What follows belongs to an exercise in optimizing a design on an open flow for small area, a short achievable clock period and few clock cycles; a production flow would make more cautious choices. Where RTL was checked, it was by simulation tests only, not by an equivalence proof against the original. Some runs may be left out. An edit can pass the tests and still lose a function that they never use. No functional check of the RTL was part of runs 2, 3 and 9 to 12. Power is estimated from default activity; no workload was simulated.

==> run_1/hierarchy.png <==
Bar = 100 um. Other sequential cells in the stronger gray, the rest of the logic in the fainter gray.
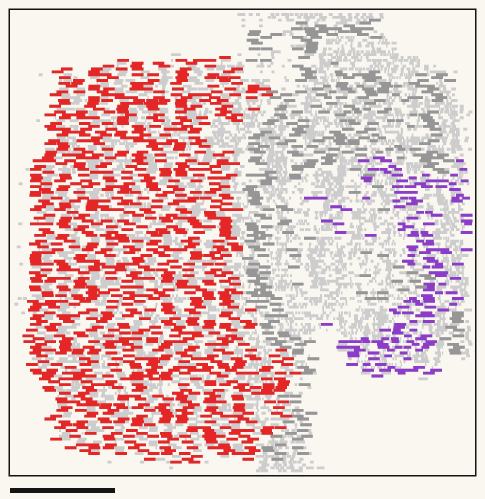
==> run_1/final_all.png <==
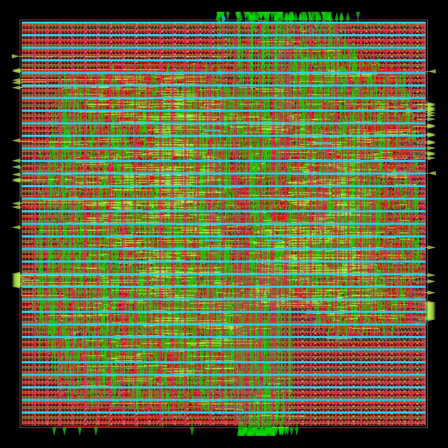
==> run_1/wire_density.png <==
The die is cut into 22 by 22 equal tiles; dark purple is low, yellow is high, scaled to the fullest tile. Values are wire area over tile area, all layers added.
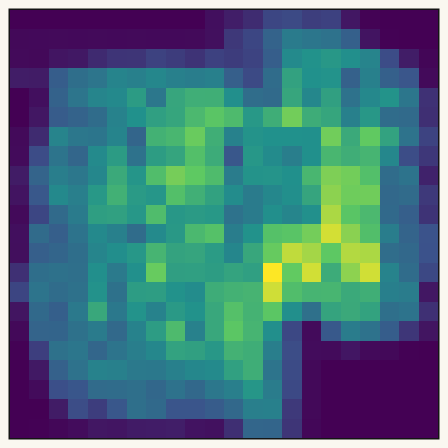
File: constraint.sdc
create_clock -name core_clock -period 16.5 [get_ports {clk}]
set_input_delay 3.3000 -clock core_clock [delete_from_list [all_inputs] [get_ports {clk}]]
set_output_delay 3.3000 -clock core_clock [all_outputs]
set_load 0.01 [all_outputs]
File: config.mk
export PLATFORM = sky130hd
export DESIGN_NAME = pipeline_cpu
export DESIGN_NICKNAME = pipeline_cpu
export VERILOG_FILES = /design/flow/design.v
export SDC_FILE = /design/flow/constraint.sdc
export NUM_CORES = 4
export LEC_CHECK = 0
export CAP_MARGIN = 20
export CORE_MARGIN = 2
export CORE_UTILIZATION = 40
export SLEW_MARGIN = 20
File: design.v
module MUX2_1( out, in1, in0, sel ) ;
output	out;
input	in1, in0, sel;
wire	out;
assign	out = sel ? in1 : in0;
endmodule
module fulladder( sum, cout, a, b, cin ) ;
output sum, cout ;
input a, b, cin ;
wire e1, e2, e3 ;
xor( e1, a, b ) ;
and( e2, a, b ) ;
xor( sum, e1, cin ) ;
and( e3, e1, cin ) ;
xor( cout, e2, e3 ) ;
endmodule
module alu1( a, b, cin, cout, sum, Signal ) ;
output cout, sum ;
input a, b, cin ;
input [2:0] Signal ;
wire binvert ;
wire btemp ;
wire s0, s1, s2 ;  
wire ct ;
and( s0, a, b ) ;
or( s1, a, b ) ;
assign binvert = Signal[2] ;
xor( btemp, binvert, b ) ;
fulladder addsub( .sum(s2), .cout(cout), .a(a), .b(btemp), .cin(cin) ) ;
assign sum = ( Signal == 3'b000 ) ? s0 : ( Signal == 3'b001 ) ? s1 : s2 ;  
endmodule
module ALU32( a, b, Signal, result, zero ) ;
input [31:0] a, b ;
input [2:0] Signal ; 
output zero;
output [31:0] result;
wire less ;
wire [31:0] c, sum, set ;
assign set = 32'b0 ;
	alu1 a0( .a(a[0]), .b(b[0]), .cin(Signal[2]), .cout(c[0]), .sum(sum[0]), .Signal(Signal) ) ;
	alu1 a1( .a(a[1]), .b(b[1]), .cin(c[0]), .cout(c[1]), .sum(sum[1]), .Signal(Signal) ) ;
	alu1 a2( .a(a[2]), .b(b[2]), .cin(c[1]), .cout(c[2]), .sum(sum[2]), .Signal(Signal) ) ;
	alu1 a3( .a(a[3]), .b(b[3]), .cin(c[2]), .cout(c[3]), .sum(sum[3]), .Signal(Signal) ) ;
	alu1 a4( .a(a[4]), .b(b[4]), .cin(c[3]), .cout(c[4]), .sum(sum[4]), .Signal(Signal) ) ;
	alu1 a5( .a(a[5]), .b(b[5]), .cin(c[4]), .cout(c[5]), .sum(sum[5]), .Signal(Signal) ) ;
	alu1 a6( .a(a[6]), .b(b[6]), .cin(c[5]), .cout(c[6]), .sum(sum[6]), .Signal(Signal) ) ;
	alu1 a7( .a(a[7]), .b(b[7]), .cin(c[6]), .cout(c[7]), .sum(sum[7]), .Signal(Signal) ) ;
	alu1 a8( .a(a[8]), .b(b[8]), .cin(c[7]), .cout(c[8]), .sum(sum[8]), .Signal(Signal) ) ;
	alu1 a9( .a(a[9]), .b(b[9]), .cin(c[8]), .cout(c[9]), .sum(sum[9]), .Signal(Signal) ) ;
	alu1 a10( .a(a[10]), .b(b[10]), .cin(c[9]), .cout(c[10]), .sum(sum[10]), .Signal(Signal) ) ;
	alu1 a11( .a(a[11]), .b(b[11]), .cin(c[10]), .cout(c[11]), .sum(sum[11]), .Signal(Signal) ) ;
	alu1 a12( .a(a[12]), .b(b[12]), .cin(c[11]), .cout(c[12]), .sum(sum[12]), .Signal(Signal) ) ;
	alu1 a13( .a(a[13]), .b(b[13]), .cin(c[12]), .cout(c[13]), .sum(sum[13]), .Signal(Signal) ) ;
	alu1 a14( .a(a[14]), .b(b[14]), .cin(c[13]), .cout(c[14]), .sum(sum[14]), .Signal(Signal) ) ;
	alu1 a15( .a(a[15]), .b(b[15]), .cin(c[14]), .cout(c[15]), .sum(sum[15]), .Signal(Signal) ) ;
	alu1 a16( .a(a[16]), .b(b[16]), .cin(c[15]), .cout(c[16]), .sum(sum[16]), .Signal(Signal) ) ;
	alu1 a17( .a(a[17]), .b(b[17]), .cin(c[16]), .cout(c[17]), .sum(sum[17]), .Signal(Signal) ) ;
	alu1 a18( .a(a[18]), .b(b[18]), .cin(c[17]), .cout(c[18]), .sum(sum[18]), .Signal(Signal) ) ;
	alu1 a19( .a(a[19]), .b(b[19]), .cin(c[18]), .cout(c[19]), .sum(sum[19]), .Signal(Signal) ) ;
	alu1 a20( .a(a[20]), .b(b[20]), .cin(c[19]), .cout(c[20]), .sum(sum[20]), .Signal(Signal) ) ;
	alu1 a21( .a(a[21]), .b(b[21]), .cin(c[20]), .cout(c[21]), .sum(sum[21]), .Signal(Signal) ) ;
	alu1 a22( .a(a[22]), .b(b[22]), .cin(c[21]), .cout(c[22]), .sum(sum[22]), .Signal(Signal) ) ;
	alu1 a23( .a(a[23]), .b(b[23]), .cin(c[22]), .cout(c[23]), .sum(sum[23]), .Signal(Signal) ) ;
	alu1 a24( .a(a[24]), .b(b[24]), .cin(c[23]), .cout(c[24]), .sum(sum[24]), .Signal(Signal) ) ;
	alu1 a25( .a(a[25]), .b(b[25]), .cin(c[24]), .cout(c[25]), .sum(sum[25]), .Signal(Signal) ) ;
	alu1 a26( .a(a[26]), .b(b[26]), .cin(c[25]), .cout(c[26]), .sum(sum[26]), .Signal(Signal) ) ;
	alu1 a27( .a(a[27]), .b(b[27]), .cin(c[26]), .cout(c[27]), .sum(sum[27]), .Signal(Signal) ) ;
	alu1 a28( .a(a[28]), .b(b[28]), .cin(c[27]), .cout(c[28]), .sum(sum[28]), .Signal(Signal) ) ;
	alu1 a29( .a(a[29]), .b(b[29]), .cin(c[28]), .cout(c[29]), .sum(sum[29]), .Signal(Signal) ) ;
	alu1 a30( .a(a[30]), .b(b[30]), .cin(c[29]), .cout(c[30]), .sum(sum[30]), .Signal(Signal) ) ;
	alu1 a31( .a(a[31]), .b(b[31]), .cin(c[30]), .cout(c[31]), .sum(sum[31]), .Signal(Signal) ) ;
	assign less = ( sum[31] == 1'b1 ) ? 1 : 0 ;  
	assign result = ( Signal == 3'b111 ) ? less : sum[31:0] ; 
	assign zero = ( result == 32'b0 ) ? 1'b1 : 1'b0 ; 
endmodule
module Shifter( dataA, dataB, dataOut );
input [31:0] dataA ;
input [4:0] dataB ;  
output [31:0] dataOut ;
wire [31:0] 	ST1, ST2, ST3, ST4;  
wire [31:0]     set, temp;
MUX2_1 m0( ST1[0], 1'b0, dataA[0], dataB[0] );
MUX2_1 m1( ST1[1], dataA[0], dataA[1], dataB[0] );
MUX2_1 m2( ST1[2], dataA[1], dataA[2], dataB[0] );
MUX2_1 m3( ST1[3], dataA[2], dataA[3], dataB[0] );
MUX2_1 m4( ST1[4], dataA[3], dataA[4], dataB[0] );
MUX2_1 m5( ST1[5], dataA[4], dataA[5], dataB[0] );
MUX2_1 m6( ST1[6], dataA[5], dataA[6], dataB[0] );
MUX2_1 m7( ST1[7], dataA[6], dataA[7], dataB[0] );
MUX2_1 m8( ST1[8], dataA[7], dataA[8], dataB[0] );
MUX2_1 m9( ST1[9], dataA[8], dataA[9], dataB[0] );
MUX2_1 m10( ST1[10], dataA[9], dataA[10], dataB[0] );
MUX2_1 m11( ST1[11], dataA[10], dataA[11], dataB[0] );
MUX2_1 m12( ST1[12], dataA[11], dataA[12], dataB[0] );
MUX2_1 m13( ST1[13], dataA[12], dataA[13], dataB[0] );
MUX2_1 m14( ST1[14], dataA[13], dataA[14], dataB[0] );
MUX2_1 m15( ST1[15], dataA[14], dataA[15], dataB[0] );
MUX2_1 m16( ST1[16], dataA[15], dataA[16], dataB[0] );
MUX2_1 m17( ST1[17], dataA[16], dataA[17], dataB[0] );
MUX2_1 m18( ST1[18], dataA[17], dataA[18], dataB[0] );
MUX2_1 m19( ST1[19], dataA[18], dataA[19], dataB[0] );
MUX2_1 m20( ST1[20], dataA[19], dataA[20], dataB[0] );
MUX2_1 m21( ST1[21], dataA[20], dataA[21], dataB[0] );
MUX2_1 m22( ST1[22], dataA[21], dataA[22], dataB[0] );
MUX2_1 m23( ST1[23], dataA[22], dataA[23], dataB[0] );
MUX2_1 m24( ST1[24], dataA[23], dataA[24], dataB[0] );
MUX2_1 m25( ST1[25], dataA[24], dataA[25], dataB[0] );
MUX2_1 m26( ST1[26], dataA[25], dataA[26], dataB[0] );
MUX2_1 m27( ST1[27], dataA[26], dataA[27], dataB[0] );
MUX2_1 m28( ST1[28], dataA[27], dataA[28], dataB[0] );
MUX2_1 m29( ST1[29], dataA[28], dataA[29], dataB[0] );
MUX2_1 m30( ST1[30], dataA[29], dataA[30], dataB[0] );
MUX2_1 m31( ST1[31], dataA[30], dataA[31], dataB[0] );
MUX2_1 ms0( ST2[0], 1'b0, ST1[0], dataB[1] );
MUX2_1 ms1( ST2[1], 1'b0, ST1[1], dataB[1] );
MUX2_1 ms2( ST2[2], ST1[0], ST1[2], dataB[1] );
MUX2_1 ms3( ST2[3], ST1[1], ST1[3], dataB[1] );
MUX2_1 ms4( ST2[4], ST1[2], ST1[4], dataB[1] );
MUX2_1 ms5( ST2[5], ST1[3], ST1[5], dataB[1] );
MUX2_1 ms6( ST2[6], ST1[4], ST1[6], dataB[1] );
MUX2_1 ms7( ST2[7], ST1[5], ST1[7], dataB[1] );
MUX2_1 ms8( ST2[8], ST1[6], ST1[8], dataB[1] );
MUX2_1 ms9( ST2[9], ST1[7], ST1[9], dataB[1] );
MUX2_1 ms10( ST2[10], ST1[8], ST1[10], dataB[1] );
MUX2_1 ms11( ST2[11], ST1[9], ST1[11], dataB[1] );
MUX2_1 ms12( ST2[12], ST1[10], ST1[12], dataB[1] );
MUX2_1 ms13( ST2[13], ST1[11], ST1[13], dataB[1] );
MUX2_1 ms14( ST2[14], ST1[12], ST1[14], dataB[1] );
MUX2_1 ms15( ST2[15], ST1[13], ST1[15], dataB[1] );
MUX2_1 ms16( ST2[16], ST1[14], ST1[16], dataB[1] );
MUX2_1 ms17( ST2[17], ST1[15], ST1[17], dataB[1] );
MUX2_1 ms18( ST2[18], ST1[16], ST1[18], dataB[1] );
MUX2_1 ms19( ST2[19], ST1[17], ST1[19], dataB[1] );
MUX2_1 ms20( ST2[20], ST1[18], ST1[20], dataB[1] );
MUX2_1 ms21( ST2[21], ST1[19], ST1[21], dataB[1] );
MUX2_1 ms22( ST2[22], ST1[20], ST1[22], dataB[1] );
MUX2_1 ms23( ST2[23], ST1[21], ST1[23], dataB[1] );
MUX2_1 ms24( ST2[24], ST1[22], ST1[24], dataB[1] );
MUX2_1 ms25( ST2[25], ST1[23], ST1[25], dataB[1] );
MUX2_1 ms26( ST2[26], ST1[24], ST1[26], dataB[1] );
MUX2_1 ms27( ST2[27], ST1[25], ST1[27], dataB[1] );
MUX2_1 ms28( ST2[28], ST1[26], ST1[28], dataB[1] );
MUX2_1 ms29( ST2[29], ST1[27], ST1[29], dataB[1] );
MUX2_1 ms30( ST2[30], ST1[28], ST1[30], dataB[1] );
MUX2_1 ms31( ST2[31], ST1[29], ST1[31], dataB[1] );
MUX2_1 mt0( ST3[0], 1'b0, ST2[0], dataB[2] );
MUX2_1 mt1( ST3[1], 1'b0, ST2[1], dataB[2] );
MUX2_1 mt2( ST3[2], 1'b0, ST2[2], dataB[2] );
MUX2_1 mt3( ST3[3], 1'b0, ST2[3], dataB[2] );
MUX2_1 mt4( ST3[4], ST2[0], ST2[4], dataB[2] );
MUX2_1 mt5( ST3[5], ST2[1], ST2[5], dataB[2] );
MUX2_1 mt6( ST3[6], ST2[2], ST2[6], dataB[2] );
MUX2_1 mt7( ST3[7], ST2[3], ST2[7], dataB[2] );
MUX2_1 mt8( ST3[8], ST2[4], ST2[8], dataB[2] );
MUX2_1 mt9( ST3[9], ST2[5], ST2[9], dataB[2] );
MUX2_1 mt10( ST3[10], ST2[6], ST2[10], dataB[2] );
MUX2_1 mt11( ST3[11], ST2[7], ST2[11], dataB[2] );
MUX2_1 mt12( ST3[12], ST2[8], ST2[12], dataB[2] );
MUX2_1 mt13( ST3[13], ST2[9], ST2[13], dataB[2] );
MUX2_1 mt14( ST3[14], ST2[10], ST2[14], dataB[2] );
MUX2_1 mt15( ST3[15], ST2[11], ST2[15], dataB[2] );
MUX2_1 mt16( ST3[16], ST2[12], ST2[16], dataB[2] );
MUX2_1 mt17( ST3[17], ST2[13], ST2[17], dataB[2] );
MUX2_1 mt18( ST3[18], ST2[14], ST2[18], dataB[2] );
MUX2_1 mt19( ST3[19], ST2[15], ST2[19], dataB[2] );
MUX2_1 mt20( ST3[20], ST2[16], ST2[20], dataB[2] );
MUX2_1 mt21( ST3[21], ST2[17], ST2[21], dataB[2] );
MUX2_1 mt22( ST3[22], ST2[18], ST2[22], dataB[2] );
MUX2_1 mt23( ST3[23], ST2[19], ST2[23], dataB[2] );
MUX2_1 mt24( ST3[24], ST2[20], ST2[24], dataB[2] );
MUX2_1 mt25( ST3[25], ST2[21], ST2[25], dataB[2] );
MUX2_1 mt26( ST3[26], ST2[22], ST2[26], dataB[2] );
MUX2_1 mt27( ST3[27], ST2[23], ST2[27], dataB[2] );
MUX2_1 mt28( ST3[28], ST2[24], ST2[28], dataB[2] );
MUX2_1 mt29( ST3[29], ST2[25], ST2[29], dataB[2] );
MUX2_1 mt30( ST3[30], ST2[26], ST2[30], dataB[2] );
MUX2_1 mt31( ST3[31], ST2[27], ST2[31], dataB[2] );
MUX2_1 mf0( ST4[0], 1'b0, ST3[0], dataB[3] );
MUX2_1 mf1( ST4[1], 1'b0, ST3[1], dataB[3] );
MUX2_1 mf2( ST4[2], 1'b0, ST3[2], dataB[3] );
MUX2_1 mf3( ST4[3], 1'b0, ST3[3], dataB[3] );
MUX2_1 mf4( ST4[4], 1'b0, ST3[4], dataB[3] );
MUX2_1 mf5( ST4[5], 1'b0, ST3[5], dataB[3] );
MUX2_1 mf6( ST4[6], 1'b0, ST3[6], dataB[3] );
MUX2_1 mf7( ST4[7], 1'b0, ST3[7], dataB[3] );
MUX2_1 mf8( ST4[8], ST3[0], ST3[8], dataB[3] );
MUX2_1 mf9( ST4[9], ST3[1], ST3[9], dataB[3] );
MUX2_1 mf10( ST4[10], ST3[2], ST3[10], dataB[3] );
MUX2_1 mf11( ST4[11], ST3[3], ST3[11], dataB[3] );
MUX2_1 mf12( ST4[12], ST3[4], ST3[12], dataB[3] );
MUX2_1 mf13( ST4[13], ST3[5], ST3[13], dataB[3] );
MUX2_1 mf14( ST4[14], ST3[6], ST3[14], dataB[3] );
MUX2_1 mf15( ST4[15], ST3[7], ST3[15], dataB[3] );
MUX2_1 mf16( ST4[16], ST3[8], ST3[16], dataB[3] );
MUX2_1 mf17( ST4[17], ST3[9], ST3[17], dataB[3] );
MUX2_1 mf18( ST4[18], ST3[10], ST3[18], dataB[3] );
MUX2_1 mf19( ST4[19], ST3[11], ST3[19], dataB[3] );
MUX2_1 mf20( ST4[20], ST3[12], ST3[20], dataB[3] );
MUX2_1 mf21( ST4[21], ST3[13], ST3[21], dataB[3] );
MUX2_1 mf22( ST4[22], ST3[14], ST3[22], dataB[3] );
MUX2_1 mf23( ST4[23], ST3[15], ST3[23], dataB[3] );
MUX2_1 mf24( ST4[24], ST3[16], ST3[24], dataB[3] );
MUX2_1 mf25( ST4[25], ST3[17], ST3[25], dataB[3] );
MUX2_1 mf26( ST4[26], ST3[18], ST3[26], dataB[3] );
MUX2_1 mf27( ST4[27], ST3[19], ST3[27], dataB[3] );
MUX2_1 mf28( ST4[28], ST3[20], ST3[28], dataB[3] );
MUX2_1 mf29( ST4[29], ST3[21], ST3[29], dataB[3] );
MUX2_1 mf30( ST4[30], ST3[22], ST3[30], dataB[3] );
MUX2_1 mf31( ST4[31], ST3[23], ST3[31], dataB[3] );
MUX2_1 mff0( temp[0], 1'b0, ST4[0], dataB[4] );
MUX2_1 mff1( temp[1], 1'b0, ST4[1], dataB[4] );
MUX2_1 mff2( temp[2], 1'b0, ST4[2], dataB[4] );
MUX2_1 mff3( temp[3], 1'b0, ST4[3], dataB[4] );
MUX2_1 mff4( temp[4], 1'b0, ST4[4], dataB[4] );
MUX2_1 mff5( temp[5], 1'b0, ST4[5], dataB[4] );
MUX2_1 mff6( temp[6], 1'b0, ST4[6], dataB[4] );
MUX2_1 mff7( temp[7], 1'b0, ST4[7], dataB[4] );
MUX2_1 mff8( temp[8], 1'b0, ST4[8], dataB[4] );
MUX2_1 mff9( temp[9], 1'b0, ST4[9], dataB[4] );
MUX2_1 mff10( temp[10], 1'b0, ST4[10], dataB[4] );
MUX2_1 mff11( temp[11], 1'b0, ST4[11], dataB[4] );
MUX2_1 mff12( temp[12], 1'b0, ST4[12], dataB[4] );
MUX2_1 mff13( temp[13], 1'b0, ST4[13], dataB[4] );
MUX2_1 mff14( temp[14], 1'b0, ST4[14], dataB[4] );
MUX2_1 mff15( temp[15], 1'b0, ST4[15], dataB[4] );
MUX2_1 mff16( temp[16], ST4[0], ST4[16], dataB[4] );
MUX2_1 mff17( temp[17], ST4[1], ST4[17], dataB[4] );
MUX2_1 mff18( temp[18], ST4[2], ST4[18], dataB[4] );
MUX2_1 mff19( temp[19], ST4[3], ST4[19], dataB[4] );
MUX2_1 mff20( temp[20], ST4[4], ST4[20], dataB[4] );
MUX2_1 mff21( temp[21], ST4[5], ST4[21], dataB[4] );
MUX2_1 mff22( temp[22], ST4[6], ST4[22], dataB[4] );
MUX2_1 mff23( temp[23], ST4[7], ST4[23], dataB[4] );
MUX2_1 mff24( temp[24], ST4[8], ST4[24], dataB[4] );
MUX2_1 mff25( temp[25], ST4[9], ST4[25], dataB[4] );
MUX2_1 mff26( temp[26], ST4[10], ST4[26], dataB[4] );
MUX2_1 mff27( temp[27], ST4[11], ST4[27], dataB[4] );
MUX2_1 mff28( temp[28], ST4[12], ST4[28], dataB[4] );
MUX2_1 mff29( temp[29], ST4[13], ST4[29], dataB[4] );
MUX2_1 mff30( temp[30], ST4[14], ST4[30], dataB[4] );
MUX2_1 mff31( temp[31], ST4[15], ST4[31], dataB[4] );
assign dataOut = temp ; 
endmodule
module TotalALU( Operation, opcode, immed, a, b, result, zero, clk );
input clk;
input [2:0] Operation;
input [5:0] opcode ;
input [15:0] immed ;
input [31:0] a, b ;
output zero ;
output [31:0] result ;
parameter AND = 6'b100100;
parameter OR  = 6'b100101;
parameter ADD = 6'b100000;
parameter SUB = 6'b100010;
parameter SLT = 6'b101010;
parameter SLL = 6'b000000;
parameter MULTU=6'b011001;
parameter MFHI= 6'b010000;
parameter MFLO= 6'b010010;
wire [5:0] get_immed ;
wire [31:0] ALUOut, ShifterOut ;
	assign get_immed = immed[5:0];
ALU32 ALU( .a(a), .b(b), .Signal(Operation), .result(ALUOut), .zero(zero) );
Shifter Shifter( .dataA(b), .dataB(immed[10:6]), .dataOut(ShifterOut) );
	assign result = ( Operation == 3'b100 ) ? ShifterOut : ALUOut;
endmodule
module mux2( sel, a, b, y );
    parameter bitwidth=32;
    input sel;
    input  [bitwidth-1:0] a, b;
    output [bitwidth-1:0] y;
    assign y = sel ? b : a;
endmodule
module mux3( sel, a, b, c, y );
    parameter bitwidth=32;
    input [1:0] sel;
    input  [bitwidth-1:0] a, b, c;
    output [bitwidth-1:0] y;
    assign y = (sel == 2'b01) ? b : (sel == 2'b10) ? c : a;
endmodule
module add32(a, b, result);
  input [31:0] a, b;
  output [31:0] result;
  assign result = a + b;
endmodule
module sign_extend( immed_in, ext_immed_out );
	input[15:0] immed_in;
	output[31:0] ext_immed_out;
	assign ext_immed_out = { {16{immed_in[15]}}, immed_in };
endmodule
module alu_ctl(ALUOp, Funct, ALUOperation);
    input [1:0] ALUOp;
    input [5:0] Funct;
    output [2:0] ALUOperation;
    reg    [2:0] ALUOperation;
    parameter F_add = 6'd32;
    parameter F_sub = 6'd34;
    parameter F_and = 6'd36;
    parameter F_or  = 6'd37;
    parameter F_slt = 6'd42;
    parameter F_sll = 6'd00;
    parameter ALU_add = 3'b010;
    parameter ALU_sub = 3'b110;
    parameter ALU_and = 3'b000;
    parameter ALU_or  = 3'b001;
    parameter ALU_slt = 3'b111;
    parameter ALU_sll = 3'b100;
    always @(*) begin
        case (ALUOp)
            2'b00 : ALUOperation = ALU_add;
            2'b01 : ALUOperation = ALU_sub;
            default : case (Funct)
                        F_sub : ALUOperation = ALU_sub;
                        F_and : ALUOperation = ALU_and;
                        F_or  : ALUOperation = ALU_or;
                        F_slt : ALUOperation = ALU_slt;
                        F_sll : ALUOperation = ALU_sll;
                        default : ALUOperation = ALU_add;
                      endcase
        endcase
    end
endmodule
module control_unit( opcode, funct, RegDst, ALUSrc, MemtoReg, RegWrite, MemRead, MemWrite,
                     Branch, Jump, Link, ALUOp, Mult, MfHi, MfLo, UseRs, UseRt );
    input  [5:0] opcode, funct;
    output RegDst, ALUSrc, MemtoReg, RegWrite, MemRead, MemWrite, Branch, Jump, Link;
    output Mult, MfHi, MfLo, UseRs, UseRt;
    output [1:0] ALUOp;
    reg RegDst, ALUSrc, MemtoReg, RegWrite, MemRead, MemWrite, Branch, Jump, Link;
    reg Mult, MfHi, MfLo, UseRs, UseRt;
    reg [1:0] ALUOp;
    parameter R_FORMAT = 6'd0;
    parameter ADDIU = 6'd9;
    parameter LW = 6'd35;
    parameter SW = 6'd43;
    parameter BEQ = 6'd4;
    parameter J = 6'd2;
    parameter JAL = 6'd3;
    parameter F_mul  = 6'd25;
    parameter F_sll  = 6'd0;
    parameter F_mfhi = 6'b010000;
    parameter F_mflo = 6'b010010;
    always @(*) begin
        RegDst = 1'b0; ALUSrc = 1'b0; MemtoReg = 1'b0; RegWrite = 1'b0; MemRead = 1'b0;
        MemWrite = 1'b0; Branch = 1'b0; Jump = 1'b0; Link = 1'b0; ALUOp = 2'b00;
        Mult = 1'b0; MfHi = 1'b0; MfLo = 1'b0; UseRs = 1'b0; UseRt = 1'b0;
        case ( opcode )
          R_FORMAT : begin
                RegDst = 1'b1; ALUOp = 2'b10;
                case ( funct )
                  F_mul  : begin Mult = 1'b1; UseRs = 1'b1; UseRt = 1'b1; end
                  F_mfhi : begin MfHi = 1'b1; RegWrite = 1'b1; end
                  F_mflo : begin MfLo = 1'b1; RegWrite = 1'b1; end
                  F_sll  : begin UseRt = 1'b1; RegWrite = 1'b1; end
                  default: begin UseRs = 1'b1; UseRt = 1'b1; RegWrite = 1'b1; end
                endcase
            end
          ADDIU : begin ALUSrc = 1'b1; RegWrite = 1'b1; UseRs = 1'b1; end
          LW    : begin ALUSrc = 1'b1; MemtoReg = 1'b1; RegWrite = 1'b1; MemRead = 1'b1; UseRs = 1'b1; end
          SW    : begin ALUSrc = 1'b1; MemWrite = 1'b1; UseRs = 1'b1; UseRt = 1'b1; end
          BEQ   : begin Branch = 1'b1; ALUOp = 2'b01; UseRs = 1'b1; UseRt = 1'b1; end
          J     : begin Jump = 1'b1; end
          JAL   : begin Jump = 1'b1; Link = 1'b1; RegWrite = 1'b1; end
          default : ;
        endcase
    end
endmodule
module reg_file( clk, RegWrite, RN1, RN2, WN, WD, RD1, RD2 );
	input clk;
	input RegWrite;
	input [4:0] RN1, RN2, WN;
	input [31:0] WD;
	output [31:0] RD1, RD2;
	reg [31:0] file_array [31:1];
	assign RD1 = ( RN1 == 5'd0 ) ? 32'd0 :
	             ( RegWrite && ( WN == RN1 ) ) ? WD : file_array[RN1];
	assign RD2 = ( RN2 == 5'd0 ) ? 32'd0 :
	             ( RegWrite && ( WN == RN2 ) ) ? WD : file_array[RN2];
	always @( posedge clk ) begin
		if ( RegWrite && ( WN != 5'd0 ) )
			file_array[WN] <= WD;
	end
endmodule
module ForwardingUnit( MEM_wr, MEM_rd, WB_wr, WB_rd, EX_rs, EX_rt, ForwardA, ForwardB );
input MEM_wr, WB_wr;
input [4:0] MEM_rd, WB_rd, EX_rs, EX_rt;
output [1:0] ForwardA, ForwardB;
assign ForwardA = ( MEM_wr && MEM_rd != 5'd0 && MEM_rd == EX_rs ) ? 2'b10 :
                  ( WB_wr  && WB_rd  != 5'd0 && WB_rd  == EX_rs ) ? 2'b01 : 2'b00;
assign ForwardB = ( MEM_wr && MEM_rd != 5'd0 && MEM_rd == EX_rt ) ? 2'b10 :
                  ( WB_wr  && WB_rd  != 5'd0 && WB_rd  == EX_rt ) ? 2'b01 : 2'b00;
endmodule
module Multiplier( clk, reset, start, dataA, dataB, busy, HiOut, LoOut );
input clk, reset, start;
input [31:0] dataA, dataB;
output busy;
output [31:0] HiOut, LoOut;
reg busy;
reg [4:0] counter;
reg [31:0] mcand;
reg [63:0] prod;
reg [63:0] HiLo;
wire [32:0] sum;
assign sum = prod[0] ? ( {1'b0, prod[63:32]} + {1'b0, mcand} ) : {1'b0, prod[63:32]};
always @( posedge clk ) begin
  if ( reset ) begin
    busy <= 1'b0;
    counter <= 5'd0;
    HiLo <= 64'd0;
  end
  else if ( start ) begin
    busy <= 1'b1;
    counter <= 5'd0;
    mcand <= dataA;
    prod <= {32'd0, dataB};
  end
  else if ( busy ) begin
    prod <= {sum, prod[31:1]};
    counter <= counter + 5'd1;
    if ( counter == 5'd31 ) begin
      busy <= 1'b0;
      HiLo <= {sum, prod[31:1]};
    end
  end
end
assign HiOut = HiLo[63:32];
assign LoOut = HiLo[31:0];
endmodule
module pipeline_cpu( clk, rst,
                     imem_addr, imem_rdata,
                     dmem_addr, dmem_wdata, dmem_we, dmem_re, dmem_rdata,
                     wb_we, wb_addr, wb_data );
	input clk, rst;
	output [31:0] imem_addr;
	input  [31:0] imem_rdata;
	output [31:0] dmem_addr, dmem_wdata;
	output dmem_we, dmem_re;
	input  [31:0] dmem_rdata;
	output wb_we;
	output [4:0] wb_addr;
	output [31:0] wb_data;
	reg  [31:0] pc;
	wire [31:0] pc_incr, pc_next;
	reg         ifid_valid;
	reg  [31:0] ifid_instr, ifid_pc;
	reg         idex_valid;
	reg         idex_RegDst, idex_ALUSrc, idex_MemtoReg, idex_RegWrite, idex_MemRead, idex_MemWrite;
	reg         idex_Branch, idex_Link, idex_Mult, idex_MfHi, idex_MfLo;
	reg  [1:0]  idex_ALUOp;
	reg  [4:0]  idex_rs, idex_rt, idex_rd;
	reg  [5:0]  idex_funct;
	reg  [31:0] idex_pc, idex_rd1, idex_rd2, idex_imm;
	reg         exmem_valid, exmem_RegWrite, exmem_MemtoReg, exmem_MemWrite, exmem_MemRead;
	reg  [4:0]  exmem_wn;
	reg  [31:0] exmem_result, exmem_sd;
	reg         memwb_valid, memwb_RegWrite;
	reg  [4:0]  memwb_wn;
	reg  [31:0] memwb_wd;
	add32 PCADD( .a(pc), .b(32'd4), .result(pc_incr) );
	assign imem_addr = pc;
	wire [5:0]  opcode = ifid_instr[31:26];
	wire [4:0]  rs     = ifid_instr[25:21];
	wire [4:0]  rt     = ifid_instr[20:16];
	wire [4:0]  rd     = ifid_instr[15:11];
	wire [5:0]  funct  = ifid_instr[5:0];
	wire [31:0] extend_immed, id_pc_incr, b_tgt, jump_addr, rfile_rd1, rfile_rd2;
	wire RegDst, ALUSrc, MemtoReg, RegWrite, MemRead, MemWrite, Branch, Jump, Link, Mult, MfHi, MfLo, UseRs, UseRt;
	wire [1:0] ALUOp;
	wire rf_we = memwb_valid & memwb_RegWrite;
	control_unit CTLS( .opcode(opcode), .funct(funct), .RegDst(RegDst), .ALUSrc(ALUSrc), .MemtoReg(MemtoReg),
	                   .RegWrite(RegWrite), .MemRead(MemRead), .MemWrite(MemWrite), .Branch(Branch), .Jump(Jump),
	                   .Link(Link), .ALUOp(ALUOp), .Mult(Mult), .MfHi(MfHi), .MfLo(MfLo), .UseRs(UseRs), .UseRt(UseRt) );
	reg_file RegFile( .clk(clk), .RegWrite(rf_we), .RN1(rs), .RN2(rt), .WN(memwb_wn), .WD(memwb_wd),
	                  .RD1(rfile_rd1), .RD2(rfile_rd2) );
	sign_extend SignExt( .immed_in(ifid_instr[15:0]), .ext_immed_out(extend_immed) );
	add32 IDPCADD( .a(ifid_pc), .b(32'd4), .result(id_pc_incr) );
	add32 BRADD( .a(id_pc_incr), .b({extend_immed[29:0], 2'b00}), .result(b_tgt) );
	assign jump_addr = { id_pc_incr[31:28], ifid_instr[25:0], 2'b00 };
	wire mul_busy;
	wire load_use = idex_valid & idex_MemRead & ( idex_rt != 5'd0 ) &
	                ( ( UseRs & ( rs == idex_rt ) ) | ( UseRt & ( rt == idex_rt ) ) );
	wire mul_haz  = ( Mult | MfHi | MfLo ) & ( mul_busy | ( idex_valid & idex_Mult ) );
	wire id_stall = ifid_valid & ( load_use | mul_haz );
	wire id_go    = ifid_valid & ~id_stall;
	wire [1:0]  ForwardA, ForwardB;
	wire [31:0] OprandA, OprandB, alu_b, alu_out, ex_pc_incr, HiOut, LoOut;
	wire [2:0]  Operation;
	wire [4:0]  rfile_wn;
	wire        Zero;
	reg  [31:0] ex_result;
	ForwardingUnit Fw_Unit( .MEM_wr(exmem_valid & exmem_RegWrite), .MEM_rd(exmem_wn),
	                        .WB_wr(memwb_valid & memwb_RegWrite), .WB_rd(memwb_wn),
	                        .EX_rs(idex_rs), .EX_rt(idex_rt), .ForwardA(ForwardA), .ForwardB(ForwardB) );
	mux3 #(32) OprandAMUX( .sel(ForwardA), .a(idex_rd1), .b(memwb_wd), .c(exmem_result), .y(OprandA) );
	mux3 #(32) OprandBMUX( .sel(ForwardB), .a(idex_rd2), .b(memwb_wd), .c(exmem_result), .y(OprandB) );
	mux2 #(32) ALUMUX( .sel(idex_ALUSrc), .a(OprandB), .b(idex_imm), .y(alu_b) );
	alu_ctl ALUCTL( .ALUOp(idex_ALUOp), .Funct(idex_funct), .ALUOperation(Operation) );
	TotalALU total_alu( .Operation(Operation), .opcode(6'd0), .immed(idex_imm[15:0]),
	                    .a(OprandA), .b(alu_b), .result(alu_out), .zero(Zero), .clk(clk) );
	Multiplier Mult_Unit( .clk(clk), .reset(rst), .start(idex_valid & idex_Mult), .dataA(OprandA), .dataB(OprandB),
	                      .busy(mul_busy), .HiOut(HiOut), .LoOut(LoOut) );
	add32 EXPCADD( .a(idex_pc), .b(32'd4), .result(ex_pc_incr) );
	always @(*) begin
		if ( idex_Link )      ex_result = ex_pc_incr;
		else if ( idex_MfHi ) ex_result = HiOut;
		else if ( idex_MfLo ) ex_result = LoOut;
		else                  ex_result = alu_out;
	end
	mux2 #(5) RFMUX( .sel(idex_RegDst), .a(idex_rt), .b(idex_rd), .y(rfile_wn) );
	wire mispredict = idex_valid & idex_Branch & ~Zero;
	assign dmem_addr  = exmem_result;
	assign dmem_wdata = exmem_sd;
	assign dmem_we    = exmem_valid & exmem_MemWrite;
	assign dmem_re    = exmem_valid & exmem_MemRead;
	assign wb_we   = memwb_valid & memwb_RegWrite & ( memwb_wn != 5'd0 );
	assign wb_addr = memwb_wn;
	assign wb_data = memwb_wd;
	assign pc_next = mispredict            ? ex_pc_incr :
	                 id_stall              ? pc :
	                 ( id_go & Branch )    ? b_tgt :
	                 ( id_go & Jump )      ? jump_addr : pc_incr;
	always @( posedge clk ) begin
		if ( rst ) begin
			pc          <= 32'd0;
			ifid_valid  <= 1'b0;
			idex_valid  <= 1'b0;
			exmem_valid <= 1'b0;
			memwb_valid <= 1'b0;
		end
		else begin
			pc <= pc_next;
			if ( mispredict || ( id_go && ( Branch || Jump ) ) )
				ifid_valid <= 1'b0;
			else if ( !id_stall ) begin
				ifid_valid <= 1'b1;
				ifid_instr <= imem_rdata;
				ifid_pc    <= pc;
			end
			idex_valid <= id_go & ~mispredict;
			idex_RegDst <= RegDst;  idex_ALUSrc <= ALUSrc;  idex_MemtoReg <= MemtoReg;
			idex_RegWrite <= RegWrite;  idex_MemRead <= MemRead;  idex_MemWrite <= MemWrite;
			idex_Branch <= Branch;  idex_Link <= Link;  idex_Mult <= Mult;
			idex_MfHi <= MfHi;  idex_MfLo <= MfLo;  idex_ALUOp <= ALUOp;
			idex_rs <= rs;  idex_rt <= rt;  idex_rd <= rd;  idex_funct <= funct;
			idex_pc <= ifid_pc;  idex_rd1 <= rfile_rd1;  idex_rd2 <= rfile_rd2;  idex_imm <= extend_immed;
			exmem_valid    <= idex_valid;
			exmem_RegWrite <= idex_RegWrite;
			exmem_MemtoReg <= idex_MemtoReg;
			exmem_MemWrite <= idex_MemWrite;
			exmem_MemRead  <= idex_MemRead;
			exmem_wn       <= idex_Link ? 5'd31 : rfile_wn;
			exmem_result   <= ex_result;
			exmem_sd       <= OprandB;
			memwb_valid    <= exmem_valid;
			memwb_RegWrite <= exmem_RegWrite;
			memwb_wn       <= exmem_wn;
			memwb_wd       <= exmem_MemtoReg ? dmem_rdata : exmem_result;
		end
	end
endmodule
File: run.sh
#!/bin/bash
# synth_recipe.tcl (not shown) runs the flow's synth.tcl, then flattens the netlist and writes it again
# the make line also repeats each setting of config.mk as NAME=value (left out here)
make -C /OpenROAD-flow-scripts/flow DESIGN_CONFIG=/design/flow/config.mk WORK_HOME=/design/flow/orfs CLKGATE_MAP_FILE= SYNTH_SCRIPT=/design/flow/synth_recipe.tcl finish
==> metrics.log, run 1 <==
INFO  metric run_status = no timing/DRC/antenna violations
INFO  metric cts_htree_levels = 4
INFO  metric drt-initial-drc-count = 5,919
INFO  metric max_clk_rate = roughly 62 MHz
INFO  metric final_report_setup_violation_count = 0
INFO  metric yosys_warnings = 5
INFO  metric netlist.top_cell.by_area = edfxtp_1
INFO  metric post_route_cells_drive_above_1_share = between 20 and 25%
INFO  metric final.setup.tns = 0 ns
INFO  metric tritoncts = built
INFO  metric largest_register_ffs = 992
INFO  metric p_total = 9250 uW
INFO  metric mappedNetlistArea = 76,300 um^2
INFO  metric criticalPathCategory = flip-flop to flip-flop
INFO  metric tritoncts_num_sinks = ~1,500
INFO  metric peakVddDrop = 110 uV
INFO  metric sum_of_net_half_perimeters_after_detailed_placement = roughly 170,000 um
INFO  metric largestRegisters = RegFile.file_array x992, Mult_Unit.HiLo x64, Mult_Unit.prod x64
INFO  metric routed_vias = approximately 51,000
INFO  metric critical_path_arrival = 16.57 ns
INFO  metric yosys.area.top_type_share = 54.9%
INFO  metric worstSetupEndpointType = flip-flop
INFO  metric startpoint_type = flip-flop
INFO  metric timing.critical_path.mode_cell = fa_2
INFO  metric area_growth = 14.7%
INFO  metric path_max_fanout = 14
INFO  metric placement.io_buffers = 201
INFO  metric cts-root-to-sink-buffers = 3
INFO  metric clk_pin_slew_worst_paths = approximately 0.060 ns
INFO  metric diodes = 0
INFO  metric number_of_instances_in_the_synthesized_netlist = 5,313
INFO  metric max-slew-margin-rel = roughly a fifth
INFO  metric placeableCoreArea = about 190,000 um^2
INFO  metric number_of_enable_type_register_cells_in_the_synthesized_netlist = 1,395
INFO  metric p_leak = a little under 0.03 uW
INFO  metric netlist_top_cells_area = edfxtp_1 (55%), mux4_2 (15%), mux2i_1 (2.9%)
INFO  metric total_power_divided_by_cell_area = 106 nW/um^2
INFO  metric report.final.hold_viol_count = 0
INFO  metric setup_ws = 0.463 ns
INFO  metric final_cell_mix = edfxtp_1 (1,395), mux4_2 (521), nor2_1 (374)
INFO  metric gp_routability_congestion = about 0.94
INFO  metric finalMaxSlewViolations = 0
INFO  metric place.detailed.instances = 7,847
INFO  metric numCtsBuffers = 168
INFO  metric registers.top_by_ff_count = RegFile.file_array
INFO  metric period_minus_slack = 16.04 ns
INFO  metric synth-seq-cells = 1,501
INFO  metric grt_overflow = 0
INFO  metric critical_path_buf_inv_count = 3
INFO  metric avgSynthCellArea = 14.4 um^2
INFO  metric buffer_type_at_the_clock_tree_root = clkbuf_16
INFO  metric clk_latency = 0.86 ns
INFO  metric synth_cell_types = 97
INFO  metric final_antenna_net_count = 0
INFO  metric yosysSeqAreaShare = between 50 and 60%
INFO  metric synth-main-ff-cell = edfxtp_1
INFO  metric cts.hold.buffers_added = 0
INFO  metric top_level_ports = 202
INFO  metric async_reset_ff_share = 0%
INFO  metric required = 17.03 ns
INFO  metric nets = roughly 5,700
INFO  metric wire_length_of_the_first_global_routing_pass = 373,000 um
INFO  metric final.hold.worst_slack = 0.426 ns
INFO  metric maxCapViolations = 0
INFO  metric drc_errors = 0
INFO  metric pre_cts_slack = 0.0143 ns
INFO  metric hold_path_class = flip-flop to flip-flop
INFO  metric mostFrequentLayoutCell = edfxtp_1
INFO  metric period_share = 97.2%
INFO  metric vias_per_cell = 6.26
INFO  metric grt_pass1_vias = 50,300
INFO  metric dpl-instance-area = ~82,000 um^2
INFO  metric cts_resized = 8
INFO  metric critical_path.max_stage_delay = 0.58 ns
INFO  metric grt_max_degree = between 100 and 150
INFO  metric timing_worst_slew_pin_value = 1.21 ns
INFO  metric post_cts_setup_inserts = 13
INFO  metric crit_family = adder cells
INFO  metric drt_pass1_iterations = 8
INFO  metric initial_utilization = between 40% and 50%
INFO  metric initial_antenna_violation_count = 8
INFO  metric critPathSlowestCell = or4_4
Testbench counts for the RTL of run 1, summed over its fixed seeds: cycles 19,369.
Notes on hierarchy.png above:
Mult_Unit -> purple  # flops 166
RegFile -> red  # flops 992
Die Footprint: 194,000 um^2
final core utilization: 46.1%
final instance count without filler cells: 8,166

Notes on final_all.png above:
x dimension of the die: 441 um
post-route cell area: 87,500 um^2
total wire length: 264,000 um
y dimension of the die: 441 um
Row Count: 160

Notes on wire_density.png above:
tiles over half the peak = 30%
emptiest ninth of the die = bottom right
mean over tiles = 0.23
nearly empty tiles = 11%
fullest tile = 0.63
wire length per cell: 32.3 um
GRT Util Overall: 26.9%

## run 1: kinds of logic (layout without fill, tap and decap cells)
group | after synthesis | after routing | share of synthesized area (%)
adder cells (fa/ha/maj) | 103 | 103 | 2.00
buffers and inverters | 443 | 785 | 2.33
flip-flops | 1501 | 1501 | 57.7
XOR/XNOR | 210 | 210 | 2.41
AND/OR/NAND/NOR | 1203 | 1203 | 7.08
AO/OA/AOI/OAI | 1007 | 1007 | 8.68
multiplexers | 846 | 846 | 19.8
## run 1: cell type report
| type | count | area, um^2 |
|---|---|---|
| clock buffer | 218 | 4510 |
| clock inverter | 83 | 777 |
| fill | 16500 | 102000 |
| inverter | 56 | 218 |
| multi-input combinational | 3369 | 31000 |
| sequential | 1501 | 44000 |
| tap | 2511 | 3140 |
| timing repair buffer | 428 | 3890 |
## run 1: routing by layer
layer  wire (um)  GRT usage [%]  up-vias  share of wire, %
met5          57              0        -             0.022
met4       14300           13.4        8               5.4
met3       23900           5.67      565               9.1
met2      125000           43.2     2614                47
met1      100000           34.6    26400                38
li1            -              -    21600                 -
## run 1: report_power, final
| group | internal (uW) | switching, uW | total [uW] |
|---|---|---|---|
| sequential | 4270 | 90.5 | 4360 |
| clock | 2010 | 1630 | 3640 |
| combinational | 487 | 760 | 1250 |
| total | 6770 | 2480 | 9250 |
## run 1: path summary, 6_finish.rpt
kind,depth (start not counted),to,slack (ns),start
setup / recovery,47,ifid_pc[2],0.46,idex_rt[2]
hold / removal,0,exmem_MemWrite,0.43,idex_MemWrite
hold reg to reg,0,exmem_MemWrite,0.43,idex_MemWrite
setup reg to reg,47,ifid_pc[2],0.46,idex_rt[2]
## run 1: worst reg2reg max path: cells and delay by family (launching register included)
family          cells  cell delay (ns)
simple gates        6             1.95
compound gates      3             0.52
flops               1             0.45
buf+inv             3             0.47
mux                 1             0.30
fa+ha+maj          30            11.33
xor+xnor            4             0.67
## run 1: cell usage after synthesis (all sizes together), types with 43 or more instances
| cell | count |
|---|---|
| a211oi | 91 |
| a21oi | 315 |
| a221oi | 65 |
| a31oi | 71 |
| buf | 109 |
| clkbuf | 278 |
| dfxtp | 106 |
| edfxtp | 1395 |
| ha | 68 |
| inv | 54 |
| mux2 | 100 |
| mux2i | 225 |
| mux4 | 521 |
| nand2 | 364 |
| nand3 | 116 |
| nor2 | 408 |
| nor3 | 112 |
| o21ai | 214 |
| o221ai | 43 |
| xnor2 | 123 |
| xor2 | 87 |
==> run_1/zoom.png <==
Window x 90 to 130, y 90 to 130 um. Cells in gray, sequential cells in the stronger gray; small squares are vias.
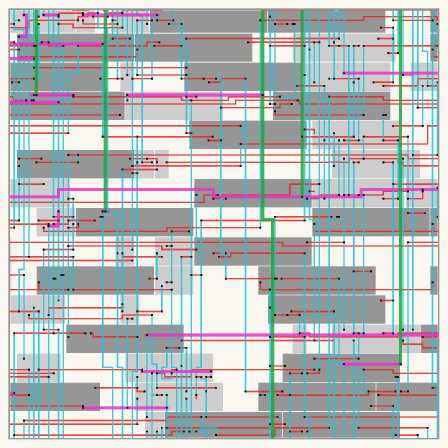

==> inputs of run 2 (changes only) <==
--- a/design.v
+++ b/design.v
@@ -441,121 +441,185 @@
 	output [4:0] wb_addr;
 	output [31:0] wb_data;
-	reg  [31:0] pc;
-	wire [31:0] pc_incr, pc_next;
+	localparam MK = 8;
+	localparam MN = 32 / MK;
+	reg  [31:2] pc;
 	reg         ifid_valid;
-	reg  [31:0] ifid_instr, ifid_pc;
-	reg         idex_valid;
-	reg         idex_RegDst, idex_ALUSrc, idex_MemtoReg, idex_RegWrite, idex_MemRead, idex_MemWrite;
-	reg         idex_Branch, idex_Link, idex_Mult, idex_MfHi, idex_MfLo;
-	reg  [1:0]  idex_ALUOp;
-	reg  [4:0]  idex_rs, idex_rt, idex_rd;
-	reg  [5:0]  idex_funct;
-	reg  [31:0] idex_pc, idex_rd1, idex_rd2, idex_imm;
-	reg         exmem_valid, exmem_RegWrite, exmem_MemtoReg, exmem_MemWrite, exmem_MemRead;
+	reg  [31:0] ifid_ir;
+	reg  [31:2] ifid_pc4;
+	reg         idex_valid, idex_we, idex_memrd, idex_memwr, idex_beq, idex_mult, idex_sub;
+	reg         idex_s_add, idex_s_and, idex_s_or, idex_s_slt, idex_s_sll, idex_s_hi, idex_s_lo, idex_s_link;
+	reg         idex_fa_mem, idex_fa_wb, idex_fa_reg;
+	reg         idex_fb_mem, idex_fb_wb, idex_fb_reg;
+	reg         idex_bi, idex_bm, idex_bw, idex_br;
+	reg  [4:0]  idex_wn;
+	reg  [15:0] idex_imm;
+	reg  [31:0] idex_a, idex_b;
+	reg  [31:2] idex_pcv;
+	reg         exmem_we, exmem_memrd, exmem_memwr;
 	reg  [4:0]  exmem_wn;
 	reg  [31:0] exmem_result, exmem_sd;
-	reg         memwb_valid, memwb_RegWrite;
+	reg         memwb_we;
 	reg  [4:0]  memwb_wn;
 	reg  [31:0] memwb_wd;
-	add32 PCADD( .a(pc), .b(32'd4), .result(pc_incr) );
-	assign imem_addr = pc;
-	wire [5:0]  opcode = ifid_instr[31:26];
-	wire [4:0]  rs     = ifid_instr[25:21];
-	wire [4:0]  rt     = ifid_instr[20:16];
-	wire [4:0]  rd     = ifid_instr[15:11];
-	wire [5:0]  funct  = ifid_instr[5:0];
-	wire [31:0] extend_immed, id_pc_incr, b_tgt, jump_addr, rfile_rd1, rfile_rd2;
-	wire RegDst, ALUSrc, MemtoReg, RegWrite, MemRead, MemWrite, Branch, Jump, Link, Mult, MfHi, MfLo, UseRs, UseRt;
-	wire [1:0] ALUOp;
-	wire rf_we = memwb_valid & memwb_RegWrite;
-	control_unit CTLS( .opcode(opcode), .funct(funct), .RegDst(RegDst), .ALUSrc(ALUSrc), .MemtoReg(MemtoReg),
-	                   .RegWrite(RegWrite), .MemRead(MemRead), .MemWrite(MemWrite), .Branch(Branch), .Jump(Jump),
-	                   .Link(Link), .ALUOp(ALUOp), .Mult(Mult), .MfHi(MfHi), .MfLo(MfLo), .UseRs(UseRs), .UseRt(UseRt) );
-	reg_file RegFile( .clk(clk), .RegWrite(rf_we), .RN1(rs), .RN2(rt), .WN(memwb_wn), .WD(memwb_wd),
-	                  .RD1(rfile_rd1), .RD2(rfile_rd2) );
-	sign_extend SignExt( .immed_in(ifid_instr[15:0]), .ext_immed_out(extend_immed) );
-	add32 IDPCADD( .a(ifid_pc), .b(32'd4), .result(id_pc_incr) );
-	add32 BRADD( .a(id_pc_incr), .b({extend_immed[29:0], 2'b00}), .result(b_tgt) );
-	assign jump_addr = { id_pc_incr[31:28], ifid_instr[25:0], 2'b00 };
-	wire mul_busy;
-	wire load_use = idex_valid & idex_MemRead & ( idex_rt != 5'd0 ) &
-	                ( ( UseRs & ( rs == idex_rt ) ) | ( UseRt & ( rt == idex_rt ) ) );
-	wire mul_haz  = ( Mult | MfHi | MfLo ) & ( mul_busy | ( idex_valid & idex_Mult ) );
+	reg  [31:0] rf [31:1];
+	reg         mul_busy;
+	reg  [4:0]  mul_cnt;
+	reg  [31:0] mcand;
+	reg  [63:0] hilo;
+	wire [31:2] pc4 = pc + 30'd1;
+	assign imem_addr = { pc, 2'b00 };
+	wire if_jump = ~imem_rdata[31] & imem_rdata[27];
+	wire [5:0]  opcode = ifid_ir[31:26];
+	wire [4:0]  rs     = ifid_ir[25:21];
+	wire [4:0]  rt     = ifid_ir[20:16];
+	wire [4:0]  rd     = ifid_ir[15:11];
+	wire [5:0]  funct  = ifid_ir[5:0];
+	wire op_r     = ( opcode == 6'd0 );
+	wire op_addiu = ( opcode == 6'd9 );
+	wire op_lw    = ( opcode == 6'd35 );
+	wire op_sw    = ( opcode == 6'd43 );
+	wire op_beq   = ( opcode == 6'd4 );
+	wire op_jal   = ( opcode == 6'd3 );
+	wire f_mult   = op_r & ( funct == 6'd25 );
+	wire f_mfhi   = op_r & ( funct == 6'd16 );
+	wire f_mflo   = op_r & ( funct == 6'd18 );
+	wire f_sll    = op_r & ( funct == 6'd0 );
+	wire f_alu    = op_r & funct[5];
+	wire f_sub    = f_alu & ( funct[3:0] == 4'd2 );
+	wire f_and    = f_alu & ( funct[3:0] == 4'd4 );
+	wire f_or     = f_alu & ( funct[3:0] == 4'd5 );
+	wire f_slt    = f_alu & ( funct[3:0] == 4'd10 );
+	wire f_add    = f_alu & ( funct[3:0] == 4'd0 );
+	wire beq_same = op_beq & ( rs == rt );
+	wire beq_cond = op_beq & ~beq_same;
+	wire use_rs   = f_alu | f_mult | op_addiu | op_lw | op_sw | beq_cond;
+	wire use_rt   = f_alu | f_sll | f_mult | op_sw | beq_cond;
+	wire [4:0] wn = op_jal ? 5'd31 : op_r ? rd : rt;
+	wire wr       = ( f_alu | f_sll | f_mfhi | f_mflo | op_addiu | op_lw | op_jal ) & ( wn != 5'd0 );
+	wire alusrc   = op_addiu | op_lw | op_sw;
+	wire [31:0] rf_a = ( rs == 5'd0 ) ? 32'd0 : ( memwb_we && ( memwb_wn == rs ) ) ? memwb_wd : rf[rs];
+	wire [31:0] rf_b = ( rt == 5'd0 ) ? 32'd0 : ( memwb_we && ( memwb_wn == rt ) ) ? memwb_wd : rf[rt];
+	wire fa_mem = idex_valid & idex_we & ( idex_wn == rs );
+	wire fa_wb  = ~fa_mem & exmem_we & ( exmem_wn == rs );
+	wire fb_mem = idex_valid & idex_we & ( idex_wn == rt );
+	wire fb_wb  = ~fb_mem & exmem_we & ( exmem_wn == rt );
+	wire [31:2] id_target = ifid_pc4 + { {14{ifid_ir[15]}}, ifid_ir[15:0] };
+	wire mul_last = mul_busy & ( mul_cnt == MN - 1 );
+	wire load_use = idex_valid & idex_memrd & idex_we &
+	                ( ( use_rs & ( rs == idex_wn ) ) | ( use_rt & ( rt == idex_wn ) ) );
+	wire mul_haz  = ( f_mult | f_mfhi | f_mflo ) & ( ( idex_valid & idex_mult ) | ( mul_busy & ~mul_last ) );
 	wire id_stall = ifid_valid & ( load_use | mul_haz );
 	wire id_go    = ifid_valid & ~id_stall;
-	wire [1:0]  ForwardA, ForwardB;
-	wire [31:0] OprandA, OprandB, alu_b, alu_out, ex_pc_incr, HiOut, LoOut;
-	wire [2:0]  Operation;
-	wire [4:0]  rfile_wn;
-	wire        Zero;
-	reg  [31:0] ex_result;
-	ForwardingUnit Fw_Unit( .MEM_wr(exmem_valid & exmem_RegWrite), .MEM_rd(exmem_wn),
-	                        .WB_wr(memwb_valid & memwb_RegWrite), .WB_rd(memwb_wn),
-	                        .EX_rs(idex_rs), .EX_rt(idex_rt), .ForwardA(ForwardA), .ForwardB(ForwardB) );
-	mux3 #(32) OprandAMUX( .sel(ForwardA), .a(idex_rd1), .b(memwb_wd), .c(exmem_result), .y(OprandA) );
-	mux3 #(32) OprandBMUX( .sel(ForwardB), .a(idex_rd2), .b(memwb_wd), .c(exmem_result), .y(OprandB) );
-	mux2 #(32) ALUMUX( .sel(idex_ALUSrc), .a(OprandB), .b(idex_imm), .y(alu_b) );
-	alu_ctl ALUCTL( .ALUOp(idex_ALUOp), .Funct(idex_funct), .ALUOperation(Operation) );
-	TotalALU total_alu( .Operation(Operation), .opcode(6'd0), .immed(idex_imm[15:0]),
-	                    .a(OprandA), .b(alu_b), .result(alu_out), .zero(Zero), .clk(clk) );
-	Multiplier Mult_Unit( .clk(clk), .reset(rst), .start(idex_valid & idex_Mult), .dataA(OprandA), .dataB(OprandB),
-	                      .busy(mul_busy), .HiOut(HiOut), .LoOut(LoOut) );
-	add32 EXPCADD( .a(idex_pc), .b(32'd4), .result(ex_pc_incr) );
-	always @(*) begin
-		if ( idex_Link )      ex_result = ex_pc_incr;
-		else if ( idex_MfHi ) ex_result = HiOut;
-		else if ( idex_MfLo ) ex_result = LoOut;
-		else                  ex_result = alu_out;
-	end
-	mux2 #(5) RFMUX( .sel(idex_RegDst), .a(idex_rt), .b(idex_rd), .y(rfile_wn) );
-	wire mispredict = idex_valid & idex_Branch & ~Zero;
+	wire [31:0] ex_a  = ( {32{idex_fa_mem}} & exmem_result ) | ( {32{idex_fa_wb}} & memwb_wd ) | ( {32{idex_fa_reg}} & idex_a );
+	wire [31:0] ex_b  = ( {32{idex_fb_mem}} & exmem_result ) | ( {32{idex_fb_wb}} & memwb_wd ) | ( {32{idex_fb_reg}} & idex_b );
+	wire [31:0] ex_imm = { {16{idex_imm[15]}}, idex_imm };
+	wire [31:0] alu_b = ( {32{idex_bm}} & exmem_result ) | ( {32{idex_bw}} & memwb_wd ) | ( {32{idex_br}} & idex_b ) |
+	                    ( {32{idex_bi}} & ex_imm );
+	wire [31:0] sum   = ex_a + ( alu_b ^ {32{idex_sub}} ) + { 31'd0, idex_sub };
+	wire [31:0] shl   = alu_b << idex_imm[10:6];
+	wire [31:0] ex_result = ( {32{idex_s_add}}  & sum ) |
+	                        ( {32{idex_s_and}}  & ( ex_a & alu_b ) ) |
+	                        ( {32{idex_s_or}}   & ( ex_a | alu_b ) ) |
+	                        ( {32{idex_s_slt}}  & { 31'd0, sum[31] } ) |
+	                        ( {32{idex_s_sll}}  & shl ) |
+	                        ( {32{idex_s_hi}}   & hilo[63:32] ) |
+	                        ( {32{idex_s_lo}}   & hilo[31:0] ) |
+	                        ( {32{idex_s_link}} & { idex_pcv, 2'b00 } );
+	wire mispredict = idex_valid & idex_beq & ( ex_a == ex_b );
+	wire mul_start  = idex_valid & idex_mult;
 	assign dmem_addr  = exmem_result;
 	assign dmem_wdata = exmem_sd;
-	assign dmem_we    = exmem_valid & exmem_MemWrite;
-	assign dmem_re    = exmem_valid & exmem_MemRead;
-	assign wb_we   = memwb_valid & memwb_RegWrite & ( memwb_wn != 5'd0 );
+	assign dmem_we    = exmem_memwr;
+	assign dmem_re    = exmem_memrd;
+	assign wb_we   = memwb_we;
 	assign wb_addr = memwb_wn;
 	assign wb_data = memwb_wd;
-	assign pc_next = mispredict            ? ex_pc_incr :
-	                 id_stall              ? pc :
-	                 ( id_go & Branch )    ? b_tgt :
-	                 ( id_go & Jump )      ? jump_addr : pc_incr;
+	always @( posedge clk ) begin
+		if ( memwb_we )
+			rf[memwb_wn] <= memwb_wd;
+	end
+	wire [31+MK:0] macc = { {MK{1'b0}}, hilo[63:32] } + mcand * hilo[MK-1:0];
+	always @( posedge clk ) begin
+		if ( rst ) begin
+			mul_busy <= 1'b0;
+			mul_cnt  <= 5'd0;
+			hilo     <= 64'd0;
+		end
+		else if ( mul_start ) begin
+			mul_busy <= 1'b1;
+			mul_cnt  <= 5'd0;
+			mcand    <= ex_a;
+			hilo     <= { 32'd0, ex_b };
+		end
+		else if ( mul_busy ) begin
+			hilo    <= { macc, hilo[31:MK] };
+			mul_cnt <= mul_cnt + 5'd1;
+			if ( mul_last )
+				mul_busy <= 1'b0;
+		end
+	end
 	always @( posedge clk ) begin
 		if ( rst ) begin
-			pc          <= 32'd0;
+			pc          <= 30'd0;
 			ifid_valid  <= 1'b0;
 			idex_valid  <= 1'b0;
-			exmem_valid <= 1'b0;
-			memwb_valid <= 1'b0;
+			exmem_we    <= 1'b0;
+			exmem_memrd <= 1'b0;
+			exmem_memwr <= 1'b0;
+			memwb_we    <= 1'b0;
 		end
 		else begin
-			pc <= pc_next;
-			if ( mispredict || ( id_go && ( Branch || Jump ) ) )
+			if ( mispredict )                pc <= idex_pcv;
+			else if ( id_stall )             pc <= pc;
+			else if ( id_go & beq_same )     pc <= id_target;
+			else if ( if_jump )              pc <= { pc4[31:28], imem_rdata[25:0] };
+			else                             pc <= pc4;
+			if ( mispredict || ( id_go && beq_same ) )
 				ifid_valid <= 1'b0;
 			else if ( !id_stall ) begin
 				ifid_valid <= 1'b1;
-				ifid_instr <= imem_rdata;
-				ifid_pc    <= pc;
+				ifid_ir    <= imem_rdata;
+				ifid_pc4   <= pc4;
 			end
 			idex_valid <= id_go & ~mispredict;
-			idex_RegDst <= RegDst;  idex_ALUSrc <= ALUSrc;  idex_MemtoReg <= MemtoReg;
-			idex_RegWrite <= RegWrite;  idex_MemRead <= MemRead;  idex_MemWrite <= MemWrite;
-			idex_Branch <= Branch;  idex_Link <= Link;  idex_Mult <= Mult;
-			idex_MfHi <= MfHi;  idex_MfLo <= MfLo;  idex_ALUOp <= ALUOp;
-			idex_rs <= rs;  idex_rt <= rt;  idex_rd <= rd;  idex_funct <= funct;
-			idex_pc <= ifid_pc;  idex_rd1 <= rfile_rd1;  idex_rd2 <= rfile_rd2;  idex_imm <= extend_immed;
-			exmem_valid    <= idex_valid;
-			exmem_RegWrite <= idex_RegWrite;
-			exmem_MemtoReg <= idex_MemtoReg;
-			exmem_MemWrite <= idex_MemWrite;
-			exmem_MemRead  <= idex_MemRead;
-			exmem_wn       <= idex_Link ? 5'd31 : rfile_wn;
-			exmem_result   <= ex_result;
-			exmem_sd       <= OprandB;
-			memwb_valid    <= exmem_valid;
-			memwb_RegWrite <= exmem_RegWrite;
-			memwb_wn       <= exmem_wn;
-			memwb_wd       <= exmem_MemtoReg ? dmem_rdata : exmem_result;
+			exmem_we    <= idex_valid & idex_we;
+			exmem_memrd <= idex_valid & idex_memrd;
+			exmem_memwr <= idex_valid & idex_memwr;
+			memwb_we    <= exmem_we;
 		end
+		idex_we   <= wr;
+		idex_memrd <= op_lw;
+		idex_memwr <= op_sw;
+		idex_beq  <= beq_cond;
+		idex_mult <= f_mult;
+		idex_sub  <= f_sub | f_slt;
+		idex_s_add <= f_add | f_sub | op_addiu | op_lw | op_sw;
+		idex_s_and <= f_and;
+		idex_s_or  <= f_or;
+		idex_s_slt <= f_slt;
+		idex_s_sll <= f_sll;
+		idex_s_hi  <= f_mfhi;
+		idex_s_lo  <= f_mflo;
+		idex_s_link <= op_jal;
+		idex_fa_mem <= fa_mem;
+		idex_fa_wb  <= fa_wb;
+		idex_fa_reg <= ~fa_mem & ~fa_wb;
+		idex_fb_mem <= fb_mem;
+		idex_fb_wb  <= fb_wb;
+		idex_fb_reg <= ~fb_mem & ~fb_wb;
+		idex_bi <= alusrc;
+		idex_bm <= ~alusrc & fb_mem;
+		idex_bw <= ~alusrc & fb_wb;
+		idex_br <= ~alusrc & ~fb_mem & ~fb_wb;
+		idex_wn  <= wn;
+		idex_imm <= ifid_ir[15:0];
+		idex_a   <= rf_a;
+		idex_b   <= rf_b;
+		idex_pcv <= op_jal ? ifid_pc4 : id_target;
+		exmem_wn     <= idex_wn;
+		exmem_result <= ex_result;
+		exmem_sd     <= ex_b;
+		memwb_wn <= exmem_wn;
+		memwb_wd <= exmem_memrd ? dmem_rdata : exmem_result;
 	end
 endmodule
==> run_2/zoom.png <==
Window x 91 to 131, y 91 to 131 um. Cells in gray, sequential cells in the stronger gray; small squares are vias.
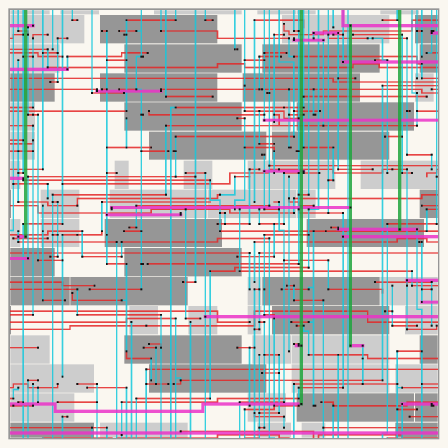
met3 -> magenta
met4 -> green
met2 -> cyan
met1 -> red
cells with their middle in the window = 51
most frequent = edfxtp_1 (20), mux4_2 (10), mux2i_1 (6)
netlist names of flops here include = rf (20)
sequential cells in the window = 20

==> run_2/final_worst_path.png <==
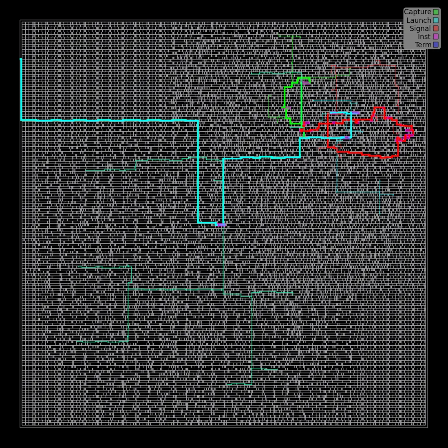
final core utilization: 45.6%
Total Neg Setup Slack: 0 ns
final instance count without filler cells: 8,835
Setup WS post-layout: 10.24 ns
Final min period: 6.26 ns

==> run 2 against run 1 <==
Net effect:
- still clean
- worst hold slack worse by 0.040 ns
- core utilization down 0.48 points
- maximum frequency rose to 2.6 times the previous value
- clock power down 2%
- critical endpoint is now hilo[60]
- largest cell class unchanged
- largest power group unchanged
==> metrics.log, run 2 <==
INFO  metric run_status = no timing/DRC/antenna violations
INFO  metric cts-root-to-sink-buffers = 3 (unchanged)
INFO  metric synth_cell_types = 89 (-8.2%)
INFO  metric regToRegStartpoint = hilo[1]
INFO  metric wl_per_cell = 31.4 um (-2.8%)
INFO  metric yosys_warnings = 1 (-4)
INFO  metric finalMaxSlewViolations = 0 (unchanged)
INFO  metric cts.hold.buffers_added = 0 (unchanged)
INFO  metric clk_latency = 0.84 ns (-0.02 ns)
INFO  metric grt_overflow = 0 (unchanged)
INFO  metric post-synth-top-count-cell = edfxtp_1
INFO  metric post_cts_setup_inserts = 0 (-13)
INFO  metric registers.top_by_ff_count = rf
INFO  metric grt_max_degree = 112 (-13%)
INFO  metric yosys.area.top_type_share = 41.8% (-13 points)
INFO  metric buffer_type_at_the_clock_tree_root = clkbuf_16
INFO  metric initial_utilization = 40.1% (-0.075 points)
INFO  metric required = 17.16 ns (+0.13 ns)
INFO  metric critical_path.max_stage_delay = 0.79 ns (+0.21 ns)
INFO  metric crit_family = adder cells
INFO  metric numCtsBuffers = 159 (-5.4%)
INFO  metric maxCapViolations = 0 (unchanged)
INFO  metric drt-initial-drc-count = 6,475 (+9.4%)
INFO  metric criticalPathCategory = flip-flop to flip-flop
INFO  metric path_max_fanout = 19 (+5)
INFO  metric post_route_cells_drive_above_1_share = 17.2% (-4.6 points)
INFO  metric number_of_instances_in_the_synthesized_netlist = 6,002 (+13%)
INFO  metric tritoncts_num_sinks = 1,437 (-4.3%)
INFO  metric netlist_top_cells_area = edfxtp_1 (42%), mux4_2 (13%), dfxtp_1 (9.0%)
INFO  metric total_power_divided_by_cell_area = 105 nW/um^2 (-0.82%)
INFO  metric worstSetupEndpointType = flip-flop
INFO  metric gp_routability_congestion = 1.01 (+7.0%)
INFO  metric cts_htree_levels = 4 (unchanged)
INFO  metric area_growth = 13.7%
INFO  metric filler_instances = 17,200 (+4.2%)
INFO  metric critical_path_buf_inv_count = 4 (+1)
INFO  metric r2r.worst_path.cells = 20 (-57%)
INFO  metric mostFrequentLayoutCell = edfxtp_1
INFO  metric largest_register_ffs = 992 (unchanged)
INFO  metric grt_pass1_vias = 54,600 (+8.6%)
INFO  metric period_share = 38.0% (-59 points)
INFO  metric crit-reg2reg-capture = hilo[60]
INFO  metric avgSynthCellArea = 13.0 um^2 (-9.5%)
INFO  metric report.final.hold_viol_count = 0 (unchanged)
INFO  metric placement.io_buffers = 199 (-1.0%)
INFO  metric max_clk_rate = 160 MHz (+160%)
INFO  metric sum_of_net_half_perimeters_after_detailed_placement = 184,000 um (+11%)
INFO  metric critical_path_arrival = 6.92 ns (-9.65 ns)
INFO  metric nets = 6,557 (+15%)
INFO  metric setup.worst_path.end = hilo[60]
INFO  metric timing.critical_path.mode_cell = fa_1
INFO  metric drc_errors = 0 (unchanged)
INFO  metric synth-main-ff-cell = edfxtp_1
INFO  metric synth_top_cells_by_count = edfxtp_1 (1,086), mux4_2 (445), nand2_1 (367), dfxtp_1 (351), inv_1 (350)
INFO  metric timing.critical_path.from = hilo[1]
INFO  metric pre_cts_slack = 10.21 ns (+10.19 ns)
INFO  metric async_reset_ff_share = 0% (unchanged)
INFO  metric netlist.top_cell.by_area = edfxtp_1
INFO  metric multi_input_comb_area = 35,700 um^2 (+15%)
INFO  metric fp-row-count = 162 (+1.3%)
INFO  metric wire_length_of_the_first_global_routing_pass = 394,000 um (+5.7%)
INFO  metric drt_pass1_iterations = 12 (+4)
INFO  metric largestRegisters = rf x992, hilo x64
INFO  metric timing_worst_slew_pin_value = 1.38 ns (+0.165 ns)
INFO  metric startpoint_type = flip-flop
INFO  metric synth-seq-cells = 1,437 (-4.3%)
INFO  metric vias_per_cell = 6.21 (-0.82%)
INFO  metric hold_path_class = flip-flop to flip-flop
INFO  metric final_antenna_net_count = 0 (unchanged)
INFO  metric top_level_ports = 202 (unchanged)
INFO  metric routed_vias = 54,900 (+7.3%)
INFO  metric initial_antenna_violation_count = 3 (-5)
INFO  metric p_leak = 0.0326 uW (+13%)
INFO  metric r2r_setup_slack = 10.24 ns (+9.78 ns)
INFO  metric cts_resized = 0 (-8)
INFO  metric peakVddDrop = 105 uV (-3.9%)
INFO  metric final_report_setup_violation_count = 0 (unchanged)
INFO  metric mappedNetlistArea = 78,000 um^2 (+2.2%)
INFO  metric max-slew-margin-rel = 8.16% (-11 points)
==> run_2/registers.png <==
Bar = 100 um. Other sequential cells in the stronger gray, the rest of the logic in the fainter gray.
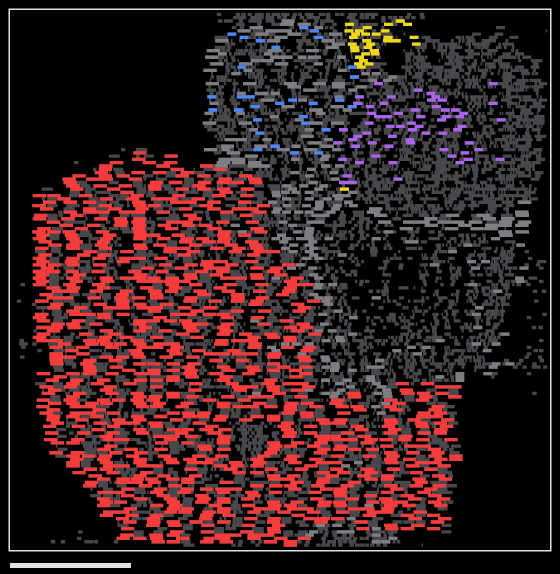
exmem_sd -> yellow  # flops 32
pc -> blue  # flops 30, where top middle
hilo -> purple  # flops 64, where top right
rf -> red  # flops 992
not colored = 319
Seq area share: 44.7%
total sequential power: 4140 uW
area of all sequential standard cells: 39,600 um^2

==> run_2/final_all.png <==
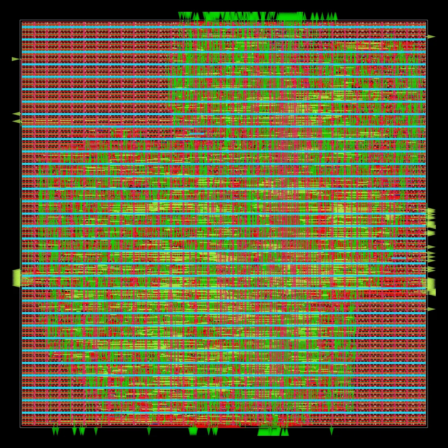
y dimension of the die: 446 um
x dimension of the die: 446 um

-- run 2: logic make-up (layout without fill, tap and decap cells) --
family	count (synthesis)	count (layout)	share of synthesized area, %
XOR/XNOR	207	207	2.32
AND/OR/NAND/NOR	1321	1321	8.11
adder cells (fa/ha/maj)	335	335	7.43
multiplexers	832	832	18.0
other	1	9	0.00481
flip-flops	1437	1437	50.8
buffers and inverters	759	1042	3.83
AO/OA/AOI/OAI	1110	1110	9.49
-- run 2: routing by layer --
| metal | global-route usage (%) | part of all wire, % | vias up |
|---|---|---|---|
| met3 | 5.79 | 9.6 | 656 |
| met5 | 0 | 0.0097 | - |
| met1 | 36.2 | 39 | 28200 |
| met4 | 14.4 | 6.0 | 4 |
| met2 | 42.9 | 46 | 2981 |
| li1 | - | - | 23000 |
-- run 2: worst min-delay path by stage --
stage / slack (ns) / endpoint / from / depth (start not counted)
2_1_floorplan: 0.35 / idex_imm[10] / ifid_ir[10] / 0
3_3_place_gp: 0.39 / exmem_wn[1] / idex_wn[1] / 0
3_5_place_dp: 0.38 / exmem_wn[1] / idex_wn[1] / 0
4_1_cts: 0.39 / exmem_wn[4] / idex_wn[4] / 0
5_1_grt: 0.39 / memwb_wn[0] / exmem_wn[0] / 0
6_report: 0.39 / memwb_wn[0] / exmem_wn[0] / 0
-- run 2: cell type report --
cell class	instances	area share (%)
timing repair buffer	399	4.06
sequential	1437	44.7
clock inverter	79	1.03
multi-input combinational	3807	40.3
antenna	7	0.0198
inverter	352	1.49
clock buffer	212	4.85
tap	2542	3.59
-- run 2: worst reg2reg max path: cells and delay by family (launching register included) --
family,cells,cell delay (ns)
buffers and inverters,4,0.53
AOI/OAI and AO/OA,9,2.12
xor gates and xnor gates,1,0.16
and+or+nand+nor,1,0.11
adders and majority gates,5,2.40
DFF,1,0.79
-- run 2: per-stage QoR --
step	area [um^2]	total power [uW]	cells	hold WS [ns]	utilization (%)
global route	88700	9570	8828	0.390	45.6
CTS	88600	9300	8825	0.388	45.6
finish	88700	9300	8835	0.386	45.6
global placement	83400	5750	8532	0.386	42.9
floorplan	78000	5110	6003	0.355	-
detailed placement	83400	5760	8534	0.384	42.9
-- run 2: where the power goes --
part,total [uW],switching (uW),internal (uW)
clock,3570,1560,2010
combinational,1590,975,616
sequential,4140,138,4000
total,9300,2670,6630
==> run_2/wire_density.png <==
The die is cut into 22 by 22 equal tiles; dark purple is low, yellow is high, scaled to the fullest tile. Values are wire area over tile area, all layers added.
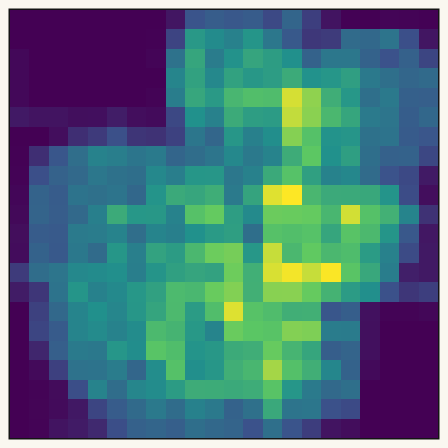

==> inputs of run 3 (changes only) <==
--- a/design.v
+++ b/design.v
@@ -445,15 +445,13 @@
 	reg  [31:2] pc;
 	reg         ifid_valid;
-	reg  [31:0] ifid_ir;
-	reg  [31:2] ifid_pc4;
+	reg  [31:0] ifid_ir;	 
 	reg         idex_valid, idex_we, idex_memrd, idex_memwr, idex_beq, idex_mult, idex_sub;
-	reg         idex_s_add, idex_s_and, idex_s_or, idex_s_slt, idex_s_sll, idex_s_hi, idex_s_lo, idex_s_link;
+	reg         idex_s_add, idex_s_and, idex_s_or, idex_s_slt, idex_s_sll, idex_s_hi, idex_s_lo;
 	reg         idex_fa_mem, idex_fa_wb, idex_fa_reg;
 	reg         idex_fb_mem, idex_fb_wb, idex_fb_reg;
 	reg         idex_bi, idex_bm, idex_bw, idex_br;
 	reg  [4:0]  idex_wn;
-	reg  [15:0] idex_imm;
+	reg  [29:0] idex_imm;	 
 	reg  [31:0] idex_a, idex_b;
-	reg  [31:2] idex_pcv;
 	reg         exmem_we, exmem_memrd, exmem_memwr;
 	reg  [4:0]  exmem_wn;
@@ -492,4 +490,5 @@
 	wire f_add    = f_alu & ( funct[3:0] == 4'd0 );
 	wire beq_same = op_beq & ( rs == rt );
+	wire [31:0] link = { pc[31:28], ifid_ir[25:0], 2'b00 };
 	wire beq_cond = op_beq & ~beq_same;
 	wire use_rs   = f_alu | f_mult | op_addiu | op_lw | op_sw | beq_cond;
@@ -498,11 +497,23 @@
 	wire wr       = ( f_alu | f_sll | f_mfhi | f_mflo | op_addiu | op_lw | op_jal ) & ( wn != 5'd0 );
 	wire alusrc   = op_addiu | op_lw | op_sw;
-	wire [31:0] rf_a = ( rs == 5'd0 ) ? 32'd0 : ( memwb_we && ( memwb_wn == rs ) ) ? memwb_wd : rf[rs];
-	wire [31:0] rf_b = ( rt == 5'd0 ) ? 32'd0 : ( memwb_we && ( memwb_wn == rt ) ) ? memwb_wd : rf[rt];
-	wire fa_mem = idex_valid & idex_we & ( idex_wn == rs );
-	wire fa_wb  = ~fa_mem & exmem_we & ( exmem_wn == rs );
-	wire fb_mem = idex_valid & idex_we & ( idex_wn == rt );
-	wire fb_wb  = ~fb_mem & exmem_we & ( exmem_wn == rt );
-	wire [31:2] id_target = ifid_pc4 + { {14{ifid_ir[15]}}, ifid_ir[15:0] };
+	reg  [31:0] rf_ra, rf_rb;
+	integer ri;
+	always @(*) begin
+		rf_ra = 32'd0;
+		rf_rb = 32'd0;
+		for ( ri = 1; ri < 32; ri = ri + 1 ) begin
+			rf_ra = rf_ra | ( {32{rs == ri}} & rf[ri] );
+			rf_rb = rf_rb | ( {32{rt == ri}} & rf[ri] );
+		end
+	end
+	wire byp_a = memwb_we & ( memwb_wn == rs );
+	wire byp_b = memwb_we & ( memwb_wn == rt );
+	wire [31:0] rf_a = byp_a ? memwb_wd : op_jal ? 32'd0 : rf_ra;
+	wire [31:0] rf_b = byp_b ? memwb_wd : op_jal ? link  : rf_rb;
+	wire fa_mem = ~op_jal & idex_valid & idex_we & ( idex_wn == rs );
+	wire fa_wb  = ~op_jal & ~fa_mem & exmem_we & ( exmem_wn == rs );
+	wire fb_mem = ~op_jal & idex_valid & idex_we & ( idex_wn == rt );
+	wire fb_wb  = ~op_jal & ~fb_mem & exmem_we & ( exmem_wn == rt );
+	wire [31:2] id_target = pc + { {14{ifid_ir[15]}}, ifid_ir[15:0] };
 	wire mul_last = mul_busy & ( mul_cnt == MN - 1 );
 	wire load_use = idex_valid & idex_memrd & idex_we &
@@ -513,5 +524,5 @@
 	wire [31:0] ex_a  = ( {32{idex_fa_mem}} & exmem_result ) | ( {32{idex_fa_wb}} & memwb_wd ) | ( {32{idex_fa_reg}} & idex_a );
 	wire [31:0] ex_b  = ( {32{idex_fb_mem}} & exmem_result ) | ( {32{idex_fb_wb}} & memwb_wd ) | ( {32{idex_fb_reg}} & idex_b );
-	wire [31:0] ex_imm = { {16{idex_imm[15]}}, idex_imm };
+	wire [31:0] ex_imm = { {16{idex_imm[15]}}, idex_imm[15:0] };
 	wire [31:0] alu_b = ( {32{idex_bm}} & exmem_result ) | ( {32{idex_bw}} & memwb_wd ) | ( {32{idex_br}} & idex_b ) |
 	                    ( {32{idex_bi}} & ex_imm );
@@ -524,6 +535,5 @@
 	                        ( {32{idex_s_sll}}  & shl ) |
 	                        ( {32{idex_s_hi}}   & hilo[63:32] ) |
-	                        ( {32{idex_s_lo}}   & hilo[31:0] ) |
-	                        ( {32{idex_s_link}} & { idex_pcv, 2'b00 } );
+	                        ( {32{idex_s_lo}}   & hilo[31:0] );
 	wire mispredict = idex_valid & idex_beq & ( ex_a == ex_b );
 	wire mul_start  = idex_valid & idex_mult;
@@ -570,5 +580,5 @@
 		end
 		else begin
-			if ( mispredict )                pc <= idex_pcv;
+			if ( mispredict )                pc <= idex_imm;
 			else if ( id_stall )             pc <= pc;
 			else if ( id_go & beq_same )     pc <= id_target;
@@ -579,6 +589,5 @@
 			else if ( !id_stall ) begin
 				ifid_valid <= 1'b1;
-				ifid_ir    <= imem_rdata;
-				ifid_pc4   <= pc4;
+				ifid_ir    <= if_jump ? { imem_rdata[31:26], pc4[27:2] } : imem_rdata;
 			end
 			idex_valid <= id_go & ~mispredict;
@@ -594,5 +603,5 @@
 		idex_mult <= f_mult;
 		idex_sub  <= f_sub | f_slt;
-		idex_s_add <= f_add | f_sub | op_addiu | op_lw | op_sw;
+		idex_s_add <= f_add | f_sub | op_addiu | op_lw | op_sw | op_jal;
 		idex_s_and <= f_and;
 		idex_s_or  <= f_or;
@@ -601,5 +610,4 @@
 		idex_s_hi  <= f_mfhi;
 		idex_s_lo  <= f_mflo;
-		idex_s_link <= op_jal;
 		idex_fa_mem <= fa_mem;
 		idex_fa_wb  <= fa_wb;
@@ -613,8 +621,7 @@
 		idex_br <= ~alusrc & ~fb_mem & ~fb_wb;
 		idex_wn  <= wn;
-		idex_imm <= ifid_ir[15:0];
+		idex_imm <= op_beq ? id_target : { 14'd0, ifid_ir[15:0] };
 		idex_a   <= rf_a;
 		idex_b   <= rf_b;
-		idex_pcv <= op_jal ? ifid_pc4 : id_target;
 		exmem_wn     <= idex_wn;
 		exmem_result <= ex_result;
--- a/config.mk
+++ b/config.mk
@@ -6,4 +6,5 @@
 export NUM_CORES = 4
 export LEC_CHECK = 0
+export ABC_CLOCK_PERIOD_IN_PS = 4000
 export CAP_MARGIN = 20
 export CORE_MARGIN = 2
==> run_3/wire_density.png <==
The die is cut into 21 by 21 equal tiles; dark purple is low, yellow is high, scaled to the fullest tile. Values are wire area over tile area, all layers added.
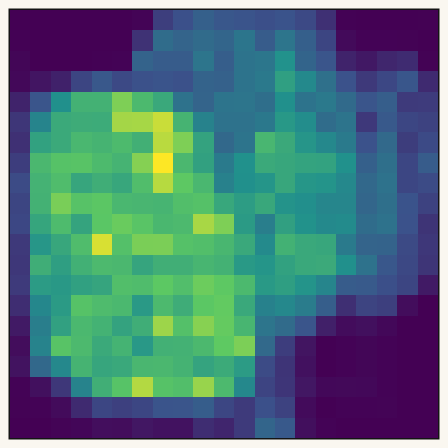
nearly empty tiles = 15%
emptiest ninth of the die = bottom right
fullest tile = 0.94
mean over tiles = 0.36
tiles over half the peak = 38%
GRT Util Overall: 37.3%
routed vias: 62,300

==> run_3/final_all.png <==
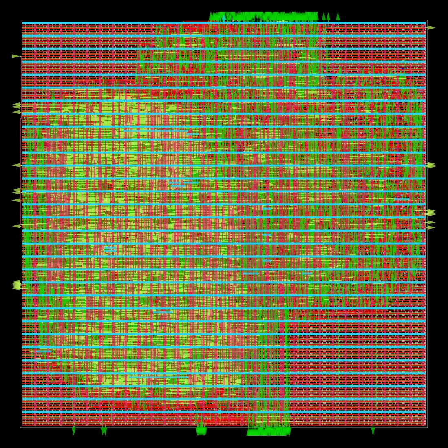
Ports: 202
final instance count without filler cells: 8,876
total wire length: 349,000 um
x dimension of the die: 427 um

==> run 3 against run 2 <==
Net effect:
- worst hold slack lost 0.0019 ns
- via count grew 14%
- combinational power fell by 19%
- clock skew barely moved
- still clean on timing, DRC and antenna
- design area fell by 6.8%
- synthesized cell count up 3.7%
- count of clock-buffer cells in the layout shrank 27
==> metrics.log, run 3 <==
INFO  metric post_cts_setup_inserts = 0 (unchanged)
INFO  metric critical_path_arrival = 6.93 ns (about the same)
INFO  metric number_of_enable_type_register_cells_in_the_synthesized_netlist = 1,056
INFO  metric clk_latency = 0.85 ns (about the same)
INFO  metric p_leak = 0.0292 uW (-10%)
INFO  metric grt_max_degree = 103 (-8.0%)
INFO  metric period_share = 37.8% (-0.20 points)
INFO  metric fp-row-count = 155 (-4.3%)
INFO  metric layout.cell_area.non_filler = 82,600 um^2 (-6.8%)
INFO  metric final_cell_mix = edfxtp_1 (1,056), nand2_1 (526), a22oi_1 (525)
INFO  metric dieArea = roughly 180,000 um^2
INFO  metric startpoint_type = flip-flop
INFO  metric area_growth = 15.2%
INFO  metric wire_length_of_the_first_global_routing_pass = 473,000 um (+20%)
INFO  metric largest_register_ffs = 992 (unchanged)
INFO  metric post-synth-top-count-cell = edfxtp_1
INFO  metric synth-seq-cells = 1,390 (-3.3%)
INFO  metric final_antenna_net_count = 0 (unchanged)
INFO  metric r2r_setup_slack = 10.27 ns (+0.03 ns)
INFO  metric max_clk_rate = 161 MHz (+0.53%)
INFO  metric timing_worst_slew_pin_value = 1.28 ns (-0.0933 ns)
INFO  metric avgSynthCellArea = 11.5 um^2 (-11%)
INFO  metric cts_htree_levels = 4 (unchanged)
INFO  metric netlist_top_cells_area = edfxtp_1 (44%), dfxtp_1 (9.3%), fa_1 (6.0%)
INFO  metric drt-initial-drc-count = 13,300 (+100%)
INFO  metric r2r.worst_path.cells = 18 (-10%)
INFO  metric async_reset_ff_share = 0% (unchanged)
INFO  metric mostFrequentLayoutCell = edfxtp_1
INFO  metric setup.worst_path.end = hilo[62]
INFO  metric period_minus_slack = 6.23 ns (-0.0328 ns)
INFO  metric total_power_divided_by_cell_area = 106 nW/um^2 (+0.96%)
INFO  metric run_status = no timing/DRC/antenna violations
INFO  metric cts_resized = 0 (unchanged)
INFO  metric finalMaxSlewViolations = 0 (unchanged)
INFO  metric synth-main-ff-cell = edfxtp_1
INFO  metric final_report_setup_violation_count = 0 (unchanged)
INFO  metric vias_per_cell = 7.02 (+13%)
INFO  metric grt_setup_unrepaired = no
INFO  metric netlist.top_cell.by_area = edfxtp_1
INFO  metric numCtsBuffers = 150 (-5.7%)
INFO  metric tritoncts_num_sinks = 1,390 (-3.3%)
INFO  metric buffer_type_at_the_clock_tree_root = clkbuf_16
INFO  metric grt_overflow = 0 (unchanged)
INFO  metric max-slew-margin-rel = 13.5% (+5.3 points)
INFO  metric path_max_fanout = 34 (+15)
INFO  metric cts-root-to-sink-buffers = 3 (unchanged)
INFO  metric drt_pass1_iterations = 10 (-2)
INFO  metric report.final.hold_viol_count = 0 (unchanged)
INFO  metric wl_per_cell = 39.3 um (+25%)
INFO  metric initial_antenna_violation_count = 21 (+18)
INFO  metric yosys_warnings = 1 (unchanged)
INFO  metric maxCapViolations = 0 (unchanged)
INFO  metric tritoncts = built
INFO  metric yosys.area.top_type_share = 44.2% (+2.4 points)
INFO  metric grt_pass1_vias = 59,000 (+8.1%)
INFO  metric gp_routability_congestion = 0.995 (-1.1%)
INFO  metric crit-reg2reg-capture = hilo[62]
INFO  metric number_of_instances_in_the_synthesized_netlist = 6,225 (+3.7%)
INFO  metric synth_top_cells_by_count = edfxtp_1 (1,056), nand2_1 (526), a22oi_1 (525), clkbuf_1 (366), dfxtp_1 (334)
INFO  metric clk_pin_slew_worst_paths = 0.08 ns
INFO  metric drc_errors = 0 (unchanged)
INFO  metric timing.critical_path.from = hilo[0]
INFO  metric filler_instances = 16,200 (-6.1%)
INFO  metric cts.hold.buffers_added = 0 (unchanged)
INFO  metric final.setup.tns = 0 ns (unchanged)
INFO  metric mappedNetlistArea = 71,700 um^2 (-8.1%)
INFO  metric yosysSeqAreaShare = a little over half
INFO  metric post_route_cells_drive_above_1_share = 10.3% (-6.9 points)
INFO  metric regToRegStartpoint = hilo[0]
INFO  metric largestRegisters = rf x992, hilo x64
INFO  metric criticalPathCategory = flip-flop to flip-flop
INFO  metric nets = 6,782 (+3.4%)
INFO  metric sum_of_net_half_perimeters_after_detailed_placement = 213,000 um (+16%)
INFO  metric worstSetupEndpointType = flip-flop
INFO  metric fin_skew = ~0.06 ns
INFO  metric dpl-instance-area = 77,500 um^2 (-7.1%)
INFO  metric placement.io_buffers = 199 (unchanged)
INFO  metric required = 17.20 ns (+0.04 ns)
INFO  metric initial_utilization = 40.2% (+0.095 points)
INFO  metric registers.top_by_ff_count = rf
INFO  metric hold_path_class = flip-flop to flip-flop
INFO  metric synth_cell_types = 83 (-6.7%)
==> run_3/registers.png <==
Bar = 100 um. Other sequential cells in the stronger gray, the rest of the logic in the fainter gray.
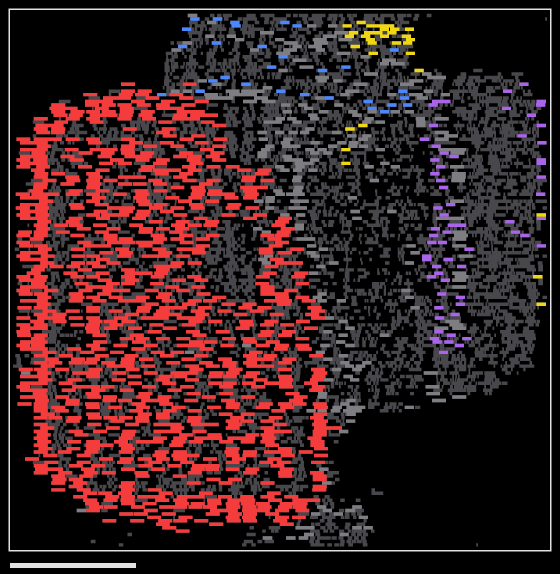
hilo -> purple  # flops 64
pc -> blue  # flops 30, where top middle
rf -> red  # flops 992
exmem_sd -> yellow  # flops 32
area of all sequential standard cells: 38,400 um^2
final core utilization: 46.4%
Seq area share: 46.5%

==> run_3/pdn.png <==
Pins as bars on the die edge. Tap cells in gray.
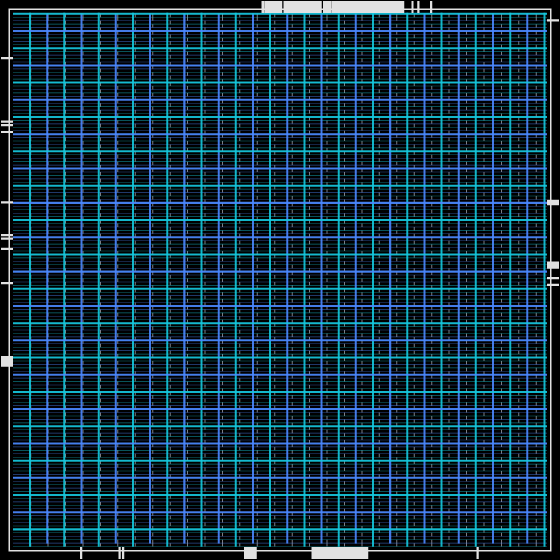
VDD -> blue
VSS -> cyan
rows = 155
signal pins = 202
met1 rails = 156
y dimension of the die: 427 um
area of the placeable core: 178,000 um^2
maximum resistive drop on vdd: 120 uV

-- run 3: per-layer routing --
layer,vias up,routed length (um),global-route usage (%)
li1,24400,-,-
met1,30300,119000,44.6
met2,5846,146000,54.3
met3,1745,51600,14.3
met4,32,33000,27.8
met5,-,284,0.0794
-- run 3: how the worst min path moves through the flow --
stage                     start           to  slack [ns]  cells past startpoint
floorplan           exmem_wn[1]  memwb_wn[1]        0.37                      0
global route         idex_wn[4]  exmem_wn[4]        0.39                      0
detailed placement  exmem_wn[4]  memwb_wn[4]        0.38                      0
CTS                  idex_wn[4]  exmem_wn[4]        0.39                      0
finish               idex_wn[4]  exmem_wn[4]        0.38                      0
global placement    exmem_wn[4]  memwb_wn[4]        0.38                      0
-- run 3: report_power, final --
part           internal (uW)  switching (uW)  total, uW  leakage (uW)
combinational            415             867       1280        0.0143
clock                   1980            1540       3520       0.00242
sequential              3850            99.4       3950        0.0125
total                   6240            2500       8750        0.0292
-- run 3: logic make-up after synthesis --
logic type	share of synthesized area, %
flip-flops	53.6
buffers and inverters	3.94
AND/OR/NAND/NOR	10.5
XOR/XNOR	2.36
adder cells (fa/ha/maj)	8.09
multiplexers	1.74
AO/OA/AOI/OAI	19.8
other	0.00523
-- run 3: worst max-delay path, stage by stage, from the launching register on --
cell      delay [ns]
dfxtp_1         0.30
buf_4           0.38
nand2_1         0.14
fa_1            0.56
fa_1            0.45
fa_1            0.50
fa_1            0.50
inv_1           0.04
ha_1            0.30
o21ai_0         0.12
o21bai_1        0.30
o21ai_0         0.21
a211oi_1        0.43
o21bai_1        0.29
o31ai_1         0.75
a211oi_1        0.21
o31a_1          0.34
o21ai_0         0.16
a21oi_1         0.08
-- run 3: through the flow --
step	hold WS, ns	total power [uW]	util [%]	worst slack, ns	instances
2_1_floorplan	0.373	4620	-	10.97	6226
3_3_place_gp	0.383	5230	43.4	10.00	8578
3_5_place_dp	0.381	5230	43.5	10.29	8581
4_1_cts	0.391	8670	46.3	10.26	8859
5_1_grt	0.385	8920	46.3	9.86	8862
6_report	0.384	8750	46.4	10.27	8876
-- run 3: cell type report --
class	instances	area [um^2]	share of cell area (%)
diodes	14	35.0	0.0424
clock buffers	185	4040	4.89
clock inverters	93	996	1.21
inverters	312	1170	1.42
multi-input cells	4096	31200	37.8
flip-flops and latches	1390	38400	46.5
well taps	2355	2950	3.57
repair buffers	431	3780	4.58
==> run_3/zoom.png <==
Window x 87 to 127, y 87 to 127 um. Cells in gray, sequential cells in the stronger gray; small squares are vias.
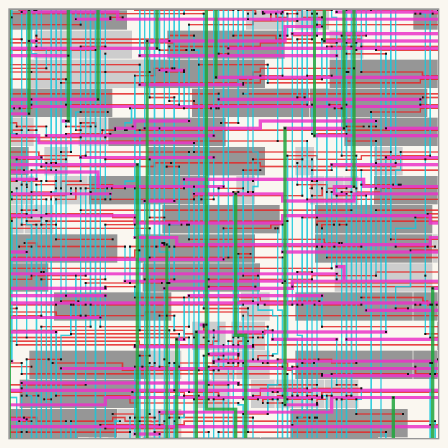

==> inputs of run 4 (changes only) <==
--- a/design.v
+++ b/design.v
@@ -441,5 +441,5 @@
 	output [4:0] wb_addr;
 	output [31:0] wb_data;
-	localparam MK = 8;
+	localparam MK = 4;
 	localparam MN = 32 / MK;
 	reg  [31:2] pc;
==> flow/run.sh (new file) <==
#!/bin/bash
# The standard layout (standard.sh) with two changes to how it is made:
#  - the resizer's setup repair aims for SETUP_SLACK_MARGIN ns of slack at the design's
#    clock period (the constraints themselves are unchanged);
#  - the port buffers that buffer_ports inserts are plain buffers (buf_2) instead of the
#    default delay cell; the resizer may resize them like any other cell.
# make's full output goes to flow_make.log in the work folder.
set -euo pipefail
bash standard.sh SETUP_SLACK_MARGIN=11.5 "BUFFER_PORTS_ARGS=-buffer_cell sky130_fd_sc_hd__buf_2" finish > flow_make.log 2>&1
==> standard.sh (new file) <==
#!/bin/bash
# synth_recipe.tcl (not shown) runs the flow's synth.tcl, then flattens the netlist and writes it again
# the make line also repeats each setting of config.mk as NAME=value (left out here)
make -C /OpenROAD-flow-scripts/flow DESIGN_CONFIG=/design/flow/config.mk WORK_HOME=/design/flow/orfs CLKGATE_MAP_FILE= SYNTH_SCRIPT=/design/flow/synth_recipe.tcl "${@:-finish}"
--- a/config.mk
+++ b/config.mk
@@ -6,7 +6,10 @@
 export NUM_CORES = 4
 export LEC_CHECK = 0
-export ABC_CLOCK_PERIOD_IN_PS = 4000
 export CAP_MARGIN = 20
+export CELL_PAD_IN_SITES_DETAIL_PLACEMENT = 1
+export CELL_PAD_IN_SITES_GLOBAL_PLACEMENT = 1
 export CORE_MARGIN = 2
 export CORE_UTILIZATION = 40
+export CTS_CLUSTER_DIAMETER = 100
+export CTS_CLUSTER_SIZE = 20
 export SLEW_MARGIN = 20
removed: run.sh
==> run_4/zoom.png <==
Window x 84 to 124, y 84 to 124 um. Cells in gray, sequential cells in the stronger gray; small squares are vias.
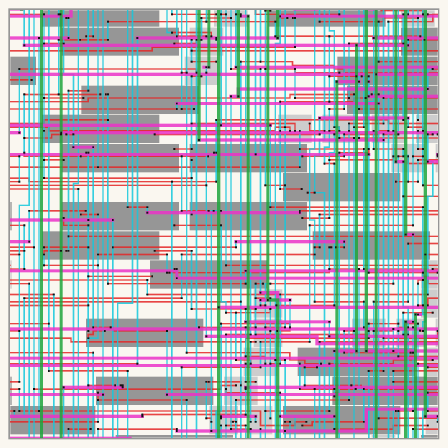
met1 -> red
met2 -> cyan
met3 -> magenta
met4 -> green
cells with their middle in the window = 40
sequential cells in the window = 21
netlist names of flops here include = rf (21)
most frequent = edfxtp_1 (21), a22o_1 (7), a221oi_1 (5)

==> run_4/final_worst_path.png <==
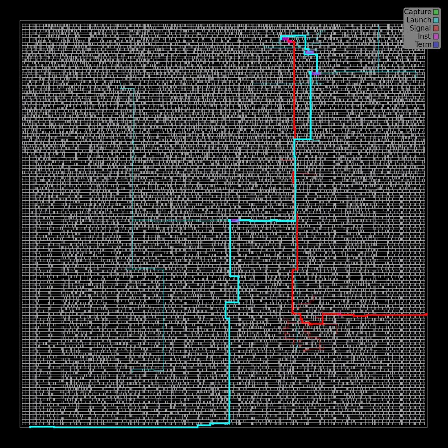
final instance count without filler cells: 8,084
Setup WS post-layout: 11.51 ns
final core utilization: 44.8%

==> run 4 against run 3 <==
Net effect:
- still clean on timing, DRC and antenna
- global-route usage is 2.3 points higher
- critical path depth decreased by 16
- non-clock buffer count fell by 2
- setup slack better by 1.2 ns
- sequential power about the same
- combinational power fell by 3%
- die area decreased by 5.9%
- via count fell by 5.2%
- clock power is 35% lower
- wire length up 0.96%
- count of clock-buffer cells in the layout shrank 78
- largest cell class unchanged
==> metrics.log, run 4 <==
INFO  metric worstSetupEndpointType = primary output
INFO  metric post_route_cells_drive_above_1_share = 12.7% (+2.5 points)
INFO  metric placeableCoreArea = 167,000 um^2 (-6.2%)
INFO  metric seq_power_share = 52.7% (+7.5 points)
INFO  metric critical_path_arrival = 1.69 ns (-5.24 ns)
INFO  metric mostFrequentLayoutCell = edfxtp_1
INFO  metric sum_of_net_half_perimeters_after_detailed_placement = 209,000 um (-2.2%)
INFO  metric filler_instances = 17,600 (+8.5%)
INFO  metric buffer_type_at_the_clock_tree_root = clkbuf_16
INFO  metric registers.top_by_ff_count = rf
INFO  metric nets = 6,096 (-10%)
INFO  metric power_top_consumer = sequential cells
INFO  metric grt_max_degree = 103 (unchanged)
INFO  metric vias_per_cell = 7.31 (+4.1%)
INFO  metric p_leak = 0.0267 uW (-8.7%)
INFO  metric final_cell_mix = edfxtp_1 (1,056), a22oi_1 (475), nand2_1 (465)
INFO  metric finalMaxSlewViolations = 0 (unchanged)
INFO  metric power.switching = 2260 uW (-9.8%)
INFO  metric wire_length_of_the_first_global_routing_pass = 474,000 um (+0.19%)
INFO  metric seq_cell_power = 3950 uW (about the same)
INFO  metric largestRegisters = rf x992, hilo x64
INFO  metric grt_pass1_vias = 56,400 (-4.4%)
INFO  metric avgSynthCellArea = 11.8 um^2 (+2.3%)
INFO  metric max-slew-margin-rel = 12.2% (-1.3 points)
INFO  metric initial_antenna_violation_count = 22 (+4.8%)
INFO  metric report.final.hold_viol_count = 0 (unchanged)
INFO  metric number_of_enable_type_register_cells_in_the_synthesized_netlist = 1,056 (unchanged)
INFO  metric period_minus_slack = 4.99 ns (-1.24 ns)
INFO  metric yosysSeqAreaShare = 57.0% (+3.4 points)
INFO  metric final.setup.tns = 0 ns (unchanged)
INFO  metric pwr-share-clk = 30.8% (-9.4 points)
INFO  metric timing_worst_slew_pin_value = 1.32 ns (+0.0325 ns)
INFO  metric criticalPathCategory = flip-flop to primary output
INFO  metric yosys_warnings = 1 (unchanged)
INFO  metric initial_utilization = 40.3% (+0.075 points)
INFO  metric synth-seq-cells = 1,390 (unchanged)
INFO  metric async_reset_ff_share = 0% (unchanged)
INFO  metric peakVddDrop = 86.6 uV (-28%)
INFO  metric yosys.area.top_type_share = 47.1% (+2.8 points)
INFO  metric netlist_top_cells_area = edfxtp_1 (47%), dfxtp_1 (9.9%), a22oi_1 (5.3%)
INFO  metric power.combinational.fraction = 16.5% (+1.8 points)
INFO  metric area_growth = 11.1%
INFO  metric cts_htree_levels = 3 (-1)
INFO  metric mappedNetlistArea = 67,400 um^2 (-6.0%)
INFO  metric clk_pin_slew_worst_paths = 0.08 ns (about the same)
INFO  metric pre_cts_slack = 11.00 ns (+0.705 ns)
INFO  metric final_report_setup_violation_count = 0 (unchanged)
INFO  metric synth-main-ff-cell = edfxtp_1
INFO  metric placement.io_buffers = 199 (unchanged)
INFO  metric path_max_fanout = 37 (+8.8%)
INFO  metric drt_pass1_iterations = 9 (-1)
INFO  metric power.share.switching = 30.2% (+1.5 points)
INFO  metric run_status = no timing/DRC/antenna violations
INFO  metric internal_power = 5230 uW (-16%)
INFO  metric netlist.top_cell.by_area = edfxtp_1
INFO  metric tritoncts_num_sinks = 1,390 (unchanged)
INFO  metric fin_skew = 0.0830 ns (+0.0236 ns)
INFO  metric gp_routability_congestion = 0.971 (-2.4%)
INFO  metric number_of_instances_in_the_synthesized_netlist = 5,720 (-8.1%)
INFO  metric synth_top_cells_by_count = edfxtp_1 (1,056), a22oi_1 (475), nand2_1 (465), clkbuf_1 (351), dfxtp_1 (334)
INFO  metric top_level_ports = 202 (unchanged)
INFO  metric pg_clk = 2300 uW (-35%)
INFO  metric dieArea = 172,000 um^2 (-5.9%)
INFO  metric cts-root-to-sink-buffers = 3 (unchanged)
INFO  metric grt_overflow = 0 (unchanged)
INFO  metric post-synth-top-count-cell = edfxtp_1
INFO  metric synth_cell_types = 84 (+1.2%)
INFO  metric max_clk_rate = 200 MHz (+25%)
INFO  metric required = 13.20 ns (-4.00 ns)
INFO  metric drt-initial-drc-count = 11,400 (-14%)
INFO  metric cts.hold.buffers_added = 0 (unchanged)
INFO  metric maxCapViolations = 0 (unchanged)
INFO  metric final_antenna_net_count = 0 (unchanged)
INFO  metric tritoncts = built
INFO  metric hold_path_class = flip-flop to flip-flop
INFO  metric period_share = 30.3% (-7.5 points)
INFO  metric startpoint_type = flip-flop
INFO  metric comb_power = 1240 uW (-3%)
INFO  metric total_power_divided_by_cell_area = 100 nW/um^2 (-5.5%)
INFO  metric clk_latency = 0.81 ns (-0.04 ns)
INFO  metric drc_errors = 0 (unchanged)
INFO  metric largest_register_ffs = 992 (unchanged)
INFO  metric grt_setup_unrepaired = yes
INFO  metric numCtsBuffers = 84 (-44%)
Testbench counts for the RTL of run 4, summed over its fixed seeds: cycles 13,324.
==> run_4/wire_density.png <==
The die is cut into 21 by 21 equal tiles; dark purple is low, yellow is high, scaled to the fullest tile. Values are wire area over tile area, all layers added.
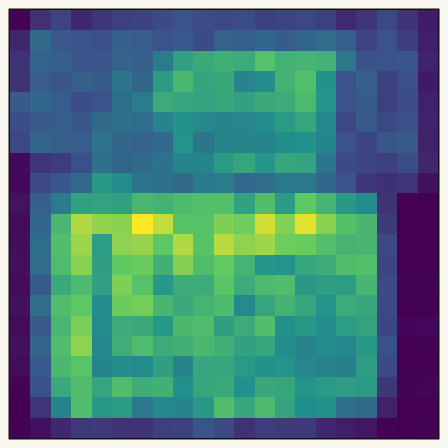
tiles over half the peak = 41%
fullest tile = 0.88
mean over tiles = 0.37
densest ninth of the die = middle
nearly empty tiles = 6.3%
total wire length: 352,000 um
routed vias: 59,100
wire length per cell: 43.6 um
GRT Util Overall: 39.6%

==> run_4/final_all.png <==
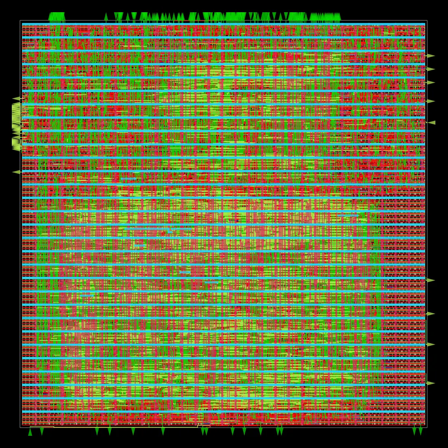
x dimension of the die: 414 um
Row Count: 150
post-route cell area: 74,900 um^2

==> run 4: cell count changes after synthesis, moves of 11 or more <==
cell      before  now
and2_1       116   51
a22oi_1      525  475
a22o_1       255  280
inv_1        310  143
nor2_1       284  267
fa_1         214   93
nand2_1      526  465
mux2i_1       55   70
o21ai_0      247  284
o31ai_1       21   10
clkbuf_1     366  351
or3_1         25   10
a221oi_1     264  288
ha_1         121  105
==> run 4: worst paths after layout <==
check	cells past startpoint	start	slack [ns]	to
min	0	idex_wn[4]	0.40	exmem_wn[4]
min reg2reg	0	idex_wn[4]	0.40	exmem_wn[4]
max reg2reg	14	idex_fa_wb	11.51	exmem_result[31]
max	2	memwb_wd[30]	11.51	wb_data[30]
==> run 4: cell families after synthesis <==
group | Yosys count | synth area share, %
simple gates | 1403 | 10.1
compound gates | 1863 | 20.6
flops | 1390 | 57.0
mux | 120 | 1.91
xor+xnor | 195 | 2.53
buf+inv | 550 | 3.13
fa+ha+maj | 198 | 4.71
other cells | 1 | 0.00556
==> run 4: repair_timing <==
action,in CTS,in global routing
endpoints found under the setup margin,48,20
buffers inserted,3,10
pin swaps,0,2
resized for setup,40,19
==> run 4: worst max-delay path, cell delays in order (launching register included) <==
cell and delay [ns]:
dfxtp_1 0.33, buf_6 0.29, buf_2 0.26
==> run 4: metrics by stage <==
stage | std cells | total power (uW) | cell area, um^2 | hold WS (ns) | util, %
after global placement | 7937 | 5180 | 72000 | 0.383 | 43.1
after floorplan | 5721 | 4630 | 67400 | 0.373 | -
final | 8084 | 7490 | 74900 | 0.396 | 44.8
after detailed placement | 7937 | 5190 | 72000 | 0.383 | 43.1
after CTS | 8066 | 7420 | 74700 | 0.394 | 44.7
after global routing | 8076 | 7640 | 74900 | 0.399 | 44.8
==> run 4: cell type report <==
cell class | count | area (um^2) | share of cell area (%)
Multi-Input combinational cell | 3781 | 27700 | 37.0
Clock inverter | 19 | 334 | 0.446
Clock buffer | 107 | 2210 | 2.95
Tap cell | 2204 | 2760 | 3.68
Timing Repair Buffer | 429 | 2890 | 3.86
Inverter | 146 | 548 | 0.732
Antenna cell | 8 | 20.0 | 0.0267
Sequential cell | 1390 | 38400 | 51.3
==> run 4: per-layer routing <==
layer  wire length (um)  vias to the layer above  global-route usage [%]
met5                144                        -                   0.417
li1                   -                    22800                       -
met3              46700                     1252                    11.7
met4              25300                       16                    23.3
met1             134000                    30000                    52.8
met2             146000                     5020                    57.0
==> run_4/pdn.png <==
Pins as bars on the die edge. Tap cells in gray.
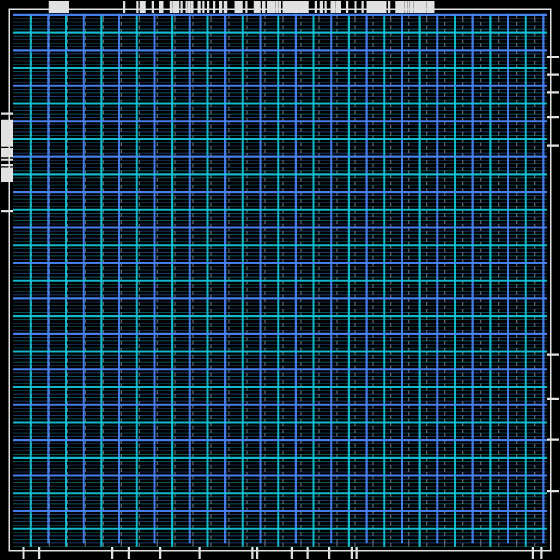

==> inputs of run 5 (changes only) <==
--- a/design.v
+++ b/design.v
@@ -441,6 +441,5 @@
 	output [4:0] wb_addr;
 	output [31:0] wb_data;
-	localparam MK = 4;
-	localparam MN = 32 / MK;
+	localparam MN = 8;
 	reg  [31:2] pc;
 	reg         ifid_valid;
@@ -460,8 +459,12 @@
 	reg  [4:0]  memwb_wn;
 	reg  [31:0] memwb_wd;
+	reg         wbo_we;
+	reg  [4:0]  wbo_wn;
+	reg  [31:0] wbo_wd;
 	reg  [31:0] rf [31:1];
 	reg         mul_busy;
 	reg  [4:0]  mul_cnt;
 	reg  [31:0] mcand;
+	reg  [33:0] mcand3;		 
 	reg  [63:0] hilo;
 	wire [31:2] pc4 = pc + 30'd1;
@@ -542,12 +545,18 @@
 	assign dmem_we    = exmem_memwr;
 	assign dmem_re    = exmem_memrd;
-	assign wb_we   = memwb_we;
-	assign wb_addr = memwb_wn;
-	assign wb_data = memwb_wd;
+	assign wb_we   = wbo_we;
+	assign wb_addr = wbo_wn;
+	assign wb_data = wbo_wd;
 	always @( posedge clk ) begin
 		if ( memwb_we )
 			rf[memwb_wn] <= memwb_wd;
 	end
-	wire [31+MK:0] macc = { {MK{1'b0}}, hilo[63:32] } + mcand * hilo[MK-1:0];
+	wire [1:0]  md0 = hilo[1:0];
+	wire [1:0]  md1 = hilo[3:2];
+	wire [33:0] pp0 = ( {34{md0 == 2'd1}} & { 2'b00, mcand } ) | ( {34{md0 == 2'd2}} & { 1'b0, mcand, 1'b0 } ) |
+	                  ( {34{md0 == 2'd3}} & mcand3 );
+	wire [33:0] pp1 = ( {34{md1 == 2'd1}} & { 2'b00, mcand } ) | ( {34{md1 == 2'd2}} & { 1'b0, mcand, 1'b0 } ) |
+	                  ( {34{md1 == 2'd3}} & mcand3 );
+	wire [35:0] macc = { 4'd0, hilo[63:32] } + { 2'b00, pp0 } + { pp1, 2'b00 };
 	always @( posedge clk ) begin
 		if ( rst ) begin
@@ -560,8 +569,9 @@
 			mul_cnt  <= 5'd0;
 			mcand    <= ex_a;
+			mcand3   <= { 2'b00, ex_a } + { 1'b0, ex_a, 1'b0 };
 			hilo     <= { 32'd0, ex_b };
 		end
 		else if ( mul_busy ) begin
-			hilo    <= { macc, hilo[31:MK] };
+			hilo    <= { macc, hilo[31:4] };
 			mul_cnt <= mul_cnt + 5'd1;
 			if ( mul_last )
@@ -578,4 +588,5 @@
 			exmem_memwr <= 1'b0;
 			memwb_we    <= 1'b0;
+			wbo_we      <= 1'b0;
 		end
 		else begin
@@ -596,4 +607,5 @@
 			exmem_memwr <= idex_valid & idex_memwr;
 			memwb_we    <= exmem_we;
+			wbo_we      <= exmem_we;
 		end
 		idex_we   <= wr;
@@ -629,4 +641,6 @@
 		memwb_wn <= exmem_wn;
 		memwb_wd <= exmem_memrd ? dmem_rdata : exmem_result;
+		wbo_wn   <= {5{exmem_we}} & exmem_wn;
+		wbo_wd   <= {32{exmem_we}} & ( exmem_memrd ? dmem_rdata : exmem_result );
 	end
 endmodule
--- a/flow/run.sh
+++ b/flow/run.sh
@@ -7,3 +7,3 @@
 # make's full output goes to flow_make.log in the work folder.
 set -euo pipefail
-bash standard.sh SETUP_SLACK_MARGIN=11.5 "BUFFER_PORTS_ARGS=-buffer_cell sky130_fd_sc_hd__buf_2" finish > flow_make.log 2>&1
+bash standard.sh SETUP_SLACK_MARGIN=12.0 "BUFFER_PORTS_ARGS=-buffer_cell sky130_fd_sc_hd__buf_2" finish > flow_make.log 2>&1
==> run_5/pdn.png <==
Pins as bars on the die edge. Tap cells in gray.
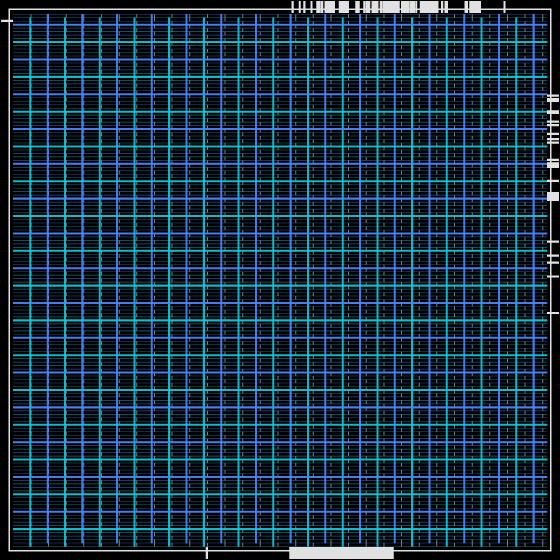
VDD -> blue
VSS -> cyan
rows = 153
tap cells = 2,325
met1 rails = 154
met4 straps = 30
maximum resistive drop on vdd: 97.1 uV
y dimension of the die: 422 um
area of the placeable core: 174,000 um^2

==> run_5/final_all.png <==
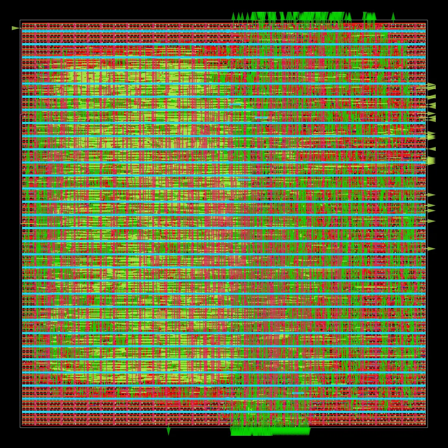
total wire length: 351,000 um
post-route cell area: 79,100 um^2

==> run_5/registers.png <==
Bar = 100 um. Other sequential cells in the stronger gray, the rest of the logic in the fainter gray.
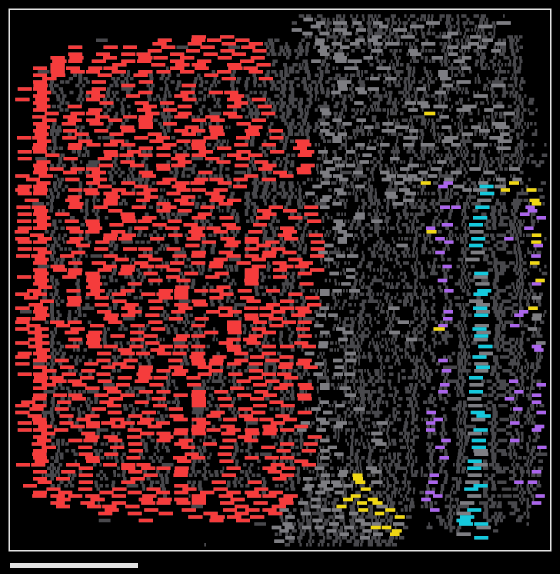
rf -> red  # flops 992
mcand3 -> cyan  # flops 34
exmem_sd -> yellow  # flops 32
hilo -> purple  # flops 64
not colored = 338
final core utilization: 45.5%
Seq area share: 51.1%

==> run_5/zoom.png <==
Window x 86 to 126, y 86 to 126 um. Cells in gray, sequential cells in the stronger gray; small squares are vias.
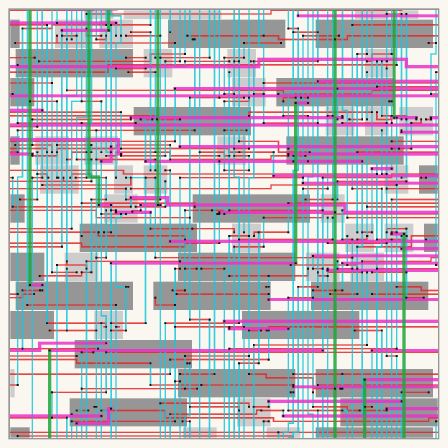
met4 -> green
met1 -> red
met3 -> magenta
met2 -> cyan
sequential cells in the window = 18
netlist names of flops here include = rf (18)
most frequent = edfxtp_1 (18), a22oi_1 (9), a22o_1 (6)
cells with their middle in the window = 44

==> run 5 against run 4 <==
Net effect:
- still clean
- sequential share of layout area down 0.20 points
- core utilization up 0.75 points
- worst hold slack worse by 0.011 ns
- count of clock-buffer cells in the layout up 7
- clock skew down 0.025 ns
- largest power group unchanged
- highest routed layer unchanged
==> metrics.log, run 5 <==
INFO  metric avgSynthCellArea = 12.0 um^2 (+1.9%)
INFO  metric synth_cell_types = 89 (+6.0%)
INFO  metric finalMaxSlewViolations = 0 (unchanged)
INFO  metric synth_top_cells_by_count = edfxtp_1 (1,089), a22oi_1 (446), nand2_1 (379), dfxtp_1 (371), a22o_1 (358)
INFO  metric required = 13.20 ns (about the same)
INFO  metric track_usage = 38.0% (-1.6 points)
INFO  metric dpl-instance-area = 74,700 um^2 (+3.7%)
INFO  metric nets = 6,258 (+2.7%)
INFO  metric criticalPathCategory = flip-flop to primary output
INFO  metric fp-row-count = 153 (+2.0%)
INFO  metric wl_per_cell = 41.7 um (-4.3%)
INFO  metric largestRegisters = rf x992, hilo x64, mcand3 x34
INFO  metric r2r.worst_path.cells = 10 (-4)
INFO  metric cts-root-to-sink-buffers = 3 (unchanged)
INFO  metric filler_instances = 18,200 (+3.6%)
INFO  metric period_minus_slack = 4.66 ns (-0.334 ns)
INFO  metric yosys.area.top_type_share = 46.7% (-0.31 points)
INFO  metric area_growth = 13.1%
INFO  metric max-slew-margin-rel = 14.4% (+2.2 points)
INFO  metric timing_worst_slew_pin_value = 1.27 ns (-0.0448 ns)
INFO  metric report.final.hold_viol_count = 0 (unchanged)
INFO  metric main_combinational_cell_family_by_area_after_synthesis = compound AO/OA/AOI/OAI gates
INFO  metric drt_pass1_iterations = 10 (+1)
INFO  metric critical_path.max_stage_delay = 0.36 ns (+0.03 ns)
INFO  metric synthSimpleGateAreaFrac = 9.20% (-0.94 points)
INFO  metric post_route_cells_drive_above_1_share = 16.8% (+4.1 points)
INFO  metric worstSetupEndpointType = primary output
INFO  metric initial_antenna_violation_count = 16 (-27%)
INFO  metric numCtsBuffers = 85 (+1.2%)
INFO  metric tritoncts_num_sinks = 1,460 (+5.0%)
INFO  metric drt-initial-drc-count = 9,768 (-14%)
INFO  metric wire_length_of_the_first_global_routing_pass = 476,000 um (+0.37%)
INFO  metric total_power_divided_by_cell_area = 99.8 nW/um^2 (-0.25%)
INFO  metric cts.hold.buffers_added = 0 (unchanged)
INFO  metric grt_overflow = 0 (unchanged)
INFO  metric hold_path_class = flip-flop to flip-flop
INFO  metric clk_pin_slew_worst_paths = 0.10 ns (+0.02 ns)
INFO  metric dieArea = 178,000 um^2 (+3.8%)
INFO  metric final_cell_mix = edfxtp_1 (1,089), a22oi_1 (445), nand2_1 (377)
INFO  metric routed_vias = 59,900 (+1.4%)
INFO  metric initial_utilization = 40.2% (-0.056 points)
INFO  metric critPathSlowestCell = dfxtp_4
INFO  metric cp_cell_sequence = buf_12, buf_6
INFO  metric multi_input_comb_area = 28,800 um^2 (+4.0%)
INFO  metric sum_of_net_half_perimeters_after_detailed_placement = 206,000 um (-1.4%)
INFO  metric mappedNetlistArea = 70,000 um^2 (+3.8%)
INFO  metric async_reset_ff_share = 0% (unchanged)
INFO  metric tritoncts = built
INFO  metric final_antenna_net_count = 0 (unchanged)
INFO  metric critical_path_buf_inv_count = 2 (unchanged)
INFO  metric area.sequential = 40,500 um^2 (+5.3%)
INFO  metric grt_setup_unrepaired = yes
INFO  metric number_of_instances_in_the_synthesized_netlist = 5,828 (+1.9%)
INFO  metric gp_routability_congestion = 0.914 (-5.9%)
INFO  metric netlist.top_cell.by_area = edfxtp_1
INFO  metric cts_htree_levels = 3 (unchanged)
INFO  metric drc_errors = 0 (unchanged)
INFO  metric path_max_fanout = 2 (-95%)
INFO  metric critical_path_depth = 2 (unchanged)
INFO  metric final_report_setup_violation_count = 0 (unchanged)
INFO  metric p_leak = 0.0278 uW (+4.2%)
INFO  metric synth-seq-cells = 1,460 (+5.0%)
INFO  metric period_share = 28.2% (-2.0 points)
INFO  metric die_width = 422 um (+1.9%)
INFO  metric fin_skew = 0.0577 ns (-0.0253 ns)
INFO  metric run_status = no timing/DRC/antenna violations
INFO  metric holdPathStages = 0 (unchanged)
INFO  metric critical_path_arrival = 1.36 ns (-0.33 ns)
INFO  metric post-synth-top-count-cell = edfxtp_1
INFO  metric synth_xor_area_share = 2.92% (+0.38 points)
INFO  metric synth-main-ff-cell = edfxtp_1
Testbench counts for the RTL of run 5, summed over its fixed seeds: cycles 13,324.
-- run 5: cell types whose count changed after synthesis, moves of 25 or more --
| cell | delta |
|---|---|
| inv_1 | -66 |
| dfxtp_1 | +37 |
| o21ai_0 | -37 |
| nand2_1 | -86 |
| mux2_2 | +73 |
| nand3_1 | -25 |
| ha_1 | +27 |
| a22o_1 | +78 |
| a22oi_1 | -29 |
| fa_1 | -59 |
| edfxtp_1 | +33 |
-- run 5: cell families (layout without fill, tap and decap cells) --
kind of cell             Yosys count  after routing
flip-flops                      1460           1460
XOR/XNOR                         233            233
adder cells (fa/ha/maj)          166            166
multiplexers                     203            203
AND/OR/NAND/NOR                 1305           1305
buffers and inverters            485            725
AO/OA/AOI/OAI                   1975           1975
other                              1             14
-- run 5: area by class of cell --
cell class	instances	share of cell area (%)
diodes	12	0.0379
clock buffers	114	2.85
clock inverters	16	0.231
inverters	82	0.394
multi-input cells	3884	36.4
flip-flops and latches	1460	51.1
well taps	2325	3.68
repair buffers	512	5.31
repair inverters	1	0.00948
-- run 5: report_power, final --
| part | switching (uW) | internal [uW] |
|---|---|---|
| combinational | 975 | 514 |
| clock | 1310 | 974 |
| sequential | 84.9 | 4040 |
-- run 5: path summary, 6_finish.rpt --
path               start     endpoint  slack [ns]
max reg2reg  ifid_ir[22]   idex_a[29]       12.02
min reg2reg   idex_wn[3]  exmem_wn[3]        0.39
max          exmem_memrd      dmem_re       11.84
min           idex_wn[3]  exmem_wn[3]        0.39
-- run 5: through the flow --
step | power (uW) | worst slack (ns) | util [%] | std cells | hold WS (ns)
after floorplan | 4990 | 11.39 | - | 5829 | 0.373
after global placement | 5540 | 11.17 | 43.0 | 8162 | 0.386
after detailed placement | 5560 | 11.14 | 43.0 | 8163 | 0.390
after CTS | 7840 | 11.83 | 45.3 | 8371 | 0.386
after global routing | 8090 | 11.80 | 45.5 | 8394 | 0.388
final | 7900 | 11.84 | 45.5 | 8406 | 0.385
-- run 5: per-layer routing --
metal	vias to the layer above	routed length [um]	GRT usage (%)
li1	23700	-	-
met1	30400	126000	46.6
met2	4577	155000	58.9
met3	1263	41700	10.6
met4	8	27500	24.2
met5	-	42	0
-- run 5: repair_timing --
action / 4_1_cts / 5_1_grt
cloned: 2 / 0
resized for setup: 298 / 57
buffers inserted: 76 / 22
pin swaps: 6 / 9
setup endpoints to repair: 196 / 201
==> run_5/final_worst_path.png <==
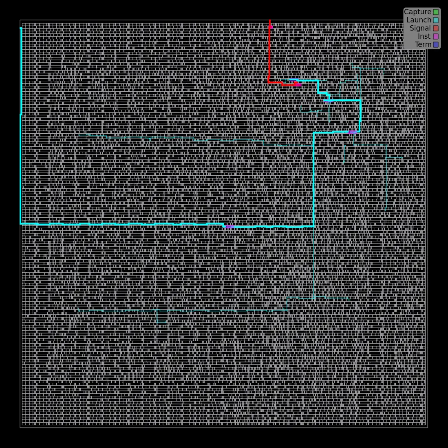

==> inputs of run 6 (changes only) <==
==> flow/run.sh (replaced) <==
#!/bin/bash
# The standard layout (standard.sh) with two changes to how it is made:
#  - the resizer's setup repair aims for SETUP_SLACK_MARGIN ns of slack at the design's
#    clock period (the constraints themselves are unchanged);
#  - the port buffers that buffer_ports inserts are plain buffers (buf_1) instead of the
#    default delay cell; the resizer may resize them like any other cell.
# make's full output goes to flow_make.log in the work folder.
set -euo pipefail
bash standard.sh SETUP_SLACK_MARGIN=11.8 "BUFFER_PORTS_ARGS=-buffer_cell sky130_fd_sc_hd__buf_1" finish > flow_make.log 2>&1
--- a/config.mk
+++ b/config.mk
@@ -10,5 +10,5 @@
 export CELL_PAD_IN_SITES_GLOBAL_PLACEMENT = 1
 export CORE_MARGIN = 2
-export CORE_UTILIZATION = 40
+export CORE_UTILIZATION = 50
 export CTS_CLUSTER_DIAMETER = 100
 export CTS_CLUSTER_SIZE = 20
==> run_6/final_worst_path.png <==
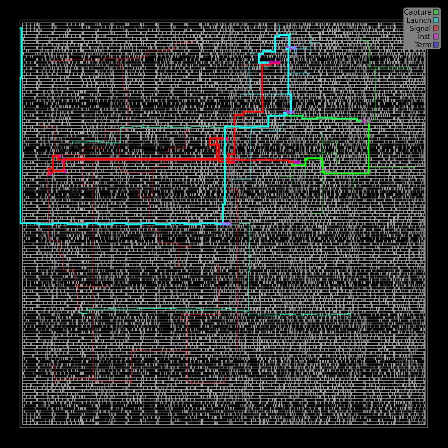
Final min period: 4.78 ns
Setup WS post-layout: 11.73 ns

==> run_6/registers.png <==
Bar = 100 um. Other sequential cells in the stronger gray, the rest of the logic in the fainter gray.
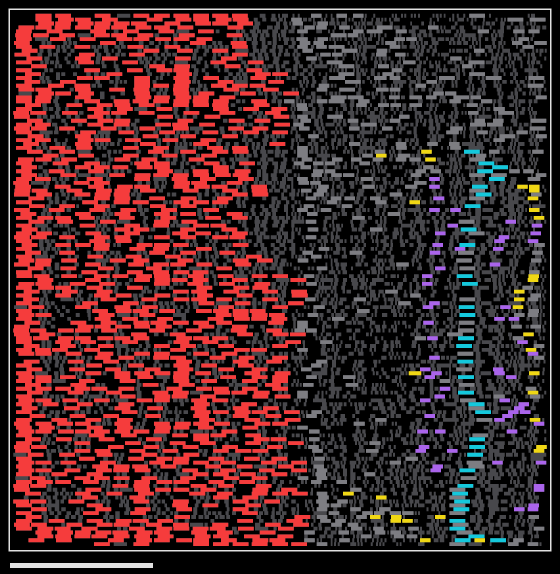
mcand3 -> cyan  # flops 34, where a vertical strip on the right
hilo -> purple  # flops 64
exmem_sd -> yellow  # flops 32
rf -> red  # flops 992
area of all sequential standard cells: 40,300 um^2
Seq area share: 52.6%
final core utilization: 55.1%

==> run 6 against run 5 <==
Net effect:
- sequential share of layout area grew 1.5 points
- core utilization grew 9.5 points
- wire length shrank 4.4%
- via count grew 0.86%
- register-to-register slack lost 0.29 ns
- clock power is essentially flat
- still clean
- combinational power shrank 7%
- sequential cell count is the same
- setup slack lost 0.12 ns
- total power shrank 1.3%
- global-route usage grew 7.7 points
- non-clock buffer count shrank 98
==> metrics.log, run 6 <==
INFO  metric mappedNetlistArea = 70,000 um^2 (unchanged)
INFO  metric grt_setup_unrepaired = yes
INFO  metric wire_length_of_the_first_global_routing_pass = 456,000 um (-4.2%)
INFO  metric final_cell_mix = edfxtp_1 (1,089), a22oi_1 (446), nand2_1 (377)
INFO  metric run_status = no timing/DRC/antenna violations
INFO  metric worstSetupEndpointType = flip-flop
INFO  metric final_antenna_net_count = 0 (unchanged)
INFO  metric hold-path-endpoint = exmem_wn[4]
INFO  metric synth-seq-cells = 1,460 (unchanged)
INFO  metric period_share = 28.9% (+0.71 points)
INFO  metric yosys.area.top_type_share = 46.7% (unchanged)
INFO  metric drt_pass1_iterations = 8 (-2)
INFO  metric post-synth-top-count-cell = edfxtp_1
INFO  metric initial_antenna_violation_count = 22 (+6)
INFO  metric finalMaxSlewViolations = 0 (unchanged)
INFO  metric total_power_divided_by_cell_area = 102 nW/um^2 (+1.9%)
INFO  metric regToRegStartpoint = ifid_ir[17]
INFO  metric wl_per_cell = 42.7 um (+2.4%)
INFO  metric synth_cell_types = 89 (unchanged)
INFO  metric crit-reg2reg-capture = idex_b[0]
INFO  metric peakVddDrop = 122 uV (+25%)
INFO  metric critical_path.max_stage_delay = 1.05 ns (+0.69 ns)
INFO  metric p_total = 7790 uW (-1.3%)
INFO  metric clk_pin_slew_worst_paths = 0.10 ns (about the same)
INFO  metric numCtsBuffers = 84 (-1.2%)
INFO  metric cts.hold.buffers_added = 0 (unchanged)
INFO  metric fin_skew = 0.0490 ns (-0.00874 ns)
INFO  metric drc_errors = 0 (unchanged)
INFO  metric netlist.top_cell.by_area = edfxtp_1
INFO  metric post_route_cells_drive_above_1_share = 11.5% (-5.3 points)
INFO  metric r2r.worst_path.cells = 8 (-2)
INFO  metric synth-main-ff-cell = edfxtp_1
INFO  metric largestRegisters = rf x992, hilo x64, mcand3 x34
INFO  metric report.final.hold_viol_count = 0 (unchanged)
INFO  metric holdPathStages = 0 (unchanged)
INFO  metric async_reset_ff_share = 0% (unchanged)
INFO  metric p_leak = 0.0265 uW (-4.7%)
INFO  metric track_usage = 45.7% (+7.7 points)
INFO  metric sum_of_net_half_perimeters_after_detailed_placement = 200,000 um (-2.8%)
INFO  metric required = 17.10 ns (+3.90 ns)
INFO  metric area_growth = 9.57%
==> run_6/pdn.png <==
Pins as bars on the die edge. Tap cells in gray.
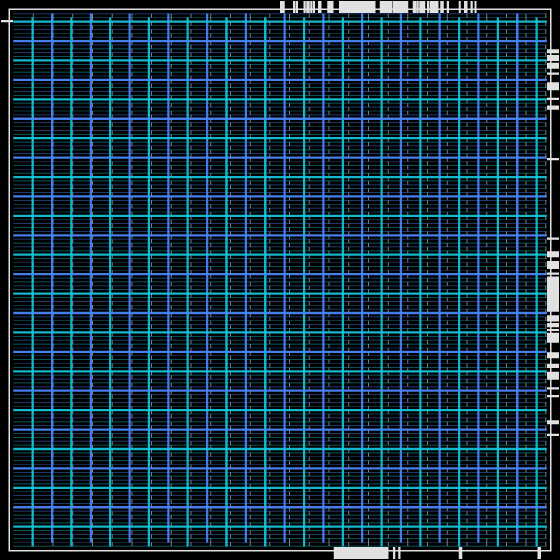
VDD -> blue
VSS -> cyan
signal pins = 202
met5 straps = 27
tap cells = 1,876
met4 straps = 27
x dimension of the die: 378 um
y dimension of the die: 378 um
area of the placeable core: 139,000 um^2

==> run_6/final_all.png <==
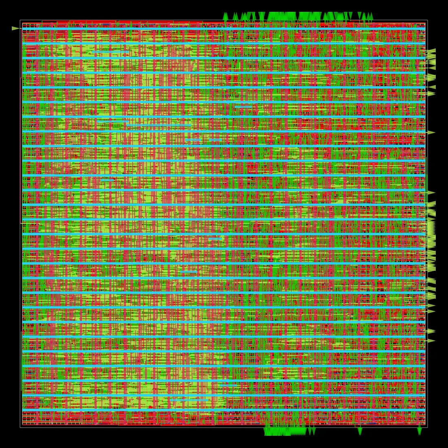
post-route cell area: 76,700 um^2
final instance count without filler cells: 7,842
total wire length: 335,000 um
Row Count: 137
Die Footprint: 143,000 um^2

[run 6: through the flow]
stage | util (%) | instances | hold slack [ns] | worst slack [ns]
floorplan | - | 5829 | 0.373 | 11.39
global placement | 53.0 | 7697 | 0.386 | 10.72
detailed placement | 53.0 | 7698 | 0.386 | 10.75
CTS | 54.9 | 7825 | 0.399 | 11.59
global route | 55.1 | 7836 | 0.407 | 11.68
finish | 55.1 | 7842 | 0.400 | 11.73
[run 6: worst max path at each step]
| stage | slack, ns | depth (start not counted) | end | startpoint |
|---|---|---|---|---|
| 6_report | 11.73 | 8 | idex_b[0] | ifid_ir[17] |
| 5_1_grt | 11.68 | 16 | hilo[62] | hilo[2] |
| 4_1_cts | 11.59 | 1 | imem_addr[31] | pc[31] |
| 3_5_place_dp | 10.75 | 7 | hilo[49] | rst |
| 3_3_place_gp | 10.72 | 7 | hilo[49] | rst |
| 2_1_floorplan | 11.39 | 4 | mcand3[0] | rst |
[run 6: area by class of cell]
cell class | count | area (um^2)
fill | 14100 | 62500
sequential | 1460 | 40300
multi-input combinational | 3884 | 28800
timing repair buffer | 414 | 2450
tap | 1876 | 2350
clock buffer | 106 | 2240
inverter | 82 | 312
clock inverter | 11 | 210
antenna | 8 | 20.0
timing repair inverter | 1 | 7.51
[run 6: kinds of logic after synthesis]
logic type | synth area share (%)
multiplexers | 3.20
AO/OA/AOI/OAI | 21.3
flip-flops | 57.4
other | 0.00536
adder cells (fa/ha/maj) | 3.33
XOR/XNOR | 2.92
buffers and inverters | 2.68
AND/OR/NAND/NOR | 9.20
[run 6: worst max-delay path, delay by kind of cell, from the launching register on]
kind                   cells  cell delay (ns)
AOI/OAI and AO/OA          4             1.25
DFF                        1             0.87
and+or+nand+nor            3             1.82
buffers and inverters      1             0.68
[run 6: routing by layer]
layer | share of wire [%] | wire, um
met4 | 7.6 | 25400
met2 | 43 | 144000
met5 | 0.070 | 235
met3 | 14 | 47800
met1 | 35 | 118000
[run 6: power by group]
| part | internal (uW) | switching [uW] |
|---|---|---|
| Clock | 986 | 1280 |
| Sequential | 4040 | 102 |
| Combinational | 458 | 926 |
| Total | 5480 | 2310 |
[run 6: what timing repair did]
| action | in CTS | in global routing |
|---|---|---|
| resized for setup | 109 | 33 |
| cloned | 1 | 0 |
| hold endpoints to repair | 0 | 0 |
| setup endpoints to repair | 114 | 68 |
| pin swaps | 4 | 4 |
| buffers inserted | 9 | 8 |
==> run_6/wire_density.png <==
The die is cut into 38 by 38 equal tiles; dark purple is low, yellow is high, scaled to the fullest tile. Values are wire area over tile area, all layers added.
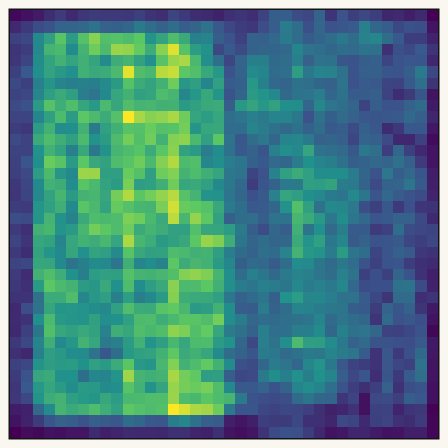

==> inputs of run 7 (changes only) <==
--- a/flow/run.sh
+++ b/flow/run.sh
@@ -7,3 +7,3 @@
 # make's full output goes to flow_make.log in the work folder.
 set -euo pipefail
-bash standard.sh SETUP_SLACK_MARGIN=11.8 "BUFFER_PORTS_ARGS=-buffer_cell sky130_fd_sc_hd__buf_1" finish > flow_make.log 2>&1
+bash standard.sh SETUP_SLACK_MARGIN=12.0 "BUFFER_PORTS_ARGS=-buffer_cell sky130_fd_sc_hd__buf_1" finish > flow_make.log 2>&1
==> run_7/wire_density.png <==
The die is cut into 38 by 38 equal tiles; dark purple is low, yellow is high, scaled to the fullest tile. Values are wire area over tile area, all layers added.
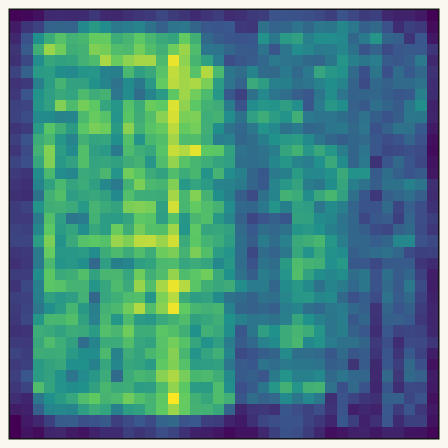
mean over tiles = 0.43
nearly empty tiles = 0.30%
tiles over half the peak = 41%
fullest tile = 0.98
emptiest ninth of the die = bottom right
total wire length: 338,000 um
routed vias: 61,000
GRT Util Overall: 46.1%
wire length per cell: 42.6 um

==> run_7/pdn.png <==
Pins as bars on the die edge. Tap cells in gray.
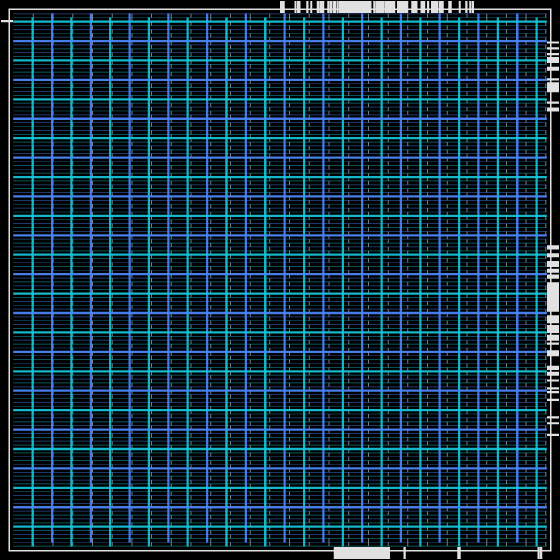
VSS -> cyan
VDD -> blue
rows = 137
met4 straps = 27
met5 straps = 27
maximum resistive drop on vdd: 116 uV

==> run 7 against run 6 <==
Net effect:
- still clean
- worst hold slack worse by 0.0028 ns
- design area up 2.2%
- combinational power up 6%
- sequential share of layout area down 0.95 points
- critical endpoint is now imem_addr[28]
- largest power group unchanged
==> metrics.log, run 7 <==
INFO  metric drt_pass1_iterations = 10 (+2)
INFO  metric crit_family = flip-flops
INFO  metric final_antenna_net_count = 0 (unchanged)
INFO  metric buffer_type_at_the_clock_tree_root = clkbuf_16
INFO  metric path_max_fanout = 2
INFO  metric period_minus_slack = 4.65 ns (-0.124 ns)
INFO  metric clk_latency = ~0.76 ns
INFO  metric drc_errors = 0 (unchanged)
INFO  metric clk_pin_slew_worst_paths = 0.09 ns (about the same)
INFO  metric final_cell_mix = edfxtp_1 (1,089), a22oi_1 (445), nand2_1 (377)
INFO  metric async_reset_ff_share = 0% (unchanged)
INFO  metric placement.io_buffers = 199
INFO  metric place.detailed.instances = 7,704 (+0.078%)
INFO  metric top_level_ports = 202
INFO  metric grt_setup_unrepaired = yes
INFO  metric drt-initial-drc-count = 11,200
INFO  metric total_power_divided_by_cell_area = 101 nW/um^2 (-1.1%)
INFO  metric regToRegStartpoint = ifid_ir[22]
INFO  metric p_leak = 0.0276 uW (+4.0%)
INFO  metric dieArea = 143,000 um^2 (unchanged)
INFO  metric netlist.top_cell.by_area = edfxtp_1
INFO  metric required = 13.20 ns (-3.90 ns)
INFO  metric placeableCoreArea = 139,000 um^2 (unchanged)
INFO  metric criticalPathCategory = flip-flop to primary output
INFO  metric registers.top_by_ff_count = rf
INFO  metric tritoncts = built
INFO  metric grt_overflow = 0
INFO  metric avgSynthCellArea = 12.0 um^2
INFO  metric yosys.area.top_type_share = 46.7% (unchanged)
INFO  metric run_status = no timing/DRC/antenna violations
INFO  metric number_of_enable_type_register_cells_in_the_synthesized_netlist = between 1,000 and 1,500
INFO  metric finalMaxSlewViolations = 0 (unchanged)
INFO  metric critical_path.max_stage_delay = 0.34 ns (-0.71 ns)
INFO  metric yosysSeqAreaShare = 57.4%
INFO  metric timing.hold.worst.start = idex_wn[0]
INFO  metric nets = roughly 6,200
INFO  metric cts_htree_levels = 3
INFO  metric largestRegisters = rf x992, hilo x64, mcand3 x34
INFO  metric netlist_top_cells_area = edfxtp_1 (47%), dfxtp_1 (11%), a22oi_1 (4.8%)
INFO  metric tritoncts_num_sinks = 1,460
INFO  metric synth-main-ff-cell = edfxtp_1
INFO  metric grt_pass1_vias = 58,900
INFO  metric max_clk_rate = 215 MHz
INFO  metric mappedNetlistArea = 70,000 um^2 (unchanged)
INFO  metric numCtsBuffers = 85 (+1.2%)
INFO  metric period_share = 28.2% (-0.75 points)
INFO  metric synth_cell_types = 89 (unchanged)
INFO  metric final_report_setup_violation_count = 0
INFO  metric initial_utilization = 50.3%
INFO  metric report.final.hold_viol_count = 0 (unchanged)
INFO  metric gr-usage-met2 = 68.6%
INFO  metric groute.layer.met3.usage = 16.2%
INFO  metric yosys_warnings = 1
INFO  metric globalRoute.busiestLayer = met2
INFO  metric synth-seq-cells = 1,460 (unchanged)
INFO  metric cp_cell_sequence = buf_12, buf_6
INFO  metric fp.dieH = 378 um (unchanged)
INFO  metric filler_instances = 14,000 (-0.53%)
INFO  metric critical_path_buf_inv_count = 2 (+1)
INFO  metric fin_skew = 0.0445 ns (-0.00453 ns)
INFO  metric grt_max_degree = 103
INFO  metric hold_path_class = flip-flop to flip-flop
INFO  metric timing_worst_slew_pin_value = ~1.3 ns
INFO  metric post-synth-top-count-cell = edfxtp_1
INFO  metric gp_routability_congestion = 0.933
INFO  metric startpoint_type = flip-flop
INFO  metric critPathSlowestCell = dfxtp_2
INFO  metric cts.hold.buffers_added = 0 (unchanged)
INFO  metric use_met1 = 57.6%
INFO  metric initial_antenna_violation_count = 24 (+9.1%)
INFO  metric post_route_cells_drive_above_1_share = 15.6% (+4.1 points)
INFO  metric p_total = 7880 uW (+1.1%)
INFO  metric critical_path_arrival = 1.35 ns
INFO  metric sum_of_net_half_perimeters_after_detailed_placement = 197,000 um (-1.7%)
INFO  metric max-slew-margin-rel = 12.0%
INFO  metric largest_register_ffs = about 1,000
INFO  metric die_width = 378 um (unchanged)
INFO  metric final.setup.tns = 0 ns
INFO  metric mostFrequentLayoutCell = edfxtp_1
INFO  metric timing.critical_path.from = pc[28]
INFO  metric cts-root-to-sink-buffers = 3
INFO  metric fp-row-count = 137 (unchanged)
INFO  metric maxCapViolations = 0
INFO  metric area_growth = 12.0%
INFO  metric final.hold.worst_slack = 0.397 ns (-0.00282 ns)
INFO  metric wire_length_of_the_first_global_routing_pass = 460,000 um (+0.76%)
INFO  metric number_of_instances_in_the_synthesized_netlist = slightly below 6,000
INFO  metric vias_per_cell = 7.70
INFO  metric synth_top_cells_by_count = edfxtp_1 (1,089), a22oi_1 (446), nand2_1 (379), dfxtp_1 (371), a22o_1 (358)
INFO  metric worstSetupEndpointType = primary output
==> run_7/final_worst_path.png <==
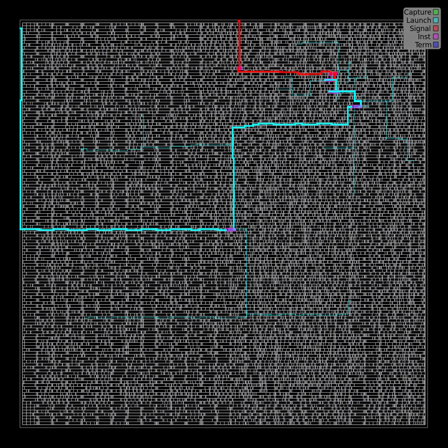
final instance count without filler cells: 7,922
Setup WS post-layout: 11.85 ns
final core utilization: 56.3%

==> run_7/final_all.png <==
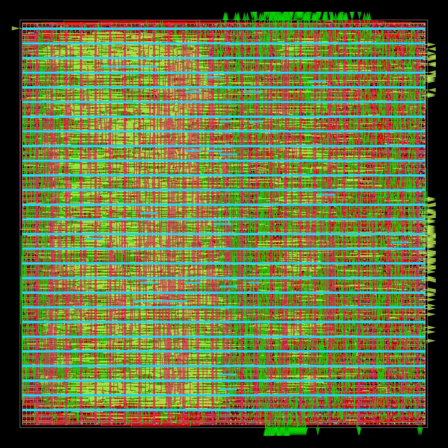
post-route cell area: 78,400 um^2

## run 7: cell counts after synthesis
Identical to the previous run, type by type.
## run 7: power breakdown
| part | internal [uW] | switching, uW |
|---|---|---|
| clock | 994 | 1290 |
| combinational | 507 | 950 |
| sequential | 4040 | 93.7 |
| total | 5540 | 2340 |
## run 7: through the flow
stage	instance area [um^2]	setup slack [ns]
5_1_grt	78300	11.81
4_1_cts	77900	11.69
3_3_place_gp	73800	11.11
6_report	78400	11.85
2_1_floorplan	70000	11.39
3_5_place_dp	73800	11.05
## run 7: area by class of cell
| class | instances | area [um^2] | share of cell area (%) |
|---|---|---|---|
| clock inverters | 15 | 258 | 0.329 |
| well taps | 1876 | 2350 | 3.00 |
| flip-flops and latches | 1460 | 40500 | 51.6 |
| repair inverters | 1 | 7.51 | 0.00958 |
| inverters | 82 | 312 | 0.398 |
| diodes | 6 | 15.0 | 0.0192 |
| multi-input cells | 3884 | 28800 | 36.8 |
| clock buffers | 104 | 2220 | 2.83 |
| repair buffers | 494 | 3910 | 4.99 |
## run 7: path summary, 6_finish.rpt
| path | end | slack [ns] | cells after the start |
|---|---|---|---|
| max | imem_addr[28] | 11.85 | 2 |
| min | exmem_wn[0] | 0.40 | 0 |
| max reg2reg | idex_a[26] | 11.95 | 8 |
| min reg2reg | exmem_wn[0] | 0.40 | 0 |
## run 7: metal layers
metal,part of all wire (%),wire length [um],up-vias
met5,0.11,355,-
met4,7.5,25500,44
met3,15,49300,1512
met2,43,145000,5386
met1,35,118000,30400
li1,-,-,23600
## run 7: logic make-up after synthesis
group / count (synthesis) / share of synthesized area [%]
AO/OA/AOI/OAI: 1975 / 21.3
XOR/XNOR: 233 / 2.92
adder cells (fa/ha/maj): 166 / 3.33
buffers and inverters: 485 / 2.68
flip-flops: 1460 / 57.4
multiplexers: 203 / 3.20
other: 1 / 0.00536
AND/OR/NAND/NOR: 1305 / 9.20
## run 7: what timing repair did
| action | in CTS | in global routing |
|---|---|---|
| buffers inserted | 68 | 21 |
| endpoints found under the setup margin | 201 | 196 |
| pin swaps | 2 | 11 |
| cloned | 1 | 0 |
| resized for setup | 423 | 73 |
==> run_7/registers.png <==
Bar = 100 um. Other sequential cells in the stronger gray, the rest of the logic in the fainter gray.
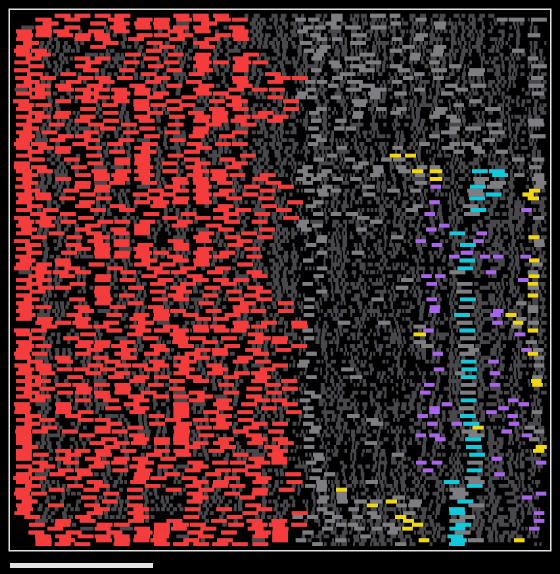

==> inputs of run 8 (changes only) <==
--- a/design.v
+++ b/design.v
@@ -464,5 +464,5 @@
 	reg  [31:0] rf [31:1];
 	reg         mul_busy;
-	reg  [4:0]  mul_cnt;
+	reg  [2:0]  mul_cnt;
 	reg  [31:0] mcand;
 	reg  [33:0] mcand3;		 
@@ -562,10 +562,10 @@
 		if ( rst ) begin
 			mul_busy <= 1'b0;
-			mul_cnt  <= 5'd0;
+			mul_cnt  <= 3'd0;
 			hilo     <= 64'd0;
 		end
 		else if ( mul_start ) begin
 			mul_busy <= 1'b1;
-			mul_cnt  <= 5'd0;
+			mul_cnt  <= 3'd0;
 			mcand    <= ex_a;
 			mcand3   <= { 2'b00, ex_a } + { 1'b0, ex_a, 1'b0 };
@@ -574,5 +574,5 @@
 		else if ( mul_busy ) begin
 			hilo    <= { macc, hilo[31:4] };
-			mul_cnt <= mul_cnt + 5'd1;
+			mul_cnt <= mul_cnt + 3'd1;
 			if ( mul_last )
 				mul_busy <= 1'b0;
--- a/config.mk
+++ b/config.mk
@@ -12,4 +12,4 @@
 export CORE_UTILIZATION = 50
 export CTS_CLUSTER_DIAMETER = 100
-export CTS_CLUSTER_SIZE = 20
+export CTS_CLUSTER_SIZE = 24
 export SLEW_MARGIN = 20
==> run_8/registers.png <==
Bar = 100 um. Other sequential cells in the stronger gray, the rest of the logic in the fainter gray.
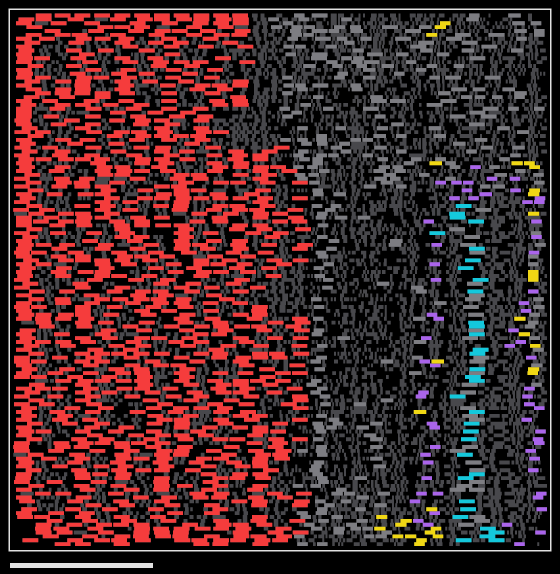
exmem_sd -> yellow  # flops 32, where a vertical strip on the right
hilo -> purple  # flops 64
mcand3 -> cyan  # flops 34
rf -> red  # flops 992
not colored = 336
total sequential power: 4120 uW
area of all sequential standard cells: 40,400 um^2
final core utilization: 56.1%
Seq area share: 51.7%

==> run_8/final_worst_path.png <==
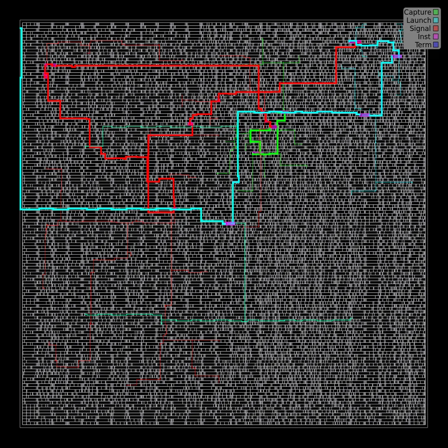
final instance count without filler cells: 7,951
Setup WS post-layout: 11.83 ns
Final min period: 4.67 ns

==> run_8/wire_density.png <==
The die is cut into 38 by 38 equal tiles; dark purple is low, yellow is high, scaled to the fullest tile. Values are wire area over tile area, all layers added.
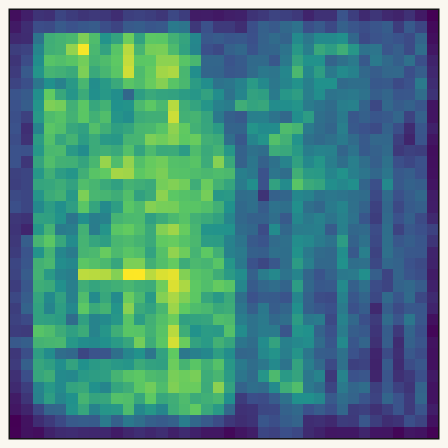
fullest tile = 0.99
nearly empty tiles = 0.40%
tiles over half the peak = 39%
emptiest ninth of the die = bottom right
total wire length: 337,000 um
routed vias: 60,800

==> run_8/pdn.png <==
Pins as bars on the die edge. Tap cells in gray.
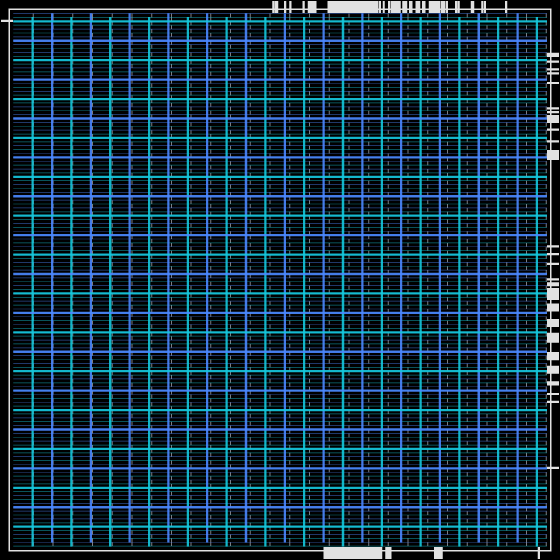
VDD -> blue
VSS -> cyan
met1 rails = 138
met4 straps = 27
rows = 137
x dimension of the die: 378 um
maximum resistive drop on vdd: 130 uV
y dimension of the die: 378 um

==> run 8 against run 7 <==
Net effect:
- still clean
- global-route usage about the same
- non-clock buffer count up 6
- die area down 0.12%
- via count fell by 0.23%
- synthesized cell count rose by 0.63%
- sequential cell count down 2
- setup slack worse by 0.019 ns
- register-to-register slack worse by 0.12 ns
- count of clock-buffer cells in the layout fell by 21
- combinational power is essentially flat
- critical path depth is 7 higher
- worst hold slack improved by 0.013 ns
- critical path type is now flip-flop to flip-flop
- largest cell class unchanged
==> metrics.log, run 8 <==
INFO  metric wl_per_cell = 42.3 um (-0.64%)
INFO  metric maxUsedRoutingLayer = met5
INFO  metric nets = 6,269 (+0.46%)
INFO  metric number_of_instances_in_the_synthesized_netlist = 5,865 (+0.63%)
INFO  metric netlist.top_cell.by_area = edfxtp_1
INFO  metric yosys_warnings = 1 (unchanged)
INFO  metric maxCapViolations = 0 (unchanged)
INFO  metric wire_length_of_the_first_global_routing_pass = 460,000 um (+0.18%)
INFO  metric cts-root-to-sink-buffers = 3 (unchanged)
INFO  metric use_met1 = 56.1% (-1.5 points)
INFO  metric worstSetupEndpointType = flip-flop
INFO  metric hold_path_class = flip-flop to flip-flop
INFO  metric dieArea = 143,000 um^2 (-0.12%)
INFO  metric synth_cell_types = 86 (-3.4%)
INFO  metric path_max_fanout = 23 (+21)
INFO  metric yosysSeqAreaShare = 57.4% (about the same)
INFO  metric timing_worst_slew_pin_value = 1.27 ns (-0.0424 ns)
INFO  metric avgSynthCellArea = 11.9 um^2 (-0.75%)
INFO  metric synth_top_cells_by_count = edfxtp_1 (1,089), a22oi_1 (468), nand2_1 (376), dfxtp_1 (369), a22o_1 (344)
INFO  metric critical_path_arrival = 5.34 ns (+3.99 ns)
INFO  metric final.hold.worst_slack = 0.410 ns (+0.0126 ns)
INFO  metric max_clk_rate = 214 MHz (-0.41%)
INFO  metric required = 17.17 ns (+3.97 ns)
INFO  metric groute.layer.met3.usage = 16.6% (+0.32 points)
INFO  metric startpoint_type = flip-flop
INFO  metric placement.io_buffers = 199 (unchanged)
INFO  metric fp-row-count = 137 (unchanged)
INFO  metric number_of_enable_type_register_cells_in_the_synthesized_netlist = 1,089 (unchanged)
INFO  metric mostFrequentLayoutCell = edfxtp_1
INFO  metric criticalPathCategory = flip-flop to flip-flop
INFO  metric largest_register_ffs = 992 (unchanged)
INFO  metric finalMaxSlewViolations = 0 (unchanged)
INFO  metric tritoncts = built
INFO  metric buffer_type_at_the_clock_tree_root = clkbuf_16
INFO  metric registers.top_by_ff_count = rf
INFO  metric run_status = no timing/DRC/antenna violations
INFO  metric post_route_cells_drive_above_1_share = 15.3% (-0.34 points)
INFO  metric largestRegisters = rf x992, hilo x64, mcand3 x34
INFO  metric clk_pin_slew_worst_paths = 0.11 ns (+0.02 ns)
INFO  metric final_cell_mix = edfxtp_1 (1,089), a22oi_1 (464), nand2_1 (372)
INFO  metric globalRoute.busiestLayer = met2
INFO  metric numCtsBuffers = 74 (-13%)
INFO  metric grt_pass1_vias = 59,200 (+0.42%)
INFO  metric sum_of_net_half_perimeters_after_detailed_placement = 200,000 um (+1.7%)
INFO  metric mappedNetlistArea = 69,900 um^2 (-0.12%)
INFO  metric synth-main-ff-cell = edfxtp_1
INFO  metric yosys.area.top_type_share = 46.8% (+0.055 points)
INFO  metric grt_max_degree = 77 (-25%)
INFO  metric grt_setup_unrepaired = yes
INFO  metric final_antenna_net_count = 0 (unchanged)
INFO  metric vias_per_cell = 7.65 (-0.60%)
INFO  metric drc_errors = 0 (unchanged)
INFO  metric tritoncts_num_sinks = 1,458 (-0.14%)
INFO  metric period_share = 28.3% (+0.12 points)
INFO  metric post-synth-top-count-cell = edfxtp_1
INFO  metric initial_utilization = 50.2% (-0.059 points)
INFO  metric cts_htree_levels = 3 (unchanged)
INFO  metric top_level_ports = 202 (unchanged)
INFO  metric final_report_setup_violation_count = 0 (unchanged)
INFO  metric async_reset_ff_share = 0% (unchanged)
INFO  metric max-slew-margin-rel = 15.3% (+3.4 points)
INFO  metric area_growth = 11.8%
INFO  metric wl_met1 = 116,000 um (-1.4%)
INFO  metric fin_skew = 0.0788 ns (+0.0344 ns)
INFO  metric gr-usage-met2 = 68.6% (+0.077 points)
Testbench counts for the RTL of run 8, summed over its fixed seeds: cycles 13,324.
-- run 8: changes by cell type after synthesis, sizes merged, moves of 8 or more --
cell,delta
and2,-9
a221o,-9
o21ai,+57
a22o,-14
nand3,+39
o211ai,-10
inv,-12
mux2,-8
a22oi,+20
o21a,+8
nand4,-10
mux2i,-11
nor4,+8
-- run 8: metrics by stage --
stage / instances / cell area (um^2) / total power (uW) / setup WS, ns
after floorplan: 5866 / 70000 / 4970 / 11.55
after global placement: 7739 / 73700 / 5470 / 10.92
after detailed placement: 7740 / 73700 / 5500 / 10.88
after CTS: 7916 / 77700 / 7650 / 11.84
after global routing: 7941 / 78100 / 7910 / 11.83
final: 7951 / 78100 / 7730 / 11.83
-- run 8: critical path: stages, from the launching register on --
cell	delay (ns)
edfxtp_1	0.98
nand2b_1	0.73
nor2_4	0.88
buf_4	0.69
a22o_1	0.23
a221oi_1	0.05
nand3_1	0.16
or4_1	0.45
o21ai_0	0.18
o21ai_0	0.19
-- run 8: worst paths after layout --
path / from / end / slack [ns] / cells past startpoint
max: ifid_ir[17] / idex_b[2] / 11.83 / 9
min: idex_wn[0] / exmem_wn[0] / 0.41 / 0
max reg2reg: ifid_ir[17] / idex_b[2] / 11.83 / 9
min reg2reg: idex_wn[0] / exmem_wn[0] / 0.41 / 0
-- run 8: timing repair --
| item | CTS | global route |
|---|---|---|
| hold buffers | 0 | 0 |
| cloned | 2 | 0 |
| resized for setup | 404 | 83 |
| pin swaps | 3 | 11 |
| setup endpoints to repair | 265 | 178 |
| setup buffers | 70 | 20 |
-- run 8: report_power, final --
part	leakage (uW)	internal (uW)	switching (uW)
sequential	0.0131	4040	84.7
combinational	0.0131	493	933
clock	0.00109	893	1300
-- run 8: final cells by class --
type	count	area, um^2
multi-input combinational	3932	28900
tap	1876	2350
fill	14000	61000
sequential	1458	40400
timing repair buffer	500	4000
clock buffer	83	1920
clock inverter	21	333
antenna	11	27.5
inverter	70	265
-- run 8: cell families (layout without fill, tap and decap cells) --
family                   after synthesis  count (layout)  share of synthesized area, %
AO/OA/AOI/OAI                       2018            2018                          21.4
flip-flops                          1458            1458                          57.4
AND/OR/NAND/NOR                     1330            1330                          9.39
buffers and inverters                476             674                          2.64
XOR/XNOR                             232             232                          2.91
multiplexers                         183             183                          2.88
adder cells (fa/ha/maj)              167             167                          3.36
other                                  1              13                       0.00537
==> run_8/final_all.png <==
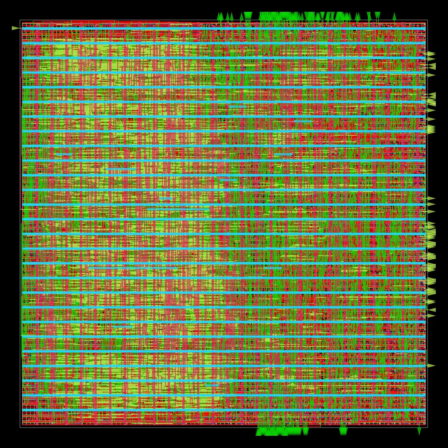

==> inputs of run 9 (changes only) <==
--- a/design.v
+++ b/design.v
@@ -447,7 +447,7 @@
 	reg         idex_valid, idex_we, idex_memrd, idex_memwr, idex_beq, idex_mult, idex_sub;
 	reg         idex_s_add, idex_s_and, idex_s_or, idex_s_slt, idex_s_sll, idex_s_hi, idex_s_lo;
-	reg         idex_fa_mem, idex_fa_wb, idex_fa_reg;
-	reg         idex_fb_mem, idex_fb_wb, idex_fb_reg;
-	reg         idex_bi, idex_bm, idex_bw, idex_br;
+	reg         idex_fa_mem, idex_fa_reg;
+	reg         idex_fb_mem, idex_fb_reg;
+	reg         idex_bi, idex_bm, idex_br;
 	reg  [4:0]  idex_wn;
 	reg  [29:0] idex_imm;	 
@@ -456,7 +456,4 @@
 	reg  [4:0]  exmem_wn;
 	reg  [31:0] exmem_result, exmem_sd;
-	reg         memwb_we;
-	reg  [4:0]  memwb_wn;
-	reg  [31:0] memwb_wd;
 	reg         wbo_we;
 	reg  [4:0]  wbo_wn;
@@ -510,12 +507,11 @@
 		end
 	end
-	wire byp_a = memwb_we & ( memwb_wn == rs );
-	wire byp_b = memwb_we & ( memwb_wn == rt );
-	wire [31:0] rf_a = byp_a ? memwb_wd : op_jal ? 32'd0 : rf_ra;
-	wire [31:0] rf_b = byp_b ? memwb_wd : op_jal ? link  : rf_rb;
+	wire [31:0] mem_wd;
+	wire byp_a = exmem_we & ( exmem_wn == rs );
+	wire byp_b = exmem_we & ( exmem_wn == rt );
+	wire [31:0] rf_a = byp_a ? mem_wd : op_jal ? 32'd0 : rf_ra;
+	wire [31:0] rf_b = byp_b ? mem_wd : op_jal ? link  : rf_rb;
 	wire fa_mem = ~op_jal & idex_valid & idex_we & ( idex_wn == rs );
-	wire fa_wb  = ~op_jal & ~fa_mem & exmem_we & ( exmem_wn == rs );
 	wire fb_mem = ~op_jal & idex_valid & idex_we & ( idex_wn == rt );
-	wire fb_wb  = ~op_jal & ~fb_mem & exmem_we & ( exmem_wn == rt );
 	wire [31:2] id_target = pc + { {14{ifid_ir[15]}}, ifid_ir[15:0] };
 	wire mul_last = mul_busy & ( mul_cnt == MN - 1 );
@@ -525,9 +521,8 @@
 	wire id_stall = ifid_valid & ( load_use | mul_haz );
 	wire id_go    = ifid_valid & ~id_stall;
-	wire [31:0] ex_a  = ( {32{idex_fa_mem}} & exmem_result ) | ( {32{idex_fa_wb}} & memwb_wd ) | ( {32{idex_fa_reg}} & idex_a );
-	wire [31:0] ex_b  = ( {32{idex_fb_mem}} & exmem_result ) | ( {32{idex_fb_wb}} & memwb_wd ) | ( {32{idex_fb_reg}} & idex_b );
+	wire [31:0] ex_a  = ( {32{idex_fa_mem}} & exmem_result ) | ( {32{idex_fa_reg}} & idex_a );
+	wire [31:0] ex_b  = ( {32{idex_fb_mem}} & exmem_result ) | ( {32{idex_fb_reg}} & idex_b );
 	wire [31:0] ex_imm = { {16{idex_imm[15]}}, idex_imm[15:0] };
-	wire [31:0] alu_b = ( {32{idex_bm}} & exmem_result ) | ( {32{idex_bw}} & memwb_wd ) | ( {32{idex_br}} & idex_b ) |
-	                    ( {32{idex_bi}} & ex_imm );
+	wire [31:0] alu_b = ( {32{idex_bm}} & exmem_result ) | ( {32{idex_br}} & idex_b ) | ( {32{idex_bi}} & ex_imm );
 	wire [31:0] sum   = ex_a + ( alu_b ^ {32{idex_sub}} ) + { 31'd0, idex_sub };
 	wire [31:0] shl   = alu_b << idex_imm[10:6];
@@ -545,11 +540,12 @@
 	assign dmem_we    = exmem_memwr;
 	assign dmem_re    = exmem_memrd;
+	assign mem_wd     = exmem_memrd ? dmem_rdata : exmem_result;
+	always @( posedge clk ) begin
+		if ( exmem_we && !rst )
+			rf[exmem_wn] <= mem_wd;
+	end
 	assign wb_we   = wbo_we;
 	assign wb_addr = wbo_wn;
 	assign wb_data = wbo_wd;
-	always @( posedge clk ) begin
-		if ( memwb_we )
-			rf[memwb_wn] <= memwb_wd;
-	end
 	wire [1:0]  md0 = hilo[1:0];
 	wire [1:0]  md1 = hilo[3:2];
@@ -587,5 +583,4 @@
 			exmem_memrd <= 1'b0;
 			exmem_memwr <= 1'b0;
-			memwb_we    <= 1'b0;
 			wbo_we      <= 1'b0;
 		end
@@ -606,5 +601,4 @@
 			exmem_memrd <= idex_valid & idex_memrd;
 			exmem_memwr <= idex_valid & idex_memwr;
-			memwb_we    <= exmem_we;
 			wbo_we      <= exmem_we;
 		end
@@ -623,13 +617,10 @@
 		idex_s_lo  <= f_mflo;
 		idex_fa_mem <= fa_mem;
-		idex_fa_wb  <= fa_wb;
-		idex_fa_reg <= ~fa_mem & ~fa_wb;
+		idex_fa_reg <= ~fa_mem;
 		idex_fb_mem <= fb_mem;
-		idex_fb_wb  <= fb_wb;
-		idex_fb_reg <= ~fb_mem & ~fb_wb;
+		idex_fb_reg <= ~fb_mem;
 		idex_bi <= alusrc;
 		idex_bm <= ~alusrc & fb_mem;
-		idex_bw <= ~alusrc & fb_wb;
-		idex_br <= ~alusrc & ~fb_mem & ~fb_wb;
+		idex_br <= ~alusrc & ~fb_mem;
 		idex_wn  <= wn;
 		idex_imm <= op_beq ? id_target : { 14'd0, ifid_ir[15:0] };
@@ -639,8 +630,6 @@
 		exmem_result <= ex_result;
 		exmem_sd     <= ex_b;
-		memwb_wn <= exmem_wn;
-		memwb_wd <= exmem_memrd ? dmem_rdata : exmem_result;
-		wbo_wn   <= {5{exmem_we}} & exmem_wn;
-		wbo_wd   <= {32{exmem_we}} & ( exmem_memrd ? dmem_rdata : exmem_result );
+		wbo_wn   <= exmem_wn;
+		wbo_wd   <= mem_wd;
 	end
 endmodule
--- a/config.mk
+++ b/config.mk
@@ -12,4 +12,4 @@
 export CORE_UTILIZATION = 50
 export CTS_CLUSTER_DIAMETER = 100
-export CTS_CLUSTER_SIZE = 24
+export CTS_CLUSTER_SIZE = 20
 export SLEW_MARGIN = 20
==> run_9/final_all.png <==
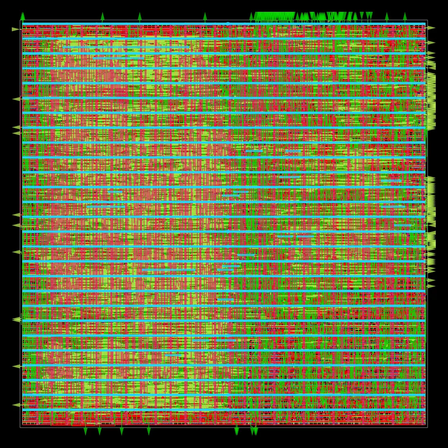
post-route cell area: 78,300 um^2
Die Footprint: 139,000 um^2
x dimension of the die: 373 um
Row Count: 135

==> run_9/final_worst_path.png <==
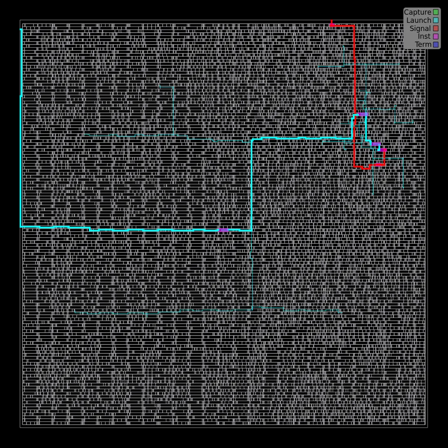
final instance count without filler cells: 7,808
Setup WS post-layout: 11.85 ns
Final min period: 4.65 ns

==> run 9 against run 8 <==
Net effect:
- total power grew 2.8%
- maximum frequency is 0.32% higher
- critical endpoint is now dmem_addr[8]
- via count is 2.5% higher
- area after synthesis fell by 2.4%
- count of clock-buffer cells in the layout rose by 49
- largest power group unchanged
- highest routed layer unchanged
- still clean
- global-route usage rose by 3.1 points
==> metrics.log, run 9 <==
INFO  metric run_status = no timing/DRC/antenna violations
INFO  metric final_cell_mix = edfxtp_1 (1,089), a22oi_1 (592), a22o_1 (288)
INFO  metric tritoncts_num_sinks = 1,418 (-2.7%)
INFO  metric async_reset_ff_share = 0% (unchanged)
INFO  metric yosys_warnings = 1 (unchanged)
INFO  metric cts-root-to-sink-buffers = 3 (unchanged)
INFO  metric max-slew-margin-rel = 11.5% (-3.8 points)
INFO  metric sum_of_net_half_perimeters_after_detailed_placement = 217,000 um (+8.5%)
INFO  metric maxCapViolations = 0 (unchanged)
INFO  metric area_growth = 14.8%
INFO  metric hold_path_class = flip-flop to flip-flop
INFO  metric buffer_type_at_the_clock_tree_root = clkbuf_16
INFO  metric grt_setup_unrepaired = yes
INFO  metric postRouteWirelength = 359,000 um (+6.6%)
INFO  metric synth-main-ff-cell = edfxtp_1
INFO  metric avgSynthCellArea = 12.0 um^2 (+0.67%)
INFO  metric largest_register_ffs = 992 (unchanged)
INFO  metric place.detailed.instances = 7,467 (-3.5%)
INFO  metric timing.critical_path.mode_cell = buf_6
INFO  metric synth_cell_types = 83 (-3.5%)
INFO  metric placement.io_buffers = 199 (unchanged)
INFO  metric numCtsBuffers = 84 (+14%)
INFO  metric mostFrequentLayoutCell = edfxtp_1
INFO  metric clk_pin_slew_worst_paths = 0.10 ns (about the same)
INFO  metric netlist.top_cell.by_area = edfxtp_1
INFO  metric post_route_cells_drive_above_1_share = 16.5% (+1.3 points)
INFO  metric cp_cell_sequence = buf_6, buf_6
INFO  metric clk_latency = 0.79 ns
INFO  metric number_of_instances_in_the_synthesized_netlist = 5,687 (-3.0%)
INFO  metric tritoncts = built
INFO  metric period_share = 28.2% (-0.092 points)
INFO  metric final_report_setup_violation_count = 0 (unchanged)
INFO  metric nets = 6,182 (-1.4%)
INFO  metric wl_per_cell = 46.0 um (+8.6%)
INFO  metric mappedNetlistArea = 68,200 um^2 (-2.4%)
INFO  metric pre_cts_slack = 9.63 ns (-1.25 ns)
INFO  metric yosys.area.top_type_share = 47.9% (+1.1 points)
INFO  metric required = 13.20 ns (-3.97 ns)
INFO  metric criticalPathCategory = flip-flop to primary output
INFO  metric yosysSeqAreaShare = 57.6% (+0.23 points)
INFO  metric cts_htree_levels = 3 (unchanged)
INFO  metric startpoint_type = flip-flop
INFO  metric finalMaxSlewViolations = 0 (unchanged)
INFO  metric grt_pass1_vias = 59,200 (+0.056%)
INFO  metric final_antenna_net_count = 0 (unchanged)
INFO  metric initial_utilization = 50.4% (+0.15 points)
INFO  metric wire_length_of_the_first_global_routing_pass = 478,000 um (+3.7%)
INFO  metric largestRegisters = rf x992, hilo x64, mcand3 x34
INFO  metric critical_path_arrival = 1.35 ns (-3.99 ns)
INFO  metric worstSetupEndpointType = primary output
INFO  metric dpl-instance-area = 71,900 um^2 (-2.4%)
INFO  metric max_clk_rate = 215 MHz (+0.32%)
INFO  metric top_level_ports = 202 (unchanged)
INFO  metric number_of_enable_type_register_cells_in_the_synthesized_netlist = 1,089 (unchanged)
INFO  metric fin_skew = 0.0509 ns (-0.0279 ns)
INFO  metric drc_errors = 0 (unchanged)
INFO  metric critPathSlowestCell = dfxtp_2
==> run_9/pdn.png <==
Pins as bars on the die edge. Tap cells in gray.
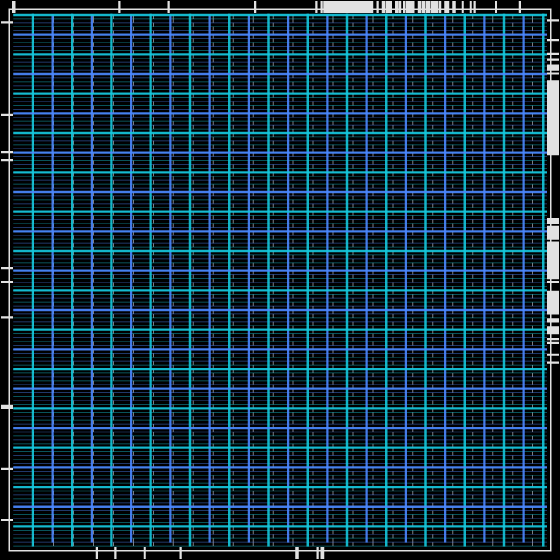
VDD -> blue
VSS -> cyan
met4 straps = 27
tap cells = 1,781
rows = 135
met1 rails = 136
maximum resistive drop on vdd: 117 uV
y dimension of the die: 373 um
area of the placeable core: 135,000 um^2

==> run_9/zoom.png <==
Window x 73 to 113, y 73 to 113 um. Cells in gray, sequential cells in the stronger gray; small squares are vias.
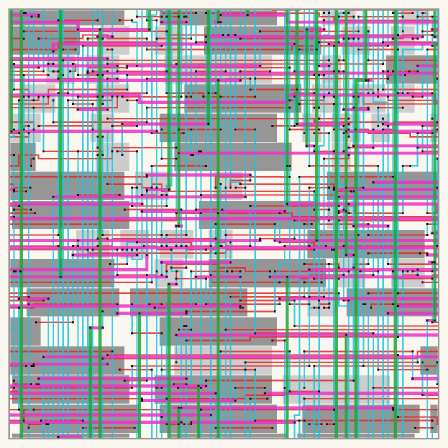
met4 -> green
met2 -> cyan
met1 -> red
met3 -> magenta
most frequent = edfxtp_1 (23), a22oi_1 (10), a221oi_1 (7)
sequential cells in the window = 24
netlist names of flops here include = rf (23), wbo_wd (1)
cells with their middle in the window = 59

run 9: path summary, 6_finish.rpt:
path	start	endpoint	slack (ns)	depth (start not counted)
max	exmem_result[8]	dmem_addr[8]	11.85	2
min	idex_wn[1]	exmem_wn[1]	0.41	0
max reg2reg	ifid_ir[17]	idex_b[9]	11.96	8
min reg2reg	idex_wn[1]	exmem_wn[1]	0.41	0
run 9: metal layers:
metal	share of wire [%]	wire length, um	global-route usage [%]	vias up
met5	0.14	490	0.583	-
met1	33	118000	58.0	30400
met2	41	147000	70.4	6357
met4	11	37800	38.7	44
met3	15	55600	20.8	2174
li1	-	-	-	23400
run 9: cells by family after synthesis:
logic type      share of synthesized area [%]
simple gates                             8.75
buf+inv                                  2.84
flops                                    57.6
other cells                           0.00550
compound gates                           21.5
mux                                      3.17
xor+xnor                                 2.75
fa+ha+maj                                3.44
run 9: layout make-up:
cell class / instances / area, um^2 / area share (%)
Clock buffer: 132 / 2320 / 2.97
Sequential cell: 1418 / 39600 / 50.6
Clock inverter: 17 / 294 / 0.376
Inverter: 115 / 469 / 0.599
Tap cell: 1781 / 2230 / 2.85
Antenna cell: 15 / 37.5 / 0.0479
Timing Repair inverter: 9 / 60.1 / 0.0767
Multi-Input combinational cell: 3764 / 28000 / 35.8
Timing Repair Buffer: 557 / 5250 / 6.70
run 9: metrics by stage:
step	hold slack (ns)	util (%)	power, uW
CTS	0.406	57.1	7810
global placement	0.397	53.1	5490
floorplan	0.329	-	4910
detailed placement	0.394	53.1	5510
finish	0.409	57.8	7950
global route	0.419	57.8	8100
run 9: critical path, delay by kind of cell, from the launching register on:
kind / cells / cell delay (ns)
buf+inv: 2 / 0.25
flops: 1 / 0.34
run 9: where the power goes:
group	switching, uW	total, uW	internal (uW)
clock network	1300	2330	1030
registers	94.0	4040	3940
logic	1060	1590	531
run 9: timing repair:
item                       in CTS  in global routing
gates resized for setup       514                115
setup buffers                 125                 18
pin swaps                      29                 17
setup endpoints to repair    1319               1006
gates cloned                   13                 17
==> run_9/registers.png <==
Bar = 100 um. Other sequential cells in the stronger gray, the rest of the logic in the fainter gray.
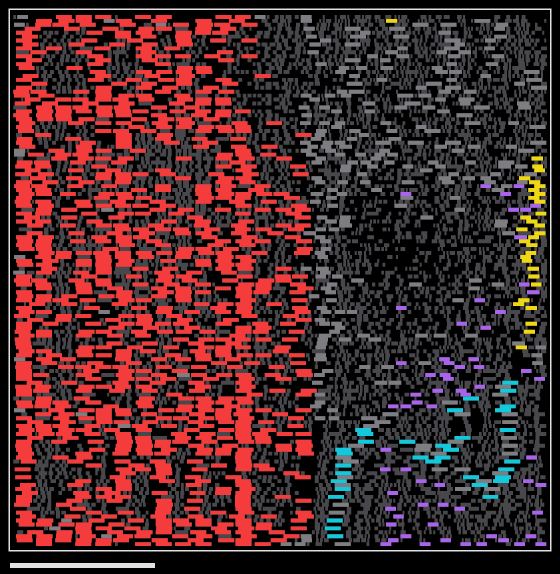

==> inputs of run 10 (changes only) <==
--- a/config.mk
+++ b/config.mk
@@ -14,2 +14,3 @@
 export CTS_CLUSTER_SIZE = 20
 export SLEW_MARGIN = 20
+export TNS_END_PERCENT = 10
==> run_10/registers.png <==
Bar = 100 um. Other sequential cells in the stronger gray, the rest of the logic in the fainter gray.
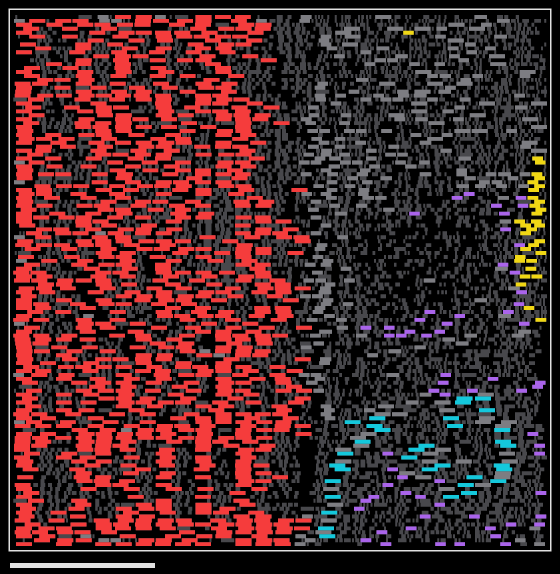
exmem_sd -> yellow  # flops 32, where right middle
rf -> red  # flops 992
hilo -> purple  # flops 64
mcand3 -> cyan  # flops 34, where bottom right
not colored = 296
Seq area share: 51.9%
area of all sequential standard cells: 39,400 um^2
final core utilization: 56.1%
total sequential power: 4040 uW

==> run_10/final_worst_path.png <==
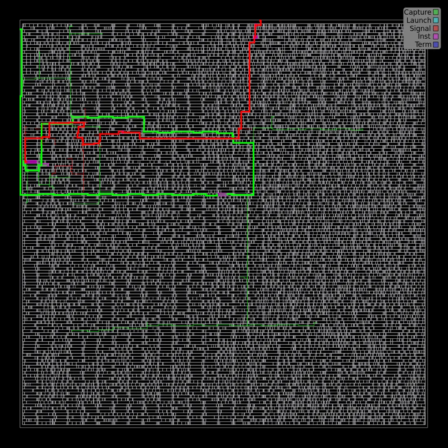
Setup WS post-layout: 11.66 ns
final instance count without filler cells: 7,717
Final min period: 4.84 ns

==> run_10/final_all.png <==
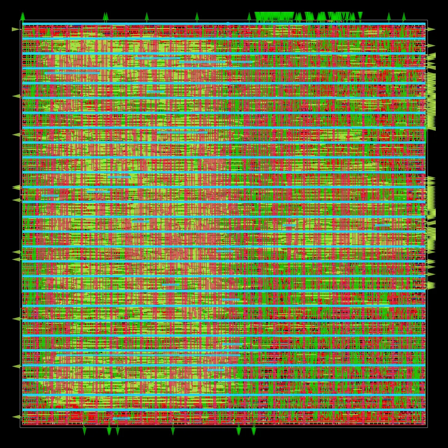
post-route cell area: 76,000 um^2
total wire length: 344,000 um

==> run_10/wire_density.png <==
The die is cut into 37 by 37 equal tiles; dark purple is low, yellow is high, scaled to the fullest tile. Values are wire area over tile area, all layers added.
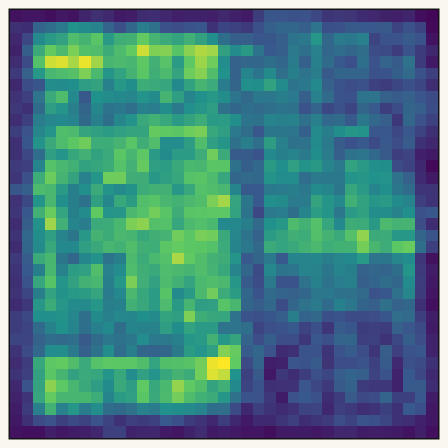
nearly empty tiles = 0.10%
emptiest ninth of the die = bottom right
fullest tile = 1.1
tiles over half the peak = 36%
mean over tiles = 0.46
routed vias: 61,300
wire length per cell: 44.6 um

==> run 10 against run 9 <==
Net effect:
- critical path depth is 1 higher
- design area decreased by 2.9%
- cell count shrank 1.2%
- non-clock buffer count decreased by 91
- critical path type is now input port to flip-flop
- area after synthesis stayed put
- sequential share of layout area up 1.3 points
- still clean
- first-iteration DRC count down 4.8%
- register-to-register slack got worse by 0.16 ns
- core utilization decreased by 1.7 points
==> metrics.log, run 10 <==
INFO  metric run_status = no timing/DRC/antenna violations
INFO  metric synth-main-ff-cell = edfxtp_1
INFO  metric hold_path_class = flip-flop to flip-flop
INFO  metric critical_path_arrival = 5.13 ns (+3.78 ns)
INFO  metric numCtsBuffers = 83 (-1.2%)
INFO  metric yosysSeqAreaShare = 57.6% (unchanged)
INFO  metric number_of_instances_in_the_synthesized_netlist = 5,687 (unchanged)
INFO  metric holdPathStages = 0 (unchanged)
INFO  metric yosys.area.top_type_share = 47.9% (unchanged)
INFO  metric fp-row-count = 135 (unchanged)
INFO  metric worstSetupEndpointType = flip-flop
INFO  metric place.detailed.instances = 7,458 (-0.12%)
INFO  metric sum_of_net_half_perimeters_after_detailed_placement = 214,000 um (-1.3%)
INFO  metric main_combinational_cell_family_by_area_after_synthesis = compound AO/OA/AOI/OAI gates
INFO  metric nets = 6,083 (-1.6%)
INFO  metric largest_register_ffs = 992 (unchanged)
INFO  metric placement.io_buffers = 199 (unchanged)
INFO  metric max_clk_rate = 207 MHz (-3.7%)
INFO  metric drc_errors = 0 (unchanged)
INFO  metric fp.dieH = 373 um (unchanged)
INFO  metric mostFrequentLayoutCell = edfxtp_1
INFO  metric grt_setup_unrepaired = yes
INFO  metric mappedNetlistArea = 68,200 um^2 (unchanged)
INFO  metric seq_power_share = 51.6% (+0.9 points)
INFO  metric async_reset_ff_share = 0% (unchanged)
INFO  metric top_level_ports = 202 (unchanged)
INFO  metric criticalPathCategory = input port to flip-flop
INFO  metric largestRegisters = rf x992, hilo x64, mcand3 x34
INFO  metric die_width = 373 um (unchanged)
INFO  metric dpl-instance-area = 71,800 um^2 (-0.15%)
INFO  metric clk_pin_slew_worst_paths = 0.09 ns (about the same)
INFO  metric power.combinational.fraction = 19.3% (-0.7 points)
INFO  metric pre_cts_slack = 9.82 ns (+0.188 ns)
INFO  metric number_of_enable_type_register_cells_in_the_synthesized_netlist = 1,089 (unchanged)
INFO  metric maxCapViolations = 0 (unchanged)
INFO  metric power.share.switching = 30.6% (-0.18 points)
INFO  metric cts_htree_levels = 3 (unchanged)
INFO  metric peakVddDrop = 110 uV (-5.8%)
INFO  metric dieArea = 139,000 um^2 (unchanged)
INFO  metric synth_cell_types = 83 (unchanged)
INFO  metric multiplexer_share_of_the_synthesized_area = 3.17% (unchanged)
INFO  metric max-slew-margin-rel = 10.3% (-1.2 points)
INFO  metric wire_length_of_the_first_global_routing_pass = 468,000 um (-2.0%)
INFO  metric clk_latency = 0.78 ns (about the same)
INFO  metric critPathSlowestCell = mux2i_1
INFO  metric synth_xor_area_share = 2.75% (unchanged)
INFO  metric power.switching = 2400 uW (-2.1%)
INFO  metric buffer_type_at_the_clock_tree_root = clkbuf_16
INFO  metric internal_power = 5440 uW (-1.2%)
## run 10: cell counts after synthesis
Identical to the previous run, type by type.
## run 10: cell type report
type | count | area, um^2
well taps | 1781 | 2230
fillers | 13700 | 59500
inverters | 115 | 439
multi-input cells | 3764 | 28000
clock inverters | 15 | 218
repair inverters | 2 | 10.0
clock buffers | 140 | 2350
diodes | 16 | 40.0
repair buffers | 466 | 3290
flip-flops and latches | 1418 | 39400
## run 10: timing repair
item / 4_1_cts / 5_1_grt
gates resized for setup: 107 / 176
buffers inserted: 34 / 48
gates cloned: 3 / 2
pin swaps: 22 / 11
endpoints found under the setup margin: 1368 / 1110
hold buffers: 0 / 0
## run 10: routing by layer
| layer | share of wire [%] | vias to the layer above | track usage, % |
|---|---|---|---|
| li1 | - | 23100 | - |
| met1 | 33 | 30100 | 57.0 |
| met2 | 41 | 6007 | 69.0 |
| met3 | 16 | 1945 | 20.5 |
| met4 | 9.2 | 38 | 33.9 |
| met5 | 0.16 | - | 1.23 |
## run 10: power groups by stage
stage / Combinational (uW) / Clock [uW] / Sequential, uW
floorplan: 837 / 0 / 4070
global placement: 1370 / 0 / 4120
detailed placement: 1390 / 0 / 4120
CTS: 1400 / 2270 / 4040
global route: 1580 / 2380 / 4040
finish: 1520 / 2280 / 4040
## run 10: critical path, delay by kind of cell
| kind | cells | cell delay, ns |
|---|---|---|
| buffers and inverters | 2 | 0.90 |
| multiplexers | 1 | 0.91 |
## run 10: metrics by stage
stage	util [%]	hold WS, ns
2_1_floorplan	-	0.329
3_3_place_gp	53.0	0.381
3_5_place_dp	53.0	0.387
4_1_cts	55.4	0.397
5_1_grt	56.1	0.408
6_report	56.1	0.394
## run 10: worst paths after layout
path	startpoint	endpoint
setup / recovery	dmem_rdata[30]	rf[31][30]
hold / removal	idex_wn[1]	exmem_wn[1]
setup reg to reg	ifid_ir[17]	idex_b[17]
hold reg to reg	idex_wn[1]	exmem_wn[1]
## run 10: kinds of logic after synthesis
logic type      Yosys count
compound gates         1959
mux                     204
buf+inv                 508
simple gates           1216
fa+ha+maj               167
other cells               1
flops                  1418
xor+xnor                214
==> inputs of run 11 (changes only) <==
--- a/config.mk
+++ b/config.mk
@@ -10,7 +10,6 @@
 export CELL_PAD_IN_SITES_GLOBAL_PLACEMENT = 1
 export CORE_MARGIN = 2
-export CORE_UTILIZATION = 50
+export CORE_UTILIZATION = 60
 export CTS_CLUSTER_DIAMETER = 100
 export CTS_CLUSTER_SIZE = 20
 export SLEW_MARGIN = 20
-export TNS_END_PERCENT = 10
==> run 11 against run 10 <==
Net effect:
- the flow now stops in 5_1_grt
- area after synthesis unchanged
- synthesized cell count unchanged
==> metrics.log, run 11 <==
INFO  metric avgSynthCellArea = 12.0 um^2
INFO  metric area_fraction_in_compound_gates_after_synthesis = between 20% and 30%
INFO  metric synth-seq-cells = around 1,400
INFO  metric yosys.area.top_type_share = 47.9% (unchanged)
INFO  metric synthAdderAreaFrac = roughly 3.4%
INFO  metric synthSimpleGateAreaFrac = approximately 8.7%
INFO  metric track_usage = 81.5%
INFO  metric worst-ep-kind = output port
INFO  metric cts-root-to-sink-buffers = 3
INFO  metric multiplexer_share_of_the_synthesized_area = 3.17% (unchanged)
INFO  metric synth_top_cells_by_count = edfxtp_1 (1,089), a22oi_1 (599), clkbuf_1 (345), dfxtp_1 (329), nor2_1 (319)
INFO  metric initial_utilization = 60.6%
INFO  metric synth_xor_area_share = 2.75% (unchanged)
INFO  metric gp_routability_congestion = 1.07
INFO  metric number_of_enable_type_register_cells_in_the_synthesized_netlist = 1,089 (unchanged)
INFO  metric netlist_top_cells_area = edfxtp_1 (48%), dfxtp_1 (9.7%), a22oi_1 (6.6%)
INFO  metric top_level_ports = 202 (unchanged)
INFO  metric main_combinational_cell_family_by_area_after_synthesis = compound AO/OA/AOI/OAI gates
INFO  metric postGrtWorstEndpoint = dmem_re
INFO  metric fp-row-count = 123 (-8.9%)
INFO  metric stop_stage = 5_1_grt
INFO  metric yosys_warnings = 1
INFO  metric tritoncts_num_sinks = ~1,400
INFO  metric run.stop_error = [ERROR GRT-0232] Routing congestion too high. Check the congestion heatmap in the GUI.
INFO  metric netlist.top_cell.by_area = edfxtp_1
INFO  metric run_status = aborted with a tool error
INFO  metric numCtsBuffers = 83 (unchanged)
INFO  metric yosysSeqAreaShare = 57.6% (unchanged)
INFO  metric placement.io_buffers = 199 (unchanged)
INFO  metric grt_overflow = between 150 and 200
INFO  metric sum_of_net_half_perimeters_after_detailed_placement = 209,000 um (-2.4%)
INFO  metric die_width = 341 um (-8.6%)
INFO  metric cts_htree_levels = 3 (unchanged)
INFO  metric buffer_type_at_the_clock_tree_root = clkbuf_16
INFO  metric initial_antenna_violation_count = 66
INFO  metric synth_cell_types = 83 (unchanged)
INFO  metric post-synth-top-count-cell = edfxtp_1
INFO  metric async_reset_ff_share = 0% (unchanged)
INFO  metric number_of_instances_in_the_synthesized_netlist = 5,687 (unchanged)
INFO  metric grt_max_degree = 100
INFO  metric mappedNetlistArea = 68,200 um^2 (unchanged)
INFO  metric fp.dieH = 341 um (-8.6%)
INFO  metric synth-main-ff-cell = edfxtp_1
==> run 11: cell counts after synthesis <==
No cell type changed its count.
==> run 11: metrics by stage <==
stage,std cells,instance area (um^2),hold slack [ns],setup slack (ns)
floorplan,5688,68500,0.329,11.35
global placement,7167,71400,0.387,9.84
detailed placement,7168,71400,0.388,9.67
CTS,7444,76700,0.404,11.86
==> run 11: worst max-delay path by stage <==
stage,end,slack [ns]
after CTS,dmem_re,11.86
after floorplan,rf[10][0],11.35
after detailed placement,rf[21][13],9.67
after global placement,rf[21][13],9.84
==> run 11: cells by family after synthesis <==
| logic type | after synthesis |
|---|---|
| AO/OA/AOI/OAI | 1959 |
| XOR/XNOR | 214 |
| adder cells (fa/ha/maj) | 167 |
| buffers and inverters | 508 |
| flip-flops | 1418 |
| multiplexers | 204 |
| other | 1 |
| AND/OR/NAND/NOR | 1216 |
==> run 11: timing repair <==
item,4_1_cts
hold buffers,0
pin swaps,28
setup endpoints to repair,1223
resized for setup,508
gates cloned,10
setup buffers,125
==> run 11: power groups by stage <==
stage / clock network [uW] / registers [uW] / logic (uW)
floorplan: 0 / 4070 / 838
detailed placement: 0 / 4120 / 1360
CTS: 2210 / 4030 / 1450
global placement: 0 / 4120 / 1320
==> run 11: layer usage <==
layer | GRT overflow | global-route usage, %
met2 | 80 | 92.8
met5 | 0 | 51.0
met1 | 5 | 82.3
met3 | 10 | 72.2
met4 | 74 | 76.9
==> inputs of run 12 (changes only) <==
--- a/design.v
+++ b/design.v
@@ -461,5 +461,5 @@
 	reg  [31:0] rf [31:1];
 	reg         mul_busy;
-	reg  [2:0]  mul_cnt;
+	reg  [4:0]  mul_cnt;
 	reg  [31:0] mcand;
 	reg  [33:0] mcand3;		 
@@ -558,10 +558,10 @@
 		if ( rst ) begin
 			mul_busy <= 1'b0;
-			mul_cnt  <= 3'd0;
+			mul_cnt  <= 5'd0;
 			hilo     <= 64'd0;
 		end
 		else if ( mul_start ) begin
 			mul_busy <= 1'b1;
-			mul_cnt  <= 3'd0;
+			mul_cnt  <= 5'd0;
 			mcand    <= ex_a;
 			mcand3   <= { 2'b00, ex_a } + { 1'b0, ex_a, 1'b0 };
@@ -570,5 +570,5 @@
 		else if ( mul_busy ) begin
 			hilo    <= { macc, hilo[31:4] };
-			mul_cnt <= mul_cnt + 3'd1;
+			mul_cnt <= mul_cnt + 5'd1;
 			if ( mul_last )
 				mul_busy <= 1'b0;
==> flow/run.sh (replaced) <==
#!/bin/bash
# The standard layout (standard.sh) with two changes to how it is made:
#  - the resizer's setup repair aims for SETUP_SLACK_MARGIN ns of slack at the design's
#    clock period (the constraints themselves are unchanged);
#  - the port buffers that buffer_ports inserts are plain buffers (buf_2) instead of the
#    default delay cell; the resizer may resize them like any other cell.
# make's full output goes to flow_make.log in the work folder.
set -euo pipefail
bash standard.sh SETUP_SLACK_MARGIN=12.0 "BUFFER_PORTS_ARGS=-buffer_cell sky130_fd_sc_hd__buf_2" finish > flow_make.log 2>&1
--- a/config.mk
+++ b/config.mk
@@ -10,5 +10,5 @@
 export CELL_PAD_IN_SITES_GLOBAL_PLACEMENT = 1
 export CORE_MARGIN = 2
-export CORE_UTILIZATION = 60
+export CORE_UTILIZATION = 40
 export CTS_CLUSTER_DIAMETER = 100
 export CTS_CLUSTER_SIZE = 20
==> run_12/wire_density.png <==
The die is cut into 21 by 21 equal tiles; dark purple is low, yellow is high, scaled to the fullest tile. Values are wire area over tile area, all layers added.
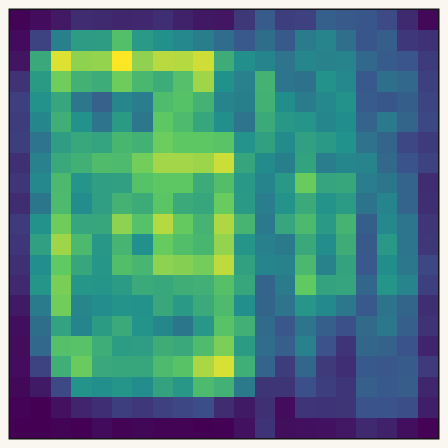
mean over tiles = 0.37
emptiest ninth of the die = bottom right
nearly empty tiles = 3.2%
tiles over half the peak = 43%
fullest tile = 0.86
densest ninth of the die = middle
routed vias: 60,200
GRT Util Overall: 40.1%

==> run_12/final_worst_path.png <==
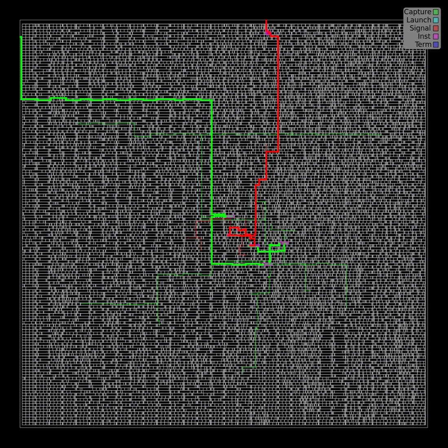
Final min period: 4.77 ns
Setup WS post-layout: 11.73 ns
final core utilization: 46.3%
final instance count without filler cells: 8,191

==> run 12 against run 11 <==
Net effect:
- now clean on timing, DRC and antenna
- area after synthesis rose by 0.29%
- synthesized cell count fell by 0.28%
==> metrics.log, run 12 <==
INFO  metric final.setup.tns = 0 ns
INFO  metric wl_per_cell = 44.3 um
INFO  metric critical_path.max_stage_delay = 0.90 ns
INFO  metric r2r.worst_path.cells = 8
INFO  metric final.hold.worst_slack = 0.399 ns
INFO  metric wire_length_of_the_first_global_routing_pass = 485,000 um
INFO  metric hold_path_class = flip-flop to flip-flop
INFO  metric final_cell_mix = edfxtp_1 (1,089), a22oi_1 (469), a22o_1 (351)
INFO  metric mostFrequentLayoutCell = edfxtp_1
INFO  metric number_of_instances_in_the_synthesized_netlist = 5,671 (-0.28%)
INFO  metric route.met3.wl = between 40,000 and 50,000 um
INFO  metric grt_max_degree = 103
INFO  metric startpoint_type = input port
INFO  metric drt_pass1_iterations = 9
INFO  metric async_reset_ff_share = 0% (unchanged)
INFO  metric crit_family = buffers and inverters
INFO  metric nets = approximately 6,000
INFO  metric clk_pin_slew_worst_paths = 0.09 ns
INFO  metric postRouteWirelength = 363,000 um
INFO  metric met2WireLength = 157,000 um
INFO  metric hold-path-endpoint = exmem_wn[1]
INFO  metric fin_skew = 0.0726 ns
INFO  metric placement.io_buffers = 199 (unchanged)
INFO  metric drt-initial-drc-count = 10,500
INFO  metric numCtsBuffers = 84 (+1.2%)
INFO  metric clk_latency = ~0.8 ns
INFO  metric r2r_setup_slack = 11.92 ns
INFO  metric wl_met1 = 132,000 um
INFO  metric dieArea = 174,000 um^2
INFO  metric registers.top_by_ff_count = rf
INFO  metric critPathSlowestCell = clkinvlp_2
INFO  metric required = 16.79 ns
INFO  metric tritoncts_num_sinks = 1,420 (+0.14%)
INFO  metric post-synth-top-count-cell = edfxtp_1
INFO  metric critical_path_buf_inv_count = 2
INFO  metric holdPathStages = 0
INFO  metric yosys.area.top_type_share = 47.8% (-0.14 points)
INFO  metric crit-reg2reg-capture = idex_a[24]
INFO  metric drc_errors = 0
INFO  metric synth-seq-cells = 1,420 (+0.14%)
INFO  metric sum_of_net_half_perimeters_after_detailed_placement = 223,000 um (+6.8%)
INFO  metric mappedNetlistArea = 68,400 um^2 (+0.29%)
INFO  metric cts-root-to-sink-buffers = 3 (unchanged)
INFO  metric run_status = no timing/DRC/antenna violations
INFO  metric initial_antenna_violation_count = 14
INFO  metric path_max_fanout = 16
INFO  metric report.final.hold_viol_count = 0
INFO  metric period_share = 28.9%
INFO  metric vias_per_cell = 7.36
INFO  metric buffer_type_at_the_clock_tree_root = clkbuf_16
INFO  metric timing.hold.worst.start = idex_wn[1]
INFO  metric total_power_divided_by_cell_area = 102 nW/um^2
INFO  metric synth_cell_types = 85 (+2.4%)
INFO  metric area_growth = 14.9%
INFO  metric tritoncts = built
INFO  metric largestRegisters = rf x992, hilo x64, mcand3 x34
INFO  metric timing_worst_slew_pin_value = 1.26 ns
INFO  metric maxUsedRoutingLayer = met5
INFO  metric netlist_top_cells_area = edfxtp_1 (48%), dfxtp_1 (9.7%), a22oi_1 (5.2%)
INFO  metric grt_setup_unrepaired = yes
INFO  metric post_route_cells_drive_above_1_share = 17.0%
INFO  metric critical_path_arrival = 5.07 ns
INFO  metric gp_routability_congestion = 0.974 (-9.2%)
INFO  metric synth-main-ff-cell = edfxtp_1
INFO  metric largest_register_ffs = 992
INFO  metric final_antenna_net_count = 0
INFO  metric top_level_ports = 202 (unchanged)
INFO  metric number_of_enable_type_register_cells_in_the_synthesized_netlist = 1,089 (unchanged)
INFO  metric yosysSeqAreaShare = 57.5% (-0.11 points)
INFO  metric grt_overflow = 0
INFO  metric yosys_warnings = 1 (unchanged)
INFO  metric worstSetupEndpointType = flip-flop
INFO  metric synth_top_cells_by_count = edfxtp_1 (1,089), a22oi_1 (471), a22o_1 (353), clkbuf_1 (333), dfxtp_1 (331)
INFO  metric finalMaxSlewViolations = 0
INFO  metric avgSynthCellArea = 12.1 um^2 (+0.57%)
INFO  metric cp_cell_sequence = buf_2, mux2i_2, clkinvlp_2
INFO  metric cts_htree_levels = 3 (unchanged)
INFO  metric fp-row-count = 151 (+23%)
INFO  metric filler_instances = 17,500
INFO  metric netlist.top_cell.by_area = edfxtp_1
INFO  metric grt_pass1_vias = approximately 58,000
INFO  metric initial_utilization = 40.3% (-20 points)
INFO  metric maxCapViolations = 0
INFO  metric max-slew-margin-rel = 15.3%
INFO  metric final_report_setup_violation_count = 0
INFO  metric regToRegStartpoint = ifid_ir[21]
INFO  metric cts.hold.buffers_added = 0 (unchanged)
INFO  metric p_leak = roughly 0.028 uW
INFO  metric max_clk_rate = 209 MHz
INFO  metric criticalPathCategory = input port to flip-flop
INFO  metric multi_input_comb_area = 28,100 um^2
==> run_12/pdn.png <==
Pins as bars on the die edge. Tap cells in gray.
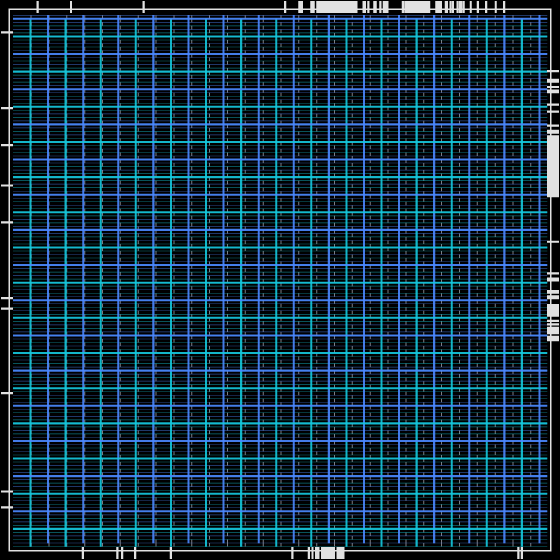
VDD -> blue
VSS -> cyan
met5 straps = 30
met1 rails = 152
met4 straps = 30
y dimension of the die: 418 um
area of the placeable core: 170,000 um^2
maximum resistive drop on vdd: 101 uV
x dimension of the die: 418 um

==> run_12/registers.png <==
Bar = 100 um. Other sequential cells in the stronger gray, the rest of the logic in the fainter gray.
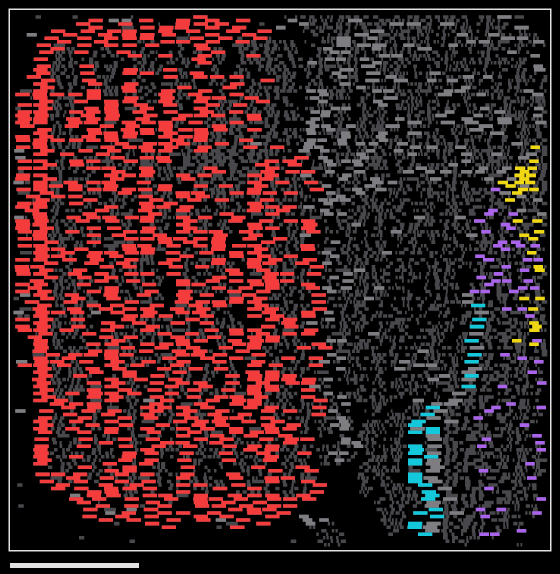
hilo -> purple  # flops 64
exmem_sd -> yellow  # flops 32
rf -> red  # flops 992
mcand3 -> cyan  # flops 34, where bottom right
not colored = 298
Seq area share: 50.5%
area of all sequential standard cells: 39,700 um^2

## run 12: cell types whose count changed after synthesis, sizes merged, moves of 17 or more
cell / delta
nor2: -38
nand4: -30
mux2i: +22
a22oi: -129
a22o: +61
nand2: +19
a221o: -17
nand3: +17
a221oi: +68
## run 12: logic make-up after synthesis
kind of cell,Yosys count,share of synthesized area (%)
muxes,236,3.70
and+or+nand+nor,1169,8.29
AOI/OAI and AO/OA,1958,21.6
other,1,0.00548
adders and majority gates,166,3.41
DFF,1420,57.5
buffers and inverters,508,2.81
xor gates and xnor gates,213,2.73
## run 12: metal layers
metal / up-vias / track usage (%)
met2: 5113 / 60.7
li1: 23300 / -
met4: 14 / 25.5
met5: - / 0.667
met1: 30400 / 50.4
met3: 1428 / 11.4
## run 12: worst reg2reg max path, cell delays in order, from the launching register on
cell,delay (ns)
edfxtp_1,0.88
nand2b_1,0.80
nor2_4,0.40
buf_4,0.47
a22o_1,0.29
a221oi_1,0.23
nand4_1,0.14
nor3_1,0.93
o22ai_1,0.23
## run 12: through the flow
step	util (%)	power (uW)	instances	cell area, um^2	setup WS, ns
global route	46.3	8160	8183	78600	11.80
CTS	45.9	7890	8153	77900	11.81
floorplan	-	4940	5672	68800	11.42
finish	46.3	7980	8191	78600	11.73
detailed placement	43.0	5580	7893	73000	10.32
global placement	43.0	5570	7892	73000	10.32
## run 12: cell type report
class	instances	area share, %
inverter	123	0.621
timing repair inverter	6	0.0541
multi-input combinational	3744	35.8
tap	2218	3.53
timing repair buffer	516	6.16
clock buffer	140	3.01
clock inverter	15	0.304
sequential	1420	50.5
antenna	9	0.0287
## run 12: how the worst max path moves through the flow
stage                           end           from  cells after the start
after floorplan           mcand3[0]            rst                      4
after global placement     rf[6][9]            rst                      8
after detailed placement   rf[6][9]            rst                      8
after CTS                   dmem_re    exmem_memrd                      2
after global routing        dmem_re    exmem_memrd                      2
final                      rf[5][5]  dmem_rdata[5]                      3
## run 12: what timing repair did
item / 4_1_cts / 5_1_grt
pin swaps: 20 / 8
endpoints found under the hold margin: 0 / 0
setup endpoints to repair: 1228 / 352
resized for setup: 391 / 81
gates cloned: 5 / 9
buffers inserted: 100 / 18
## run 12: power by group
| group | switching [uW] | internal (uW) |
|---|---|---|
| combinational | 1070 | 545 |
| sequential | 91.6 | 3950 |
| clock | 1320 | 1010 |
| total | 2480 | 5500 |

separate check: timing with driven ports:
How much do the figures lean on ideal ports? The routed layouts below were timed once more, with nothing changed but the port constraints. Step 1: set_driving_cell puts a clkbuf_16 on clk and a buf_2 on each other input, an assumption about the parent block. Step 2 moves the port delays by t, midway between the first and last clock arrival at a register: inputs arrive t later, outputs are due t later. That takes back most of the time a late clock gives input paths. a / b / c = ideal ports / drivers / drivers and shift; a / b = the first two.
run	shift t [ns]	slack for setup (ns)	clock arrival spread, ns
run 1	0.919	0.463 / 0.463 / 0.463	0.068 / 0.069
run 2	0.895	10.238 / 10.238 / 10.238	0.065 / 0.065
run 3	0.908	10.271 / 10.271 / 10.271	0.063 / 0.064
run 4	0.857	11.508 / 11.419 / 10.980	0.087 / 0.087
run 5	0.848	11.842 / 11.756 / 11.316	0.060 / 0.060
run 6	0.834	11.725 / 11.725 / 11.092	0.058 / 0.058
run 7	0.830	11.849 / 11.765 / 11.317	0.052 / 0.052
run 8	0.836	11.830 / 11.776 / 11.346	0.079 / 0.079
run 9	0.843	11.845 / 11.760 / 11.123	0.058 / 0.058
run 10	0.815	11.664 / 11.624 / 10.904	0.081 / 0.081
run 12	0.855	11.726 / 11.738 / 10.940	0.080 / 0.079
After both steps setup and hold are still met in every run listed. The setup slack of run 12, which loses most, moves by +0.012 ns with the drivers and by -0.786 ns with both steps.
